This design comes from an exercise in tuning for small area on the open sky130 flow, not from production work. Not every run is shown, and edits may drop behaviour that the tests do not exercise. No run shown here included a check of the RTL's function; only the layout flow was run.

[config.mk]
export PLATFORM = sky130hd
export DESIGN_NAME = fir
export DESIGN_NICKNAME = fir
export VERILOG_FILES = /design/flow/design.v
export SDC_FILE = /design/flow/constraint.sdc
export NUM_CORES = 4
export LEC_CHECK = 0
export CAP_MARGIN = 20
export CORE_MARGIN = 2
export CORE_UTILIZATION = 60
export CTS_BUF_LIST = sky130_fd_sc_hd__clkbuf_8
export CTS_CLUSTER_DIAMETER = 70
export CTS_CLUSTER_SIZE = 18
export PLACE_DENSITY = 0.75
export SLEW_MARGIN = 20
export SYNTH_HIERARCHICAL = 1
export SYNTH_MINIMUM_KEEP_SIZE = 0
[design.v]
module fir(
    input clk,
    input rst,
    input signed [15:0] x_in,
    output reg signed [31:0] y_out
);
    reg [15:0] r0;
    reg [15:0] r1;
    reg [15:0] r2;
    reg [15:0] r3;
    reg [15:0] r4;
    reg [15:0] r5;
    reg [15:0] r6;
    reg [15:0] r7;
    reg [15:0] r8;
    reg [15:0] r9;
    reg [15:0] r10;
    reg [15:0] r11;
    reg [15:0] r12;
    reg [15:0] r13;
    reg [15:0] r14;
    reg [15:0] r15;
    wire n1, n2;
    ha un1 (.a(r1[0]), .b(r15[0]), .s(n1), .co(n2));
    wire n3, n4;
    ha un3 (.a(r1[1]), .b(r15[1]), .s(n3), .co(n4));
    wire n5, n6;
    fa un5 (.a(r1[2]), .b(r15[2]), .c(n4), .s(n5), .co(n6));
    wire n7, n8;
    fa un7 (.a(r1[3]), .b(r15[3]), .c(n6), .s(n7), .co(n8));
    wire n9, n10;
    fa un9 (.a(r1[4]), .b(r15[4]), .c(n8), .s(n9), .co(n10));
    wire n11, n12;
    fa un11 (.a(r1[5]), .b(r15[5]), .c(n10), .s(n11), .co(n12));
    wire n13, n14;
    fa un13 (.a(r1[6]), .b(r15[6]), .c(n12), .s(n13), .co(n14));
    wire n15, n16;
    fa un15 (.a(r1[7]), .b(r15[7]), .c(n14), .s(n15), .co(n16));
    wire n17, n18;
    fa un17 (.a(r1[8]), .b(r15[8]), .c(n16), .s(n17), .co(n18));
    wire n19, n20;
    fa un19 (.a(r1[9]), .b(r15[9]), .c(n18), .s(n19), .co(n20));
    wire n21, n22;
    fa un21 (.a(r1[10]), .b(r15[10]), .c(n20), .s(n21), .co(n22));
    wire n23, n24;
    fa un23 (.a(r1[11]), .b(r15[11]), .c(n22), .s(n23), .co(n24));
    wire n25, n26;
    fa un25 (.a(r1[12]), .b(r15[12]), .c(n24), .s(n25), .co(n26));
    wire n27, n28;
    fa un27 (.a(r1[13]), .b(r15[13]), .c(n26), .s(n27), .co(n28));
    wire n29, n30;
    fa un29 (.a(r1[14]), .b(r15[14]), .c(n28), .s(n29), .co(n30));
    wire n31, n32;
    fa un31 (.a(r1[15]), .b(r15[15]), .c(n30), .s(n31), .co(n32));
    wire n33, n34;
    ha un33 (.a(r2[0]), .b(r14[0]), .s(n33), .co(n34));
    wire n35, n36;
    fa un35 (.a(r2[1]), .b(r14[1]), .c(n34), .s(n35), .co(n36));
    wire n37, n38;
    fa un37 (.a(r2[2]), .b(r14[2]), .c(n36), .s(n37), .co(n38));
    wire n39, n40;
    fa un39 (.a(r2[3]), .b(r14[3]), .c(n38), .s(n39), .co(n40));
    wire n41, n42;
    fa un41 (.a(r2[4]), .b(r14[4]), .c(n40), .s(n41), .co(n42));
    wire n43, n44;
    fa un43 (.a(r2[5]), .b(r14[5]), .c(n42), .s(n43), .co(n44));
    wire n45, n46;
    fa un45 (.a(r2[6]), .b(r14[6]), .c(n44), .s(n45), .co(n46));
    wire n47, n48;
    fa un47 (.a(r2[7]), .b(r14[7]), .c(n46), .s(n47), .co(n48));
    wire n49, n50;
    fa un49 (.a(r2[8]), .b(r14[8]), .c(n48), .s(n49), .co(n50));
    wire n51, n52;
    fa un51 (.a(r2[9]), .b(r14[9]), .c(n50), .s(n51), .co(n52));
    wire n53, n54;
    fa un53 (.a(r2[10]), .b(r14[10]), .c(n52), .s(n53), .co(n54));
    wire n55, n56;
    fa un55 (.a(r2[11]), .b(r14[11]), .c(n54), .s(n55), .co(n56));
    wire n57, n58;
    fa un57 (.a(r2[12]), .b(r14[12]), .c(n56), .s(n57), .co(n58));
    wire n59, n60;
    fa un59 (.a(r2[13]), .b(r14[13]), .c(n58), .s(n59), .co(n60));
    wire n61, n62;
    fa un61 (.a(r2[14]), .b(r14[14]), .c(n60), .s(n61), .co(n62));
    wire n63, n64;
    fa un63 (.a(r2[15]), .b(r14[15]), .c(n62), .s(n63), .co(n64));
    wire n65, n66;
    ha un65 (.a(r3[0]), .b(r13[0]), .s(n65), .co(n66));
    wire n67, n68;
    fa un67 (.a(r3[1]), .b(r13[1]), .c(n66), .s(n67), .co(n68));
    wire n69, n70;
    fa un69 (.a(r3[2]), .b(r13[2]), .c(n68), .s(n69), .co(n70));
    wire n71, n72;
    fa un71 (.a(r3[3]), .b(r13[3]), .c(n70), .s(n71), .co(n72));
    wire n73, n74;
    fa un73 (.a(r3[4]), .b(r13[4]), .c(n72), .s(n73), .co(n74));
    wire n75, n76;
    fa un75 (.a(r3[5]), .b(r13[5]), .c(n74), .s(n75), .co(n76));
    wire n77, n78;
    fa un77 (.a(r3[6]), .b(r13[6]), .c(n76), .s(n77), .co(n78));
    wire n79, n80;
    fa un79 (.a(r3[7]), .b(r13[7]), .c(n78), .s(n79), .co(n80));
    wire n81, n82;
    fa un81 (.a(r3[8]), .b(r13[8]), .c(n80), .s(n81), .co(n82));
    wire n83, n84;
    fa un83 (.a(r3[9]), .b(r13[9]), .c(n82), .s(n83), .co(n84));
    wire n85, n86;
    fa un85 (.a(r3[10]), .b(r13[10]), .c(n84), .s(n85), .co(n86));
    wire n87, n88;
    fa un87 (.a(r3[11]), .b(r13[11]), .c(n86), .s(n87), .co(n88));
    wire n89, n90;
    fa un89 (.a(r3[12]), .b(r13[12]), .c(n88), .s(n89), .co(n90));
    wire n91, n92;
    fa un91 (.a(r3[13]), .b(r13[13]), .c(n90), .s(n91), .co(n92));
    wire n93, n94;
    fa un93 (.a(r3[14]), .b(r13[14]), .c(n92), .s(n93), .co(n94));
    wire n95, n96;
    fa un95 (.a(r3[15]), .b(r13[15]), .c(n94), .s(n95), .co(n96));
    wire n97, n98;
    ha un97 (.a(r4[0]), .b(r12[0]), .s(n97), .co(n98));
    wire n99, n100;
    fa un99 (.a(r4[1]), .b(r12[1]), .c(n98), .s(n99), .co(n100));
    wire n101, n102;
    fa un101 (.a(r4[2]), .b(r12[2]), .c(n100), .s(n101), .co(n102));
    wire n103, n104;
    fa un103 (.a(r4[3]), .b(r12[3]), .c(n102), .s(n103), .co(n104));
    wire n105, n106;
    fa un105 (.a(r4[4]), .b(r12[4]), .c(n104), .s(n105), .co(n106));
    wire n107, n108;
    fa un107 (.a(r4[5]), .b(r12[5]), .c(n106), .s(n107), .co(n108));
    wire n109, n110;
    fa un109 (.a(r4[6]), .b(r12[6]), .c(n108), .s(n109), .co(n110));
    wire n111, n112;
    fa un111 (.a(r4[7]), .b(r12[7]), .c(n110), .s(n111), .co(n112));
    wire n113, n114;
    fa un113 (.a(r4[8]), .b(r12[8]), .c(n112), .s(n113), .co(n114));
    wire n115, n116;
    fa un115 (.a(r4[9]), .b(r12[9]), .c(n114), .s(n115), .co(n116));
    wire n117, n118;
    fa un117 (.a(r4[10]), .b(r12[10]), .c(n116), .s(n117), .co(n118));
    wire n119, n120;
    fa un119 (.a(r4[11]), .b(r12[11]), .c(n118), .s(n119), .co(n120));
    wire n121, n122;
    fa un121 (.a(r4[12]), .b(r12[12]), .c(n120), .s(n121), .co(n122));
    wire n123, n124;
    fa un123 (.a(r4[13]), .b(r12[13]), .c(n122), .s(n123), .co(n124));
    wire n125, n126;
    fa un125 (.a(r4[14]), .b(r12[14]), .c(n124), .s(n125), .co(n126));
    wire n127, n128;
    fa un127 (.a(r4[15]), .b(r12[15]), .c(n126), .s(n127), .co(n128));
    wire n129, n130;
    ha un129 (.a(r5[0]), .b(r11[0]), .s(n129), .co(n130));
    wire n131, n132;
    fa un131 (.a(r5[1]), .b(r11[1]), .c(n130), .s(n131), .co(n132));
    wire n133, n134;
    fa un133 (.a(r5[2]), .b(r11[2]), .c(n132), .s(n133), .co(n134));
    wire n135, n136;
    fa un135 (.a(r5[3]), .b(r11[3]), .c(n134), .s(n135), .co(n136));
    wire n137, n138;
    fa un137 (.a(r5[4]), .b(r11[4]), .c(n136), .s(n137), .co(n138));
    wire n139, n140;
    fa un139 (.a(r5[5]), .b(r11[5]), .c(n138), .s(n139), .co(n140));
    wire n141, n142;
    fa un141 (.a(r5[6]), .b(r11[6]), .c(n140), .s(n141), .co(n142));
    wire n143, n144;
    fa un143 (.a(r5[7]), .b(r11[7]), .c(n142), .s(n143), .co(n144));
    wire n145, n146;
    fa un145 (.a(r5[8]), .b(r11[8]), .c(n144), .s(n145), .co(n146));
    wire n147, n148;
    fa un147 (.a(r5[9]), .b(r11[9]), .c(n146), .s(n147), .co(n148));
    wire n149, n150;
    fa un149 (.a(r5[10]), .b(r11[10]), .c(n148), .s(n149), .co(n150));
    wire n151, n152;
    fa un151 (.a(r5[11]), .b(r11[11]), .c(n150), .s(n151), .co(n152));
    wire n153, n154;
    fa un153 (.a(r5[12]), .b(r11[12]), .c(n152), .s(n153), .co(n154));
    wire n155, n156;
    fa un155 (.a(r5[13]), .b(r11[13]), .c(n154), .s(n155), .co(n156));
    wire n157, n158;
    fa un157 (.a(r5[14]), .b(r11[14]), .c(n156), .s(n157), .co(n158));
    wire n159, n160;
    fa un159 (.a(r5[15]), .b(r11[15]), .c(n158), .s(n159), .co(n160));
    wire n161, n162;
    ha un161 (.a(r6[0]), .b(r10[0]), .s(n161), .co(n162));
    wire n163, n164;
    fa un163 (.a(r6[1]), .b(r10[1]), .c(n162), .s(n163), .co(n164));
    wire n165, n166;
    fa un165 (.a(r6[2]), .b(r10[2]), .c(n164), .s(n165), .co(n166));
    wire n167, n168;
    fa un167 (.a(r6[3]), .b(r10[3]), .c(n166), .s(n167), .co(n168));
    wire n169, n170;
    fa un169 (.a(r6[4]), .b(r10[4]), .c(n168), .s(n169), .co(n170));
    wire n171, n172;
    fa un171 (.a(r6[5]), .b(r10[5]), .c(n170), .s(n171), .co(n172));
    wire n173, n174;
    fa un173 (.a(r6[6]), .b(r10[6]), .c(n172), .s(n173), .co(n174));
    wire n175, n176;
    fa un175 (.a(r6[7]), .b(r10[7]), .c(n174), .s(n175), .co(n176));
    wire n177, n178;
    fa un177 (.a(r6[8]), .b(r10[8]), .c(n176), .s(n177), .co(n178));
    wire n179, n180;
    fa un179 (.a(r6[9]), .b(r10[9]), .c(n178), .s(n179), .co(n180));
    wire n181, n182;
    fa un181 (.a(r6[10]), .b(r10[10]), .c(n180), .s(n181), .co(n182));
    wire n183, n184;
    fa un183 (.a(r6[11]), .b(r10[11]), .c(n182), .s(n183), .co(n184));
    wire n185, n186;
    fa un185 (.a(r6[12]), .b(r10[12]), .c(n184), .s(n185), .co(n186));
    wire n187, n188;
    fa un187 (.a(r6[13]), .b(r10[13]), .c(n186), .s(n187), .co(n188));
    wire n189, n190;
    fa un189 (.a(r6[14]), .b(r10[14]), .c(n188), .s(n189), .co(n190));
    wire n191, n192;
    fa un191 (.a(r6[15]), .b(r10[15]), .c(n190), .s(n191), .co(n192));
    wire n193, n194;
    ha un193 (.a(r7[0]), .b(r9[0]), .s(n193), .co(n194));
    wire n195, n196;
    fa un195 (.a(r7[1]), .b(r9[1]), .c(n194), .s(n195), .co(n196));
    wire n197, n198;
    fa un197 (.a(r7[2]), .b(r9[2]), .c(n196), .s(n197), .co(n198));
    wire n199, n200;
    fa un199 (.a(r7[3]), .b(r9[3]), .c(n198), .s(n199), .co(n200));
    wire n201, n202;
    fa un201 (.a(r7[4]), .b(r9[4]), .c(n200), .s(n201), .co(n202));
    wire n203, n204;
    fa un203 (.a(r7[5]), .b(r9[5]), .c(n202), .s(n203), .co(n204));
    wire n205, n206;
    fa un205 (.a(r7[6]), .b(r9[6]), .c(n204), .s(n205), .co(n206));
    wire n207, n208;
    fa un207 (.a(r7[7]), .b(r9[7]), .c(n206), .s(n207), .co(n208));
    wire n209, n210;
    fa un209 (.a(r7[8]), .b(r9[8]), .c(n208), .s(n209), .co(n210));
    wire n211, n212;
    fa un211 (.a(r7[9]), .b(r9[9]), .c(n210), .s(n211), .co(n212));
    wire n213, n214;
    fa un213 (.a(r7[10]), .b(r9[10]), .c(n212), .s(n213), .co(n214));
    wire n215, n216;
    fa un215 (.a(r7[11]), .b(r9[11]), .c(n214), .s(n215), .co(n216));
    wire n217, n218;
    fa un217 (.a(r7[12]), .b(r9[12]), .c(n216), .s(n217), .co(n218));
    wire n219, n220;
    ha un219 (.a(r7[13]), .b(r9[13]), .s(n219), .co(n220));
    wire n221, n222;
    fa un221 (.a(r7[14]), .b(r9[14]), .c(n220), .s(n221), .co(n222));
    wire n223, n224;
    fa un223 (.a(r7[15]), .b(r9[15]), .c(n222), .s(n223), .co(n224));
    wire ni225 = ~n193;
    wire ni226 = ~n195;
    wire ni227 = ~n197;
    wire ni228 = ~n199;
    wire ni229 = ~n201;
    wire ni230 = ~n203;
    wire ni231 = ~n205;
    wire ni232 = ~n207;
    wire ni233 = ~n209;
    wire ni234 = ~n211;
    wire ni235 = ~n213;
    wire ni236 = ~n215;
    wire ni237 = ~n217;
    wire ni238 = ~n218;
    wire ni239 = ~n219;
    wire ni240 = ~n221;
    wire ni241 = ~n223;
    wire ni242 = ~n224;
    wire n243, n244;
    ha un243 (.a(n33), .b(ni225), .s(n243), .co(n244));
    wire n245, n246;
    fa un245 (.a(n244), .b(n35), .c(ni226), .s(n245), .co(n246));
    wire n247, n248;
    fa un247 (.a(n37), .b(n246), .c(ni227), .s(n247), .co(n248));
    wire n249, n250;
    fa un249 (.a(n39), .b(ni228), .c(n248), .s(n249), .co(n250));
    wire n251, n252;
    fa un251 (.a(n41), .b(ni229), .c(n250), .s(n251), .co(n252));
    wire n253, n254;
    fa un253 (.a(n43), .b(ni230), .c(n252), .s(n253), .co(n254));
    wire n255, n256;
    fa un255 (.a(n45), .b(ni231), .c(n254), .s(n255), .co(n256));
    wire n257, n258;
    fa un257 (.a(n47), .b(ni232), .c(n256), .s(n257), .co(n258));
    wire n259, n260;
    fa un259 (.a(n49), .b(ni233), .c(n258), .s(n259), .co(n260));
    wire n261, n262;
    fa un261 (.a(n51), .b(ni234), .c(n260), .s(n261), .co(n262));
    wire n263, n264;
    fa un263 (.a(n53), .b(ni235), .c(n262), .s(n263), .co(n264));
    wire n265, n266;
    fa un265 (.a(n55), .b(ni236), .c(n264), .s(n265), .co(n266));
    wire n267, n268;
    fa un267 (.a(n57), .b(ni237), .c(n266), .s(n267), .co(n268));
    wire n269, n270;
    fa un269 (.a(ni239), .b(ni238), .c(n59), .s(n269), .co(n270));
    wire n271, n272;
    fa un271 (.a(ni240), .b(n61), .c(n270), .s(n271), .co(n272));
    wire n273, n274;
    fa un273 (.a(ni241), .b(n63), .c(n272), .s(n273), .co(n274));
    wire n275, n276;
    fa un275 (.a(ni242), .b(n64), .c(n274), .s(n275), .co(n276));
    wire n277, n278;
    fa un277 (.a(n2), .b(n3), .c(n97), .s(n277), .co(n278));
    wire n279, n280;
    fa un279 (.a(n278), .b(n5), .c(n99), .s(n279), .co(n280));
    wire n281, n282;
    fa un281 (.a(n7), .b(n101), .c(n280), .s(n281), .co(n282));
    wire n283, n284;
    fa un283 (.a(n9), .b(n103), .c(n282), .s(n283), .co(n284));
    wire n285, n286;
    fa un285 (.a(n11), .b(n105), .c(n284), .s(n285), .co(n286));
    wire n287, n288;
    fa un287 (.a(n13), .b(n107), .c(n286), .s(n287), .co(n288));
    wire n289, n290;
    fa un289 (.a(n15), .b(n109), .c(n288), .s(n289), .co(n290));
    wire n291, n292;
    fa un291 (.a(n17), .b(n111), .c(n290), .s(n291), .co(n292));
    wire n293, n294;
    fa un293 (.a(n19), .b(n113), .c(n292), .s(n293), .co(n294));
    wire n295, n296;
    fa un295 (.a(n21), .b(n115), .c(n294), .s(n295), .co(n296));
    wire n297, n298;
    fa un297 (.a(n23), .b(n117), .c(n296), .s(n297), .co(n298));
    wire n299, n300;
    fa un299 (.a(n25), .b(n119), .c(n298), .s(n299), .co(n300));
    wire n301, n302;
    fa un301 (.a(n27), .b(n121), .c(n300), .s(n301), .co(n302));
    wire n303, n304;
    fa un303 (.a(n29), .b(n123), .c(n302), .s(n303), .co(n304));
    wire n305, n306;
    fa un305 (.a(n31), .b(n125), .c(n304), .s(n305), .co(n306));
    wire n307, n308;
    fa un307 (.a(n32), .b(n127), .c(n306), .s(n307), .co(n308));
    wire n309, n310;
    ha un309 (.a(n128), .b(n308), .s(n309), .co(n310));
    wire ni311 = ~n1;
    wire ni312 = ~n277;
    wire ni313 = ~n279;
    wire ni314 = ~n281;
    wire ni315 = ~n283;
    wire ni316 = ~n285;
    wire ni317 = ~n287;
    wire ni318 = ~n289;
    wire ni319 = ~n291;
    wire ni320 = ~n293;
    wire ni321 = ~n295;
    wire ni322 = ~n297;
    wire ni323 = ~n299;
    wire ni324 = ~n301;
    wire ni325 = ~n303;
    wire ni326 = ~n305;
    wire ni327 = ~n307;
    wire ni328 = ~n309;
    wire ni329 = ~n310;
    wire n330, n331;
    ha un330 (.a(ni311), .b(n243), .s(n330), .co(n331));
    wire n332, n333;
    fa un332 (.a(ni312), .b(n331), .c(n245), .s(n332), .co(n333));
    wire n334, n335;
    fa un334 (.a(ni313), .b(n333), .c(n247), .s(n334), .co(n335));
    wire n336, n337;
    fa un336 (.a(ni314), .b(n249), .c(n335), .s(n336), .co(n337));
    wire n338, n339;
    fa un338 (.a(ni315), .b(n251), .c(n337), .s(n338), .co(n339));
    wire n340, n341;
    fa un340 (.a(ni316), .b(n253), .c(n339), .s(n340), .co(n341));
    wire n342, n343;
    fa un342 (.a(ni317), .b(n255), .c(n341), .s(n342), .co(n343));
    wire n344, n345;
    fa un344 (.a(ni318), .b(n257), .c(n343), .s(n344), .co(n345));
    wire n346, n347;
    fa un346 (.a(ni319), .b(n259), .c(n345), .s(n346), .co(n347));
    wire n348, n349;
    fa un348 (.a(ni320), .b(n261), .c(n347), .s(n348), .co(n349));
    wire n350, n351;
    fa un350 (.a(ni321), .b(n263), .c(n349), .s(n350), .co(n351));
    wire n352, n353;
    fa un352 (.a(ni322), .b(n265), .c(n351), .s(n352), .co(n353));
    wire n354, n355;
    fa un354 (.a(ni323), .b(n267), .c(n353), .s(n354), .co(n355));
    wire n356, n357;
    fa un356 (.a(n268), .b(ni324), .c(n269), .s(n356), .co(n357));
    wire n358, n359;
    fa un358 (.a(ni325), .b(n271), .c(n357), .s(n358), .co(n359));
    wire n360, n361;
    fa un360 (.a(ni326), .b(n273), .c(n359), .s(n360), .co(n361));
    wire n362, n363;
    fa un362 (.a(ni327), .b(n275), .c(n361), .s(n362), .co(n363));
    wire n364, n365;
    fa un364 (.a(n276), .b(ni328), .c(n363), .s(n364), .co(n365));
    wire n366, n367;
    ha un366 (.a(r8[1]), .b(n65), .s(n366), .co(n367));
    wire n368, n369;
    fa un368 (.a(r8[2]), .b(n367), .c(n67), .s(n368), .co(n369));
    wire n370, n371;
    fa un370 (.a(r8[3]), .b(n69), .c(n369), .s(n370), .co(n371));
    wire n372, n373;
    fa un372 (.a(r8[4]), .b(n71), .c(n371), .s(n372), .co(n373));
    wire n374, n375;
    fa un374 (.a(r8[5]), .b(n73), .c(n373), .s(n374), .co(n375));
    wire n376, n377;
    fa un376 (.a(r8[6]), .b(n75), .c(n375), .s(n376), .co(n377));
    wire n378, n379;
    fa un378 (.a(r8[7]), .b(n77), .c(n377), .s(n378), .co(n379));
    wire n380, n381;
    fa un380 (.a(r8[8]), .b(n79), .c(n379), .s(n380), .co(n381));
    wire n382, n383;
    fa un382 (.a(r8[9]), .b(n81), .c(n381), .s(n382), .co(n383));
    wire n384, n385;
    fa un384 (.a(r8[10]), .b(n83), .c(n383), .s(n384), .co(n385));
    wire n386, n387;
    fa un386 (.a(r8[11]), .b(n85), .c(n385), .s(n386), .co(n387));
    wire n388, n389;
    fa un388 (.a(r8[12]), .b(n87), .c(n387), .s(n388), .co(n389));
    wire n390, n391;
    fa un390 (.a(r8[13]), .b(n89), .c(n389), .s(n390), .co(n391));
    wire n392, n393;
    fa un392 (.a(r8[14]), .b(n91), .c(n391), .s(n392), .co(n393));
    wire n394, n395;
    fa un394 (.a(r8[15]), .b(n93), .c(n393), .s(n394), .co(n395));
    wire n396, n397;
    ha un396 (.a(n95), .b(n395), .s(n396), .co(n397));
    wire n398, n399;
    ha un398 (.a(n96), .b(n397), .s(n398), .co(n399));
    wire n400, n401;
    ha un400 (.a(n161), .b(n370), .s(n400), .co(n401));
    wire n402, n403;
    fa un402 (.a(n163), .b(n401), .c(n372), .s(n402), .co(n403));
    wire n404, n405;
    fa un404 (.a(n165), .b(n374), .c(n403), .s(n404), .co(n405));
    wire n406, n407;
    fa un406 (.a(n167), .b(n376), .c(n405), .s(n406), .co(n407));
    wire n408, n409;
    fa un408 (.a(n169), .b(n378), .c(n407), .s(n408), .co(n409));
    wire n410, n411;
    fa un410 (.a(n171), .b(n380), .c(n409), .s(n410), .co(n411));
    wire n412, n413;
    fa un412 (.a(n173), .b(n382), .c(n411), .s(n412), .co(n413));
    wire n414, n415;
    fa un414 (.a(n175), .b(n384), .c(n413), .s(n414), .co(n415));
    wire n416, n417;
    fa un416 (.a(n177), .b(n386), .c(n415), .s(n416), .co(n417));
    wire n418, n419;
    fa un418 (.a(n179), .b(n388), .c(n417), .s(n418), .co(n419));
    wire n420, n421;
    fa un420 (.a(n181), .b(n390), .c(n419), .s(n420), .co(n421));
    wire n422, n423;
    fa un422 (.a(n183), .b(n392), .c(n421), .s(n422), .co(n423));
    wire n424, n425;
    fa un424 (.a(n185), .b(n394), .c(n423), .s(n424), .co(n425));
    wire n426, n427;
    fa un426 (.a(n187), .b(n396), .c(n425), .s(n426), .co(n427));
    wire n428, n429;
    fa un428 (.a(n189), .b(n398), .c(n427), .s(n428), .co(n429));
    wire n430, n431;
    fa un430 (.a(n191), .b(n399), .c(n429), .s(n430), .co(n431));
    wire n432, n433;
    ha un432 (.a(n192), .b(n431), .s(n432), .co(n433));
    wire n434, n435;
    ha un434 (.a(n129), .b(n330), .s(n434), .co(n435));
    wire n436, n437;
    fa un436 (.a(n131), .b(n435), .c(n332), .s(n436), .co(n437));
    wire n438, n439;
    fa un438 (.a(n133), .b(n334), .c(n437), .s(n438), .co(n439));
    wire n440, n441;
    fa un440 (.a(n135), .b(n336), .c(n439), .s(n440), .co(n441));
    wire n442, n443;
    fa un442 (.a(n137), .b(n338), .c(n441), .s(n442), .co(n443));
    wire n444, n445;
    fa un444 (.a(n139), .b(n340), .c(n443), .s(n444), .co(n445));
    wire n446, n447;
    fa un446 (.a(n141), .b(n342), .c(n445), .s(n446), .co(n447));
    wire n448, n449;
    fa un448 (.a(n143), .b(n344), .c(n447), .s(n448), .co(n449));
    wire n450, n451;
    fa un450 (.a(n145), .b(n346), .c(n449), .s(n450), .co(n451));
    wire n452, n453;
    fa un452 (.a(n147), .b(n348), .c(n451), .s(n452), .co(n453));
    wire n454, n455;
    fa un454 (.a(n149), .b(n350), .c(n453), .s(n454), .co(n455));
    wire n456, n457;
    fa un456 (.a(n151), .b(n352), .c(n455), .s(n456), .co(n457));
    wire n458, n459;
    fa un458 (.a(n153), .b(n354), .c(n457), .s(n458), .co(n459));
    wire n460, n461;
    fa un460 (.a(n155), .b(n355), .c(n356), .s(n460), .co(n461));
    wire n462, n463;
    fa un462 (.a(n157), .b(n358), .c(n461), .s(n462), .co(n463));
    wire n464, n465;
    fa un464 (.a(n159), .b(n360), .c(n463), .s(n464), .co(n465));
    wire n466, n467;
    fa un466 (.a(n160), .b(n465), .c(n362), .s(n466), .co(n467));
    wire n468, n469;
    ha un468 (.a(n364), .b(n467), .s(n468), .co(n469));
    wire n470, n471;
    fa un470 (.a(ni329), .b(n365), .c(n469), .s(n470), .co(n471));
    wire n472, n473;
    ha un472 (.a(r8[0]), .b(n167), .s(n472), .co(n473));
    wire n474, n475;
    fa un474 (.a(r8[1]), .b(n473), .c(n169), .s(n474), .co(n475));
    wire n476, n477;
    fa un476 (.a(r8[2]), .b(n171), .c(n475), .s(n476), .co(n477));
    wire n478, n479;
    fa un478 (.a(r8[3]), .b(n173), .c(n477), .s(n478), .co(n479));
    wire n480, n481;
    fa un480 (.a(r8[4]), .b(n175), .c(n479), .s(n480), .co(n481));
    wire n482, n483;
    fa un482 (.a(r8[5]), .b(n177), .c(n481), .s(n482), .co(n483));
    wire n484, n485;
    fa un484 (.a(r8[6]), .b(n179), .c(n483), .s(n484), .co(n485));
    wire n486, n487;
    fa un486 (.a(r8[7]), .b(n181), .c(n485), .s(n486), .co(n487));
    wire n488, n489;
    fa un488 (.a(r8[8]), .b(n183), .c(n487), .s(n488), .co(n489));
    wire n490, n491;
    fa un490 (.a(r8[9]), .b(n185), .c(n489), .s(n490), .co(n491));
    wire n492, n493;
    fa un492 (.a(r8[10]), .b(n187), .c(n491), .s(n492), .co(n493));
    wire n494, n495;
    fa un494 (.a(r8[11]), .b(n189), .c(n493), .s(n494), .co(n495));
    wire n496, n497;
    fa un496 (.a(r8[12]), .b(n191), .c(n495), .s(n496), .co(n497));
    wire n498, n499;
    fa un498 (.a(r8[13]), .b(n192), .c(n497), .s(n498), .co(n499));
    wire n500, n501;
    ha un500 (.a(r8[14]), .b(n499), .s(n500), .co(n501));
    wire n502, n503;
    ha un502 (.a(r8[15]), .b(n501), .s(n502), .co(n503));
    wire ni504 = ~n434;
    wire ni505 = ~n436;
    wire ni506 = ~n438;
    wire ni507 = ~n440;
    wire ni508 = ~n442;
    wire ni509 = ~n444;
    wire ni510 = ~n446;
    wire ni511 = ~n448;
    wire ni512 = ~n450;
    wire ni513 = ~n452;
    wire ni514 = ~n454;
    wire ni515 = ~n456;
    wire ni516 = ~n458;
    wire ni517 = ~n460;
    wire ni518 = ~n459;
    wire ni519 = ~n462;
    wire ni520 = ~n464;
    wire ni521 = ~n466;
    wire ni522 = ~n468;
    wire ni523 = ~n470;
    wire ni524 = ~n471;
    wire n525, n526;
    ha un525 (.a(ni504), .b(n251), .s(n525), .co(n526));
    wire n527, n528;
    fa un527 (.a(ni505), .b(n526), .c(n253), .s(n527), .co(n528));
    wire n529, n530;
    fa un529 (.a(ni506), .b(n255), .c(n528), .s(n529), .co(n530));
    wire n531, n532;
    fa un531 (.a(ni507), .b(n257), .c(n530), .s(n531), .co(n532));
    wire n533, n534;
    fa un533 (.a(ni508), .b(n259), .c(n532), .s(n533), .co(n534));
    wire n535, n536;
    fa un535 (.a(ni509), .b(n261), .c(n534), .s(n535), .co(n536));
    wire n537, n538;
    fa un537 (.a(ni510), .b(n263), .c(n536), .s(n537), .co(n538));
    wire n539, n540;
    fa un539 (.a(ni511), .b(n265), .c(n538), .s(n539), .co(n540));
    wire n541, n542;
    fa un541 (.a(ni512), .b(n267), .c(n540), .s(n541), .co(n542));
    wire n543, n544;
    fa un543 (.a(n268), .b(ni513), .c(n269), .s(n543), .co(n544));
    wire n545, n546;
    fa un545 (.a(ni514), .b(n271), .c(n544), .s(n545), .co(n546));
    wire n547, n548;
    fa un547 (.a(ni515), .b(n273), .c(n546), .s(n547), .co(n548));
    wire n549, n550;
    fa un549 (.a(ni516), .b(n275), .c(n548), .s(n549), .co(n550));
    wire n551, n552;
    fa un551 (.a(ni518), .b(n276), .c(ni517), .s(n551), .co(n552));
    wire n553, n554;
    fa un553 (.a(r8[0]), .b(n161), .c(n1), .s(n553), .co(n554));
    wire n555, n556;
    fa un555 (.a(~n97), .b(n193), .c(n553), .s(n555), .co(n556));
    wire n557, n558;
    fa un557 (.a(n3), .b(n366), .c(n554), .s(n557), .co(n558));
    wire n559, n560;
    fa un559 (.a(n2), .b(n99), .c(n330), .s(n559), .co(n560));
    wire n561, n562;
    fa un561 (.a(n195), .b(n163), .c(n557), .s(n561), .co(n562));
    wire n563, n564;
    fa un563 (.a(n556), .b(~n559), .c(n561), .s(n563), .co(n564));
    wire n565, n566;
    fa un565 (.a(r8[0]), .b(n2), .c(n5), .s(n565), .co(n566));
    wire n567, n568;
    fa un567 (.a(n558), .b(n197), .c(n165), .s(n567), .co(n568));
    wire n569, n570;
    fa un569 (.a(n565), .b(n368), .c(n562), .s(n569), .co(n570));
    wire n571, n572;
    fa un571 (.a(n101), .b(n560), .c(n332), .s(n571), .co(n572));
    wire n573, n574;
    fa un573 (.a(n567), .b(n569), .c(n564), .s(n573), .co(n574));
    wire n575, n576;
    ha un575 (.a(n571), .b(~n573), .s(n575), .co(n576));
    wire n577, n578;
    fa un577 (.a(~n366), .b(n7), .c(n566), .s(n577), .co(n578));
    wire n579, n580;
    fa un579 (.a(n199), .b(n568), .c(n577), .s(n579), .co(n580));
    wire n581, n582;
    fa un581 (.a(n472), .b(n570), .c(n400), .s(n581), .co(n582));
    wire n583, n584;
    fa un583 (.a(n103), .b(n334), .c(n572), .s(n583), .co(n584));
    wire n585, n586;
    fa un585 (.a(n579), .b(n581), .c(n574), .s(n585), .co(n586));
    wire n587, n588;
    fa un587 (.a(n583), .b(n576), .c(~n585), .s(n587), .co(n588));
    wire n589, n590;
    fa un589 (.a(~n129), .b(n97), .c(n366), .s(n589), .co(n590));
    wire n591, n592;
    fa un591 (.a(n589), .b(n368), .c(n9), .s(n591), .co(n592));
    wire n593, n594;
    fa un593 (.a(n578), .b(n201), .c(n591), .s(n593), .co(n594));
    wire n595, n596;
    fa un595 (.a(n580), .b(n582), .c(n474), .s(n595), .co(n596));
    wire n597, n598;
    fa un597 (.a(n243), .b(n105), .c(n336), .s(n597), .co(n598));
    wire n599, n600;
    fa un599 (.a(n593), .b(n402), .c(n586), .s(n599), .co(n600));
    wire n601, n602;
    fa un601 (.a(n584), .b(n597), .c(n588), .s(n601), .co(n602));
    wire n603, n604;
    fa un603 (.a(n595), .b(n599), .c(~n601), .s(n603), .co(n604));
    wire n605, n606;
    fa un605 (.a(n131), .b(n99), .c(n590), .s(n605), .co(n606));
    wire n607, n608;
    fa un607 (.a(n129), .b(n245), .c(~n605), .s(n607), .co(n608));
    wire n609, n610;
    fa un609 (.a(n370), .b(n11), .c(n592), .s(n609), .co(n610));
    wire n611, n612;
    fa un611 (.a(n203), .b(n594), .c(n609), .s(n611), .co(n612));
    wire n613, n614;
    fa un613 (.a(n476), .b(n596), .c(n611), .s(n613), .co(n614));
    wire n615, n616;
    fa un615 (.a(n607), .b(n107), .c(n338), .s(n615), .co(n616));
    wire n617, n618;
    fa un617 (.a(n404), .b(n600), .c(n613), .s(n617), .co(n618));
    wire n619, n620;
    fa un619 (.a(n598), .b(n615), .c(n602), .s(n619), .co(n620));
    wire n621, n622;
    fa un621 (.a(n617), .b(~n619), .c(n604), .s(n621), .co(n622));
    wire n623, n624;
    fa un623 (.a(n129), .b(n1), .c(n243), .s(n623), .co(n624));
    wire n625, n626;
    fa un625 (.a(n133), .b(n101), .c(n606), .s(n625), .co(n626));
    wire n627, n628;
    fa un627 (.a(n623), .b(n247), .c(n608), .s(n627), .co(n628));
    wire n629, n630;
    fa un629 (.a(n625), .b(n372), .c(n13), .s(n629), .co(n630));
    wire n631, n632;
    fa un631 (.a(n610), .b(n205), .c(n612), .s(n631), .co(n632));
    wire n633, n634;
    fa un633 (.a(n627), .b(n109), .c(~n629), .s(n633), .co(n634));
    wire n635, n636;
    fa un635 (.a(n478), .b(n614), .c(n631), .s(n635), .co(n636));
    wire n637, n638;
    fa un637 (.a(n633), .b(n340), .c(n616), .s(n637), .co(n638));
    wire n639, n640;
    fa un639 (.a(n406), .b(n618), .c(n635), .s(n639), .co(n640));
    wire n641, n642;
    fa un641 (.a(n637), .b(n620), .c(~n639), .s(n641), .co(n642));
    wire n643, n644;
    ha un643 (.a(n641), .b(~n622), .s(n643), .co(n644));
    wire n645, n646;
    fa un645 (.a(~n129), .b(n2), .c(n3), .s(n645), .co(n646));
    wire n647, n648;
    fa un647 (.a(n645), .b(n624), .c(n245), .s(n647), .co(n648));
    wire n649, n650;
    fa un649 (.a(n135), .b(n103), .c(n626), .s(n649), .co(n650));
    wire n651, n652;
    fa un651 (.a(n647), .b(n249), .c(n628), .s(n651), .co(n652));
    wire n653, n654;
    fa un653 (.a(n649), .b(n374), .c(n15), .s(n653), .co(n654));
    wire n655, n656;
    fa un655 (.a(n630), .b(n207), .c(n653), .s(n655), .co(n656));
    wire n657, n658;
    fa un657 (.a(n651), .b(n111), .c(n634), .s(n657), .co(n658));
    wire n659, n660;
    fa un659 (.a(n632), .b(n480), .c(n636), .s(n659), .co(n660));
    wire n661, n662;
    fa un661 (.a(n657), .b(n342), .c(n638), .s(n661), .co(n662));
    wire n663, n664;
    fa un663 (.a(n655), .b(n408), .c(n659), .s(n663), .co(n664));
    wire n665, n666;
    fa un665 (.a(n640), .b(~n661), .c(n663), .s(n665), .co(n666));
    wire n667, n668;
    fa un667 (.a(n642), .b(n644), .c(~n665), .s(n667), .co(n668));
    wire n669, n670;
    fa un669 (.a(~n65), .b(n646), .c(n5), .s(n669), .co(n670));
    wire n671, n672;
    fa un671 (.a(n669), .b(n247), .c(n648), .s(n671), .co(n672));
    wire n673, n674;
    fa un673 (.a(n137), .b(n105), .c(n650), .s(n673), .co(n674));
    wire n675, n676;
    fa un675 (.a(n671), .b(n652), .c(n525), .s(n675), .co(n676));
    wire n677, n678;
    fa un677 (.a(n673), .b(n376), .c(n17), .s(n677), .co(n678));
    wire n679, n680;
    fa un679 (.a(n654), .b(n209), .c(n656), .s(n679), .co(n680));
    wire n681, n682;
    fa un681 (.a(n675), .b(n113), .c(n658), .s(n681), .co(n682));
    wire n683, n684;
    fa un683 (.a(n677), .b(n482), .c(n660), .s(n683), .co(n684));
    wire n685, n686;
    fa un685 (.a(n681), .b(n344), .c(n662), .s(n685), .co(n686));
    wire n687, n688;
    fa un687 (.a(n679), .b(n410), .c(n664), .s(n687), .co(n688));
    wire n689, n690;
    fa un689 (.a(n683), .b(n687), .c(n666), .s(n689), .co(n690));
    wire n691, n692;
    fa un691 (.a(n685), .b(~n689), .c(n668), .s(n691), .co(n692));
    wire n693, n694;
    fa un693 (.a(~r8[0]), .b(n65), .c(n161), .s(n693), .co(n694));
    wire n695, n696;
    fa un695 (.a(n67), .b(n693), .c(n7), .s(n695), .co(n696));
    wire n697, n698;
    fa un697 (.a(n670), .b(n695), .c(n249), .s(n697), .co(n698));
    wire n699, n700;
    fa un699 (.a(n139), .b(n107), .c(n674), .s(n699), .co(n700));
    wire n701, n702;
    fa un701 (.a(n672), .b(n697), .c(n676), .s(n701), .co(n702));
    wire n703, n704;
    fa un703 (.a(n699), .b(n378), .c(n19), .s(n703), .co(n704));
    wire n705, n706;
    fa un705 (.a(n527), .b(n701), .c(n115), .s(n705), .co(n706));
    wire n707, n708;
    fa un707 (.a(n678), .b(n211), .c(n680), .s(n707), .co(n708));
    wire n709, n710;
    fa un709 (.a(n703), .b(n484), .c(n684), .s(n709), .co(n710));
    wire n711, n712;
    fa un711 (.a(n682), .b(n705), .c(n346), .s(n711), .co(n712));
    wire n713, n714;
    fa un713 (.a(n707), .b(n412), .c(n688), .s(n713), .co(n714));
    wire n715, n716;
    fa un715 (.a(n686), .b(~n709), .c(n711), .s(n715), .co(n716));
    wire n717, n718;
    fa un717 (.a(n713), .b(n690), .c(~n715), .s(n717), .co(n718));
    wire n719, n720;
    ha un719 (.a(n692), .b(~n717), .s(n719), .co(n720));
    wire n721, n722;
    fa un721 (.a(n366), .b(n694), .c(n163), .s(n721), .co(n722));
    wire n723, n724;
    fa un723 (.a(n69), .b(n721), .c(n9), .s(n723), .co(n724));
    wire n725, n726;
    fa un725 (.a(n696), .b(n723), .c(n698), .s(n725), .co(n726));
    wire n727, n728;
    fa un727 (.a(n141), .b(n109), .c(n700), .s(n727), .co(n728));
    wire n729, n730;
    fa un729 (.a(n525), .b(n725), .c(n702), .s(n729), .co(n730));
    wire n731, n732;
    fa un731 (.a(n727), .b(n380), .c(n21), .s(n731), .co(n732));
    wire n733, n734;
    fa un733 (.a(n529), .b(n729), .c(n117), .s(n733), .co(n734));
    wire n735, n736;
    fa un735 (.a(n704), .b(n213), .c(n731), .s(n735), .co(n736));
    wire n737, n738;
    fa un737 (.a(n708), .b(n486), .c(n735), .s(n737), .co(n738));
    wire n739, n740;
    fa un739 (.a(n706), .b(n733), .c(n348), .s(n739), .co(n740));
    wire n741, n742;
    fa un741 (.a(n710), .b(n414), .c(n737), .s(n741), .co(n742));
    wire n743, n744;
    fa un743 (.a(n712), .b(n739), .c(n716), .s(n743), .co(n744));
    wire n745, n746;
    fa un745 (.a(n714), .b(n741), .c(n718), .s(n745), .co(n746));
    wire n747, n748;
    fa un747 (.a(n743), .b(n720), .c(~n745), .s(n747), .co(n748));
    wire n749, n750;
    fa un749 (.a(n366), .b(n165), .c(n722), .s(n749), .co(n750));
    wire n751, n752;
    fa un751 (.a(n71), .b(n749), .c(n11), .s(n751), .co(n752));
    wire n753, n754;
    fa un753 (.a(~n368), .b(n724), .c(n751), .s(n753), .co(n754));
    wire n755, n756;
    fa un755 (.a(n143), .b(n111), .c(n728), .s(n755), .co(n756));
    wire n757, n758;
    fa un757 (.a(n726), .b(n753), .c(n527), .s(n757), .co(n758));
    wire n759, n760;
    fa un759 (.a(n757), .b(n730), .c(n531), .s(n759), .co(n760));
    wire n761, n762;
    fa un761 (.a(n755), .b(n382), .c(n23), .s(n761), .co(n762));
    wire n763, n764;
    fa un763 (.a(n119), .b(n734), .c(n759), .s(n763), .co(n764));
    wire n765, n766;
    fa un765 (.a(n732), .b(n215), .c(n736), .s(n765), .co(n766));
    wire n767, n768;
    fa un767 (.a(n761), .b(n488), .c(n738), .s(n767), .co(n768));
    wire n769, n770;
    fa un769 (.a(n763), .b(n350), .c(n740), .s(n769), .co(n770));
    wire n771, n772;
    fa un771 (.a(n765), .b(n416), .c(n742), .s(n771), .co(n772));
    wire n773, n774;
    fa un773 (.a(~n767), .b(n769), .c(n744), .s(n773), .co(n774));
    wire n775, n776;
    fa un775 (.a(n771), .b(n746), .c(~n773), .s(n775), .co(n776));
    wire n777, n778;
    ha un777 (.a(n748), .b(~n775), .s(n777), .co(n778));
    wire n779, n780;
    fa un779 (.a(n366), .b(n750), .c(n472), .s(n779), .co(n780));
    wire n781, n782;
    fa un781 (.a(n73), .b(n13), .c(n752), .s(n781), .co(n782));
    wire n783, n784;
    fa un783 (.a(n779), .b(n781), .c(n754), .s(n783), .co(n784));
    wire n785, n786;
    fa un785 (.a(n400), .b(n145), .c(n113), .s(n785), .co(n786));
    wire n787, n788;
    fa un787 (.a(n783), .b(n758), .c(n529), .s(n787), .co(n788));
    wire n789, n790;
    fa un789 (.a(n756), .b(n785), .c(n384), .s(n789), .co(n790));
    wire n791, n792;
    fa un791 (.a(n787), .b(n533), .c(n760), .s(n791), .co(n792));
    wire n793, n794;
    fa un793 (.a(n25), .b(n762), .c(n789), .s(n793), .co(n794));
    wire n795, n796;
    fa un795 (.a(n121), .b(n764), .c(n791), .s(n795), .co(n796));
    wire n797, n798;
    fa un797 (.a(n217), .b(n766), .c(n793), .s(n797), .co(n798));
    wire n799, n800;
    fa un799 (.a(n490), .b(n768), .c(n418), .s(n799), .co(n800));
    wire n801, n802;
    fa un801 (.a(n795), .b(n352), .c(n770), .s(n801), .co(n802));
    wire n803, n804;
    fa un803 (.a(n797), .b(n772), .c(n799), .s(n803), .co(n804));
    wire n805, n806;
    fa un805 (.a(n801), .b(n774), .c(~n803), .s(n805), .co(n806));
    wire n807, n808;
    fa un807 (.a(~n776), .b(n805), .c(n778), .s(n807), .co(n808));
    wire n809, n810;
    fa un809 (.a(n219), .b(~n193), .c(n366), .s(n809), .co(n810));
    wire n811, n812;
    fa un811 (.a(n780), .b(n75), .c(n474), .s(n811), .co(n812));
    wire n813, n814;
    fa un813 (.a(n15), .b(n782), .c(n811), .s(n813), .co(n814));
    wire n815, n816;
    fa un815 (.a(n809), .b(n402), .c(~n784), .s(n815), .co(n816));
    wire n817, n818;
    fa un817 (.a(n147), .b(n815), .c(n115), .s(n817), .co(n818));
    wire n819, n820;
    fa un819 (.a(n813), .b(n531), .c(n788), .s(n819), .co(n820));
    wire n821, n822;
    fa un821 (.a(n786), .b(n817), .c(n386), .s(n821), .co(n822));
    wire n823, n824;
    fa un823 (.a(n819), .b(n535), .c(n792), .s(n823), .co(n824));
    wire n825, n826;
    fa un825 (.a(n790), .b(n218), .c(n27), .s(n825), .co(n826));
    wire n827, n828;
    fa un827 (.a(n123), .b(n796), .c(n823), .s(n827), .co(n828));
    wire n829, n830;
    fa un829 (.a(n794), .b(n821), .c(n825), .s(n829), .co(n830));
    wire n831, n832;
    fa un831 (.a(n798), .b(n492), .c(n829), .s(n831), .co(n832));
    wire n833, n834;
    fa un833 (.a(n827), .b(n354), .c(n802), .s(n833), .co(n834));
    wire n835, n836;
    fa un835 (.a(n420), .b(n800), .c(n831), .s(n835), .co(n836));
    wire n837, n838;
    fa un837 (.a(n804), .b(~n833), .c(n835), .s(n837), .co(n838));
    wire n839, n840;
    fa un839 (.a(n806), .b(~n837), .c(n808), .s(n839), .co(n840));
    wire n841, n842;
    fa un841 (.a(r8[0]), .b(~n221), .c(n195), .s(n841), .co(n842));
    wire n843, n844;
    fa un843 (.a(n841), .b(n77), .c(n476), .s(n843), .co(n844));
    wire n845, n846;
    fa un845 (.a(n812), .b(n17), .c(n814), .s(n845), .co(n846));
    wire n847, n848;
    fa un847 (.a(n810), .b(n404), .c(~n843), .s(n847), .co(n848));
    wire n849, n850;
    fa un849 (.a(n816), .b(n847), .c(n149), .s(n849), .co(n850));
    wire n851, n852;
    fa un851 (.a(~n845), .b(n117), .c(n818), .s(n851), .co(n852));
    wire n853, n854;
    fa un853 (.a(n533), .b(n820), .c(~n849), .s(n853), .co(n854));
    wire n855, n856;
    fa un855 (.a(n851), .b(n388), .c(n822), .s(n855), .co(n856));
    wire n857, n858;
    fa un857 (.a(n853), .b(n537), .c(n824), .s(n857), .co(n858));
    wire n859, n860;
    fa un859 (.a(n29), .b(n826), .c(n855), .s(n859), .co(n860));
    wire n861, n862;
    fa un861 (.a(n125), .b(n828), .c(n857), .s(n861), .co(n862));
    wire n863, n864;
    fa un863 (.a(n830), .b(n859), .c(n494), .s(n863), .co(n864));
    wire n865, n866;
    fa un865 (.a(n355), .b(n861), .c(n356), .s(n865), .co(n866));
    wire n867, n868;
    fa un867 (.a(n832), .b(n422), .c(n863), .s(n867), .co(n868));
    wire n869, n870;
    fa un869 (.a(n834), .b(~n836), .c(n865), .s(n869), .co(n870));
    wire n871, n872;
    fa un871 (.a(n867), .b(n838), .c(~n869), .s(n871), .co(n872));
    wire n873, n874;
    ha un873 (.a(~n871), .b(n840), .s(n873), .co(n874));
    wire n875, n876;
    fa un875 (.a(r8[1]), .b(n197), .c(n842), .s(n875), .co(n876));
    wire n877, n878;
    fa un877 (.a(n875), .b(n79), .c(n478), .s(n877), .co(n878));
    wire n879, n880;
    fa un879 (.a(n844), .b(n19), .c(n846), .s(n879), .co(n880));
    wire n881, n882;
    fa un881 (.a(n223), .b(n406), .c(n848), .s(n881), .co(n882));
    wire n883, n884;
    fa un883 (.a(n881), .b(n151), .c(n850), .s(n883), .co(n884));
    wire n885, n886;
    fa un885 (.a(n877), .b(n879), .c(~n119), .s(n885), .co(n886));
    wire n887, n888;
    fa un887 (.a(n535), .b(n854), .c(n885), .s(n887), .co(n888));
    wire n889, n890;
    fa un889 (.a(n852), .b(n883), .c(n390), .s(n889), .co(n890));
    wire n891, n892;
    fa un891 (.a(n887), .b(n539), .c(n858), .s(n891), .co(n892));
    wire n893, n894;
    fa un893 (.a(n856), .b(n31), .c(n860), .s(n893), .co(n894));
    wire n895, n896;
    fa un895 (.a(n127), .b(n862), .c(n891), .s(n895), .co(n896));
    wire n897, n898;
    fa un897 (.a(n889), .b(n893), .c(n496), .s(n897), .co(n898));
    wire n899, n900;
    fa un899 (.a(n895), .b(n358), .c(n866), .s(n899), .co(n900));
    wire n901, n902;
    fa un901 (.a(n864), .b(n424), .c(n868), .s(n901), .co(n902));
    wire n903, n904;
    fa un903 (.a(~n897), .b(n899), .c(n870), .s(n903), .co(n904));
    wire n905, n906;
    fa un905 (.a(n901), .b(n872), .c(~n903), .s(n905), .co(n906));
    wire n907, n908;
    ha un907 (.a(~n905), .b(n874), .s(n907), .co(n908));
    wire n909, n910;
    fa un909 (.a(r8[2]), .b(n199), .c(n876), .s(n909), .co(n910));
    wire n911, n912;
    fa un911 (.a(n909), .b(n81), .c(n480), .s(n911), .co(n912));
    wire n913, n914;
    fa un913 (.a(n878), .b(n21), .c(n880), .s(n913), .co(n914));
    wire n915, n916;
    fa un915 (.a(n224), .b(n408), .c(n882), .s(n915), .co(n916));
    wire n917, n918;
    fa un917 (.a(n915), .b(n153), .c(n884), .s(n917), .co(n918));
    wire n919, n920;
    fa un919 (.a(n911), .b(n913), .c(n886), .s(n919), .co(n920));
    wire n921, n922;
    fa un921 (.a(n537), .b(n888), .c(n919), .s(n921), .co(n922));
    wire n923, n924;
    fa un923 (.a(n121), .b(n917), .c(n32), .s(n923), .co(n924));
    wire n925, n926;
    fa un925 (.a(n921), .b(n128), .c(n541), .s(n925), .co(n926));
    wire n927, n928;
    fa un927 (.a(n392), .b(n890), .c(n923), .s(n927), .co(n928));
    wire n929, n930;
    fa un929 (.a(n892), .b(n896), .c(n925), .s(n929), .co(n930));
    wire n931, n932;
    fa un931 (.a(n894), .b(n927), .c(n498), .s(n931), .co(n932));
    wire n933, n934;
    fa un933 (.a(n929), .b(n360), .c(n900), .s(n933), .co(n934));
    wire n935, n936;
    fa un935 (.a(n898), .b(n426), .c(n902), .s(n935), .co(n936));
    wire n937, n938;
    fa un937 (.a(~n931), .b(n933), .c(n904), .s(n937), .co(n938));
    wire n939, n940;
    fa un939 (.a(n935), .b(n906), .c(~n937), .s(n939), .co(n940));
    wire n941, n942;
    ha un941 (.a(~n939), .b(n908), .s(n941), .co(n942));
    wire n943, n944;
    fa un943 (.a(~r8[3]), .b(n201), .c(n910), .s(n943), .co(n944));
    wire n945, n946;
    fa un945 (.a(n943), .b(n83), .c(n482), .s(n945), .co(n946));
    wire n947, n948;
    fa un947 (.a(n912), .b(n23), .c(n914), .s(n947), .co(n948));
    wire n949, n950;
    fa un949 (.a(n410), .b(~n945), .c(n916), .s(n949), .co(n950));
    wire n951, n952;
    fa un951 (.a(n949), .b(n155), .c(n918), .s(n951), .co(n952));
    wire n953, n954;
    fa un953 (.a(n947), .b(n920), .c(n539), .s(n953), .co(n954));
    wire n955, n956;
    fa un955 (.a(n123), .b(n951), .c(n924), .s(n955), .co(n956));
    wire n957, n958;
    fa un957 (.a(n922), .b(n542), .c(n953), .s(n957), .co(n958));
    wire n959, n960;
    fa un959 (.a(n394), .b(n928), .c(n955), .s(n959), .co(n960));
    wire n961, n962;
    fa un961 (.a(n543), .b(n926), .c(n957), .s(n961), .co(n962));
    wire n963, n964;
    fa un963 (.a(n959), .b(n500), .c(n932), .s(n963), .co(n964));
    wire n965, n966;
    fa un965 (.a(n930), .b(n961), .c(n934), .s(n965), .co(n966));
    wire n967, n968;
    fa un967 (.a(n428), .b(n963), .c(n936), .s(n967), .co(n968));
    wire n969, n970;
    fa un969 (.a(n362), .b(n965), .c(n938), .s(n969), .co(n970));
    wire n971, n972;
    fa un971 (.a(n967), .b(~n969), .c(n940), .s(n971), .co(n972));
    wire n973, n974;
    fa un973 (.a(r8[3]), .b(n203), .c(n944), .s(n973), .co(n974));
    wire n975, n976;
    fa un975 (.a(n973), .b(n85), .c(n484), .s(n975), .co(n976));
    wire n977, n978;
    fa un977 (.a(n946), .b(n25), .c(n948), .s(n977), .co(n978));
    wire n979, n980;
    fa un979 (.a(r8[4]), .b(n412), .c(n950), .s(n979), .co(n980));
    wire n981, n982;
    fa un981 (.a(n979), .b(n157), .c(n952), .s(n981), .co(n982));
    wire n983, n984;
    fa un983 (.a(n975), .b(n977), .c(~n125), .s(n983), .co(n984));
    wire n985, n986;
    fa un985 (.a(n541), .b(n954), .c(n983), .s(n985), .co(n986));
    wire n987, n988;
    fa un987 (.a(n981), .b(n396), .c(n956), .s(n987), .co(n988));
    wire n989, n990;
    fa un989 (.a(n958), .b(n545), .c(n985), .s(n989), .co(n990));
    wire n991, n992;
    fa un991 (.a(n960), .b(n987), .c(~n962), .s(n991), .co(n992));
    wire n993, n994;
    fa un993 (.a(n502), .b(n991), .c(n964), .s(n993), .co(n994));
    wire n995, n996;
    fa un995 (.a(n989), .b(n966), .c(n364), .s(n995), .co(n996));
    wire n997, n998;
    fa un997 (.a(n430), .b(n993), .c(n968), .s(n997), .co(n998));
    wire n999, n1000;
    fa un999 (.a(n995), .b(n970), .c(~n997), .s(n999), .co(n1000));
    wire n1001, n1002;
    fa un1001 (.a(r8[4]), .b(n205), .c(n974), .s(n1001), .co(n1002));
    wire n1003, n1004;
    fa un1003 (.a(n1001), .b(n87), .c(n486), .s(n1003), .co(n1004));
    wire n1005, n1006;
    fa un1005 (.a(n976), .b(n27), .c(n978), .s(n1005), .co(n1006));
    wire n1007, n1008;
    fa un1007 (.a(r8[5]), .b(n414), .c(n980), .s(n1007), .co(n1008));
    wire n1009, n1010;
    fa un1009 (.a(n1003), .b(n1005), .c(n542), .s(n1009), .co(n1010));
    wire n1011, n1012;
    fa un1011 (.a(n1007), .b(n159), .c(n982), .s(n1011), .co(n1012));
    wire n1013, n1014;
    fa un1013 (.a(n984), .b(n543), .c(n1009), .s(n1013), .co(n1014));
    wire n1015, n1016;
    fa un1015 (.a(n127), .b(n1011), .c(n398), .s(n1015), .co(n1016));
    wire n1017, n1018;
    fa un1017 (.a(n986), .b(ni329), .c(n1013), .s(n1017), .co(n1018));
    wire n1019, n1020;
    fa un1019 (.a(n988), .b(n1015), .c(n503), .s(n1019), .co(n1020));
    wire n1021, n1022;
    fa un1021 (.a(n547), .b(n990), .c(n1017), .s(n1021), .co(n1022));
    wire n1023, n1024;
    fa un1023 (.a(n992), .b(n1019), .c(n432), .s(n1023), .co(n1024));
    wire n1025, n1026;
    fa un1025 (.a(n365), .b(n1021), .c(n996), .s(n1025), .co(n1026));
    wire n1027, n1028;
    fa un1027 (.a(n994), .b(n1023), .c(n998), .s(n1027), .co(n1028));
    wire n1029, n1030;
    fa un1029 (.a(n1025), .b(~n1027), .c(n1000), .s(n1029), .co(n1030));
    wire n1031, n1032;
    fa un1031 (.a(r8[6]), .b(r8[5]), .c(n207), .s(n1031), .co(n1032));
    wire n1033, n1034;
    fa un1033 (.a(n1002), .b(n1031), .c(n89), .s(n1033), .co(n1034));
    wire n1035, n1036;
    fa un1035 (.a(n488), .b(n1004), .c(n29), .s(n1035), .co(n1036));
    wire n1037, n1038;
    fa un1037 (.a(n1033), .b(n1006), .c(n1035), .s(n1037), .co(n1038));
    wire n1039, n1040;
    fa un1039 (.a(n416), .b(n1008), .c(n160), .s(n1039), .co(n1040));
    wire n1041, n1042;
    fa un1041 (.a(n128), .b(n1012), .c(n1039), .s(n1041), .co(n1042));
    wire n1043, n1044;
    fa un1043 (.a(n1037), .b(n1010), .c(n545), .s(n1043), .co(n1044));
    wire n1045, n1046;
    fa un1045 (.a(n399), .b(n1041), .c(n1016), .s(n1045), .co(n1046));
    wire n1047, n1048;
    fa un1047 (.a(n1014), .b(n1043), .c(n1018), .s(n1047), .co(n1048));
    wire n1049, n1050;
    fa un1049 (.a(n549), .b(n1022), .c(n1047), .s(n1049), .co(n1050));
    wire n1051, n1052;
    fa un1051 (.a(n1045), .b(n1020), .c(n433), .s(n1051), .co(n1052));
    wire n1053, n1054;
    fa un1053 (.a(~n1049), .b(n1024), .c(n1051), .s(n1053), .co(n1054));
    wire n1055, n1056;
    fa un1055 (.a(~n1026), .b(n1028), .c(n1053), .s(n1055), .co(n1056));
    wire n1057, n1058;
    fa un1057 (.a(~r8[7]), .b(n209), .c(n1032), .s(n1057), .co(n1058));
    wire n1059, n1060;
    fa un1059 (.a(n1057), .b(n91), .c(n1034), .s(n1059), .co(n1060));
    wire n1061, n1062;
    fa un1061 (.a(n490), .b(n31), .c(n1036), .s(n1061), .co(n1062));
    wire n1063, n1064;
    fa un1063 (.a(n1059), .b(n1038), .c(n1061), .s(n1063), .co(n1064));
    wire n1065, n1066;
    fa un1065 (.a(n418), .b(n1040), .c(n1042), .s(n1065), .co(n1066));
    wire n1067, n1068;
    fa un1067 (.a(n1063), .b(n547), .c(n1044), .s(n1067), .co(n1068));
    wire n1069, n1070;
    fa un1069 (.a(n550), .b(n551), .c(n1067), .s(n1069), .co(n1070));
    wire n1071, n1072;
    fa un1071 (.a(n1065), .b(n1046), .c(~n1048), .s(n1071), .co(n1072));
    wire n1073, n1074;
    fa un1073 (.a(n1069), .b(n1050), .c(~n1071), .s(n1073), .co(n1074));
    wire n1075, n1076;
    fa un1075 (.a(n1052), .b(~n1073), .c(n1054), .s(n1075), .co(n1076));
    wire n1077, n1078;
    fa un1077 (.a(r8[8]), .b(r8[7]), .c(n211), .s(n1077), .co(n1078));
    wire n1079, n1080;
    fa un1079 (.a(n1058), .b(n1077), .c(n32), .s(n1079), .co(n1080));
    wire n1081, n1082;
    fa un1081 (.a(n93), .b(n1060), .c(n492), .s(n1081), .co(n1082));
    wire n1083, n1084;
    fa un1083 (.a(n1062), .b(n1079), .c(n1081), .s(n1083), .co(n1084));
    wire n1085, n1086;
    fa un1085 (.a(~n420), .b(n1064), .c(n1083), .s(n1085), .co(n1086));
    wire n1087, n1088;
    fa un1087 (.a(n552), .b(ni519), .c(n1085), .s(n1087), .co(n1088));
    wire n1089, n1090;
    fa un1089 (.a(~n1066), .b(n1068), .c(n549), .s(n1089), .co(n1090));
    wire n1091, n1092;
    fa un1091 (.a(n1087), .b(n1070), .c(n1089), .s(n1091), .co(n1092));
    wire n1093, n1094;
    fa un1093 (.a(~n1072), .b(n1091), .c(n1074), .s(n1093), .co(n1094));
    wire n1095, n1096;
    fa un1095 (.a(~r8[9]), .b(n213), .c(n1078), .s(n1095), .co(n1096));
    wire n1097, n1098;
    fa un1097 (.a(n1095), .b(n1080), .c(n95), .s(n1097), .co(n1098));
    wire n1099, n1100;
    fa un1099 (.a(n494), .b(n1082), .c(n1097), .s(n1099), .co(n1100));
    wire n1101, n1102;
    fa un1101 (.a(n1084), .b(n1099), .c(n1086), .s(n1101), .co(n1102));
    wire n1103, n1104;
    fa un1103 (.a(n550), .b(n551), .c(ni520), .s(n1103), .co(n1104));
    wire n1105, n1106;
    fa un1105 (.a(n1088), .b(n1101), .c(n1090), .s(n1105), .co(n1106));
    wire n1107, n1108;
    fa un1107 (.a(n1103), .b(n1092), .c(n1105), .s(n1107), .co(n1108));
    wire n1109, n1110;
    fa un1109 (.a(~n422), .b(n1107), .c(n1094), .s(n1109), .co(n1110));
    wire n1111, n1112;
    fa un1111 (.a(r8[10]), .b(r8[9]), .c(n215), .s(n1111), .co(n1112));
    wire n1113, n1114;
    fa un1113 (.a(n1096), .b(n1111), .c(n96), .s(n1113), .co(n1114));
    wire n1115, n1116;
    fa un1115 (.a(n1098), .b(n1113), .c(n496), .s(n1115), .co(n1116));
    wire n1117, n1118;
    fa un1117 (.a(n1100), .b(n1115), .c(n552), .s(n1117), .co(n1118));
    wire n1119, n1120;
    fa un1119 (.a(ni519), .b(n1102), .c(n1117), .s(n1119), .co(n1120));
    wire n1121, n1122;
    fa un1121 (.a(ni521), .b(n1104), .c(n1119), .s(n1121), .co(n1122));
    wire n1123, n1124;
    fa un1123 (.a(n1106), .b(n1121), .c(n1108), .s(n1123), .co(n1124));
    wire n1125, n1126;
    fa un1125 (.a(~n424), .b(n1123), .c(n1110), .s(n1125), .co(n1126));
    wire n1127, n1128;
    fa un1127 (.a(r8[11]), .b(n217), .c(n1112), .s(n1127), .co(n1128));
    wire n1129, n1130;
    fa un1129 (.a(n1127), .b(n1114), .c(n498), .s(n1129), .co(n1130));
    wire n1131, n1132;
    fa un1131 (.a(n1116), .b(n1129), .c(n1118), .s(n1131), .co(n1132));
    wire n1133, n1134;
    fa un1133 (.a(ni520), .b(n1131), .c(n1120), .s(n1133), .co(n1134));
    wire n1135, n1136;
    fa un1135 (.a(ni522), .b(n1122), .c(n1133), .s(n1135), .co(n1136));
    wire n1137, n1138;
    fa un1137 (.a(~n426), .b(n1135), .c(n1124), .s(n1137), .co(n1138));
    wire n1139, n1140;
    fa un1139 (.a(r8[12]), .b(n219), .c(n218), .s(n1139), .co(n1140));
    wire n1141, n1142;
    fa un1141 (.a(n1128), .b(n1139), .c(n500), .s(n1141), .co(n1142));
    wire n1143, n1144;
    fa un1143 (.a(n1130), .b(~n428), .c(n1141), .s(n1143), .co(n1144));
    wire n1145, n1146;
    fa un1145 (.a(n1132), .b(ni521), .c(n1143), .s(n1145), .co(n1146));
    wire n1147, n1148;
    fa un1147 (.a(n1134), .b(n1145), .c(ni523), .s(n1147), .co(n1148));
    wire n1149, n1150;
    fa un1149 (.a(n1136), .b(n1147), .c(n1138), .s(n1149), .co(n1150));
    wire n1151, n1152;
    fa un1151 (.a(r8[13]), .b(n221), .c(n1140), .s(n1151), .co(n1152));
    wire n1153, n1154;
    fa un1153 (.a(n1151), .b(n502), .c(n1142), .s(n1153), .co(n1154));
    wire n1155, n1156;
    fa un1155 (.a(n1153), .b(n1144), .c(ni522), .s(n1155), .co(n1156));
    wire n1157, n1158;
    fa un1157 (.a(n1146), .b(ni524), .c(n1155), .s(n1157), .co(n1158));
    wire n1159, n1160;
    fa un1159 (.a(~n430), .b(n1148), .c(n1157), .s(n1159), .co(n1160));
    wire n1161, n1162;
    fa un1161 (.a(r8[14]), .b(n223), .c(n1152), .s(n1161), .co(n1162));
    wire n1163, n1164;
    fa un1163 (.a(n1161), .b(n503), .c(n1154), .s(n1163), .co(n1164));
    wire n1165, n1166;
    fa un1165 (.a(n1163), .b(n1156), .c(ni523), .s(n1165), .co(n1166));
    wire n1167, n1168;
    fa un1167 (.a(~n432), .b(n1158), .c(n1165), .s(n1167), .co(n1168));
    wire n1169, n1170;
    fa un1169 (.a(~r8[15]), .b(n224), .c(n1162), .s(n1169), .co(n1170));
    wire n1171, n1172;
    fa un1171 (.a(n1169), .b(n1164), .c(ni524), .s(n1171), .co(n1172));
    wire n1173, n1174;
    fa un1173 (.a(~n433), .b(n1166), .c(n1171), .s(n1173), .co(n1174));
    wire n1175, n1176;
    fa un1175 (.a(~r8[15]), .b(n1170), .c(n1172), .s(n1175), .co(n1176));
    wire [31:0] row0 = {r8[15], n1174, n1168, n1160, n1150, n1149, n1126, n1125, n1109, ~n1076, ~n1056, n1030, n1029, ~n972, n942, n941, n907, n873, n839, n807, n777, n747, n719, n691, n667, n643, ~n621, ~n603, n587, n575, ~n563, ~n555};
    wire [31:0] row1 = {n1176, n1175, n1173, n1167, n1159, 1'b0, n1137, 1'b0, 1'b0, n1093, ~n1075, ~n1055, 1'b0, n999, ~n971, 1'b0, 1'b0, 1'b0, 1'b0, 1'b0, 1'b0, 1'b0, 1'b0, 1'b0, 1'b0, 1'b0, 1'b0, 1'b0, 1'b0, 1'b0, 1'b0, 1'b0};
    wire [31:0] ysum = row0 + row1;
    always @(posedge clk or posedge rst) begin
        if (rst) begin
            r0 <= 16'h8000;
            r1 <= 16'h8000;
            r2 <= 16'h8000;
            r3 <= 16'h8000;
            r4 <= 16'h8000;
            r5 <= 16'h8000;
            r6 <= 16'h8000;
            r7 <= 16'h8000;
            r8 <= 16'h8000;
            r9 <= 16'h8000;
            r10 <= 16'h8000;
            r11 <= 16'h8000;
            r12 <= 16'h8000;
            r13 <= 16'h8000;
            r14 <= 16'h8000;
            r15 <= 16'h8000;
            y_out <= 32'd0;
        end else begin
            r0 <= {~x_in[15], x_in[14:0]};
            r1 <= r0;
            r2 <= r1;
            r3 <= r2;
            r4 <= r3;
            r5 <= r4;
            r6 <= r5;
            r7 <= r6;
            r8 <= r7;
            r9 <= r8;
            r10 <= r9;
            r11 <= r10;
            r12 <= r11;
            r13 <= r12;
            r14 <= r13;
            r15 <= r14;
            y_out <= ysum;
        end
    end
endmodule
module fa(input a, input b, input c, output s, output co);
    assign s = a ^ b ^ c;
    assign co = (a & b) | (c & (a | b));
endmodule
module ha(input a, input b, output s, output co);
    assign s = a ^ b;
    assign co = a & b;
endmodule
module hn(input a, input b, output s, output co);
    assign s = a ^ b;
    assign co = ~(a | b);
endmodule
[standard.sh]
#!/bin/bash
# synth_recipe.tcl (not shown) runs the flow's synth.tcl, then flattens the netlist and writes it again
# the make line also repeats each setting of config.mk as NAME=value (left out here)
make -C /OpenROAD-flow-scripts/flow DESIGN_CONFIG=/design/flow/config.mk WORK_HOME=/design/flow/orfs CLKGATE_MAP_FILE= SYNTH_SCRIPT=/design/flow/synth_recipe.tcl "${@:-finish}"
[constraint.sdc]
create_clock -name core_clock -period 12.0 [get_ports {clk}]
set_input_delay 2.4000 -clock core_clock [delete_from_list [all_inputs] [get_ports {clk}]]
set_output_delay 2.4000 -clock core_clock [all_outputs]
set_load 0.01 [all_outputs]
[flow/run.sh]
#!/bin/bash
# Own flow: the standard layout (standard.sh) with two changes:
#  - the port buffers that global placement inserts are the smallest buffer
#    cell (buf_1) instead of the default choice;
#  - clock tree synthesis does not add dummy loads.
set -euo pipefail
export BUFFER_PORTS_ARGS="-buffer_cell sky130_fd_sc_hd__buf_1"
export CTS_ARGS="-sink_clustering_enable -repair_clock_nets -sink_clustering_size 18 -sink_clustering_max_diameter 70 -buf_list sky130_fd_sc_hd__clkbuf_8 -dont_use_dummy_load"
bash standard.sh > standard.log 2>&1
Run 1, full-chip view from the flow's report step:
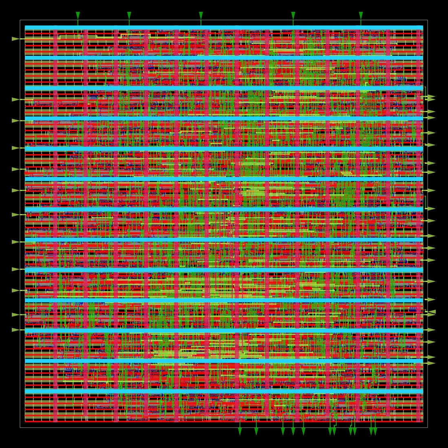
fin area: 20700 um^2
Die Footprint: 33400 um^2
FP Rows: 65

Run 1, wire density map:
Scale bar: 50 um. 37 x 37 tiles, from dark purple (low) to yellow (high), scaled to the fullest tile. Values are wire area over tile area, all layers added.
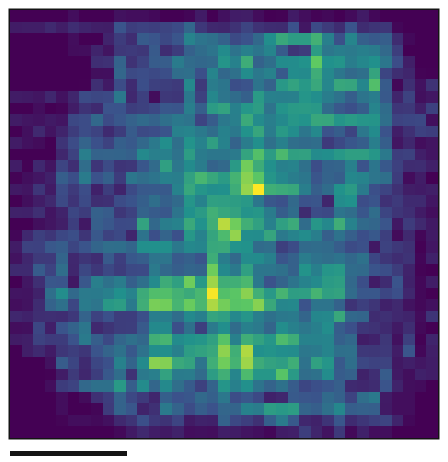
mean over tiles	0.19
nearly empty tiles	10%
densest ninth of the die	center
Vias: 8563
final wirelength: 39600 um
WL/cell: 25.5 um

Run 1, the metal 1 layer:
Supply wires on this layer in gray.
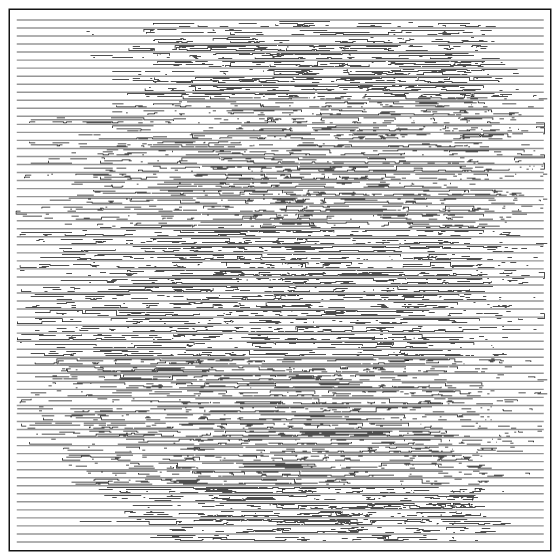
share of all routed wire	45%
nets with wire on the layer	1613
longest straight run	69.9 um
main direction	horizontal
wire length on this layer	17800 um
met1 Track Usage GR: 42.2%

==> results.toml, run 1 <==
[run_status]
status = "timing/DRC/antenna clean"

[cts]
postCtsSetupBuffers = 0
cts_max_level = 1
cts_tree = "done"
cts_buffers = 23
cts.root.buffer_cell = "clkbuf_8"
hold_buffers = 0
cts.clk_slew.worst_paths_ps = 100
clk_latency_ps = 590
cts-resized-gates = 12
cts_sinks = 288

[routing]
drcViolationCount = 0
drt_pass1_iterations = 5
dr.max_layer_used = "met4"
via_per_inst = 5.51
drt_first_iter_violations = 656
wl_met1_um = 17800

[min_path]
min_from = "r0[15]"
hold_end = "r1[15]"
hold_class = "register to register"
whs_path_depth = 0

[critical_path]
critical_path.top_delay_family = "adder cells"
ff2ff_setup_slack_ps = 280
critPathBufInv = 1
criticalPathCategory = "register to register"
critical_path_peak_fanout = 3
cp.arrival_ps = 12130
r2r.worst_path.cells = 31
worst-path-stages = 31
critPathSlowestCell = "fa_2"
worst_path_most_repeated_cell = "fa_1"
required_ps = 12410
crit_path_end = "y_out[28]"
startpoint = "r3[0]"
r2r-end = "y_out[28]"
crit_path_end_kind = "register"
crit_path_start_kind = "register"

[synth]
synth_cell_type_count = 27
async_flop_share_pct = 100
synth_top_family_by_area = "adder cells"
yosysWarnings = 7
synthCells = 1048
synth_compound_area_share_pct = 0.606
syn_area_per_cell_um2 = 18.3
ys_seq_elements = 288
synth-edff-count = 0
synthAdderAreaFrac_pct = 57.9
synth-xor-area-share_pct = 0.639
yosys.area_share.simple_pct = 0.456
syn-cell-area_um2 = 19200
synth_area_leaders = "fa_1 (55%), dfrtp_1 (35%), inv_1 (2.8%)"
synth_top_area_share_pct = 55.3
synth.mux.area_fraction_pct = 0

[place]
placed_cell_area_um2 = 20000
gp_congestion = 0.969
place_inst = 1517

[global_routing]
grt_pass1_vias = 10200
grt_usage_pct = 25.9
use_met2_pct = 35.7
antenna_found_initial = 0
grt_overflow = 0
globalRoute.busiestLayer = "met1"

[layout]
multi_input_area_share_pct = 56.4
clk_share_pct = 1.53
nClkBuffers = 23
diodes = 0
regMostFlops = "y_out"
final_cells = 1554
area_delta_synth_final_pct = 8.00
utilization_pct = 65.7
biggestCellCategory = "multi-input combinational cells"
layout_common_cells = "fa_1 (453), dfrtp_1 (272), inv_1 (140)"
nets = 1742
largest_reg_flops = 32
inverters = 143
seq_share_pct = 34.8
layout_commonest_cell = "fa_1"
n_sequential_cell = 288
bufAreaShareNonClock_pct = 2.14
multi_input_gates = 617
buffers_excl_clock = 81
fillCellCount = 2118

[timing]
setup_viol = 0
skew_ps = 61.8
worst_hold_slack_ps = 300
fin_ws_ps = 280
setup-tns-final_ps = 0
relSlewSlack_pct = 36.6
finalCriticalPeriod_ps = 11720
rsz0062_at_grt = "yes"
fin_crit_sh_pct = 97.7
fmax_mhz = 85.3
report.final.slew_viol_count = 0

[floorplanning]
tap_cells = 402
io_pins = 50
start_util_pct = 60.8
dieWidth_um = 183
core_area_um2 = 31600

[job]
drv_cap = 0
Run 1, cell density map:
Scale bar: 50 um. 18 x 18 tiles, from dark purple (low) to yellow (high), 0 to 100% covered.
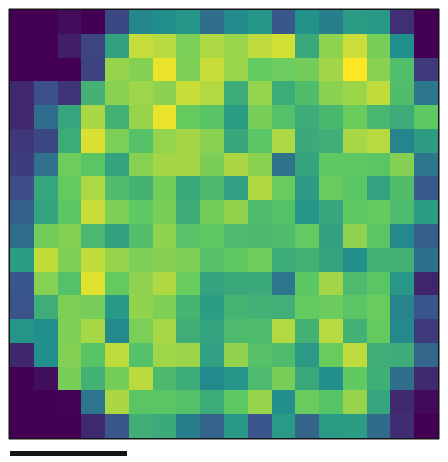

## Run 2: what changed since run 1
--- a/config.mk
+++ b/config.mk
@@ -8,9 +8,9 @@
 export CAP_MARGIN = 20
 export CORE_MARGIN = 2
-export CORE_UTILIZATION = 60
+export CORE_UTILIZATION = 70
 export CTS_BUF_LIST = sky130_fd_sc_hd__clkbuf_8
 export CTS_CLUSTER_DIAMETER = 70
 export CTS_CLUSTER_SIZE = 18
-export PLACE_DENSITY = 0.75
+export PLACE_DENSITY = 0.85
 export SLEW_MARGIN = 20
 export SYNTH_HIERARCHICAL = 1
Run 2, cell density map:
Scale bar: 50 um. 17 x 17 tiles, from dark purple (low) to yellow (high), 0 to 100% covered.
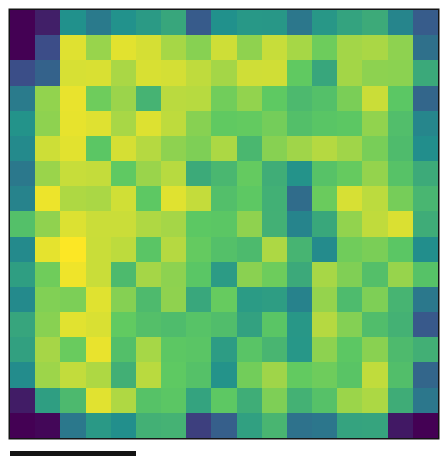
mean over tiles	71%
fullest tile	100%
nearly empty tiles	1.7%
tiles over 75% full	50%
post-layout util: 77.0%
Initial Util: 71.2%
core area: 27000 um^2

Run 2, ports around the boundary:
Pins as bars across the die edge, other pins in gray.
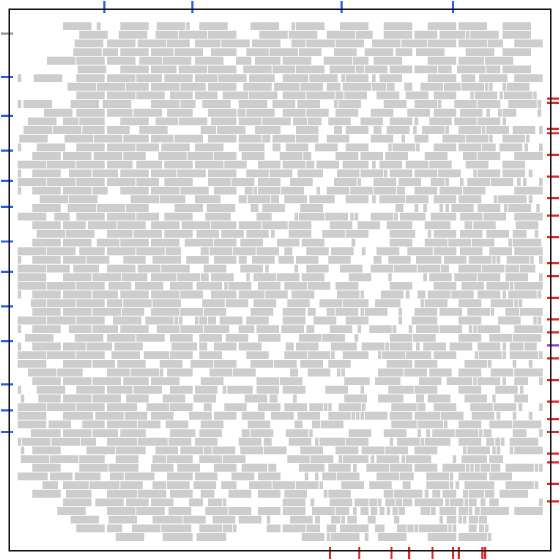
port	color	pins	direction	edge
x_in	blue	16	input	12 left, 4 top
rst	purple	1	input	right
y_out	red	32	output	23 right, 9 bottom
all pins by edge	24 right, 13 left, 9 bottom, 4 top
Die Y: 170 um
Horiz. Die Dim: 170 um
IO Port Bufs: 49

==> run 2 against run 1 <==
Compared with the run above: clock skew grew 3.2 ps; critical endpoint is now y_out[29]; sequential share of layout area is essentially flat; synthesized cell count is the same; fmax shrank 0.79%; first-iteration DRC count grew 25%; non-clock buffer count grew 14; worst hold slack gained 20 ps; global-route usage grew 5.9 points; critical path depth is the same; register-to-register slack lost 90 ps; utilization grew 11 points.
==> results.toml, run 2 <==
[critical_path]
slowest_delay_ps = 580
required_ps = 12430
crit_path_start_kind = "register"
critical_path_peak_fanout = 4
crit_path_end_kind = "register"
critPathBufInv = 2
crit_path_end = "y_out[29]"
ff2ff_setup_slack_ps = 190
worst-path-stages = 31
r2r.worst_path.cells = 31
worst_path_most_repeated_cell = "fa_1"
r2r-end = "y_out[29]"
criticalPathCategory = "register to register"
startpoint = "r6[0]"
critical_path.top_delay_family = "adder cells"
rr_startpoint = "r6[0]"
critPathSlowestCell = "fa_1"
cp.arrival_ps = 12240

[layout]
area_delta_synth_final_pct = 8.05
multi_input_gates = 617
multi_input_area_share_pct = 56.5
seq_share_pct = 34.8
nets = 1754
bufAreaShareNonClock_pct = 2.61
layout_common_cells = "fa_1 (435), dfrtp_1 (272), inv_1 (139)"
buffers_excl_clock = 95
seqCellArea_um2 = 7230
regMostFlops = "y_out"
largest_reg_flops = 32
biggestCellCategory = "multi-input combinational cells"
inverters = 143
drive_gt1_share_pct = 16.6
nClkBuffers = 21
fillCellCount = 1494
clk_share_pct = 1.39
fin_area_um2 = 20700
final_cells = 1505
layout_commonest_cell = "fa_1"
diodes = 0
n_sequential_cell = 288

[synth]
synthTopCellsByCount = "fa_1 (530), dfrtp_1 (272), inv_1 (142), ha_1 (40), dfstp_2 (16)"
synth_top_family_by_area = "adder cells"
synth-edff-count = 0
synth_most_common_cell = "fa_1"
synth_top_area_cell = "fa_1"
syn-cell-area_um2 = 19200
synth_flop_cell = "dfrtp_1"
synth_seq_area_share_pct = 37.6
synth_cell_type_count = 27
synth.mux.area_fraction_pct = 0
synth_top_area_share_pct = 55.3
synth_nets = 1636
synthCells = 1048
syn_area_per_cell_um2 = 18.3
async_flop_share_pct = 100
ys_seq_elements = 288
synth-xor-area-share_pct = 0.639
synthAdderAreaFrac_pct = 57.9
yosys.area_share.simple_pct = 0.456
synth_area_leaders = "fa_1 (55%), dfrtp_1 (35%), inv_1 (2.8%)"
synth_compound_area_share_pct = 0.606
yosysWarnings = 7

[run_status]
status = "timing/DRC/antenna clean"

[cts]
postCtsSetupBuffers = 2
hold_buffers = 0
cts_tree = "done"
cts.root.buffer_cell = "clkbuf_8"
cts-resized-gates = 24
cts_sinks = 288
clk_latency_ps = 580
cts_max_level = 1
cts.clk_slew.worst_paths_ps = 100
cts_buffers = 21

[place]
placed_cell_area_um2 = 20100
dpl.hpwl_um = 36800
dp_slack_ps = -159
gp_congestion = 1.01
place_inst = 1470

[timing]
setup-tns-final_ps = 0
report.final.slew_viol_count = 0
fin_crit_sh_pct = 98.4
worst_hold_slack_ps = 320
finalCriticalPeriod_ps = 11810
fin_ws_ps = 188
skew_ps = 64.9
fmax_mhz = 84.7
setup_viol = 0
relSlewSlack_pct = 32.9

[global_routing]
grt_pass1_wl_um = 63100
antenna_found_initial = 1
globalRoute.busiestLayer = "met1"
grt_overflow = 0
grt_max_degree = 175
use_met2_pct = 44.1
grt_pass1_vias = 10500
gr-usage-met3_pct = 10.3
grt_usage_pct = 31.7

[routing]
wl_met1_um = 18000
ant_nets = 0
wl_per_cell_um = 27.7
dr.max_layer_used = "met5"
via_per_inst = 5.88
drcViolationCount = 0
drt_first_iter_violations = 822
drt_pass1_iterations = 5

[floorplanning]
rows = 60
tap_cells = 341
fp.dieArea_um2 = 28800
io_pins = 50

[min_path]
min_from = "r0[14]"
whs_path_depth = 0
hold_class = "register to register"
hold_end = "r1[14]"

[job]
drv_cap = 0
Run 2, the metal 1 layer:
Supply wires on this layer in gray.
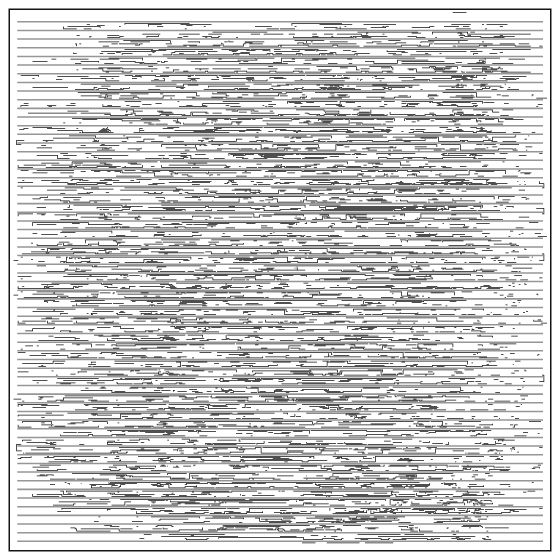
share of all routed wire	43%
longest straight run	68.5 um
wire length on this layer	18000 um
nets with wire on the layer	1622
main direction	horizontal
final wirelength: 41700 um
Vias: 8851
met1 Track Usage GR: 52.3%

Run 2, full-chip view from the flow's report step:
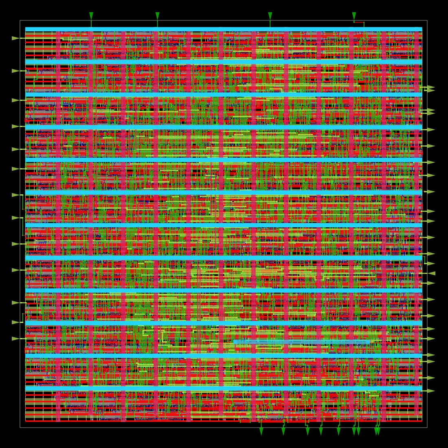

--- run 3 (changed files replaced; the others as in run 2) ---
==> design.v <==
module fir(
    input clk,
    input rst,
    input signed [15:0] x_in,
    output reg signed [31:0] y_out
);
    reg [15:0] r0;
    reg [15:0] r1;
    reg [15:0] r2;
    reg [15:0] r3;
    reg [15:0] r4;
    reg [15:0] r5;
    reg [15:0] r6;
    reg [15:0] r7;
    reg [15:0] r8;
    reg [15:0] r9;
    reg [15:0] r10;
    reg [15:0] r11;
    reg [15:0] r12;
    reg [15:0] r13;
    reg [15:0] r14;
    reg [15:0] r15;
    wire n1, n2;
    ha un1 (.a(r1[0]), .b(r15[0]), .s(n1), .co(n2));
    wire n3, n4;
    ha un3 (.a(r1[1]), .b(r15[1]), .s(n3), .co(n4));
    wire n5, n6;
    fa un5 (.a(r1[2]), .b(r15[2]), .c(n4), .s(n5), .co(n6));
    wire n7, n8;
    fa un7 (.a(r1[3]), .b(r15[3]), .c(n6), .s(n7), .co(n8));
    wire n9, n10;
    fa un9 (.a(r1[4]), .b(r15[4]), .c(n8), .s(n9), .co(n10));
    wire n11, n12;
    fa un11 (.a(r1[5]), .b(r15[5]), .c(n10), .s(n11), .co(n12));
    wire n13, n14;
    fa un13 (.a(r1[6]), .b(r15[6]), .c(n12), .s(n13), .co(n14));
    wire n15, n16;
    fa un15 (.a(r1[7]), .b(r15[7]), .c(n14), .s(n15), .co(n16));
    wire n17, n18;
    fa un17 (.a(r1[8]), .b(r15[8]), .c(n16), .s(n17), .co(n18));
    wire n19, n20;
    fa un19 (.a(r1[9]), .b(r15[9]), .c(n18), .s(n19), .co(n20));
    wire n21, n22;
    fa un21 (.a(r1[10]), .b(r15[10]), .c(n20), .s(n21), .co(n22));
    wire n23, n24;
    fa un23 (.a(r1[11]), .b(r15[11]), .c(n22), .s(n23), .co(n24));
    wire n25, n26;
    fa un25 (.a(r1[12]), .b(r15[12]), .c(n24), .s(n25), .co(n26));
    wire n27, n28;
    ha un27 (.a(r1[13]), .b(r15[13]), .s(n27), .co(n28));
    wire n29, n30;
    fa un29 (.a(r1[14]), .b(r15[14]), .c(n28), .s(n29), .co(n30));
    wire n31, n32;
    fa un31 (.a(r1[15]), .b(r15[15]), .c(n30), .s(n31), .co(n32));
    wire n33, n34;
    ha un33 (.a(r2[0]), .b(r14[0]), .s(n33), .co(n34));
    wire n35, n36;
    fa un35 (.a(r2[1]), .b(r14[1]), .c(n34), .s(n35), .co(n36));
    wire n37, n38;
    fa un37 (.a(r2[2]), .b(r14[2]), .c(n36), .s(n37), .co(n38));
    wire n39, n40;
    fa un39 (.a(r2[3]), .b(r14[3]), .c(n38), .s(n39), .co(n40));
    wire n41, n42;
    fa un41 (.a(r2[4]), .b(r14[4]), .c(n40), .s(n41), .co(n42));
    wire n43, n44;
    fa un43 (.a(r2[5]), .b(r14[5]), .c(n42), .s(n43), .co(n44));
    wire n45, n46;
    fa un45 (.a(r2[6]), .b(r14[6]), .c(n44), .s(n45), .co(n46));
    wire n47, n48;
    fa un47 (.a(r2[7]), .b(r14[7]), .c(n46), .s(n47), .co(n48));
    wire n49, n50;
    fa un49 (.a(r2[8]), .b(r14[8]), .c(n48), .s(n49), .co(n50));
    wire n51, n52;
    fa un51 (.a(r2[9]), .b(r14[9]), .c(n50), .s(n51), .co(n52));
    wire n53, n54;
    fa un53 (.a(r2[10]), .b(r14[10]), .c(n52), .s(n53), .co(n54));
    wire n55, n56;
    fa un55 (.a(r2[11]), .b(r14[11]), .c(n54), .s(n55), .co(n56));
    wire n57, n58;
    fa un57 (.a(r2[12]), .b(r14[12]), .c(n56), .s(n57), .co(n58));
    wire n59, n60;
    fa un59 (.a(r2[13]), .b(r14[13]), .c(n58), .s(n59), .co(n60));
    wire n61, n62;
    fa un61 (.a(r2[14]), .b(r14[14]), .c(n60), .s(n61), .co(n62));
    wire n63, n64;
    fa un63 (.a(r2[15]), .b(r14[15]), .c(n62), .s(n63), .co(n64));
    wire n65, n66;
    ha un65 (.a(r3[0]), .b(r13[0]), .s(n65), .co(n66));
    wire n67, n68;
    fa un67 (.a(r3[1]), .b(r13[1]), .c(n66), .s(n67), .co(n68));
    wire n69, n70;
    fa un69 (.a(r3[2]), .b(r13[2]), .c(n68), .s(n69), .co(n70));
    wire n71, n72;
    fa un71 (.a(r3[3]), .b(r13[3]), .c(n70), .s(n71), .co(n72));
    wire n73, n74;
    fa un73 (.a(r3[4]), .b(r13[4]), .c(n72), .s(n73), .co(n74));
    wire n75, n76;
    fa un75 (.a(r3[5]), .b(r13[5]), .c(n74), .s(n75), .co(n76));
    wire n77, n78;
    fa un77 (.a(r3[6]), .b(r13[6]), .c(n76), .s(n77), .co(n78));
    wire n79, n80;
    fa un79 (.a(r3[7]), .b(r13[7]), .c(n78), .s(n79), .co(n80));
    wire n81, n82;
    fa un81 (.a(r3[8]), .b(r13[8]), .c(n80), .s(n81), .co(n82));
    wire n83, n84;
    fa un83 (.a(r3[9]), .b(r13[9]), .c(n82), .s(n83), .co(n84));
    wire n85, n86;
    fa un85 (.a(r3[10]), .b(r13[10]), .c(n84), .s(n85), .co(n86));
    wire n87, n88;
    fa un87 (.a(r3[11]), .b(r13[11]), .c(n86), .s(n87), .co(n88));
    wire n89, n90;
    fa un89 (.a(r3[12]), .b(r13[12]), .c(n88), .s(n89), .co(n90));
    wire n91, n92;
    fa un91 (.a(r3[13]), .b(r13[13]), .c(n90), .s(n91), .co(n92));
    wire n93, n94;
    fa un93 (.a(r3[14]), .b(r13[14]), .c(n92), .s(n93), .co(n94));
    wire n95, n96;
    fa un95 (.a(r3[15]), .b(r13[15]), .c(n94), .s(n95), .co(n96));
    wire n97, n98;
    ha un97 (.a(r4[0]), .b(r12[0]), .s(n97), .co(n98));
    wire n99, n100;
    fa un99 (.a(r4[1]), .b(r12[1]), .c(n98), .s(n99), .co(n100));
    wire n101, n102;
    fa un101 (.a(r4[2]), .b(r12[2]), .c(n100), .s(n101), .co(n102));
    wire n103, n104;
    fa un103 (.a(r4[3]), .b(r12[3]), .c(n102), .s(n103), .co(n104));
    wire n105, n106;
    fa un105 (.a(r4[4]), .b(r12[4]), .c(n104), .s(n105), .co(n106));
    wire n107, n108;
    fa un107 (.a(r4[5]), .b(r12[5]), .c(n106), .s(n107), .co(n108));
    wire n109, n110;
    fa un109 (.a(r4[6]), .b(r12[6]), .c(n108), .s(n109), .co(n110));
    wire n111, n112;
    fa un111 (.a(r4[7]), .b(r12[7]), .c(n110), .s(n111), .co(n112));
    wire n113, n114;
    fa un113 (.a(r4[8]), .b(r12[8]), .c(n112), .s(n113), .co(n114));
    wire n115, n116;
    fa un115 (.a(r4[9]), .b(r12[9]), .c(n114), .s(n115), .co(n116));
    wire n117, n118;
    fa un117 (.a(r4[10]), .b(r12[10]), .c(n116), .s(n117), .co(n118));
    wire n119, n120;
    ha un119 (.a(r4[11]), .b(r12[11]), .s(n119), .co(n120));
    wire n121, n122;
    fa un121 (.a(r4[12]), .b(r12[12]), .c(n120), .s(n121), .co(n122));
    wire n123, n124;
    fa un123 (.a(r4[13]), .b(r12[13]), .c(n122), .s(n123), .co(n124));
    wire n125, n126;
    fa un125 (.a(r4[14]), .b(r12[14]), .c(n124), .s(n125), .co(n126));
    wire n127, n128;
    fa un127 (.a(r4[15]), .b(r12[15]), .c(n126), .s(n127), .co(n128));
    wire n129, n130;
    ha un129 (.a(r5[0]), .b(r11[0]), .s(n129), .co(n130));
    wire n131, n132;
    fa un131 (.a(r5[1]), .b(r11[1]), .c(n130), .s(n131), .co(n132));
    wire n133, n134;
    fa un133 (.a(r5[2]), .b(r11[2]), .c(n132), .s(n133), .co(n134));
    wire n135, n136;
    fa un135 (.a(r5[3]), .b(r11[3]), .c(n134), .s(n135), .co(n136));
    wire n137, n138;
    fa un137 (.a(r5[4]), .b(r11[4]), .c(n136), .s(n137), .co(n138));
    wire n139, n140;
    fa un139 (.a(r5[5]), .b(r11[5]), .c(n138), .s(n139), .co(n140));
    wire n141, n142;
    fa un141 (.a(r5[6]), .b(r11[6]), .c(n140), .s(n141), .co(n142));
    wire n143, n144;
    fa un143 (.a(r5[7]), .b(r11[7]), .c(n142), .s(n143), .co(n144));
    wire n145, n146;
    fa un145 (.a(r5[8]), .b(r11[8]), .c(n144), .s(n145), .co(n146));
    wire n147, n148;
    fa un147 (.a(r5[9]), .b(r11[9]), .c(n146), .s(n147), .co(n148));
    wire n149, n150;
    fa un149 (.a(r5[10]), .b(r11[10]), .c(n148), .s(n149), .co(n150));
    wire n151, n152;
    fa un151 (.a(r5[11]), .b(r11[11]), .c(n150), .s(n151), .co(n152));
    wire n153, n154;
    fa un153 (.a(r5[12]), .b(r11[12]), .c(n152), .s(n153), .co(n154));
    wire n155, n156;
    fa un155 (.a(r5[13]), .b(r11[13]), .c(n154), .s(n155), .co(n156));
    wire n157, n158;
    fa un157 (.a(r5[14]), .b(r11[14]), .c(n156), .s(n157), .co(n158));
    wire n159, n160;
    fa un159 (.a(r5[15]), .b(r11[15]), .c(n158), .s(n159), .co(n160));
    wire n161, n162;
    ha un161 (.a(r6[0]), .b(r10[0]), .s(n161), .co(n162));
    wire n163, n164;
    fa un163 (.a(r6[1]), .b(r10[1]), .c(n162), .s(n163), .co(n164));
    wire n165, n166;
    fa un165 (.a(r6[2]), .b(r10[2]), .c(n164), .s(n165), .co(n166));
    wire n167, n168;
    fa un167 (.a(r6[3]), .b(r10[3]), .c(n166), .s(n167), .co(n168));
    wire n169, n170;
    fa un169 (.a(r6[4]), .b(r10[4]), .c(n168), .s(n169), .co(n170));
    wire n171, n172;
    fa un171 (.a(r6[5]), .b(r10[5]), .c(n170), .s(n171), .co(n172));
    wire n173, n174;
    fa un173 (.a(r6[6]), .b(r10[6]), .c(n172), .s(n173), .co(n174));
    wire n175, n176;
    fa un175 (.a(r6[7]), .b(r10[7]), .c(n174), .s(n175), .co(n176));
    wire n177, n178;
    fa un177 (.a(r6[8]), .b(r10[8]), .c(n176), .s(n177), .co(n178));
    wire n179, n180;
    fa un179 (.a(r6[9]), .b(r10[9]), .c(n178), .s(n179), .co(n180));
    wire n181, n182;
    fa un181 (.a(r6[10]), .b(r10[10]), .c(n180), .s(n181), .co(n182));
    wire n183, n184;
    fa un183 (.a(r6[11]), .b(r10[11]), .c(n182), .s(n183), .co(n184));
    wire n185, n186;
    fa un185 (.a(r6[12]), .b(r10[12]), .c(n184), .s(n185), .co(n186));
    wire n187, n188;
    fa un187 (.a(r6[13]), .b(r10[13]), .c(n186), .s(n187), .co(n188));
    wire n189, n190;
    fa un189 (.a(r6[14]), .b(r10[14]), .c(n188), .s(n189), .co(n190));
    wire n191, n192;
    fa un191 (.a(r6[15]), .b(r10[15]), .c(n190), .s(n191), .co(n192));
    wire n193, n194;
    ha un193 (.a(r7[0]), .b(r9[0]), .s(n193), .co(n194));
    wire n195, n196;
    fa un195 (.a(r7[1]), .b(r9[1]), .c(n194), .s(n195), .co(n196));
    wire n197, n198;
    fa un197 (.a(r7[2]), .b(r9[2]), .c(n196), .s(n197), .co(n198));
    wire n199, n200;
    fa un199 (.a(r7[3]), .b(r9[3]), .c(n198), .s(n199), .co(n200));
    wire n201, n202;
    fa un201 (.a(r7[4]), .b(r9[4]), .c(n200), .s(n201), .co(n202));
    wire n203, n204;
    fa un203 (.a(r7[5]), .b(r9[5]), .c(n202), .s(n203), .co(n204));
    wire n205, n206;
    fa un205 (.a(r7[6]), .b(r9[6]), .c(n204), .s(n205), .co(n206));
    wire n207, n208;
    fa un207 (.a(r7[7]), .b(r9[7]), .c(n206), .s(n207), .co(n208));
    wire n209, n210;
    fa un209 (.a(r7[8]), .b(r9[8]), .c(n208), .s(n209), .co(n210));
    wire n211, n212;
    fa un211 (.a(r7[9]), .b(r9[9]), .c(n210), .s(n211), .co(n212));
    wire n213, n214;
    fa un213 (.a(r7[10]), .b(r9[10]), .c(n212), .s(n213), .co(n214));
    wire n215, n216;
    fa un215 (.a(r7[11]), .b(r9[11]), .c(n214), .s(n215), .co(n216));
    wire n217, n218;
    fa un217 (.a(r7[12]), .b(r9[12]), .c(n216), .s(n217), .co(n218));
    wire n219, n220;
    ha un219 (.a(r7[13]), .b(r9[13]), .s(n219), .co(n220));
    wire n221, n222;
    fa un221 (.a(r7[14]), .b(r9[14]), .c(n220), .s(n221), .co(n222));
    wire n223, n224;
    fa un223 (.a(r7[15]), .b(r9[15]), .c(n222), .s(n223), .co(n224));
    wire ni225 = ~n193;
    wire ni226 = ~n195;
    wire ni227 = ~n197;
    wire ni228 = ~n199;
    wire ni229 = ~n201;
    wire ni230 = ~n203;
    wire ni231 = ~n205;
    wire ni232 = ~n207;
    wire ni233 = ~n209;
    wire ni234 = ~n211;
    wire ni235 = ~n213;
    wire ni236 = ~n215;
    wire ni237 = ~n217;
    wire ni238 = ~n218;
    wire ni239 = ~n219;
    wire ni240 = ~n221;
    wire ni241 = ~n223;
    wire ni242 = ~n224;
    wire n243, n244;
    ha un243 (.a(n33), .b(ni225), .s(n243), .co(n244));
    wire n245, n246;
    fa un245 (.a(n244), .b(n35), .c(ni226), .s(n245), .co(n246));
    wire n247, n248;
    fa un247 (.a(n37), .b(n246), .c(ni227), .s(n247), .co(n248));
    wire n249, n250;
    fa un249 (.a(n39), .b(ni228), .c(n248), .s(n249), .co(n250));
    wire n251, n252;
    fa un251 (.a(n41), .b(ni229), .c(n250), .s(n251), .co(n252));
    wire n253, n254;
    fa un253 (.a(n43), .b(ni230), .c(n252), .s(n253), .co(n254));
    wire n255, n256;
    fa un255 (.a(n45), .b(ni231), .c(n254), .s(n255), .co(n256));
    wire n257, n258;
    fa un257 (.a(n47), .b(ni232), .c(n256), .s(n257), .co(n258));
    wire n259, n260;
    fa un259 (.a(n49), .b(ni233), .c(n258), .s(n259), .co(n260));
    wire n261, n262;
    fa un261 (.a(n51), .b(ni234), .c(n260), .s(n261), .co(n262));
    wire n263, n264;
    fa un263 (.a(n53), .b(ni235), .c(n262), .s(n263), .co(n264));
    wire n265, n266;
    fa un265 (.a(n55), .b(ni236), .c(n264), .s(n265), .co(n266));
    wire n267, n268;
    fa un267 (.a(n57), .b(ni237), .c(n266), .s(n267), .co(n268));
    wire n269, n270;
    fa un269 (.a(ni239), .b(ni238), .c(n59), .s(n269), .co(n270));
    wire n271, n272;
    fa un271 (.a(ni240), .b(n61), .c(n270), .s(n271), .co(n272));
    wire n273, n274;
    fa un273 (.a(ni241), .b(n63), .c(n272), .s(n273), .co(n274));
    wire n275, n276;
    fa un275 (.a(ni242), .b(n64), .c(n274), .s(n275), .co(n276));
    wire n277, n278;
    fa un277 (.a(n2), .b(n3), .c(n97), .s(n277), .co(n278));
    wire n279, n280;
    fa un279 (.a(n278), .b(n5), .c(n99), .s(n279), .co(n280));
    wire n281, n282;
    fa un281 (.a(n7), .b(n101), .c(n280), .s(n281), .co(n282));
    wire n283, n284;
    fa un283 (.a(n9), .b(n103), .c(n282), .s(n283), .co(n284));
    wire n285, n286;
    fa un285 (.a(n11), .b(n105), .c(n284), .s(n285), .co(n286));
    wire n287, n288;
    fa un287 (.a(n13), .b(n107), .c(n286), .s(n287), .co(n288));
    wire n289, n290;
    fa un289 (.a(n15), .b(n109), .c(n288), .s(n289), .co(n290));
    wire n291, n292;
    fa un291 (.a(n17), .b(n111), .c(n290), .s(n291), .co(n292));
    wire n293, n294;
    fa un293 (.a(n19), .b(n113), .c(n292), .s(n293), .co(n294));
    wire n295, n296;
    fa un295 (.a(n21), .b(n115), .c(n294), .s(n295), .co(n296));
    wire n297, n298;
    fa un297 (.a(n23), .b(n117), .c(n296), .s(n297), .co(n298));
    wire n299, n300;
    fa un299 (.a(n119), .b(n118), .c(n25), .s(n299), .co(n300));
    wire n301, n302;
    fa un301 (.a(n27), .b(n121), .c(n26), .s(n301), .co(n302));
    wire n303, n304;
    fa un303 (.a(n29), .b(n123), .c(n302), .s(n303), .co(n304));
    wire n305, n306;
    fa un305 (.a(n31), .b(n125), .c(n304), .s(n305), .co(n306));
    wire n307, n308;
    fa un307 (.a(n32), .b(n127), .c(n306), .s(n307), .co(n308));
    wire n309, n310;
    ha un309 (.a(n128), .b(n308), .s(n309), .co(n310));
    wire ni311 = ~n1;
    wire ni312 = ~n277;
    wire ni313 = ~n279;
    wire ni314 = ~n281;
    wire ni315 = ~n283;
    wire ni316 = ~n285;
    wire ni317 = ~n287;
    wire ni318 = ~n289;
    wire ni319 = ~n291;
    wire ni320 = ~n293;
    wire ni321 = ~n295;
    wire ni322 = ~n297;
    wire ni323 = ~n299;
    wire ni324 = ~n298;
    wire ni325 = ~n301;
    wire ni326 = ~n300;
    wire ni327 = ~n303;
    wire ni328 = ~n305;
    wire ni329 = ~n307;
    wire ni330 = ~n309;
    wire ni331 = ~n310;
    wire n332, n333;
    ha un332 (.a(ni311), .b(n243), .s(n332), .co(n333));
    wire n334, n335;
    fa un334 (.a(ni312), .b(n333), .c(n245), .s(n334), .co(n335));
    wire n336, n337;
    fa un336 (.a(ni313), .b(n335), .c(n247), .s(n336), .co(n337));
    wire n338, n339;
    fa un338 (.a(ni314), .b(n249), .c(n337), .s(n338), .co(n339));
    wire n340, n341;
    fa un340 (.a(ni315), .b(n251), .c(n339), .s(n340), .co(n341));
    wire n342, n343;
    fa un342 (.a(ni316), .b(n253), .c(n341), .s(n342), .co(n343));
    wire n344, n345;
    fa un344 (.a(ni317), .b(n255), .c(n343), .s(n344), .co(n345));
    wire n346, n347;
    fa un346 (.a(ni318), .b(n257), .c(n345), .s(n346), .co(n347));
    wire n348, n349;
    fa un348 (.a(ni319), .b(n259), .c(n347), .s(n348), .co(n349));
    wire n350, n351;
    fa un350 (.a(ni320), .b(n261), .c(n349), .s(n350), .co(n351));
    wire n352, n353;
    fa un352 (.a(ni321), .b(n263), .c(n351), .s(n352), .co(n353));
    wire n354, n355;
    fa un354 (.a(ni322), .b(n265), .c(n353), .s(n354), .co(n355));
    wire n356, n357;
    fa un356 (.a(ni324), .b(ni323), .c(n267), .s(n356), .co(n357));
    wire n358, n359;
    fa un358 (.a(ni325), .b(ni326), .c(n268), .s(n358), .co(n359));
    wire n360, n361;
    fa un360 (.a(ni327), .b(n359), .c(n271), .s(n360), .co(n361));
    wire n362, n363;
    fa un362 (.a(ni328), .b(n273), .c(n361), .s(n362), .co(n363));
    wire n364, n365;
    fa un364 (.a(ni329), .b(n275), .c(n363), .s(n364), .co(n365));
    wire n366, n367;
    fa un366 (.a(ni330), .b(n276), .c(n365), .s(n366), .co(n367));
    wire n368, n369;
    ha un368 (.a(ni331), .b(n367), .s(n368), .co(n369));
    wire n370, n371;
    ha un370 (.a(r8[1]), .b(n65), .s(n370), .co(n371));
    wire n372, n373;
    fa un372 (.a(r8[2]), .b(n371), .c(n67), .s(n372), .co(n373));
    wire n374, n375;
    fa un374 (.a(r8[3]), .b(n69), .c(n373), .s(n374), .co(n375));
    wire n376, n377;
    fa un376 (.a(r8[4]), .b(n71), .c(n375), .s(n376), .co(n377));
    wire n378, n379;
    fa un378 (.a(r8[5]), .b(n73), .c(n377), .s(n378), .co(n379));
    wire n380, n381;
    fa un380 (.a(r8[6]), .b(n75), .c(n379), .s(n380), .co(n381));
    wire n382, n383;
    fa un382 (.a(r8[7]), .b(n77), .c(n381), .s(n382), .co(n383));
    wire n384, n385;
    fa un384 (.a(r8[8]), .b(n79), .c(n383), .s(n384), .co(n385));
    wire n386, n387;
    fa un386 (.a(r8[9]), .b(n81), .c(n385), .s(n386), .co(n387));
    wire n388, n389;
    fa un388 (.a(r8[10]), .b(n83), .c(n387), .s(n388), .co(n389));
    wire n390, n391;
    fa un390 (.a(r8[11]), .b(n85), .c(n389), .s(n390), .co(n391));
    wire n392, n393;
    fa un392 (.a(r8[12]), .b(n87), .c(n391), .s(n392), .co(n393));
    wire n394, n395;
    fa un394 (.a(r8[13]), .b(n89), .c(n393), .s(n394), .co(n395));
    wire n396, n397;
    fa un396 (.a(r8[14]), .b(n91), .c(n395), .s(n396), .co(n397));
    wire n398, n399;
    fa un398 (.a(r8[15]), .b(n93), .c(n397), .s(n398), .co(n399));
    wire n400, n401;
    ha un400 (.a(n95), .b(n399), .s(n400), .co(n401));
    wire n402, n403;
    ha un402 (.a(n96), .b(n401), .s(n402), .co(n403));
    wire n404, n405;
    ha un404 (.a(n161), .b(n374), .s(n404), .co(n405));
    wire n406, n407;
    fa un406 (.a(n163), .b(n405), .c(n376), .s(n406), .co(n407));
    wire n408, n409;
    fa un408 (.a(n165), .b(n378), .c(n407), .s(n408), .co(n409));
    wire n410, n411;
    fa un410 (.a(n167), .b(n380), .c(n409), .s(n410), .co(n411));
    wire n412, n413;
    fa un412 (.a(n169), .b(n382), .c(n411), .s(n412), .co(n413));
    wire n414, n415;
    fa un414 (.a(n171), .b(n384), .c(n413), .s(n414), .co(n415));
    wire n416, n417;
    fa un416 (.a(n173), .b(n386), .c(n415), .s(n416), .co(n417));
    wire n418, n419;
    fa un418 (.a(n175), .b(n388), .c(n417), .s(n418), .co(n419));
    wire n420, n421;
    fa un420 (.a(n177), .b(n390), .c(n419), .s(n420), .co(n421));
    wire n422, n423;
    fa un422 (.a(n179), .b(n392), .c(n421), .s(n422), .co(n423));
    wire n424, n425;
    fa un424 (.a(n181), .b(n394), .c(n423), .s(n424), .co(n425));
    wire n426, n427;
    fa un426 (.a(n183), .b(n396), .c(n425), .s(n426), .co(n427));
    wire n428, n429;
    fa un428 (.a(n185), .b(n398), .c(n427), .s(n428), .co(n429));
    wire n430, n431;
    fa un430 (.a(n187), .b(n400), .c(n429), .s(n430), .co(n431));
    wire n432, n433;
    fa un432 (.a(n189), .b(n402), .c(n431), .s(n432), .co(n433));
    wire n434, n435;
    fa un434 (.a(n191), .b(n403), .c(n433), .s(n434), .co(n435));
    wire n436, n437;
    ha un436 (.a(n192), .b(n435), .s(n436), .co(n437));
    wire n438, n439;
    ha un438 (.a(n129), .b(n332), .s(n438), .co(n439));
    wire n440, n441;
    fa un440 (.a(n131), .b(n439), .c(n334), .s(n440), .co(n441));
    wire n442, n443;
    fa un442 (.a(n133), .b(n336), .c(n441), .s(n442), .co(n443));
    wire n444, n445;
    fa un444 (.a(n135), .b(n338), .c(n443), .s(n444), .co(n445));
    wire n446, n447;
    fa un446 (.a(n137), .b(n340), .c(n445), .s(n446), .co(n447));
    wire n448, n449;
    fa un448 (.a(n139), .b(n342), .c(n447), .s(n448), .co(n449));
    wire n450, n451;
    fa un450 (.a(n141), .b(n344), .c(n449), .s(n450), .co(n451));
    wire n452, n453;
    fa un452 (.a(n143), .b(n346), .c(n451), .s(n452), .co(n453));
    wire n454, n455;
    fa un454 (.a(n145), .b(n348), .c(n453), .s(n454), .co(n455));
    wire n456, n457;
    fa un456 (.a(n147), .b(n350), .c(n455), .s(n456), .co(n457));
    wire n458, n459;
    fa un458 (.a(n149), .b(n352), .c(n457), .s(n458), .co(n459));
    wire n460, n461;
    fa un460 (.a(n151), .b(n354), .c(n459), .s(n460), .co(n461));
    wire n462, n463;
    fa un462 (.a(n153), .b(n355), .c(n356), .s(n462), .co(n463));
    wire n464, n465;
    fa un464 (.a(n155), .b(n269), .c(n358), .s(n464), .co(n465));
    wire n466, n467;
    fa un466 (.a(n157), .b(n465), .c(n360), .s(n466), .co(n467));
    wire n468, n469;
    fa un468 (.a(n159), .b(n362), .c(n467), .s(n468), .co(n469));
    wire n470, n471;
    fa un470 (.a(n160), .b(n469), .c(n364), .s(n470), .co(n471));
    wire n472, n473;
    ha un472 (.a(n366), .b(n471), .s(n472), .co(n473));
    wire n474, n475;
    ha un474 (.a(n368), .b(n473), .s(n474), .co(n475));
    wire n476, n477;
    ha un476 (.a(r8[0]), .b(n167), .s(n476), .co(n477));
    wire n478, n479;
    fa un478 (.a(r8[1]), .b(n477), .c(n169), .s(n478), .co(n479));
    wire n480, n481;
    fa un480 (.a(r8[2]), .b(n171), .c(n479), .s(n480), .co(n481));
    wire n482, n483;
    fa un482 (.a(r8[3]), .b(n173), .c(n481), .s(n482), .co(n483));
    wire n484, n485;
    fa un484 (.a(r8[4]), .b(n175), .c(n483), .s(n484), .co(n485));
    wire n486, n487;
    fa un486 (.a(r8[5]), .b(n177), .c(n485), .s(n486), .co(n487));
    wire n488, n489;
    fa un488 (.a(r8[6]), .b(n179), .c(n487), .s(n488), .co(n489));
    wire n490, n491;
    fa un490 (.a(r8[7]), .b(n181), .c(n489), .s(n490), .co(n491));
    wire n492, n493;
    fa un492 (.a(r8[8]), .b(n183), .c(n491), .s(n492), .co(n493));
    wire n494, n495;
    fa un494 (.a(r8[9]), .b(n185), .c(n493), .s(n494), .co(n495));
    wire n496, n497;
    fa un496 (.a(r8[10]), .b(n187), .c(n495), .s(n496), .co(n497));
    wire n498, n499;
    fa un498 (.a(r8[11]), .b(n189), .c(n497), .s(n498), .co(n499));
    wire n500, n501;
    fa un500 (.a(r8[12]), .b(n191), .c(n499), .s(n500), .co(n501));
    wire n502, n503;
    fa un502 (.a(r8[13]), .b(n192), .c(n501), .s(n502), .co(n503));
    wire n504, n505;
    ha un504 (.a(r8[14]), .b(n503), .s(n504), .co(n505));
    wire n506, n507;
    ha un506 (.a(r8[15]), .b(n505), .s(n506), .co(n507));
    wire ni508 = ~n438;
    wire ni509 = ~n440;
    wire ni510 = ~n442;
    wire ni511 = ~n444;
    wire ni512 = ~n446;
    wire ni513 = ~n448;
    wire ni514 = ~n450;
    wire ni515 = ~n452;
    wire ni516 = ~n454;
    wire ni517 = ~n456;
    wire ni518 = ~n458;
    wire ni519 = ~n460;
    wire ni520 = ~n462;
    wire ni521 = ~n461;
    wire ni522 = ~n464;
    wire ni523 = ~n357;
    wire ni524 = ~n463;
    wire ni525 = ~n466;
    wire ni526 = ~n468;
    wire ni527 = ~n470;
    wire ni528 = ~n472;
    wire ni529 = ~n474;
    wire ni530 = ~n475;
    wire ni531 = ~n369;
    wire n532, n533;
    ha un532 (.a(ni508), .b(n251), .s(n532), .co(n533));
    wire n534, n535;
    fa un534 (.a(ni509), .b(n533), .c(n253), .s(n534), .co(n535));
    wire n536, n537;
    fa un536 (.a(ni510), .b(n255), .c(n535), .s(n536), .co(n537));
    wire n538, n539;
    fa un538 (.a(ni511), .b(n257), .c(n537), .s(n538), .co(n539));
    wire n540, n541;
    fa un540 (.a(ni512), .b(n259), .c(n539), .s(n540), .co(n541));
    wire n542, n543;
    fa un542 (.a(ni513), .b(n261), .c(n541), .s(n542), .co(n543));
    wire n544, n545;
    fa un544 (.a(ni514), .b(n263), .c(n543), .s(n544), .co(n545));
    wire n546, n547;
    fa un546 (.a(ni515), .b(n265), .c(n545), .s(n546), .co(n547));
    wire n548, n549;
    fa un548 (.a(ni516), .b(n267), .c(n547), .s(n548), .co(n549));
    wire n550, n551;
    fa un550 (.a(n268), .b(ni517), .c(n269), .s(n550), .co(n551));
    wire n552, n553;
    fa un552 (.a(ni518), .b(n271), .c(n551), .s(n552), .co(n553));
    wire n554, n555;
    fa un554 (.a(ni519), .b(n273), .c(n553), .s(n554), .co(n555));
    wire n556, n557;
    fa un556 (.a(ni521), .b(ni520), .c(n275), .s(n556), .co(n557));
    wire n558, n559;
    fa un558 (.a(ni523), .b(ni522), .c(ni524), .s(n558), .co(n559));
    wire n560, n561;
    ha un560 (.a(ni531), .b(ni530), .s(n560), .co(n561));
    wire n562, n563;
    fa un562 (.a(r8[0]), .b(n161), .c(n1), .s(n562), .co(n563));
    wire n564, n565;
    fa un564 (.a(~n97), .b(n193), .c(n562), .s(n564), .co(n565));
    wire n566, n567;
    fa un566 (.a(n3), .b(n370), .c(n563), .s(n566), .co(n567));
    wire n568, n569;
    fa un568 (.a(n2), .b(n99), .c(n332), .s(n568), .co(n569));
    wire n570, n571;
    fa un570 (.a(n195), .b(n163), .c(n566), .s(n570), .co(n571));
    wire n572, n573;
    fa un572 (.a(n565), .b(~n568), .c(n570), .s(n572), .co(n573));
    wire n574, n575;
    fa un574 (.a(r8[0]), .b(n2), .c(n5), .s(n574), .co(n575));
    wire n576, n577;
    fa un576 (.a(n567), .b(n197), .c(n165), .s(n576), .co(n577));
    wire n578, n579;
    fa un578 (.a(n574), .b(n372), .c(n571), .s(n578), .co(n579));
    wire n580, n581;
    fa un580 (.a(n101), .b(n569), .c(n334), .s(n580), .co(n581));
    wire n582, n583;
    fa un582 (.a(n576), .b(n578), .c(n573), .s(n582), .co(n583));
    wire n584, n585;
    ha un584 (.a(n580), .b(~n582), .s(n584), .co(n585));
    wire n586, n587;
    fa un586 (.a(~n370), .b(n7), .c(n575), .s(n586), .co(n587));
    wire n588, n589;
    fa un588 (.a(n199), .b(n577), .c(n586), .s(n588), .co(n589));
    wire n590, n591;
    fa un590 (.a(n476), .b(n579), .c(n404), .s(n590), .co(n591));
    wire n592, n593;
    fa un592 (.a(n103), .b(n336), .c(n581), .s(n592), .co(n593));
    wire n594, n595;
    fa un594 (.a(n588), .b(n590), .c(n583), .s(n594), .co(n595));
    wire n596, n597;
    fa un596 (.a(n592), .b(n585), .c(~n594), .s(n596), .co(n597));
    wire n598, n599;
    fa un598 (.a(~n129), .b(n97), .c(n370), .s(n598), .co(n599));
    wire n600, n601;
    fa un600 (.a(n598), .b(n372), .c(n9), .s(n600), .co(n601));
    wire n602, n603;
    fa un602 (.a(n587), .b(n201), .c(n600), .s(n602), .co(n603));
    wire n604, n605;
    fa un604 (.a(n589), .b(n591), .c(n478), .s(n604), .co(n605));
    wire n606, n607;
    fa un606 (.a(n243), .b(n105), .c(n338), .s(n606), .co(n607));
    wire n608, n609;
    fa un608 (.a(n602), .b(n406), .c(n595), .s(n608), .co(n609));
    wire n610, n611;
    fa un610 (.a(n593), .b(n606), .c(n597), .s(n610), .co(n611));
    wire n612, n613;
    fa un612 (.a(n604), .b(n608), .c(~n610), .s(n612), .co(n613));
    wire n614, n615;
    fa un614 (.a(n131), .b(n99), .c(n599), .s(n614), .co(n615));
    wire n616, n617;
    fa un616 (.a(n129), .b(n245), .c(~n614), .s(n616), .co(n617));
    wire n618, n619;
    fa un618 (.a(n374), .b(n11), .c(n601), .s(n618), .co(n619));
    wire n620, n621;
    fa un620 (.a(n203), .b(n603), .c(n618), .s(n620), .co(n621));
    wire n622, n623;
    fa un622 (.a(n480), .b(n605), .c(n620), .s(n622), .co(n623));
    wire n624, n625;
    fa un624 (.a(n616), .b(n107), .c(n340), .s(n624), .co(n625));
    wire n626, n627;
    fa un626 (.a(n408), .b(n609), .c(n622), .s(n626), .co(n627));
    wire n628, n629;
    fa un628 (.a(n607), .b(n624), .c(n611), .s(n628), .co(n629));
    wire n630, n631;
    fa un630 (.a(n626), .b(~n628), .c(n613), .s(n630), .co(n631));
    wire n632, n633;
    fa un632 (.a(n129), .b(n1), .c(n243), .s(n632), .co(n633));
    wire n634, n635;
    fa un634 (.a(n133), .b(n101), .c(n615), .s(n634), .co(n635));
    wire n636, n637;
    fa un636 (.a(n632), .b(n247), .c(n617), .s(n636), .co(n637));
    wire n638, n639;
    fa un638 (.a(n634), .b(n376), .c(n13), .s(n638), .co(n639));
    wire n640, n641;
    fa un640 (.a(n619), .b(n205), .c(n621), .s(n640), .co(n641));
    wire n642, n643;
    fa un642 (.a(n636), .b(n109), .c(~n638), .s(n642), .co(n643));
    wire n644, n645;
    fa un644 (.a(n482), .b(n623), .c(n640), .s(n644), .co(n645));
    wire n646, n647;
    fa un646 (.a(n642), .b(n342), .c(n625), .s(n646), .co(n647));
    wire n648, n649;
    fa un648 (.a(n410), .b(n627), .c(n644), .s(n648), .co(n649));
    wire n650, n651;
    fa un650 (.a(n646), .b(n629), .c(~n648), .s(n650), .co(n651));
    wire n652, n653;
    ha un652 (.a(n650), .b(~n631), .s(n652), .co(n653));
    wire n654, n655;
    fa un654 (.a(~n129), .b(n2), .c(n3), .s(n654), .co(n655));
    wire n656, n657;
    fa un656 (.a(n654), .b(n633), .c(n245), .s(n656), .co(n657));
    wire n658, n659;
    fa un658 (.a(n135), .b(n103), .c(n635), .s(n658), .co(n659));
    wire n660, n661;
    fa un660 (.a(n656), .b(n249), .c(n637), .s(n660), .co(n661));
    wire n662, n663;
    fa un662 (.a(n658), .b(n378), .c(n15), .s(n662), .co(n663));
    wire n664, n665;
    fa un664 (.a(n639), .b(n207), .c(n662), .s(n664), .co(n665));
    wire n666, n667;
    fa un666 (.a(n660), .b(n111), .c(n643), .s(n666), .co(n667));
    wire n668, n669;
    fa un668 (.a(n641), .b(n484), .c(n645), .s(n668), .co(n669));
    wire n670, n671;
    fa un670 (.a(n666), .b(n344), .c(n647), .s(n670), .co(n671));
    wire n672, n673;
    fa un672 (.a(n664), .b(n412), .c(n668), .s(n672), .co(n673));
    wire n674, n675;
    fa un674 (.a(n649), .b(~n670), .c(n672), .s(n674), .co(n675));
    wire n676, n677;
    fa un676 (.a(n651), .b(n653), .c(~n674), .s(n676), .co(n677));
    wire n678, n679;
    fa un678 (.a(~n65), .b(n655), .c(n5), .s(n678), .co(n679));
    wire n680, n681;
    fa un680 (.a(n678), .b(n247), .c(n657), .s(n680), .co(n681));
    wire n682, n683;
    fa un682 (.a(n137), .b(n105), .c(n659), .s(n682), .co(n683));
    wire n684, n685;
    fa un684 (.a(n680), .b(n661), .c(n532), .s(n684), .co(n685));
    wire n686, n687;
    fa un686 (.a(n682), .b(n380), .c(n17), .s(n686), .co(n687));
    wire n688, n689;
    fa un688 (.a(n663), .b(n209), .c(n665), .s(n688), .co(n689));
    wire n690, n691;
    fa un690 (.a(n684), .b(n113), .c(n667), .s(n690), .co(n691));
    wire n692, n693;
    fa un692 (.a(n686), .b(n486), .c(n669), .s(n692), .co(n693));
    wire n694, n695;
    fa un694 (.a(n690), .b(n346), .c(n671), .s(n694), .co(n695));
    wire n696, n697;
    fa un696 (.a(n688), .b(n414), .c(n673), .s(n696), .co(n697));
    wire n698, n699;
    fa un698 (.a(n692), .b(n696), .c(n675), .s(n698), .co(n699));
    wire n700, n701;
    fa un700 (.a(n694), .b(~n698), .c(n677), .s(n700), .co(n701));
    wire n702, n703;
    fa un702 (.a(~r8[0]), .b(n65), .c(n161), .s(n702), .co(n703));
    wire n704, n705;
    fa un704 (.a(n67), .b(n702), .c(n7), .s(n704), .co(n705));
    wire n706, n707;
    fa un706 (.a(n679), .b(n704), .c(n249), .s(n706), .co(n707));
    wire n708, n709;
    fa un708 (.a(n139), .b(n107), .c(n683), .s(n708), .co(n709));
    wire n710, n711;
    fa un710 (.a(n681), .b(n706), .c(n685), .s(n710), .co(n711));
    wire n712, n713;
    fa un712 (.a(n708), .b(n382), .c(n19), .s(n712), .co(n713));
    wire n714, n715;
    fa un714 (.a(n534), .b(n710), .c(n115), .s(n714), .co(n715));
    wire n716, n717;
    fa un716 (.a(n687), .b(n211), .c(n689), .s(n716), .co(n717));
    wire n718, n719;
    fa un718 (.a(n712), .b(n488), .c(n693), .s(n718), .co(n719));
    wire n720, n721;
    fa un720 (.a(n691), .b(n714), .c(n348), .s(n720), .co(n721));
    wire n722, n723;
    fa un722 (.a(n716), .b(n416), .c(n697), .s(n722), .co(n723));
    wire n724, n725;
    fa un724 (.a(n695), .b(~n718), .c(n720), .s(n724), .co(n725));
    wire n726, n727;
    fa un726 (.a(n722), .b(n699), .c(~n724), .s(n726), .co(n727));
    wire n728, n729;
    ha un728 (.a(n701), .b(~n726), .s(n728), .co(n729));
    wire n730, n731;
    fa un730 (.a(n370), .b(n703), .c(n163), .s(n730), .co(n731));
    wire n732, n733;
    fa un732 (.a(n69), .b(n730), .c(n9), .s(n732), .co(n733));
    wire n734, n735;
    fa un734 (.a(n705), .b(n732), .c(n707), .s(n734), .co(n735));
    wire n736, n737;
    fa un736 (.a(n141), .b(n109), .c(n709), .s(n736), .co(n737));
    wire n738, n739;
    fa un738 (.a(n532), .b(n734), .c(n711), .s(n738), .co(n739));
    wire n740, n741;
    fa un740 (.a(n736), .b(n384), .c(n21), .s(n740), .co(n741));
    wire n742, n743;
    fa un742 (.a(n536), .b(n738), .c(n117), .s(n742), .co(n743));
    wire n744, n745;
    fa un744 (.a(n713), .b(n213), .c(n740), .s(n744), .co(n745));
    wire n746, n747;
    fa un746 (.a(n717), .b(n490), .c(n744), .s(n746), .co(n747));
    wire n748, n749;
    fa un748 (.a(n715), .b(n742), .c(n350), .s(n748), .co(n749));
    wire n750, n751;
    fa un750 (.a(n719), .b(n418), .c(n746), .s(n750), .co(n751));
    wire n752, n753;
    fa un752 (.a(n721), .b(n748), .c(n725), .s(n752), .co(n753));
    wire n754, n755;
    fa un754 (.a(n723), .b(n750), .c(n727), .s(n754), .co(n755));
    wire n756, n757;
    fa un756 (.a(n752), .b(n729), .c(~n754), .s(n756), .co(n757));
    wire n758, n759;
    fa un758 (.a(n119), .b(n370), .c(n372), .s(n758), .co(n759));
    wire n760, n761;
    fa un760 (.a(n165), .b(n731), .c(n71), .s(n760), .co(n761));
    wire n762, n763;
    fa un762 (.a(n11), .b(n733), .c(n760), .s(n762), .co(n763));
    wire n764, n765;
    fa un764 (.a(n758), .b(n143), .c(n111), .s(n764), .co(n765));
    wire n766, n767;
    fa un766 (.a(n762), .b(n735), .c(n534), .s(n766), .co(n767));
    wire n768, n769;
    fa un768 (.a(n737), .b(n764), .c(n386), .s(n768), .co(n769));
    wire n770, n771;
    fa un770 (.a(n766), .b(n739), .c(n118), .s(n770), .co(n771));
    wire n772, n773;
    fa un772 (.a(n23), .b(n741), .c(n768), .s(n772), .co(n773));
    wire n774, n775;
    fa un774 (.a(n538), .b(n743), .c(n770), .s(n774), .co(n775));
    wire n776, n777;
    fa un776 (.a(n215), .b(n745), .c(n772), .s(n776), .co(n777));
    wire n778, n779;
    fa un778 (.a(n492), .b(n747), .c(n420), .s(n778), .co(n779));
    wire n780, n781;
    fa un780 (.a(n774), .b(n352), .c(n749), .s(n780), .co(n781));
    wire n782, n783;
    fa un782 (.a(n776), .b(n751), .c(n778), .s(n782), .co(n783));
    wire n784, n785;
    fa un784 (.a(n780), .b(n753), .c(~n782), .s(n784), .co(n785));
    wire n786, n787;
    fa un786 (.a(~n755), .b(n784), .c(n757), .s(n786), .co(n787));
    wire n788, n789;
    fa un788 (.a(n121), .b(n476), .c(n73), .s(n788), .co(n789));
    wire n790, n791;
    fa un790 (.a(n119), .b(n759), .c(n404), .s(n790), .co(n791));
    wire n792, n793;
    fa un792 (.a(n761), .b(n13), .c(n788), .s(n792), .co(n793));
    wire n794, n795;
    fa un794 (.a(n763), .b(~n790), .c(n792), .s(n794), .co(n795));
    wire n796, n797;
    fa un796 (.a(n145), .b(n113), .c(n765), .s(n796), .co(n797));
    wire n798, n799;
    fa un798 (.a(n794), .b(n767), .c(n536), .s(n798), .co(n799));
    wire n800, n801;
    fa un800 (.a(n796), .b(n388), .c(n769), .s(n800), .co(n801));
    wire n802, n803;
    fa un802 (.a(n798), .b(n771), .c(n540), .s(n802), .co(n803));
    wire n804, n805;
    fa un804 (.a(n25), .b(n773), .c(n800), .s(n804), .co(n805));
    wire n806, n807;
    fa un806 (.a(n217), .b(n777), .c(n804), .s(n806), .co(n807));
    wire n808, n809;
    fa un808 (.a(n494), .b(n422), .c(n779), .s(n808), .co(n809));
    wire n810, n811;
    fa un810 (.a(n775), .b(n802), .c(n354), .s(n810), .co(n811));
    wire n812, n813;
    fa un812 (.a(n806), .b(n783), .c(n808), .s(n812), .co(n813));
    wire n814, n815;
    fa un814 (.a(n781), .b(n810), .c(n785), .s(n814), .co(n815));
    wire n816, n817;
    fa un816 (.a(~n812), .b(n814), .c(n787), .s(n816), .co(n817));
    wire n818, n819;
    fa un818 (.a(n27), .b(n219), .c(~n193), .s(n818), .co(n819));
    wire n820, n821;
    fa un820 (.a(n119), .b(~n818), .c(n123), .s(n820), .co(n821));
    wire n822, n823;
    fa un822 (.a(n820), .b(n75), .c(n789), .s(n822), .co(n823));
    wire n824, n825;
    fa un824 (.a(n478), .b(n15), .c(n793), .s(n824), .co(n825));
    wire n826, n827;
    fa un826 (.a(n791), .b(n406), .c(~n822), .s(n826), .co(n827));
    wire n828, n829;
    fa un828 (.a(n824), .b(n795), .c(~n826), .s(n828), .co(n829));
    wire n830, n831;
    fa un830 (.a(n147), .b(n115), .c(n797), .s(n830), .co(n831));
    wire n832, n833;
    fa un832 (.a(n828), .b(n538), .c(n799), .s(n832), .co(n833));
    wire n834, n835;
    fa un834 (.a(n830), .b(n26), .c(n390), .s(n834), .co(n835));
    wire n836, n837;
    fa un836 (.a(n832), .b(n542), .c(n803), .s(n836), .co(n837));
    wire n838, n839;
    fa un838 (.a(n801), .b(n218), .c(n805), .s(n838), .co(n839));
    wire n840, n841;
    fa un840 (.a(n834), .b(n807), .c(n838), .s(n840), .co(n841));
    wire n842, n843;
    fa un842 (.a(n496), .b(n424), .c(n809), .s(n842), .co(n843));
    wire n844, n845;
    fa un844 (.a(n836), .b(n355), .c(n356), .s(n844), .co(n845));
    wire n846, n847;
    fa un846 (.a(n840), .b(n813), .c(n842), .s(n846), .co(n847));
    wire n848, n849;
    fa un848 (.a(n811), .b(n844), .c(n815), .s(n848), .co(n849));
    wire n850, n851;
    fa un850 (.a(~n846), .b(n848), .c(n817), .s(n850), .co(n851));
    wire n852, n853;
    fa un852 (.a(n819), .b(n29), .c(n221), .s(n852), .co(n853));
    wire n854, n855;
    fa un854 (.a(r8[0]), .b(n195), .c(n125), .s(n854), .co(n855));
    wire n856, n857;
    fa un856 (.a(~n852), .b(n821), .c(n854), .s(n856), .co(n857));
    wire n858, n859;
    fa un858 (.a(n856), .b(n77), .c(n823), .s(n858), .co(n859));
    wire n860, n861;
    fa un860 (.a(n480), .b(n17), .c(n825), .s(n860), .co(n861));
    wire n862, n863;
    fa un862 (.a(n408), .b(~n858), .c(n827), .s(n862), .co(n863));
    wire n864, n865;
    fa un864 (.a(n860), .b(n829), .c(~n862), .s(n864), .co(n865));
    wire n866, n867;
    fa un866 (.a(n149), .b(n117), .c(n831), .s(n866), .co(n867));
    wire n868, n869;
    fa un868 (.a(n864), .b(n540), .c(n833), .s(n868), .co(n869));
    wire n870, n871;
    fa un870 (.a(n866), .b(n392), .c(n835), .s(n870), .co(n871));
    wire n872, n873;
    fa un872 (.a(n868), .b(n544), .c(n837), .s(n872), .co(n873));
    wire n874, n875;
    fa un874 (.a(n872), .b(n269), .c(n358), .s(n874), .co(n875));
    wire n876, n877;
    fa un876 (.a(n839), .b(n870), .c(n841), .s(n876), .co(n877));
    wire n878, n879;
    fa un878 (.a(n498), .b(n426), .c(n843), .s(n878), .co(n879));
    wire n880, n881;
    fa un880 (.a(n357), .b(n874), .c(n845), .s(n880), .co(n881));
    wire n882, n883;
    fa un882 (.a(n876), .b(n847), .c(n878), .s(n882), .co(n883));
    wire n884, n885;
    fa un884 (.a(n880), .b(~n882), .c(n849), .s(n884), .co(n885));
    wire n886, n887;
    ha un886 (.a(n884), .b(n851), .s(n886), .co(n887));
    wire n888, n889;
    fa un888 (.a(n119), .b(n31), .c(n223), .s(n888), .co(n889));
    wire n890, n891;
    fa un890 (.a(r8[1]), .b(n197), .c(~n853), .s(n890), .co(n891));
    wire n892, n893;
    fa un892 (.a(n890), .b(n127), .c(n855), .s(n892), .co(n893));
    wire n894, n895;
    fa un894 (.a(~n888), .b(n892), .c(n857), .s(n894), .co(n895));
    wire n896, n897;
    fa un896 (.a(n79), .b(n859), .c(n894), .s(n896), .co(n897));
    wire n898, n899;
    fa un898 (.a(n482), .b(n19), .c(n861), .s(n898), .co(n899));
    wire n900, n901;
    fa un900 (.a(n410), .b(~n896), .c(n863), .s(n900), .co(n901));
    wire n902, n903;
    fa un902 (.a(n118), .b(n900), .c(n151), .s(n902), .co(n903));
    wire n904, n905;
    fa un904 (.a(n898), .b(n865), .c(~n867), .s(n904), .co(n905));
    wire n906, n907;
    fa un906 (.a(n542), .b(n869), .c(n904), .s(n906), .co(n907));
    wire n908, n909;
    fa un908 (.a(n902), .b(n394), .c(n871), .s(n908), .co(n909));
    wire n910, n911;
    fa un910 (.a(n906), .b(n546), .c(n873), .s(n910), .co(n911));
    wire n912, n913;
    fa un912 (.a(n908), .b(n877), .c(n500), .s(n912), .co(n913));
    wire n914, n915;
    fa un914 (.a(n910), .b(n875), .c(n360), .s(n914), .co(n915));
    wire n916, n917;
    fa un916 (.a(n428), .b(n879), .c(n912), .s(n916), .co(n917));
    wire n918, n919;
    fa un918 (.a(n881), .b(n914), .c(~n883), .s(n918), .co(n919));
    wire n920, n921;
    fa un920 (.a(~n916), .b(n918), .c(n885), .s(n920), .co(n921));
    wire n922, n923;
    ha un922 (.a(n920), .b(n887), .s(n922), .co(n923));
    wire n924, n925;
    fa un924 (.a(r8[2]), .b(n121), .c(n32), .s(n924), .co(n925));
    wire n926, n927;
    fa un926 (.a(n224), .b(n889), .c(n924), .s(n926), .co(n927));
    wire n928, n929;
    fa un928 (.a(n199), .b(n891), .c(n128), .s(n928), .co(n929));
    wire n930, n931;
    fa un930 (.a(~n926), .b(n928), .c(n893), .s(n930), .co(n931));
    wire n932, n933;
    fa un932 (.a(n930), .b(n895), .c(n81), .s(n932), .co(n933));
    wire n934, n935;
    fa un934 (.a(n897), .b(n484), .c(n21), .s(n934), .co(n935));
    wire n936, n937;
    fa un936 (.a(~n412), .b(n899), .c(n932), .s(n936), .co(n937));
    wire n938, n939;
    fa un938 (.a(~n901), .b(n934), .c(n936), .s(n938), .co(n939));
    wire n940, n941;
    fa un940 (.a(n938), .b(n905), .c(n544), .s(n940), .co(n941));
    wire n942, n943;
    fa un942 (.a(n153), .b(n903), .c(n396), .s(n942), .co(n943));
    wire n944, n945;
    fa un944 (.a(n907), .b(n940), .c(n548), .s(n944), .co(n945));
    wire n946, n947;
    fa un946 (.a(n909), .b(~n911), .c(n942), .s(n946), .co(n947));
    wire n948, n949;
    fa un948 (.a(n946), .b(n502), .c(n913), .s(n948), .co(n949));
    wire n950, n951;
    fa un950 (.a(n944), .b(n362), .c(n915), .s(n950), .co(n951));
    wire n952, n953;
    fa un952 (.a(n430), .b(n917), .c(n948), .s(n952), .co(n953));
    wire n954, n955;
    fa un954 (.a(n950), .b(n919), .c(~n952), .s(n954), .co(n955));
    wire n956, n957;
    fa un956 (.a(n921), .b(n954), .c(n923), .s(n956), .co(n957));
    wire n958, n959;
    fa un958 (.a(r8[3]), .b(r8[2]), .c(~n123), .s(n958), .co(n959));
    wire n960, n961;
    fa un960 (.a(n958), .b(n201), .c(n929), .s(n960), .co(n961));
    wire n962, n963;
    fa un962 (.a(n925), .b(n927), .c(~n960), .s(n962), .co(n963));
    wire n964, n965;
    fa un964 (.a(n931), .b(n83), .c(n933), .s(n964), .co(n965));
    wire n966, n967;
    fa un966 (.a(n486), .b(n23), .c(n935), .s(n966), .co(n967));
    wire n968, n969;
    fa un968 (.a(n962), .b(n414), .c(~n964), .s(n968), .co(n969));
    wire n970, n971;
    fa un970 (.a(n937), .b(n966), .c(n939), .s(n970), .co(n971));
    wire n972, n973;
    fa un972 (.a(n970), .b(n546), .c(n941), .s(n972), .co(n973));
    wire n974, n975;
    fa un974 (.a(n968), .b(n155), .c(n398), .s(n974), .co(n975));
    wire n976, n977;
    fa un976 (.a(n549), .b(n972), .c(n550), .s(n976), .co(n977));
    wire n978, n979;
    fa un978 (.a(n943), .b(n974), .c(n947), .s(n978), .co(n979));
    wire n980, n981;
    fa un980 (.a(n504), .b(n978), .c(n949), .s(n980), .co(n981));
    wire n982, n983;
    fa un982 (.a(n945), .b(n976), .c(n951), .s(n982), .co(n983));
    wire n984, n985;
    fa un984 (.a(n432), .b(n980), .c(n953), .s(n984), .co(n985));
    wire n986, n987;
    fa un986 (.a(n364), .b(n982), .c(n955), .s(n986), .co(n987));
    wire n988, n989;
    fa un988 (.a(~n984), .b(n986), .c(n957), .s(n988), .co(n989));
    wire n990, n991;
    fa un990 (.a(r8[4]), .b(n125), .c(~n959), .s(n990), .co(n991));
    wire n992, n993;
    fa un992 (.a(~n990), .b(n203), .c(n961), .s(n992), .co(n993));
    wire n994, n995;
    fa un994 (.a(n992), .b(n85), .c(n965), .s(n994), .co(n995));
    wire n996, n997;
    fa un996 (.a(n488), .b(n25), .c(n967), .s(n996), .co(n997));
    wire n998, n999;
    fa un998 (.a(n963), .b(n416), .c(n969), .s(n998), .co(n999));
    wire n1000, n1001;
    fa un1000 (.a(n994), .b(n996), .c(n971), .s(n1000), .co(n1001));
    wire n1002, n1003;
    fa un1002 (.a(n1000), .b(n548), .c(n973), .s(n1002), .co(n1003));
    wire n1004, n1005;
    fa un1004 (.a(n998), .b(n157), .c(n400), .s(n1004), .co(n1005));
    wire n1006, n1007;
    fa un1006 (.a(n1002), .b(n552), .c(n977), .s(n1006), .co(n1007));
    wire n1008, n1009;
    fa un1008 (.a(n975), .b(n1004), .c(n979), .s(n1008), .co(n1009));
    wire n1010, n1011;
    fa un1010 (.a(n506), .b(n1008), .c(n981), .s(n1010), .co(n1011));
    wire n1012, n1013;
    fa un1012 (.a(n1006), .b(n983), .c(n366), .s(n1012), .co(n1013));
    wire n1014, n1015;
    fa un1014 (.a(n434), .b(n1010), .c(n985), .s(n1014), .co(n1015));
    wire n1016, n1017;
    fa un1016 (.a(n1012), .b(~n1014), .c(n987), .s(n1016), .co(n1017));
    wire n1018, n1019;
    fa un1018 (.a(~r8[5]), .b(r8[4]), .c(n27), .s(n1018), .co(n1019));
    wire n1020, n1021;
    fa un1020 (.a(~n1018), .b(n127), .c(n991), .s(n1020), .co(n1021));
    wire n1022, n1023;
    fa un1022 (.a(~n1020), .b(n205), .c(n993), .s(n1022), .co(n1023));
    wire n1024, n1025;
    fa un1024 (.a(n1022), .b(n26), .c(n87), .s(n1024), .co(n1025));
    wire n1026, n1027;
    fa un1026 (.a(n995), .b(n490), .c(n997), .s(n1026), .co(n1027));
    wire n1028, n1029;
    fa un1028 (.a(n418), .b(~n1024), .c(n999), .s(n1028), .co(n1029));
    wire n1030, n1031;
    fa un1030 (.a(n1026), .b(n1001), .c(n549), .s(n1030), .co(n1031));
    wire n1032, n1033;
    fa un1032 (.a(n550), .b(n1030), .c(n1003), .s(n1032), .co(n1033));
    wire n1034, n1035;
    fa un1034 (.a(n1028), .b(n159), .c(n402), .s(n1034), .co(n1035));
    wire n1036, n1037;
    fa un1036 (.a(n1032), .b(n554), .c(n1007), .s(n1036), .co(n1037));
    wire n1038, n1039;
    fa un1038 (.a(n1005), .b(n1034), .c(n507), .s(n1038), .co(n1039));
    wire n1040, n1041;
    fa un1040 (.a(n1009), .b(n1038), .c(n436), .s(n1040), .co(n1041));
    wire n1042, n1043;
    fa un1042 (.a(n1036), .b(n368), .c(n1013), .s(n1042), .co(n1043));
    wire n1044, n1045;
    fa un1044 (.a(n1011), .b(n1040), .c(n1015), .s(n1044), .co(n1045));
    wire n1046, n1047;
    fa un1046 (.a(n1042), .b(~n1044), .c(n1017), .s(n1046), .co(n1047));
    wire n1048, n1049;
    fa un1048 (.a(r8[6]), .b(r8[5]), .c(n1019), .s(n1048), .co(n1049));
    wire n1050, n1051;
    fa un1050 (.a(n29), .b(n1048), .c(~n128), .s(n1050), .co(n1051));
    wire n1052, n1053;
    fa un1052 (.a(n1050), .b(~n1021), .c(n207), .s(n1052), .co(n1053));
    wire n1054, n1055;
    fa un1054 (.a(n1023), .b(n1052), .c(n89), .s(n1054), .co(n1055));
    wire n1056, n1057;
    fa un1056 (.a(n1025), .b(n492), .c(n1027), .s(n1056), .co(n1057));
    wire n1058, n1059;
    fa un1058 (.a(n420), .b(~n1054), .c(n1029), .s(n1058), .co(n1059));
    wire n1060, n1061;
    fa un1060 (.a(~n1056), .b(n160), .c(n1058), .s(n1060), .co(n1061));
    wire n1062, n1063;
    fa un1062 (.a(n1031), .b(n552), .c(n1033), .s(n1062), .co(n1063));
    wire n1064, n1065;
    fa un1064 (.a(n1060), .b(n403), .c(n1035), .s(n1064), .co(n1065));
    wire n1066, n1067;
    fa un1066 (.a(n555), .b(n1062), .c(n1037), .s(n1066), .co(n1067));
    wire n1068, n1069;
    fa un1068 (.a(n556), .b(n1066), .c(n369), .s(n1068), .co(n1069));
    wire n1070, n1071;
    fa un1070 (.a(n1064), .b(n1039), .c(n437), .s(n1070), .co(n1071));
    wire n1072, n1073;
    fa un1072 (.a(n1041), .b(~n1068), .c(n1070), .s(n1072), .co(n1073));
    wire n1074, n1075;
    fa un1074 (.a(~n1043), .b(n1045), .c(n1072), .s(n1074), .co(n1075));
    wire n1076, n1077;
    fa un1076 (.a(~r8[7]), .b(n1049), .c(n31), .s(n1076), .co(n1077));
    wire n1078, n1079;
    fa un1078 (.a(n1076), .b(n1051), .c(n209), .s(n1078), .co(n1079));
    wire n1080, n1081;
    fa un1080 (.a(n1053), .b(n1078), .c(n91), .s(n1080), .co(n1081));
    wire n1082, n1083;
    fa un1082 (.a(n1055), .b(n494), .c(n1057), .s(n1082), .co(n1083));
    wire n1084, n1085;
    fa un1084 (.a(n422), .b(~n1080), .c(n1059), .s(n1084), .co(n1085));
    wire n1086, n1087;
    fa un1086 (.a(~n1082), .b(n1061), .c(n1084), .s(n1086), .co(n1087));
    wire n1088, n1089;
    fa un1088 (.a(n276), .b(n554), .c(n558), .s(n1088), .co(n1089));
    wire n1090, n1091;
    fa un1090 (.a(n1063), .b(n557), .c(n1088), .s(n1090), .co(n1091));
    wire n1092, n1093;
    fa un1092 (.a(n1086), .b(n1065), .c(~n1067), .s(n1092), .co(n1093));
    wire n1094, n1095;
    fa un1094 (.a(n1090), .b(~n1092), .c(n1069), .s(n1094), .co(n1095));
    wire n1096, n1097;
    fa un1096 (.a(n1071), .b(~n1094), .c(n1073), .s(n1096), .co(n1097));
    wire n1098, n1099;
    fa un1098 (.a(r8[8]), .b(r8[7]), .c(n32), .s(n1098), .co(n1099));
    wire n1100, n1101;
    fa un1100 (.a(n1098), .b(n1077), .c(n211), .s(n1100), .co(n1101));
    wire n1102, n1103;
    fa un1102 (.a(n1079), .b(n1100), .c(n93), .s(n1102), .co(n1103));
    wire n1104, n1105;
    fa un1104 (.a(n1081), .b(n496), .c(n1083), .s(n1104), .co(n1105));
    wire n1106, n1107;
    fa un1106 (.a(n424), .b(~n1102), .c(n1085), .s(n1106), .co(n1107));
    wire n1108, n1109;
    fa un1108 (.a(n1104), .b(n555), .c(n559), .s(n1108), .co(n1109));
    wire n1110, n1111;
    fa un1110 (.a(ni525), .b(n556), .c(n1089), .s(n1110), .co(n1111));
    wire n1112, n1113;
    fa un1112 (.a(n1087), .b(n1106), .c(~n1108), .s(n1112), .co(n1113));
    wire n1114, n1115;
    fa un1114 (.a(n1110), .b(n1091), .c(~n1112), .s(n1114), .co(n1115));
    wire n1116, n1117;
    fa un1116 (.a(~n1093), .b(n1114), .c(n1095), .s(n1116), .co(n1117));
    wire n1118, n1119;
    fa un1118 (.a(n1099), .b(n213), .c(n1101), .s(n1118), .co(n1119));
    wire n1120, n1121;
    fa un1120 (.a(n1118), .b(n95), .c(n1103), .s(n1120), .co(n1121));
    wire n1122, n1123;
    fa un1122 (.a(n498), .b(n1105), .c(n1120), .s(n1122), .co(n1123));
    wire n1124, n1125;
    fa un1124 (.a(r8[9]), .b(n426), .c(n1107), .s(n1124), .co(n1125));
    wire n1126, n1127;
    fa un1126 (.a(n276), .b(n1122), .c(n558), .s(n1126), .co(n1127));
    wire n1128, n1129;
    fa un1128 (.a(n557), .b(n1109), .c(n1126), .s(n1128), .co(n1129));
    wire n1130, n1131;
    fa un1130 (.a(ni526), .b(n1111), .c(n1128), .s(n1130), .co(n1131));
    wire n1132, n1133;
    fa un1132 (.a(n1124), .b(n1113), .c(~n1115), .s(n1132), .co(n1133));
    wire n1134, n1135;
    fa un1134 (.a(n1130), .b(~n1132), .c(n1117), .s(n1134), .co(n1135));
    wire n1136, n1137;
    fa un1136 (.a(r8[10]), .b(r8[9]), .c(n215), .s(n1136), .co(n1137));
    wire n1138, n1139;
    fa un1138 (.a(n1119), .b(n1136), .c(n96), .s(n1138), .co(n1139));
    wire n1140, n1141;
    fa un1140 (.a(n1121), .b(n1138), .c(n500), .s(n1140), .co(n1141));
    wire n1142, n1143;
    fa un1142 (.a(n1123), .b(n559), .c(n1140), .s(n1142), .co(n1143));
    wire n1144, n1145;
    fa un1144 (.a(ni525), .b(n1127), .c(n1142), .s(n1144), .co(n1145));
    wire n1146, n1147;
    fa un1146 (.a(n1129), .b(n1144), .c(ni527), .s(n1146), .co(n1147));
    wire n1148, n1149;
    fa un1148 (.a(n428), .b(n1125), .c(~n1131), .s(n1148), .co(n1149));
    wire n1150, n1151;
    fa un1150 (.a(~n1146), .b(n1133), .c(n1148), .s(n1150), .co(n1151));
    wire n1152, n1153;
    fa un1152 (.a(r8[11]), .b(n217), .c(n1137), .s(n1152), .co(n1153));
    wire n1154, n1155;
    fa un1154 (.a(n1152), .b(n1139), .c(n502), .s(n1154), .co(n1155));
    wire n1156, n1157;
    fa un1156 (.a(n1141), .b(n1143), .c(n1154), .s(n1156), .co(n1157));
    wire n1158, n1159;
    fa un1158 (.a(ni526), .b(n1145), .c(n1156), .s(n1158), .co(n1159));
    wire n1160, n1161;
    fa un1160 (.a(ni528), .b(n1158), .c(n1147), .s(n1160), .co(n1161));
    wire n1162, n1163;
    fa un1162 (.a(n430), .b(n1149), .c(~n1160), .s(n1162), .co(n1163));
    wire n1164, n1165;
    fa un1164 (.a(r8[12]), .b(n219), .c(n218), .s(n1164), .co(n1165));
    wire n1166, n1167;
    fa un1166 (.a(n1153), .b(n1164), .c(n504), .s(n1166), .co(n1167));
    wire n1168, n1169;
    fa un1168 (.a(n1155), .b(n1166), .c(n1157), .s(n1168), .co(n1169));
    wire n1170, n1171;
    fa un1170 (.a(ni527), .b(n1159), .c(n1168), .s(n1170), .co(n1171));
    wire n1172, n1173;
    fa un1172 (.a(ni529), .b(n1170), .c(n1161), .s(n1172), .co(n1173));
    wire n1174, n1175;
    fa un1174 (.a(n432), .b(~n1172), .c(n1163), .s(n1174), .co(n1175));
    wire n1176, n1177;
    fa un1176 (.a(~r8[13]), .b(n221), .c(n1165), .s(n1176), .co(n1177));
    wire n1178, n1179;
    fa un1178 (.a(n1176), .b(n506), .c(n1167), .s(n1178), .co(n1179));
    wire n1180, n1181;
    fa un1180 (.a(n1178), .b(n1169), .c(ni528), .s(n1180), .co(n1181));
    wire n1182, n1183;
    fa un1182 (.a(n1171), .b(n1180), .c(n560), .s(n1182), .co(n1183));
    wire n1184, n1185;
    fa un1184 (.a(~n434), .b(n1173), .c(n1182), .s(n1184), .co(n1185));
    wire n1186, n1187;
    fa un1186 (.a(~r8[14]), .b(r8[13]), .c(n223), .s(n1186), .co(n1187));
    wire n1188, n1189;
    fa un1188 (.a(n1186), .b(n1177), .c(n507), .s(n1188), .co(n1189));
    wire n1190, n1191;
    fa un1190 (.a(n1179), .b(n1188), .c(~n436), .s(n1190), .co(n1191));
    wire n1192, n1193;
    fa un1192 (.a(ni529), .b(n1181), .c(n1190), .s(n1192), .co(n1193));
    wire n1194, n1195;
    fa un1194 (.a(n561), .b(n1192), .c(n1183), .s(n1194), .co(n1195));
    wire n1196, n1197;
    fa un1196 (.a(~r8[15]), .b(r8[14]), .c(n224), .s(n1196), .co(n1197));
    wire n1198, n1199;
    fa un1198 (.a(n1187), .b(n1196), .c(n1189), .s(n1198), .co(n1199));
    wire n1200, n1201;
    fa un1200 (.a(n1198), .b(n1191), .c(n560), .s(n1200), .co(n1201));
    wire n1202, n1203;
    fa un1202 (.a(n1193), .b(n1200), .c(n1195), .s(n1202), .co(n1203));
    wire n1204, n1205;
    fa un1204 (.a(r8[15]), .b(n1197), .c(n1199), .s(n1204), .co(n1205));
    wire n1206, n1207;
    fa un1206 (.a(n1204), .b(n561), .c(n1201), .s(n1206), .co(n1207));
    wire [31:0] row0 = {n1205, n1203, ~n437, n1185, ~n1175, ~n1174, ~n1151, n1135, n1134, ~n1097, ~n1075, n1047, n1046, n989, n988, n956, n922, n886, n850, n816, n786, n756, n728, n700, n676, n652, ~n630, ~n612, n596, n584, ~n572, ~n564};
    wire [31:0] row1 = {n1207, n1206, n1202, n1194, n1184, 1'b0, ~n1162, ~n1150, 1'b0, n1116, ~n1096, ~n1074, 1'b0, n1016, 1'b0, 1'b0, 1'b0, 1'b0, 1'b0, 1'b0, 1'b0, 1'b0, 1'b0, 1'b0, 1'b0, 1'b0, 1'b0, 1'b0, 1'b0, 1'b0, 1'b0, 1'b0};
    wire [31:0] ysum = row0 + row1;
    always @(posedge clk or posedge rst) begin
        if (rst) begin
            r0 <= 16'h8000;
            r1 <= 16'h8000;
            r2 <= 16'h8000;
            r3 <= 16'h8000;
            r4 <= 16'h8000;
            r5 <= 16'h8000;
            r6 <= 16'h8000;
            r7 <= 16'h8000;
            r8 <= 16'h8000;
            r9 <= 16'h8000;
            r10 <= 16'h8000;
            r11 <= 16'h8000;
            r12 <= 16'h8000;
            r13 <= 16'h8000;
            r14 <= 16'h8000;
            r15 <= 16'h8000;
            y_out <= 32'd0;
        end else begin
            r0 <= {~x_in[15], x_in[14:0]};
            r1 <= r0;
            r2 <= r1;
            r3 <= r2;
            r4 <= r3;
            r5 <= r4;
            r6 <= r5;
            r7 <= r6;
            r8 <= r7;
            r9 <= r8;
            r10 <= r9;
            r11 <= r10;
            r12 <= r11;
            r13 <= r12;
            r14 <= r13;
            r15 <= r14;
            y_out <= ysum;
        end
    end
endmodule
module fa(input a, input b, input c, output s, output co);
    assign s = a ^ b ^ c;
    assign co = (a & b) | (c & (a | b));
endmodule
module ha(input a, input b, output s, output co);
    assign s = a ^ b;
    assign co = a & b;
endmodule
module hn(input a, input b, output s, output co);
    assign s = a ^ b;
    assign co = ~(a | b);
endmodule
==> config.mk <==
export PLATFORM = sky130hd
export DESIGN_NAME = fir
export DESIGN_NICKNAME = fir
export VERILOG_FILES = /design/flow/design.v
export SDC_FILE = /design/flow/constraint.sdc
export NUM_CORES = 4
export LEC_CHECK = 0
export CAP_MARGIN = 20
export CORE_MARGIN = 2
export CORE_UTILIZATION = 60
export CTS_BUF_LIST = sky130_fd_sc_hd__clkbuf_8
export CTS_CLUSTER_DIAMETER = 70
export CTS_CLUSTER_SIZE = 18
export PLACE_DENSITY = 0.75
export SLEW_MARGIN = 20
export SYNTH_HIERARCHICAL = 1
export SYNTH_MINIMUM_KEEP_SIZE = 0
Run 3, full-chip view from the flow's report step:
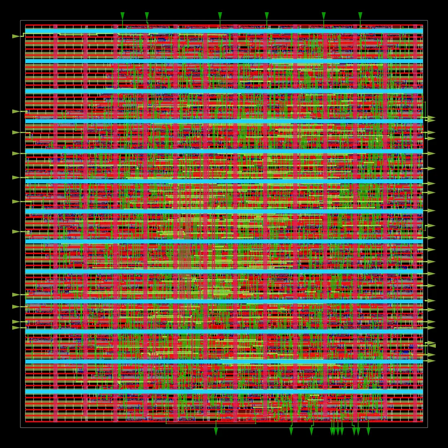
FP Rows: 66
Die Footprint: 34000 um^2
final wirelength: 40400 um
fin area: 21000 um^2

Run 3, wire density map:
Scale bar: 50 um. 37 x 37 tiles, from dark purple (low) to yellow (high), scaled to the fullest tile. Values are wire area over tile area, all layers added.
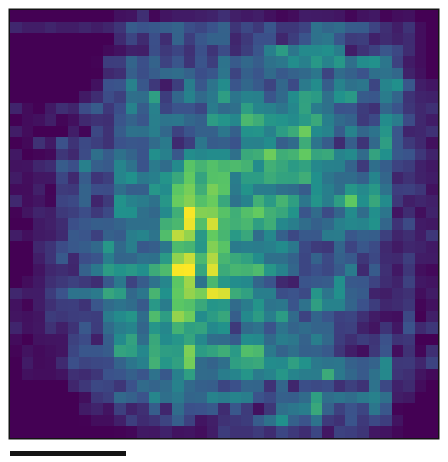
densest ninth of the die	center
nearly empty tiles	11%
tiles over half the peak	15%
WL/cell: 24.8 um
GRT Total Usage: 26.2%
Vias: 8782

Run 3, the metal 1 layer:
Supply wires on this layer in gray.
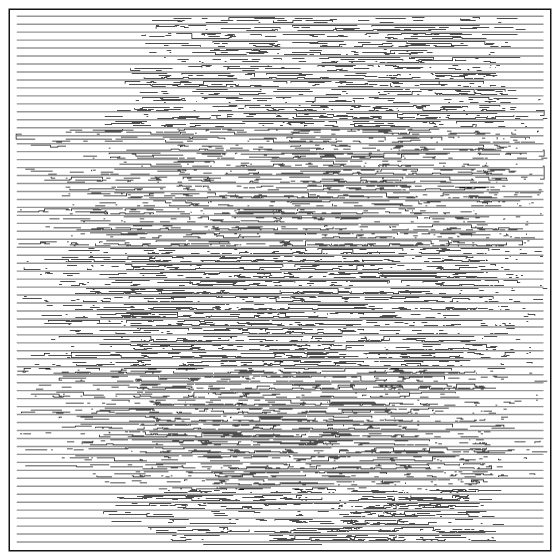
main direction	horizontal
wire length on this layer	17900 um
share of all routed wire	44%
nets with wire on the layer	1656
met1 Track Usage GR: 41.4%

==> run 3 against run 2 <==
Compared with the run above: register-to-register slack better by 110 ps; largest cell class unchanged; synthesized cell count up 3.1%; synthesized area up 1.6%; sequential share of layout area down 0.49 points; via count down 0.78%; still clean.
==> results.toml, run 3 <==
[synth]
synth_flop_cell = "dfrtp_1"
synth_top_family_by_area = "adder cells"
synth_nets = 1682
synth-edff-count = 0
synth_seq_area_share_pct = 37.0
syn-cell-area_um2 = 19500
ys_seq_elements = 288
synth_most_common_cell = "fa_1"
yosysWarnings = 7
synth_top_area_share_pct = 55.3
yosys.area_share.simple_pct = 0.391
synth_cell_type_count = 29
synth_area_leaders = "fa_1 (55%), dfrtp_1 (35%), inv_1 (3.2%)"

[place]
dpl.hpwl_um = 35500
dp_slack_ps = -115
placed_cell_area_um2 = 20500
gp_congestion = 0.964

[layout]
diodes = 0
utilization_pct = 65.2
buffers_excl_clock = 82
biggestCellCategory = "multi-input combinational cells"
bufAreaShareNonClock_pct = 2.11
layout_commonest_cell = "fa_1"
nClkBuffers = 23
clk_share_pct = 1.50

[floorplanning]
core_area_um2 = 32300
io_pins = 50

[run_status]
status = "timing/DRC/antenna clean"

[routing]
via_per_inst = 5.39
drt_first_iter_violations = 806
ant_nets = 0
drt_pass1_iterations = 5

[cts]
cts.root.buffer_cell = "clkbuf_8"
cts_tree = "done"
clk_latency_ps = 590
cts-resized-gates = 13
cts_sinks = 288

[critical_path]
critical_path.top_delay_family = "adder cells"
crit_path_start_kind = "register"
criticalPathCategory = "register to register"
crit_path_end_kind = "register"
r2r-end = "y_out[30]"
r2r.worst_path.cells = 31
critPathSlowestCell = "fa_2"

[global_routing]
gr-usage-met3_pct = 8.06
grt_max_degree = 175
grt_pass1_wl_um = 62300
globalRoute.busiestLayer = "met1"
grt_pass1_vias = 10400

[timing]
fin_crit_sh_pct = 97.6
fmax_mhz = 85.4
setup_viol = 0
finalCriticalPeriod_ps = 11710
report.final.slew_viol_count = 0
setup-tns-final_ps = 0

[min_path]
hold_class = "register to register"
min_from = "r1[15]"
hold_end = "r2[15]"

[job]
drv_cap = 0
Run 3, ports around the boundary:
Pins as bars across the die edge, other pins in gray.
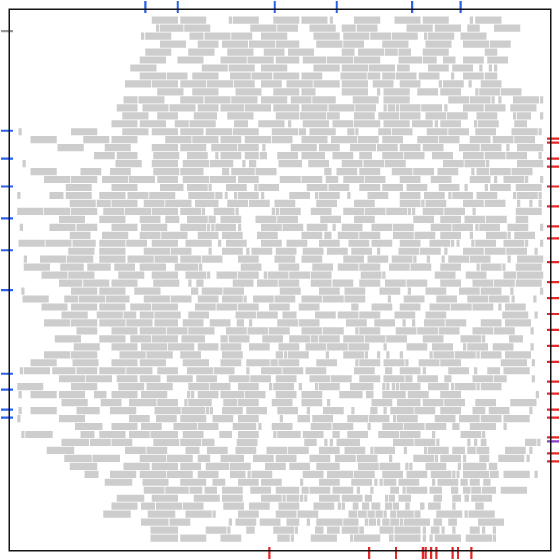

==> run 4: too many edits to list; what changed since run 3 <==
design.v: 1284 -> 1266 lines; modules unchanged: 3
  fir: edited, 1272 -> 1254 lines
Run 4, ports around the boundary:
Pins as bars across the die edge, other pins in gray.
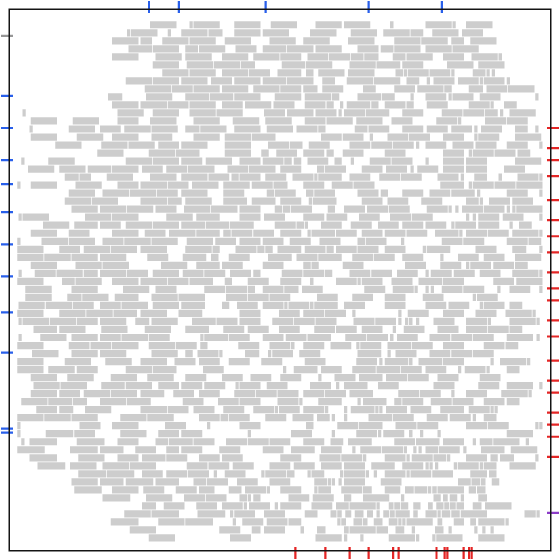
port	color	pins	direction	edge
y_out	red	32	output	20 right, 12 bottom
rst	purple	1	input	right
x_in	blue	16	input	11 left, 5 top
Die Y: 183 um
Horiz. Die Dim: 183 um

Run 4, wire density map:
Scale bar: 50 um. 37 x 37 tiles, from dark purple (low) to yellow (high), scaled to the fullest tile. Values are wire area over tile area, all layers added.
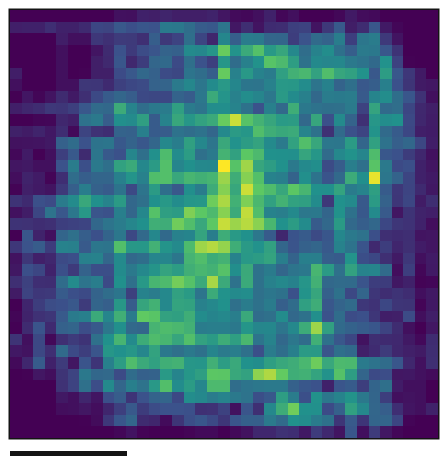
nearly empty tiles	8.8%
tiles over half the peak	22%
emptiest ninth of the die	upper left
mean over tiles	0.20
fullest tile	0.61
densest ninth of the die	center
final wirelength: 40900 um
Vias: 8832
WL/cell: 26.0 um
GRT Total Usage: 26.8%

==> run 4 against run 3 <==
Compared with the run above: largest cell class unchanged; sequential share of layout area is 0.35 points higher; utilization is 0.85 points higher; non-clock buffer count is 18 higher; clock-buffer cell count is 2 lower; synthesized cell count is 2.7% lower; still clean; final cell count is 3.3% lower.
==> results.toml, run 4 <==
[place]
placed_cell_area_um2 = 20300
dp_slack_ps = -236
dpl.hpwl_um = 36200
gp_congestion = 0.940

[synth]
ys_seq_elements = 288
synth_flop_cell = "dfrtp_1"
synth_top_family_by_area = "adder cells"
synth_compound_area_share_pct = 0.819
synth-edff-count = 0
synth-xor-area-share_pct = 0.546
yosys.area_share.simple_pct = 0.461
synth_nets = 1646
synth_most_common_cell = "fa_1"
yosysWarnings = 7
synth_top_area_share_pct = 54.8
synth.mux.area_fraction_pct = 0
synthAdderAreaFrac_pct = 58.0

[critical_path]
crit_path_end_kind = "register"
r2r.worst_path.cells = 31
r2r-end = "y_out[31]"
critical_path.top_delay_family = "adder cells"
rr_startpoint = "r3[0]"
crit_path_end = "y_out[31]"
crit_path_start_kind = "register"
critical_path_peak_fanout = 4
worst-path-stages = 31
cp.arrival_ps = 12250
startpoint = "r3[0]"

[timing]
finalCriticalPeriod_ps = 11810
setup-tns-final_ps = 0
skew_ps = 51.5
fin_ws_ps = 193
worst_hold_slack_ps = 356

[cts]
cts_sinks = 288
cts-resized-gates = 22
cts.root.buffer_cell = "clkbuf_8"
hold_buffers = 0
cts_max_level = 1
cts_buffers = 21
cts_tree = "done"

[layout]
multi_input_area_share_pct = 56.3
nClkBuffers = 21
biggestCellCategory = "multi-input combinational cells"
bufAreaShareNonClock_pct = 2.76
clk_share_pct = 1.39
final_cells = 1574
area_delta_synth_final_pct = 8.17
layout_commonest_cell = "fa_1"
regMostFlops = "y_out"
buffers_excl_clock = 100
drive_gt1_share_pct = 14.7
multi_input_gates = 628
inverters = 135
seqCellArea_um2 = 7230
diodes = 0
nets = 1768

[global_routing]
grtUsageMet1_pct = 45.2
gr-usage-met3_pct = 6.87
grt_pass1_vias = 10500
grt_max_degree = 119
globalRoute.busiestLayer = "met1"
antenna_found_initial = 1
grt_overflow = 0
grt_pass1_wl_um = 63200

[min_path]
min_from = "r0[9]"
whs_path_depth = 0
hold_end = "r1[9]"
hold_class = "register to register"

[routing]
ant_nets = 0
drt_first_iter_violations = 678
drcViolationCount = 0
drt_pass1_iterations = 5
wl_met1_um = 19200
dr.max_layer_used = "met4"

[floorplanning]
tap_cells = 402
start_util_pct = 61.0
rows = 65
core_area_um2 = 31600

[run_status]
status = "timing/DRC/antenna clean"
Run 4, full-chip view from the flow's report step:
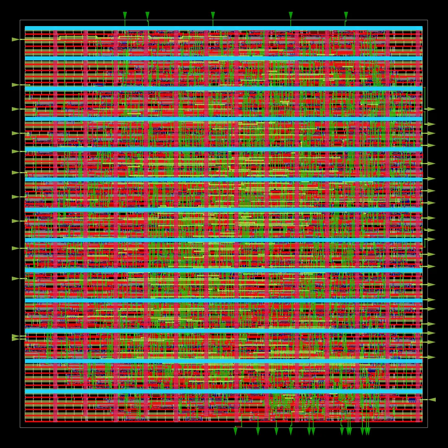
Die Footprint: 33500 um^2
fin area: 20800 um^2

Run 4, cell density map:
Scale bar: 50 um. 18 x 18 tiles, from dark purple (low) to yellow (high), 0 to 100% covered.
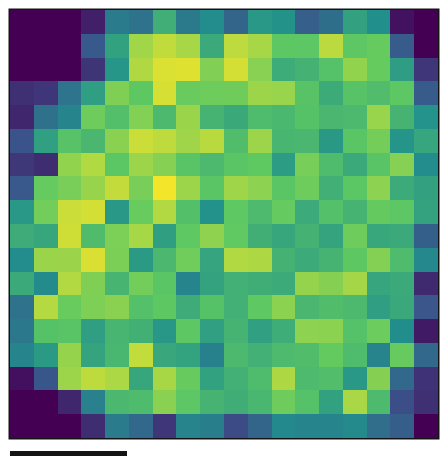

## Run 5: large edit since run 4, in outline
design.v: 1266 -> 1276 lines; modules unchanged: 3
  fir: edited, 1254 -> 1264 lines
Run 5, cell density map:
Scale bar: 50 um. 18 x 18 tiles, from dark purple (low) to yellow (high), 0 to 100% covered.
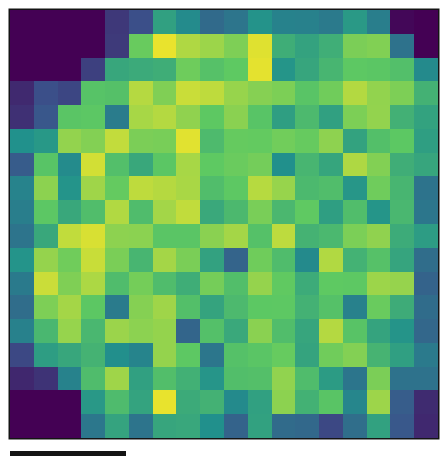
tiles over 75% full	33%
fullest tile	97%
emptiest ninth of the die	upper left
Initial Util: 61.2%
post-layout util: 66.5%
core area: 31700 um^2

Run 5, wire density map:
Scale bar: 50 um. 37 x 37 tiles, from dark purple (low) to yellow (high), scaled to the fullest tile. Values are wire area over tile area, all layers added.
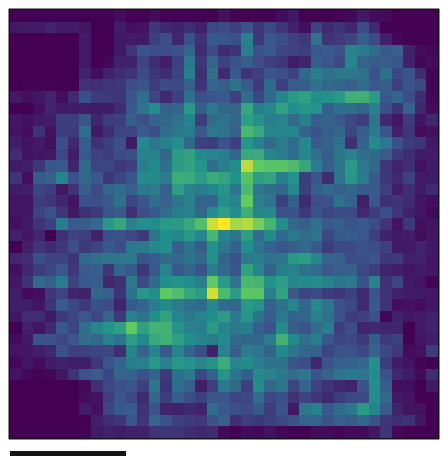
emptiest ninth of the die	upper left
tiles over half the peak	8.1%
fullest tile	0.76
WL/cell: 25.2 um
Vias: 8650
final wirelength: 40000 um
GRT Total Usage: 25.9%

Run 5, the metal 1 layer:
Supply wires on this layer in gray.
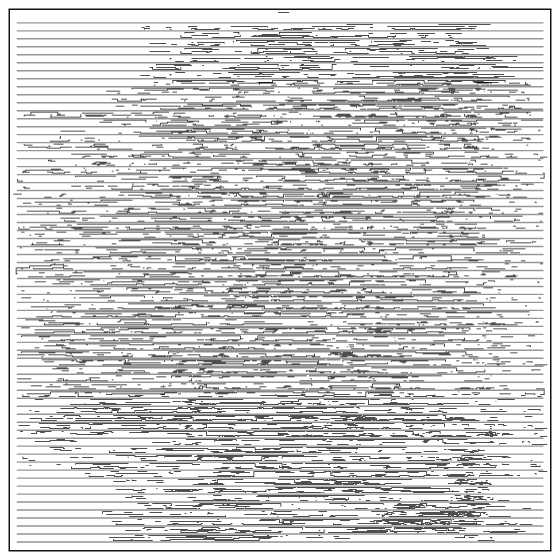
main direction	horizontal
share of all routed wire	46%
met1 Track Usage GR: 41.7%

==> run 5 against run 4 <==
Compared with the run above: still clean on timing, DRC and antenna; synthesized area up 0.82%; via count down 2.1%; routed wire length down 2.2%; register-to-register slack better by 80 ps; non-clock buffer count up 5; worst setup slack better by 83 ps; global-route usage down 0.86 points; clock-buffer cell count up 1.
==> results.toml, run 5 <==
[cts]
cts_buffers = 22
clk_latency_ps = 600
cts_max_level = 1
cts.root.buffer_cell = "clkbuf_8"
cts-resized-gates = 22
hold_buffers = 0
postCtsSetupBuffers = 2
cts_sinks = 288
cts.clk_slew.worst_paths_ps = 110
cts_tree = "done"

[global_routing]
grt_pass1_wl_um = 61600
antenna_found_initial = 0
grt_max_degree = 165
globalRoute.busiestLayer = "met1"
use_met2_pct = 37.1
grt_overflow = 0

[place]
gp_congestion = 0.936
portBuffers = 49
place_inst = 1549
dpl.hpwl_um = 35300
dp_slack_ps = -187

[synth]
syn_area_per_cell_um2 = 18.3
synthAdderAreaFrac_pct = 57.9
synth_cell_type_count = 34
synth_nets = 1658
synth_seq_area_share_pct = 37.2
synth_top_family_by_area = "adder cells"
syn-cell-area_um2 = 19400
yosysWarnings = 7
yosys.area_share.simple_pct = 0.644
synth_area_leaders = "fa_1 (55%), dfrtp_1 (35%), ha_1 (3.0%)"
synth_compound_area_share_pct = 1.10
ys_seq_elements = 288
synth_top_area_share_pct = 55.0
synth.mux.area_fraction_pct = 0.0515
synth-xor-area-share_pct = 0.451
synthTopCellsByCount = "fa_1 (533), dfrtp_1 (272), inv_1 (134), ha_1 (46), dfstp_2 (16)"
synth_flop_cell = "dfrtp_1"
synth-edff-count = 0

[layout]
seqCellArea_um2 = 7230
nets = 1786
fin_area_um2 = 21100
biggestCellCategory = "multi-input combinational cells"
final_cells = 1589
multi_input_area_share_pct = 56.6
buffers_excl_clock = 105
diodes = 0
clk_share_pct = 1.44
drive_gt1_share_pct = 15.8
largest_reg_flops = 32
area_delta_synth_final_pct = 8.62
fillCellCount = 2162
bufAreaShareNonClock_pct = 2.92
layout_commonest_cell = "fa_1"
nClkBuffers = 22

[routing]
drcViolationCount = 0
dr.max_layer_used = "met4"
via_per_inst = 5.44
wl_met1_um = 18200
ant_nets = 0

[timing]
rsz0062_at_grt = "no"
report.final.slew_viol_count = 0
setup_viol = 0
skew_ps = 85.1
finalCriticalPeriod_ps = 11720
setup-tns-final_ps = 0

[critical_path]
r2r-end = "y_out[31]"
rr_startpoint = "r10[0]"
crit_path_end_kind = "register"
critical_path.top_delay_family = "adder cells"
required_ps = 12460
worst-path-stages = 30
slowest_delay_ps = 590
critPathSlowestCell = "fa_2"
critPathBufInv = 1
startpoint = "r10[0]"
cp.arrival_ps = 12180
crit_path_end = "y_out[31]"

[min_path]
whs_path_depth = 0
hold_class = "register to register"
hold_end = "r13[15]"

[floorplanning]
rows = 65
fp.dieArea_um2 = 33800
tap_cells = 402
dieHeight_um = 184
dieWidth_um = 184
io_pins = 50

[run_status]
status = "timing/DRC/antenna clean"

## what the ideal ports hide
In the flow no input, the clock included, has a driving cell. The finished layouts below were timed again as built, in two steps. Step 1 assumes that a clkbuf_16 drives the clock port and a buf_2 every other input. Step 2 also shifts input and output timing later by t, the mid clock arrival at the registers, as if the neighbouring blocks saw the same clock. a / b / c = no drivers / after step 1 / after step 2; a / b = the first two.
| run | t, ns | slack for setup (ns) | hold WS [ns] | worst setup path at the end |
|---|---|---|---|---|
| run 1 | 0.597 | 0.280 / 0.281 / 0.281 | 0.300 / 0.300 / 0.300 | register to register |
| run 2 | 0.593 | 0.188 / 0.188 / 0.188 | 0.320 / 0.320 / 0.320 | register to register |
| run 3 | 0.609 | 0.294 / 0.294 / 0.294 | 0.327 / 0.327 / 0.327 | register to register |
| run 4 | 0.607 | 0.193 / 0.193 / 0.193 | 0.356 / 0.356 / 0.356 | register to register |
| run 5 | 0.602 | 0.276 / 0.276 / 0.276 | 0.301 / 0.301 / 0.301 | register to register |
After both steps setup and hold are still met in every run listed.
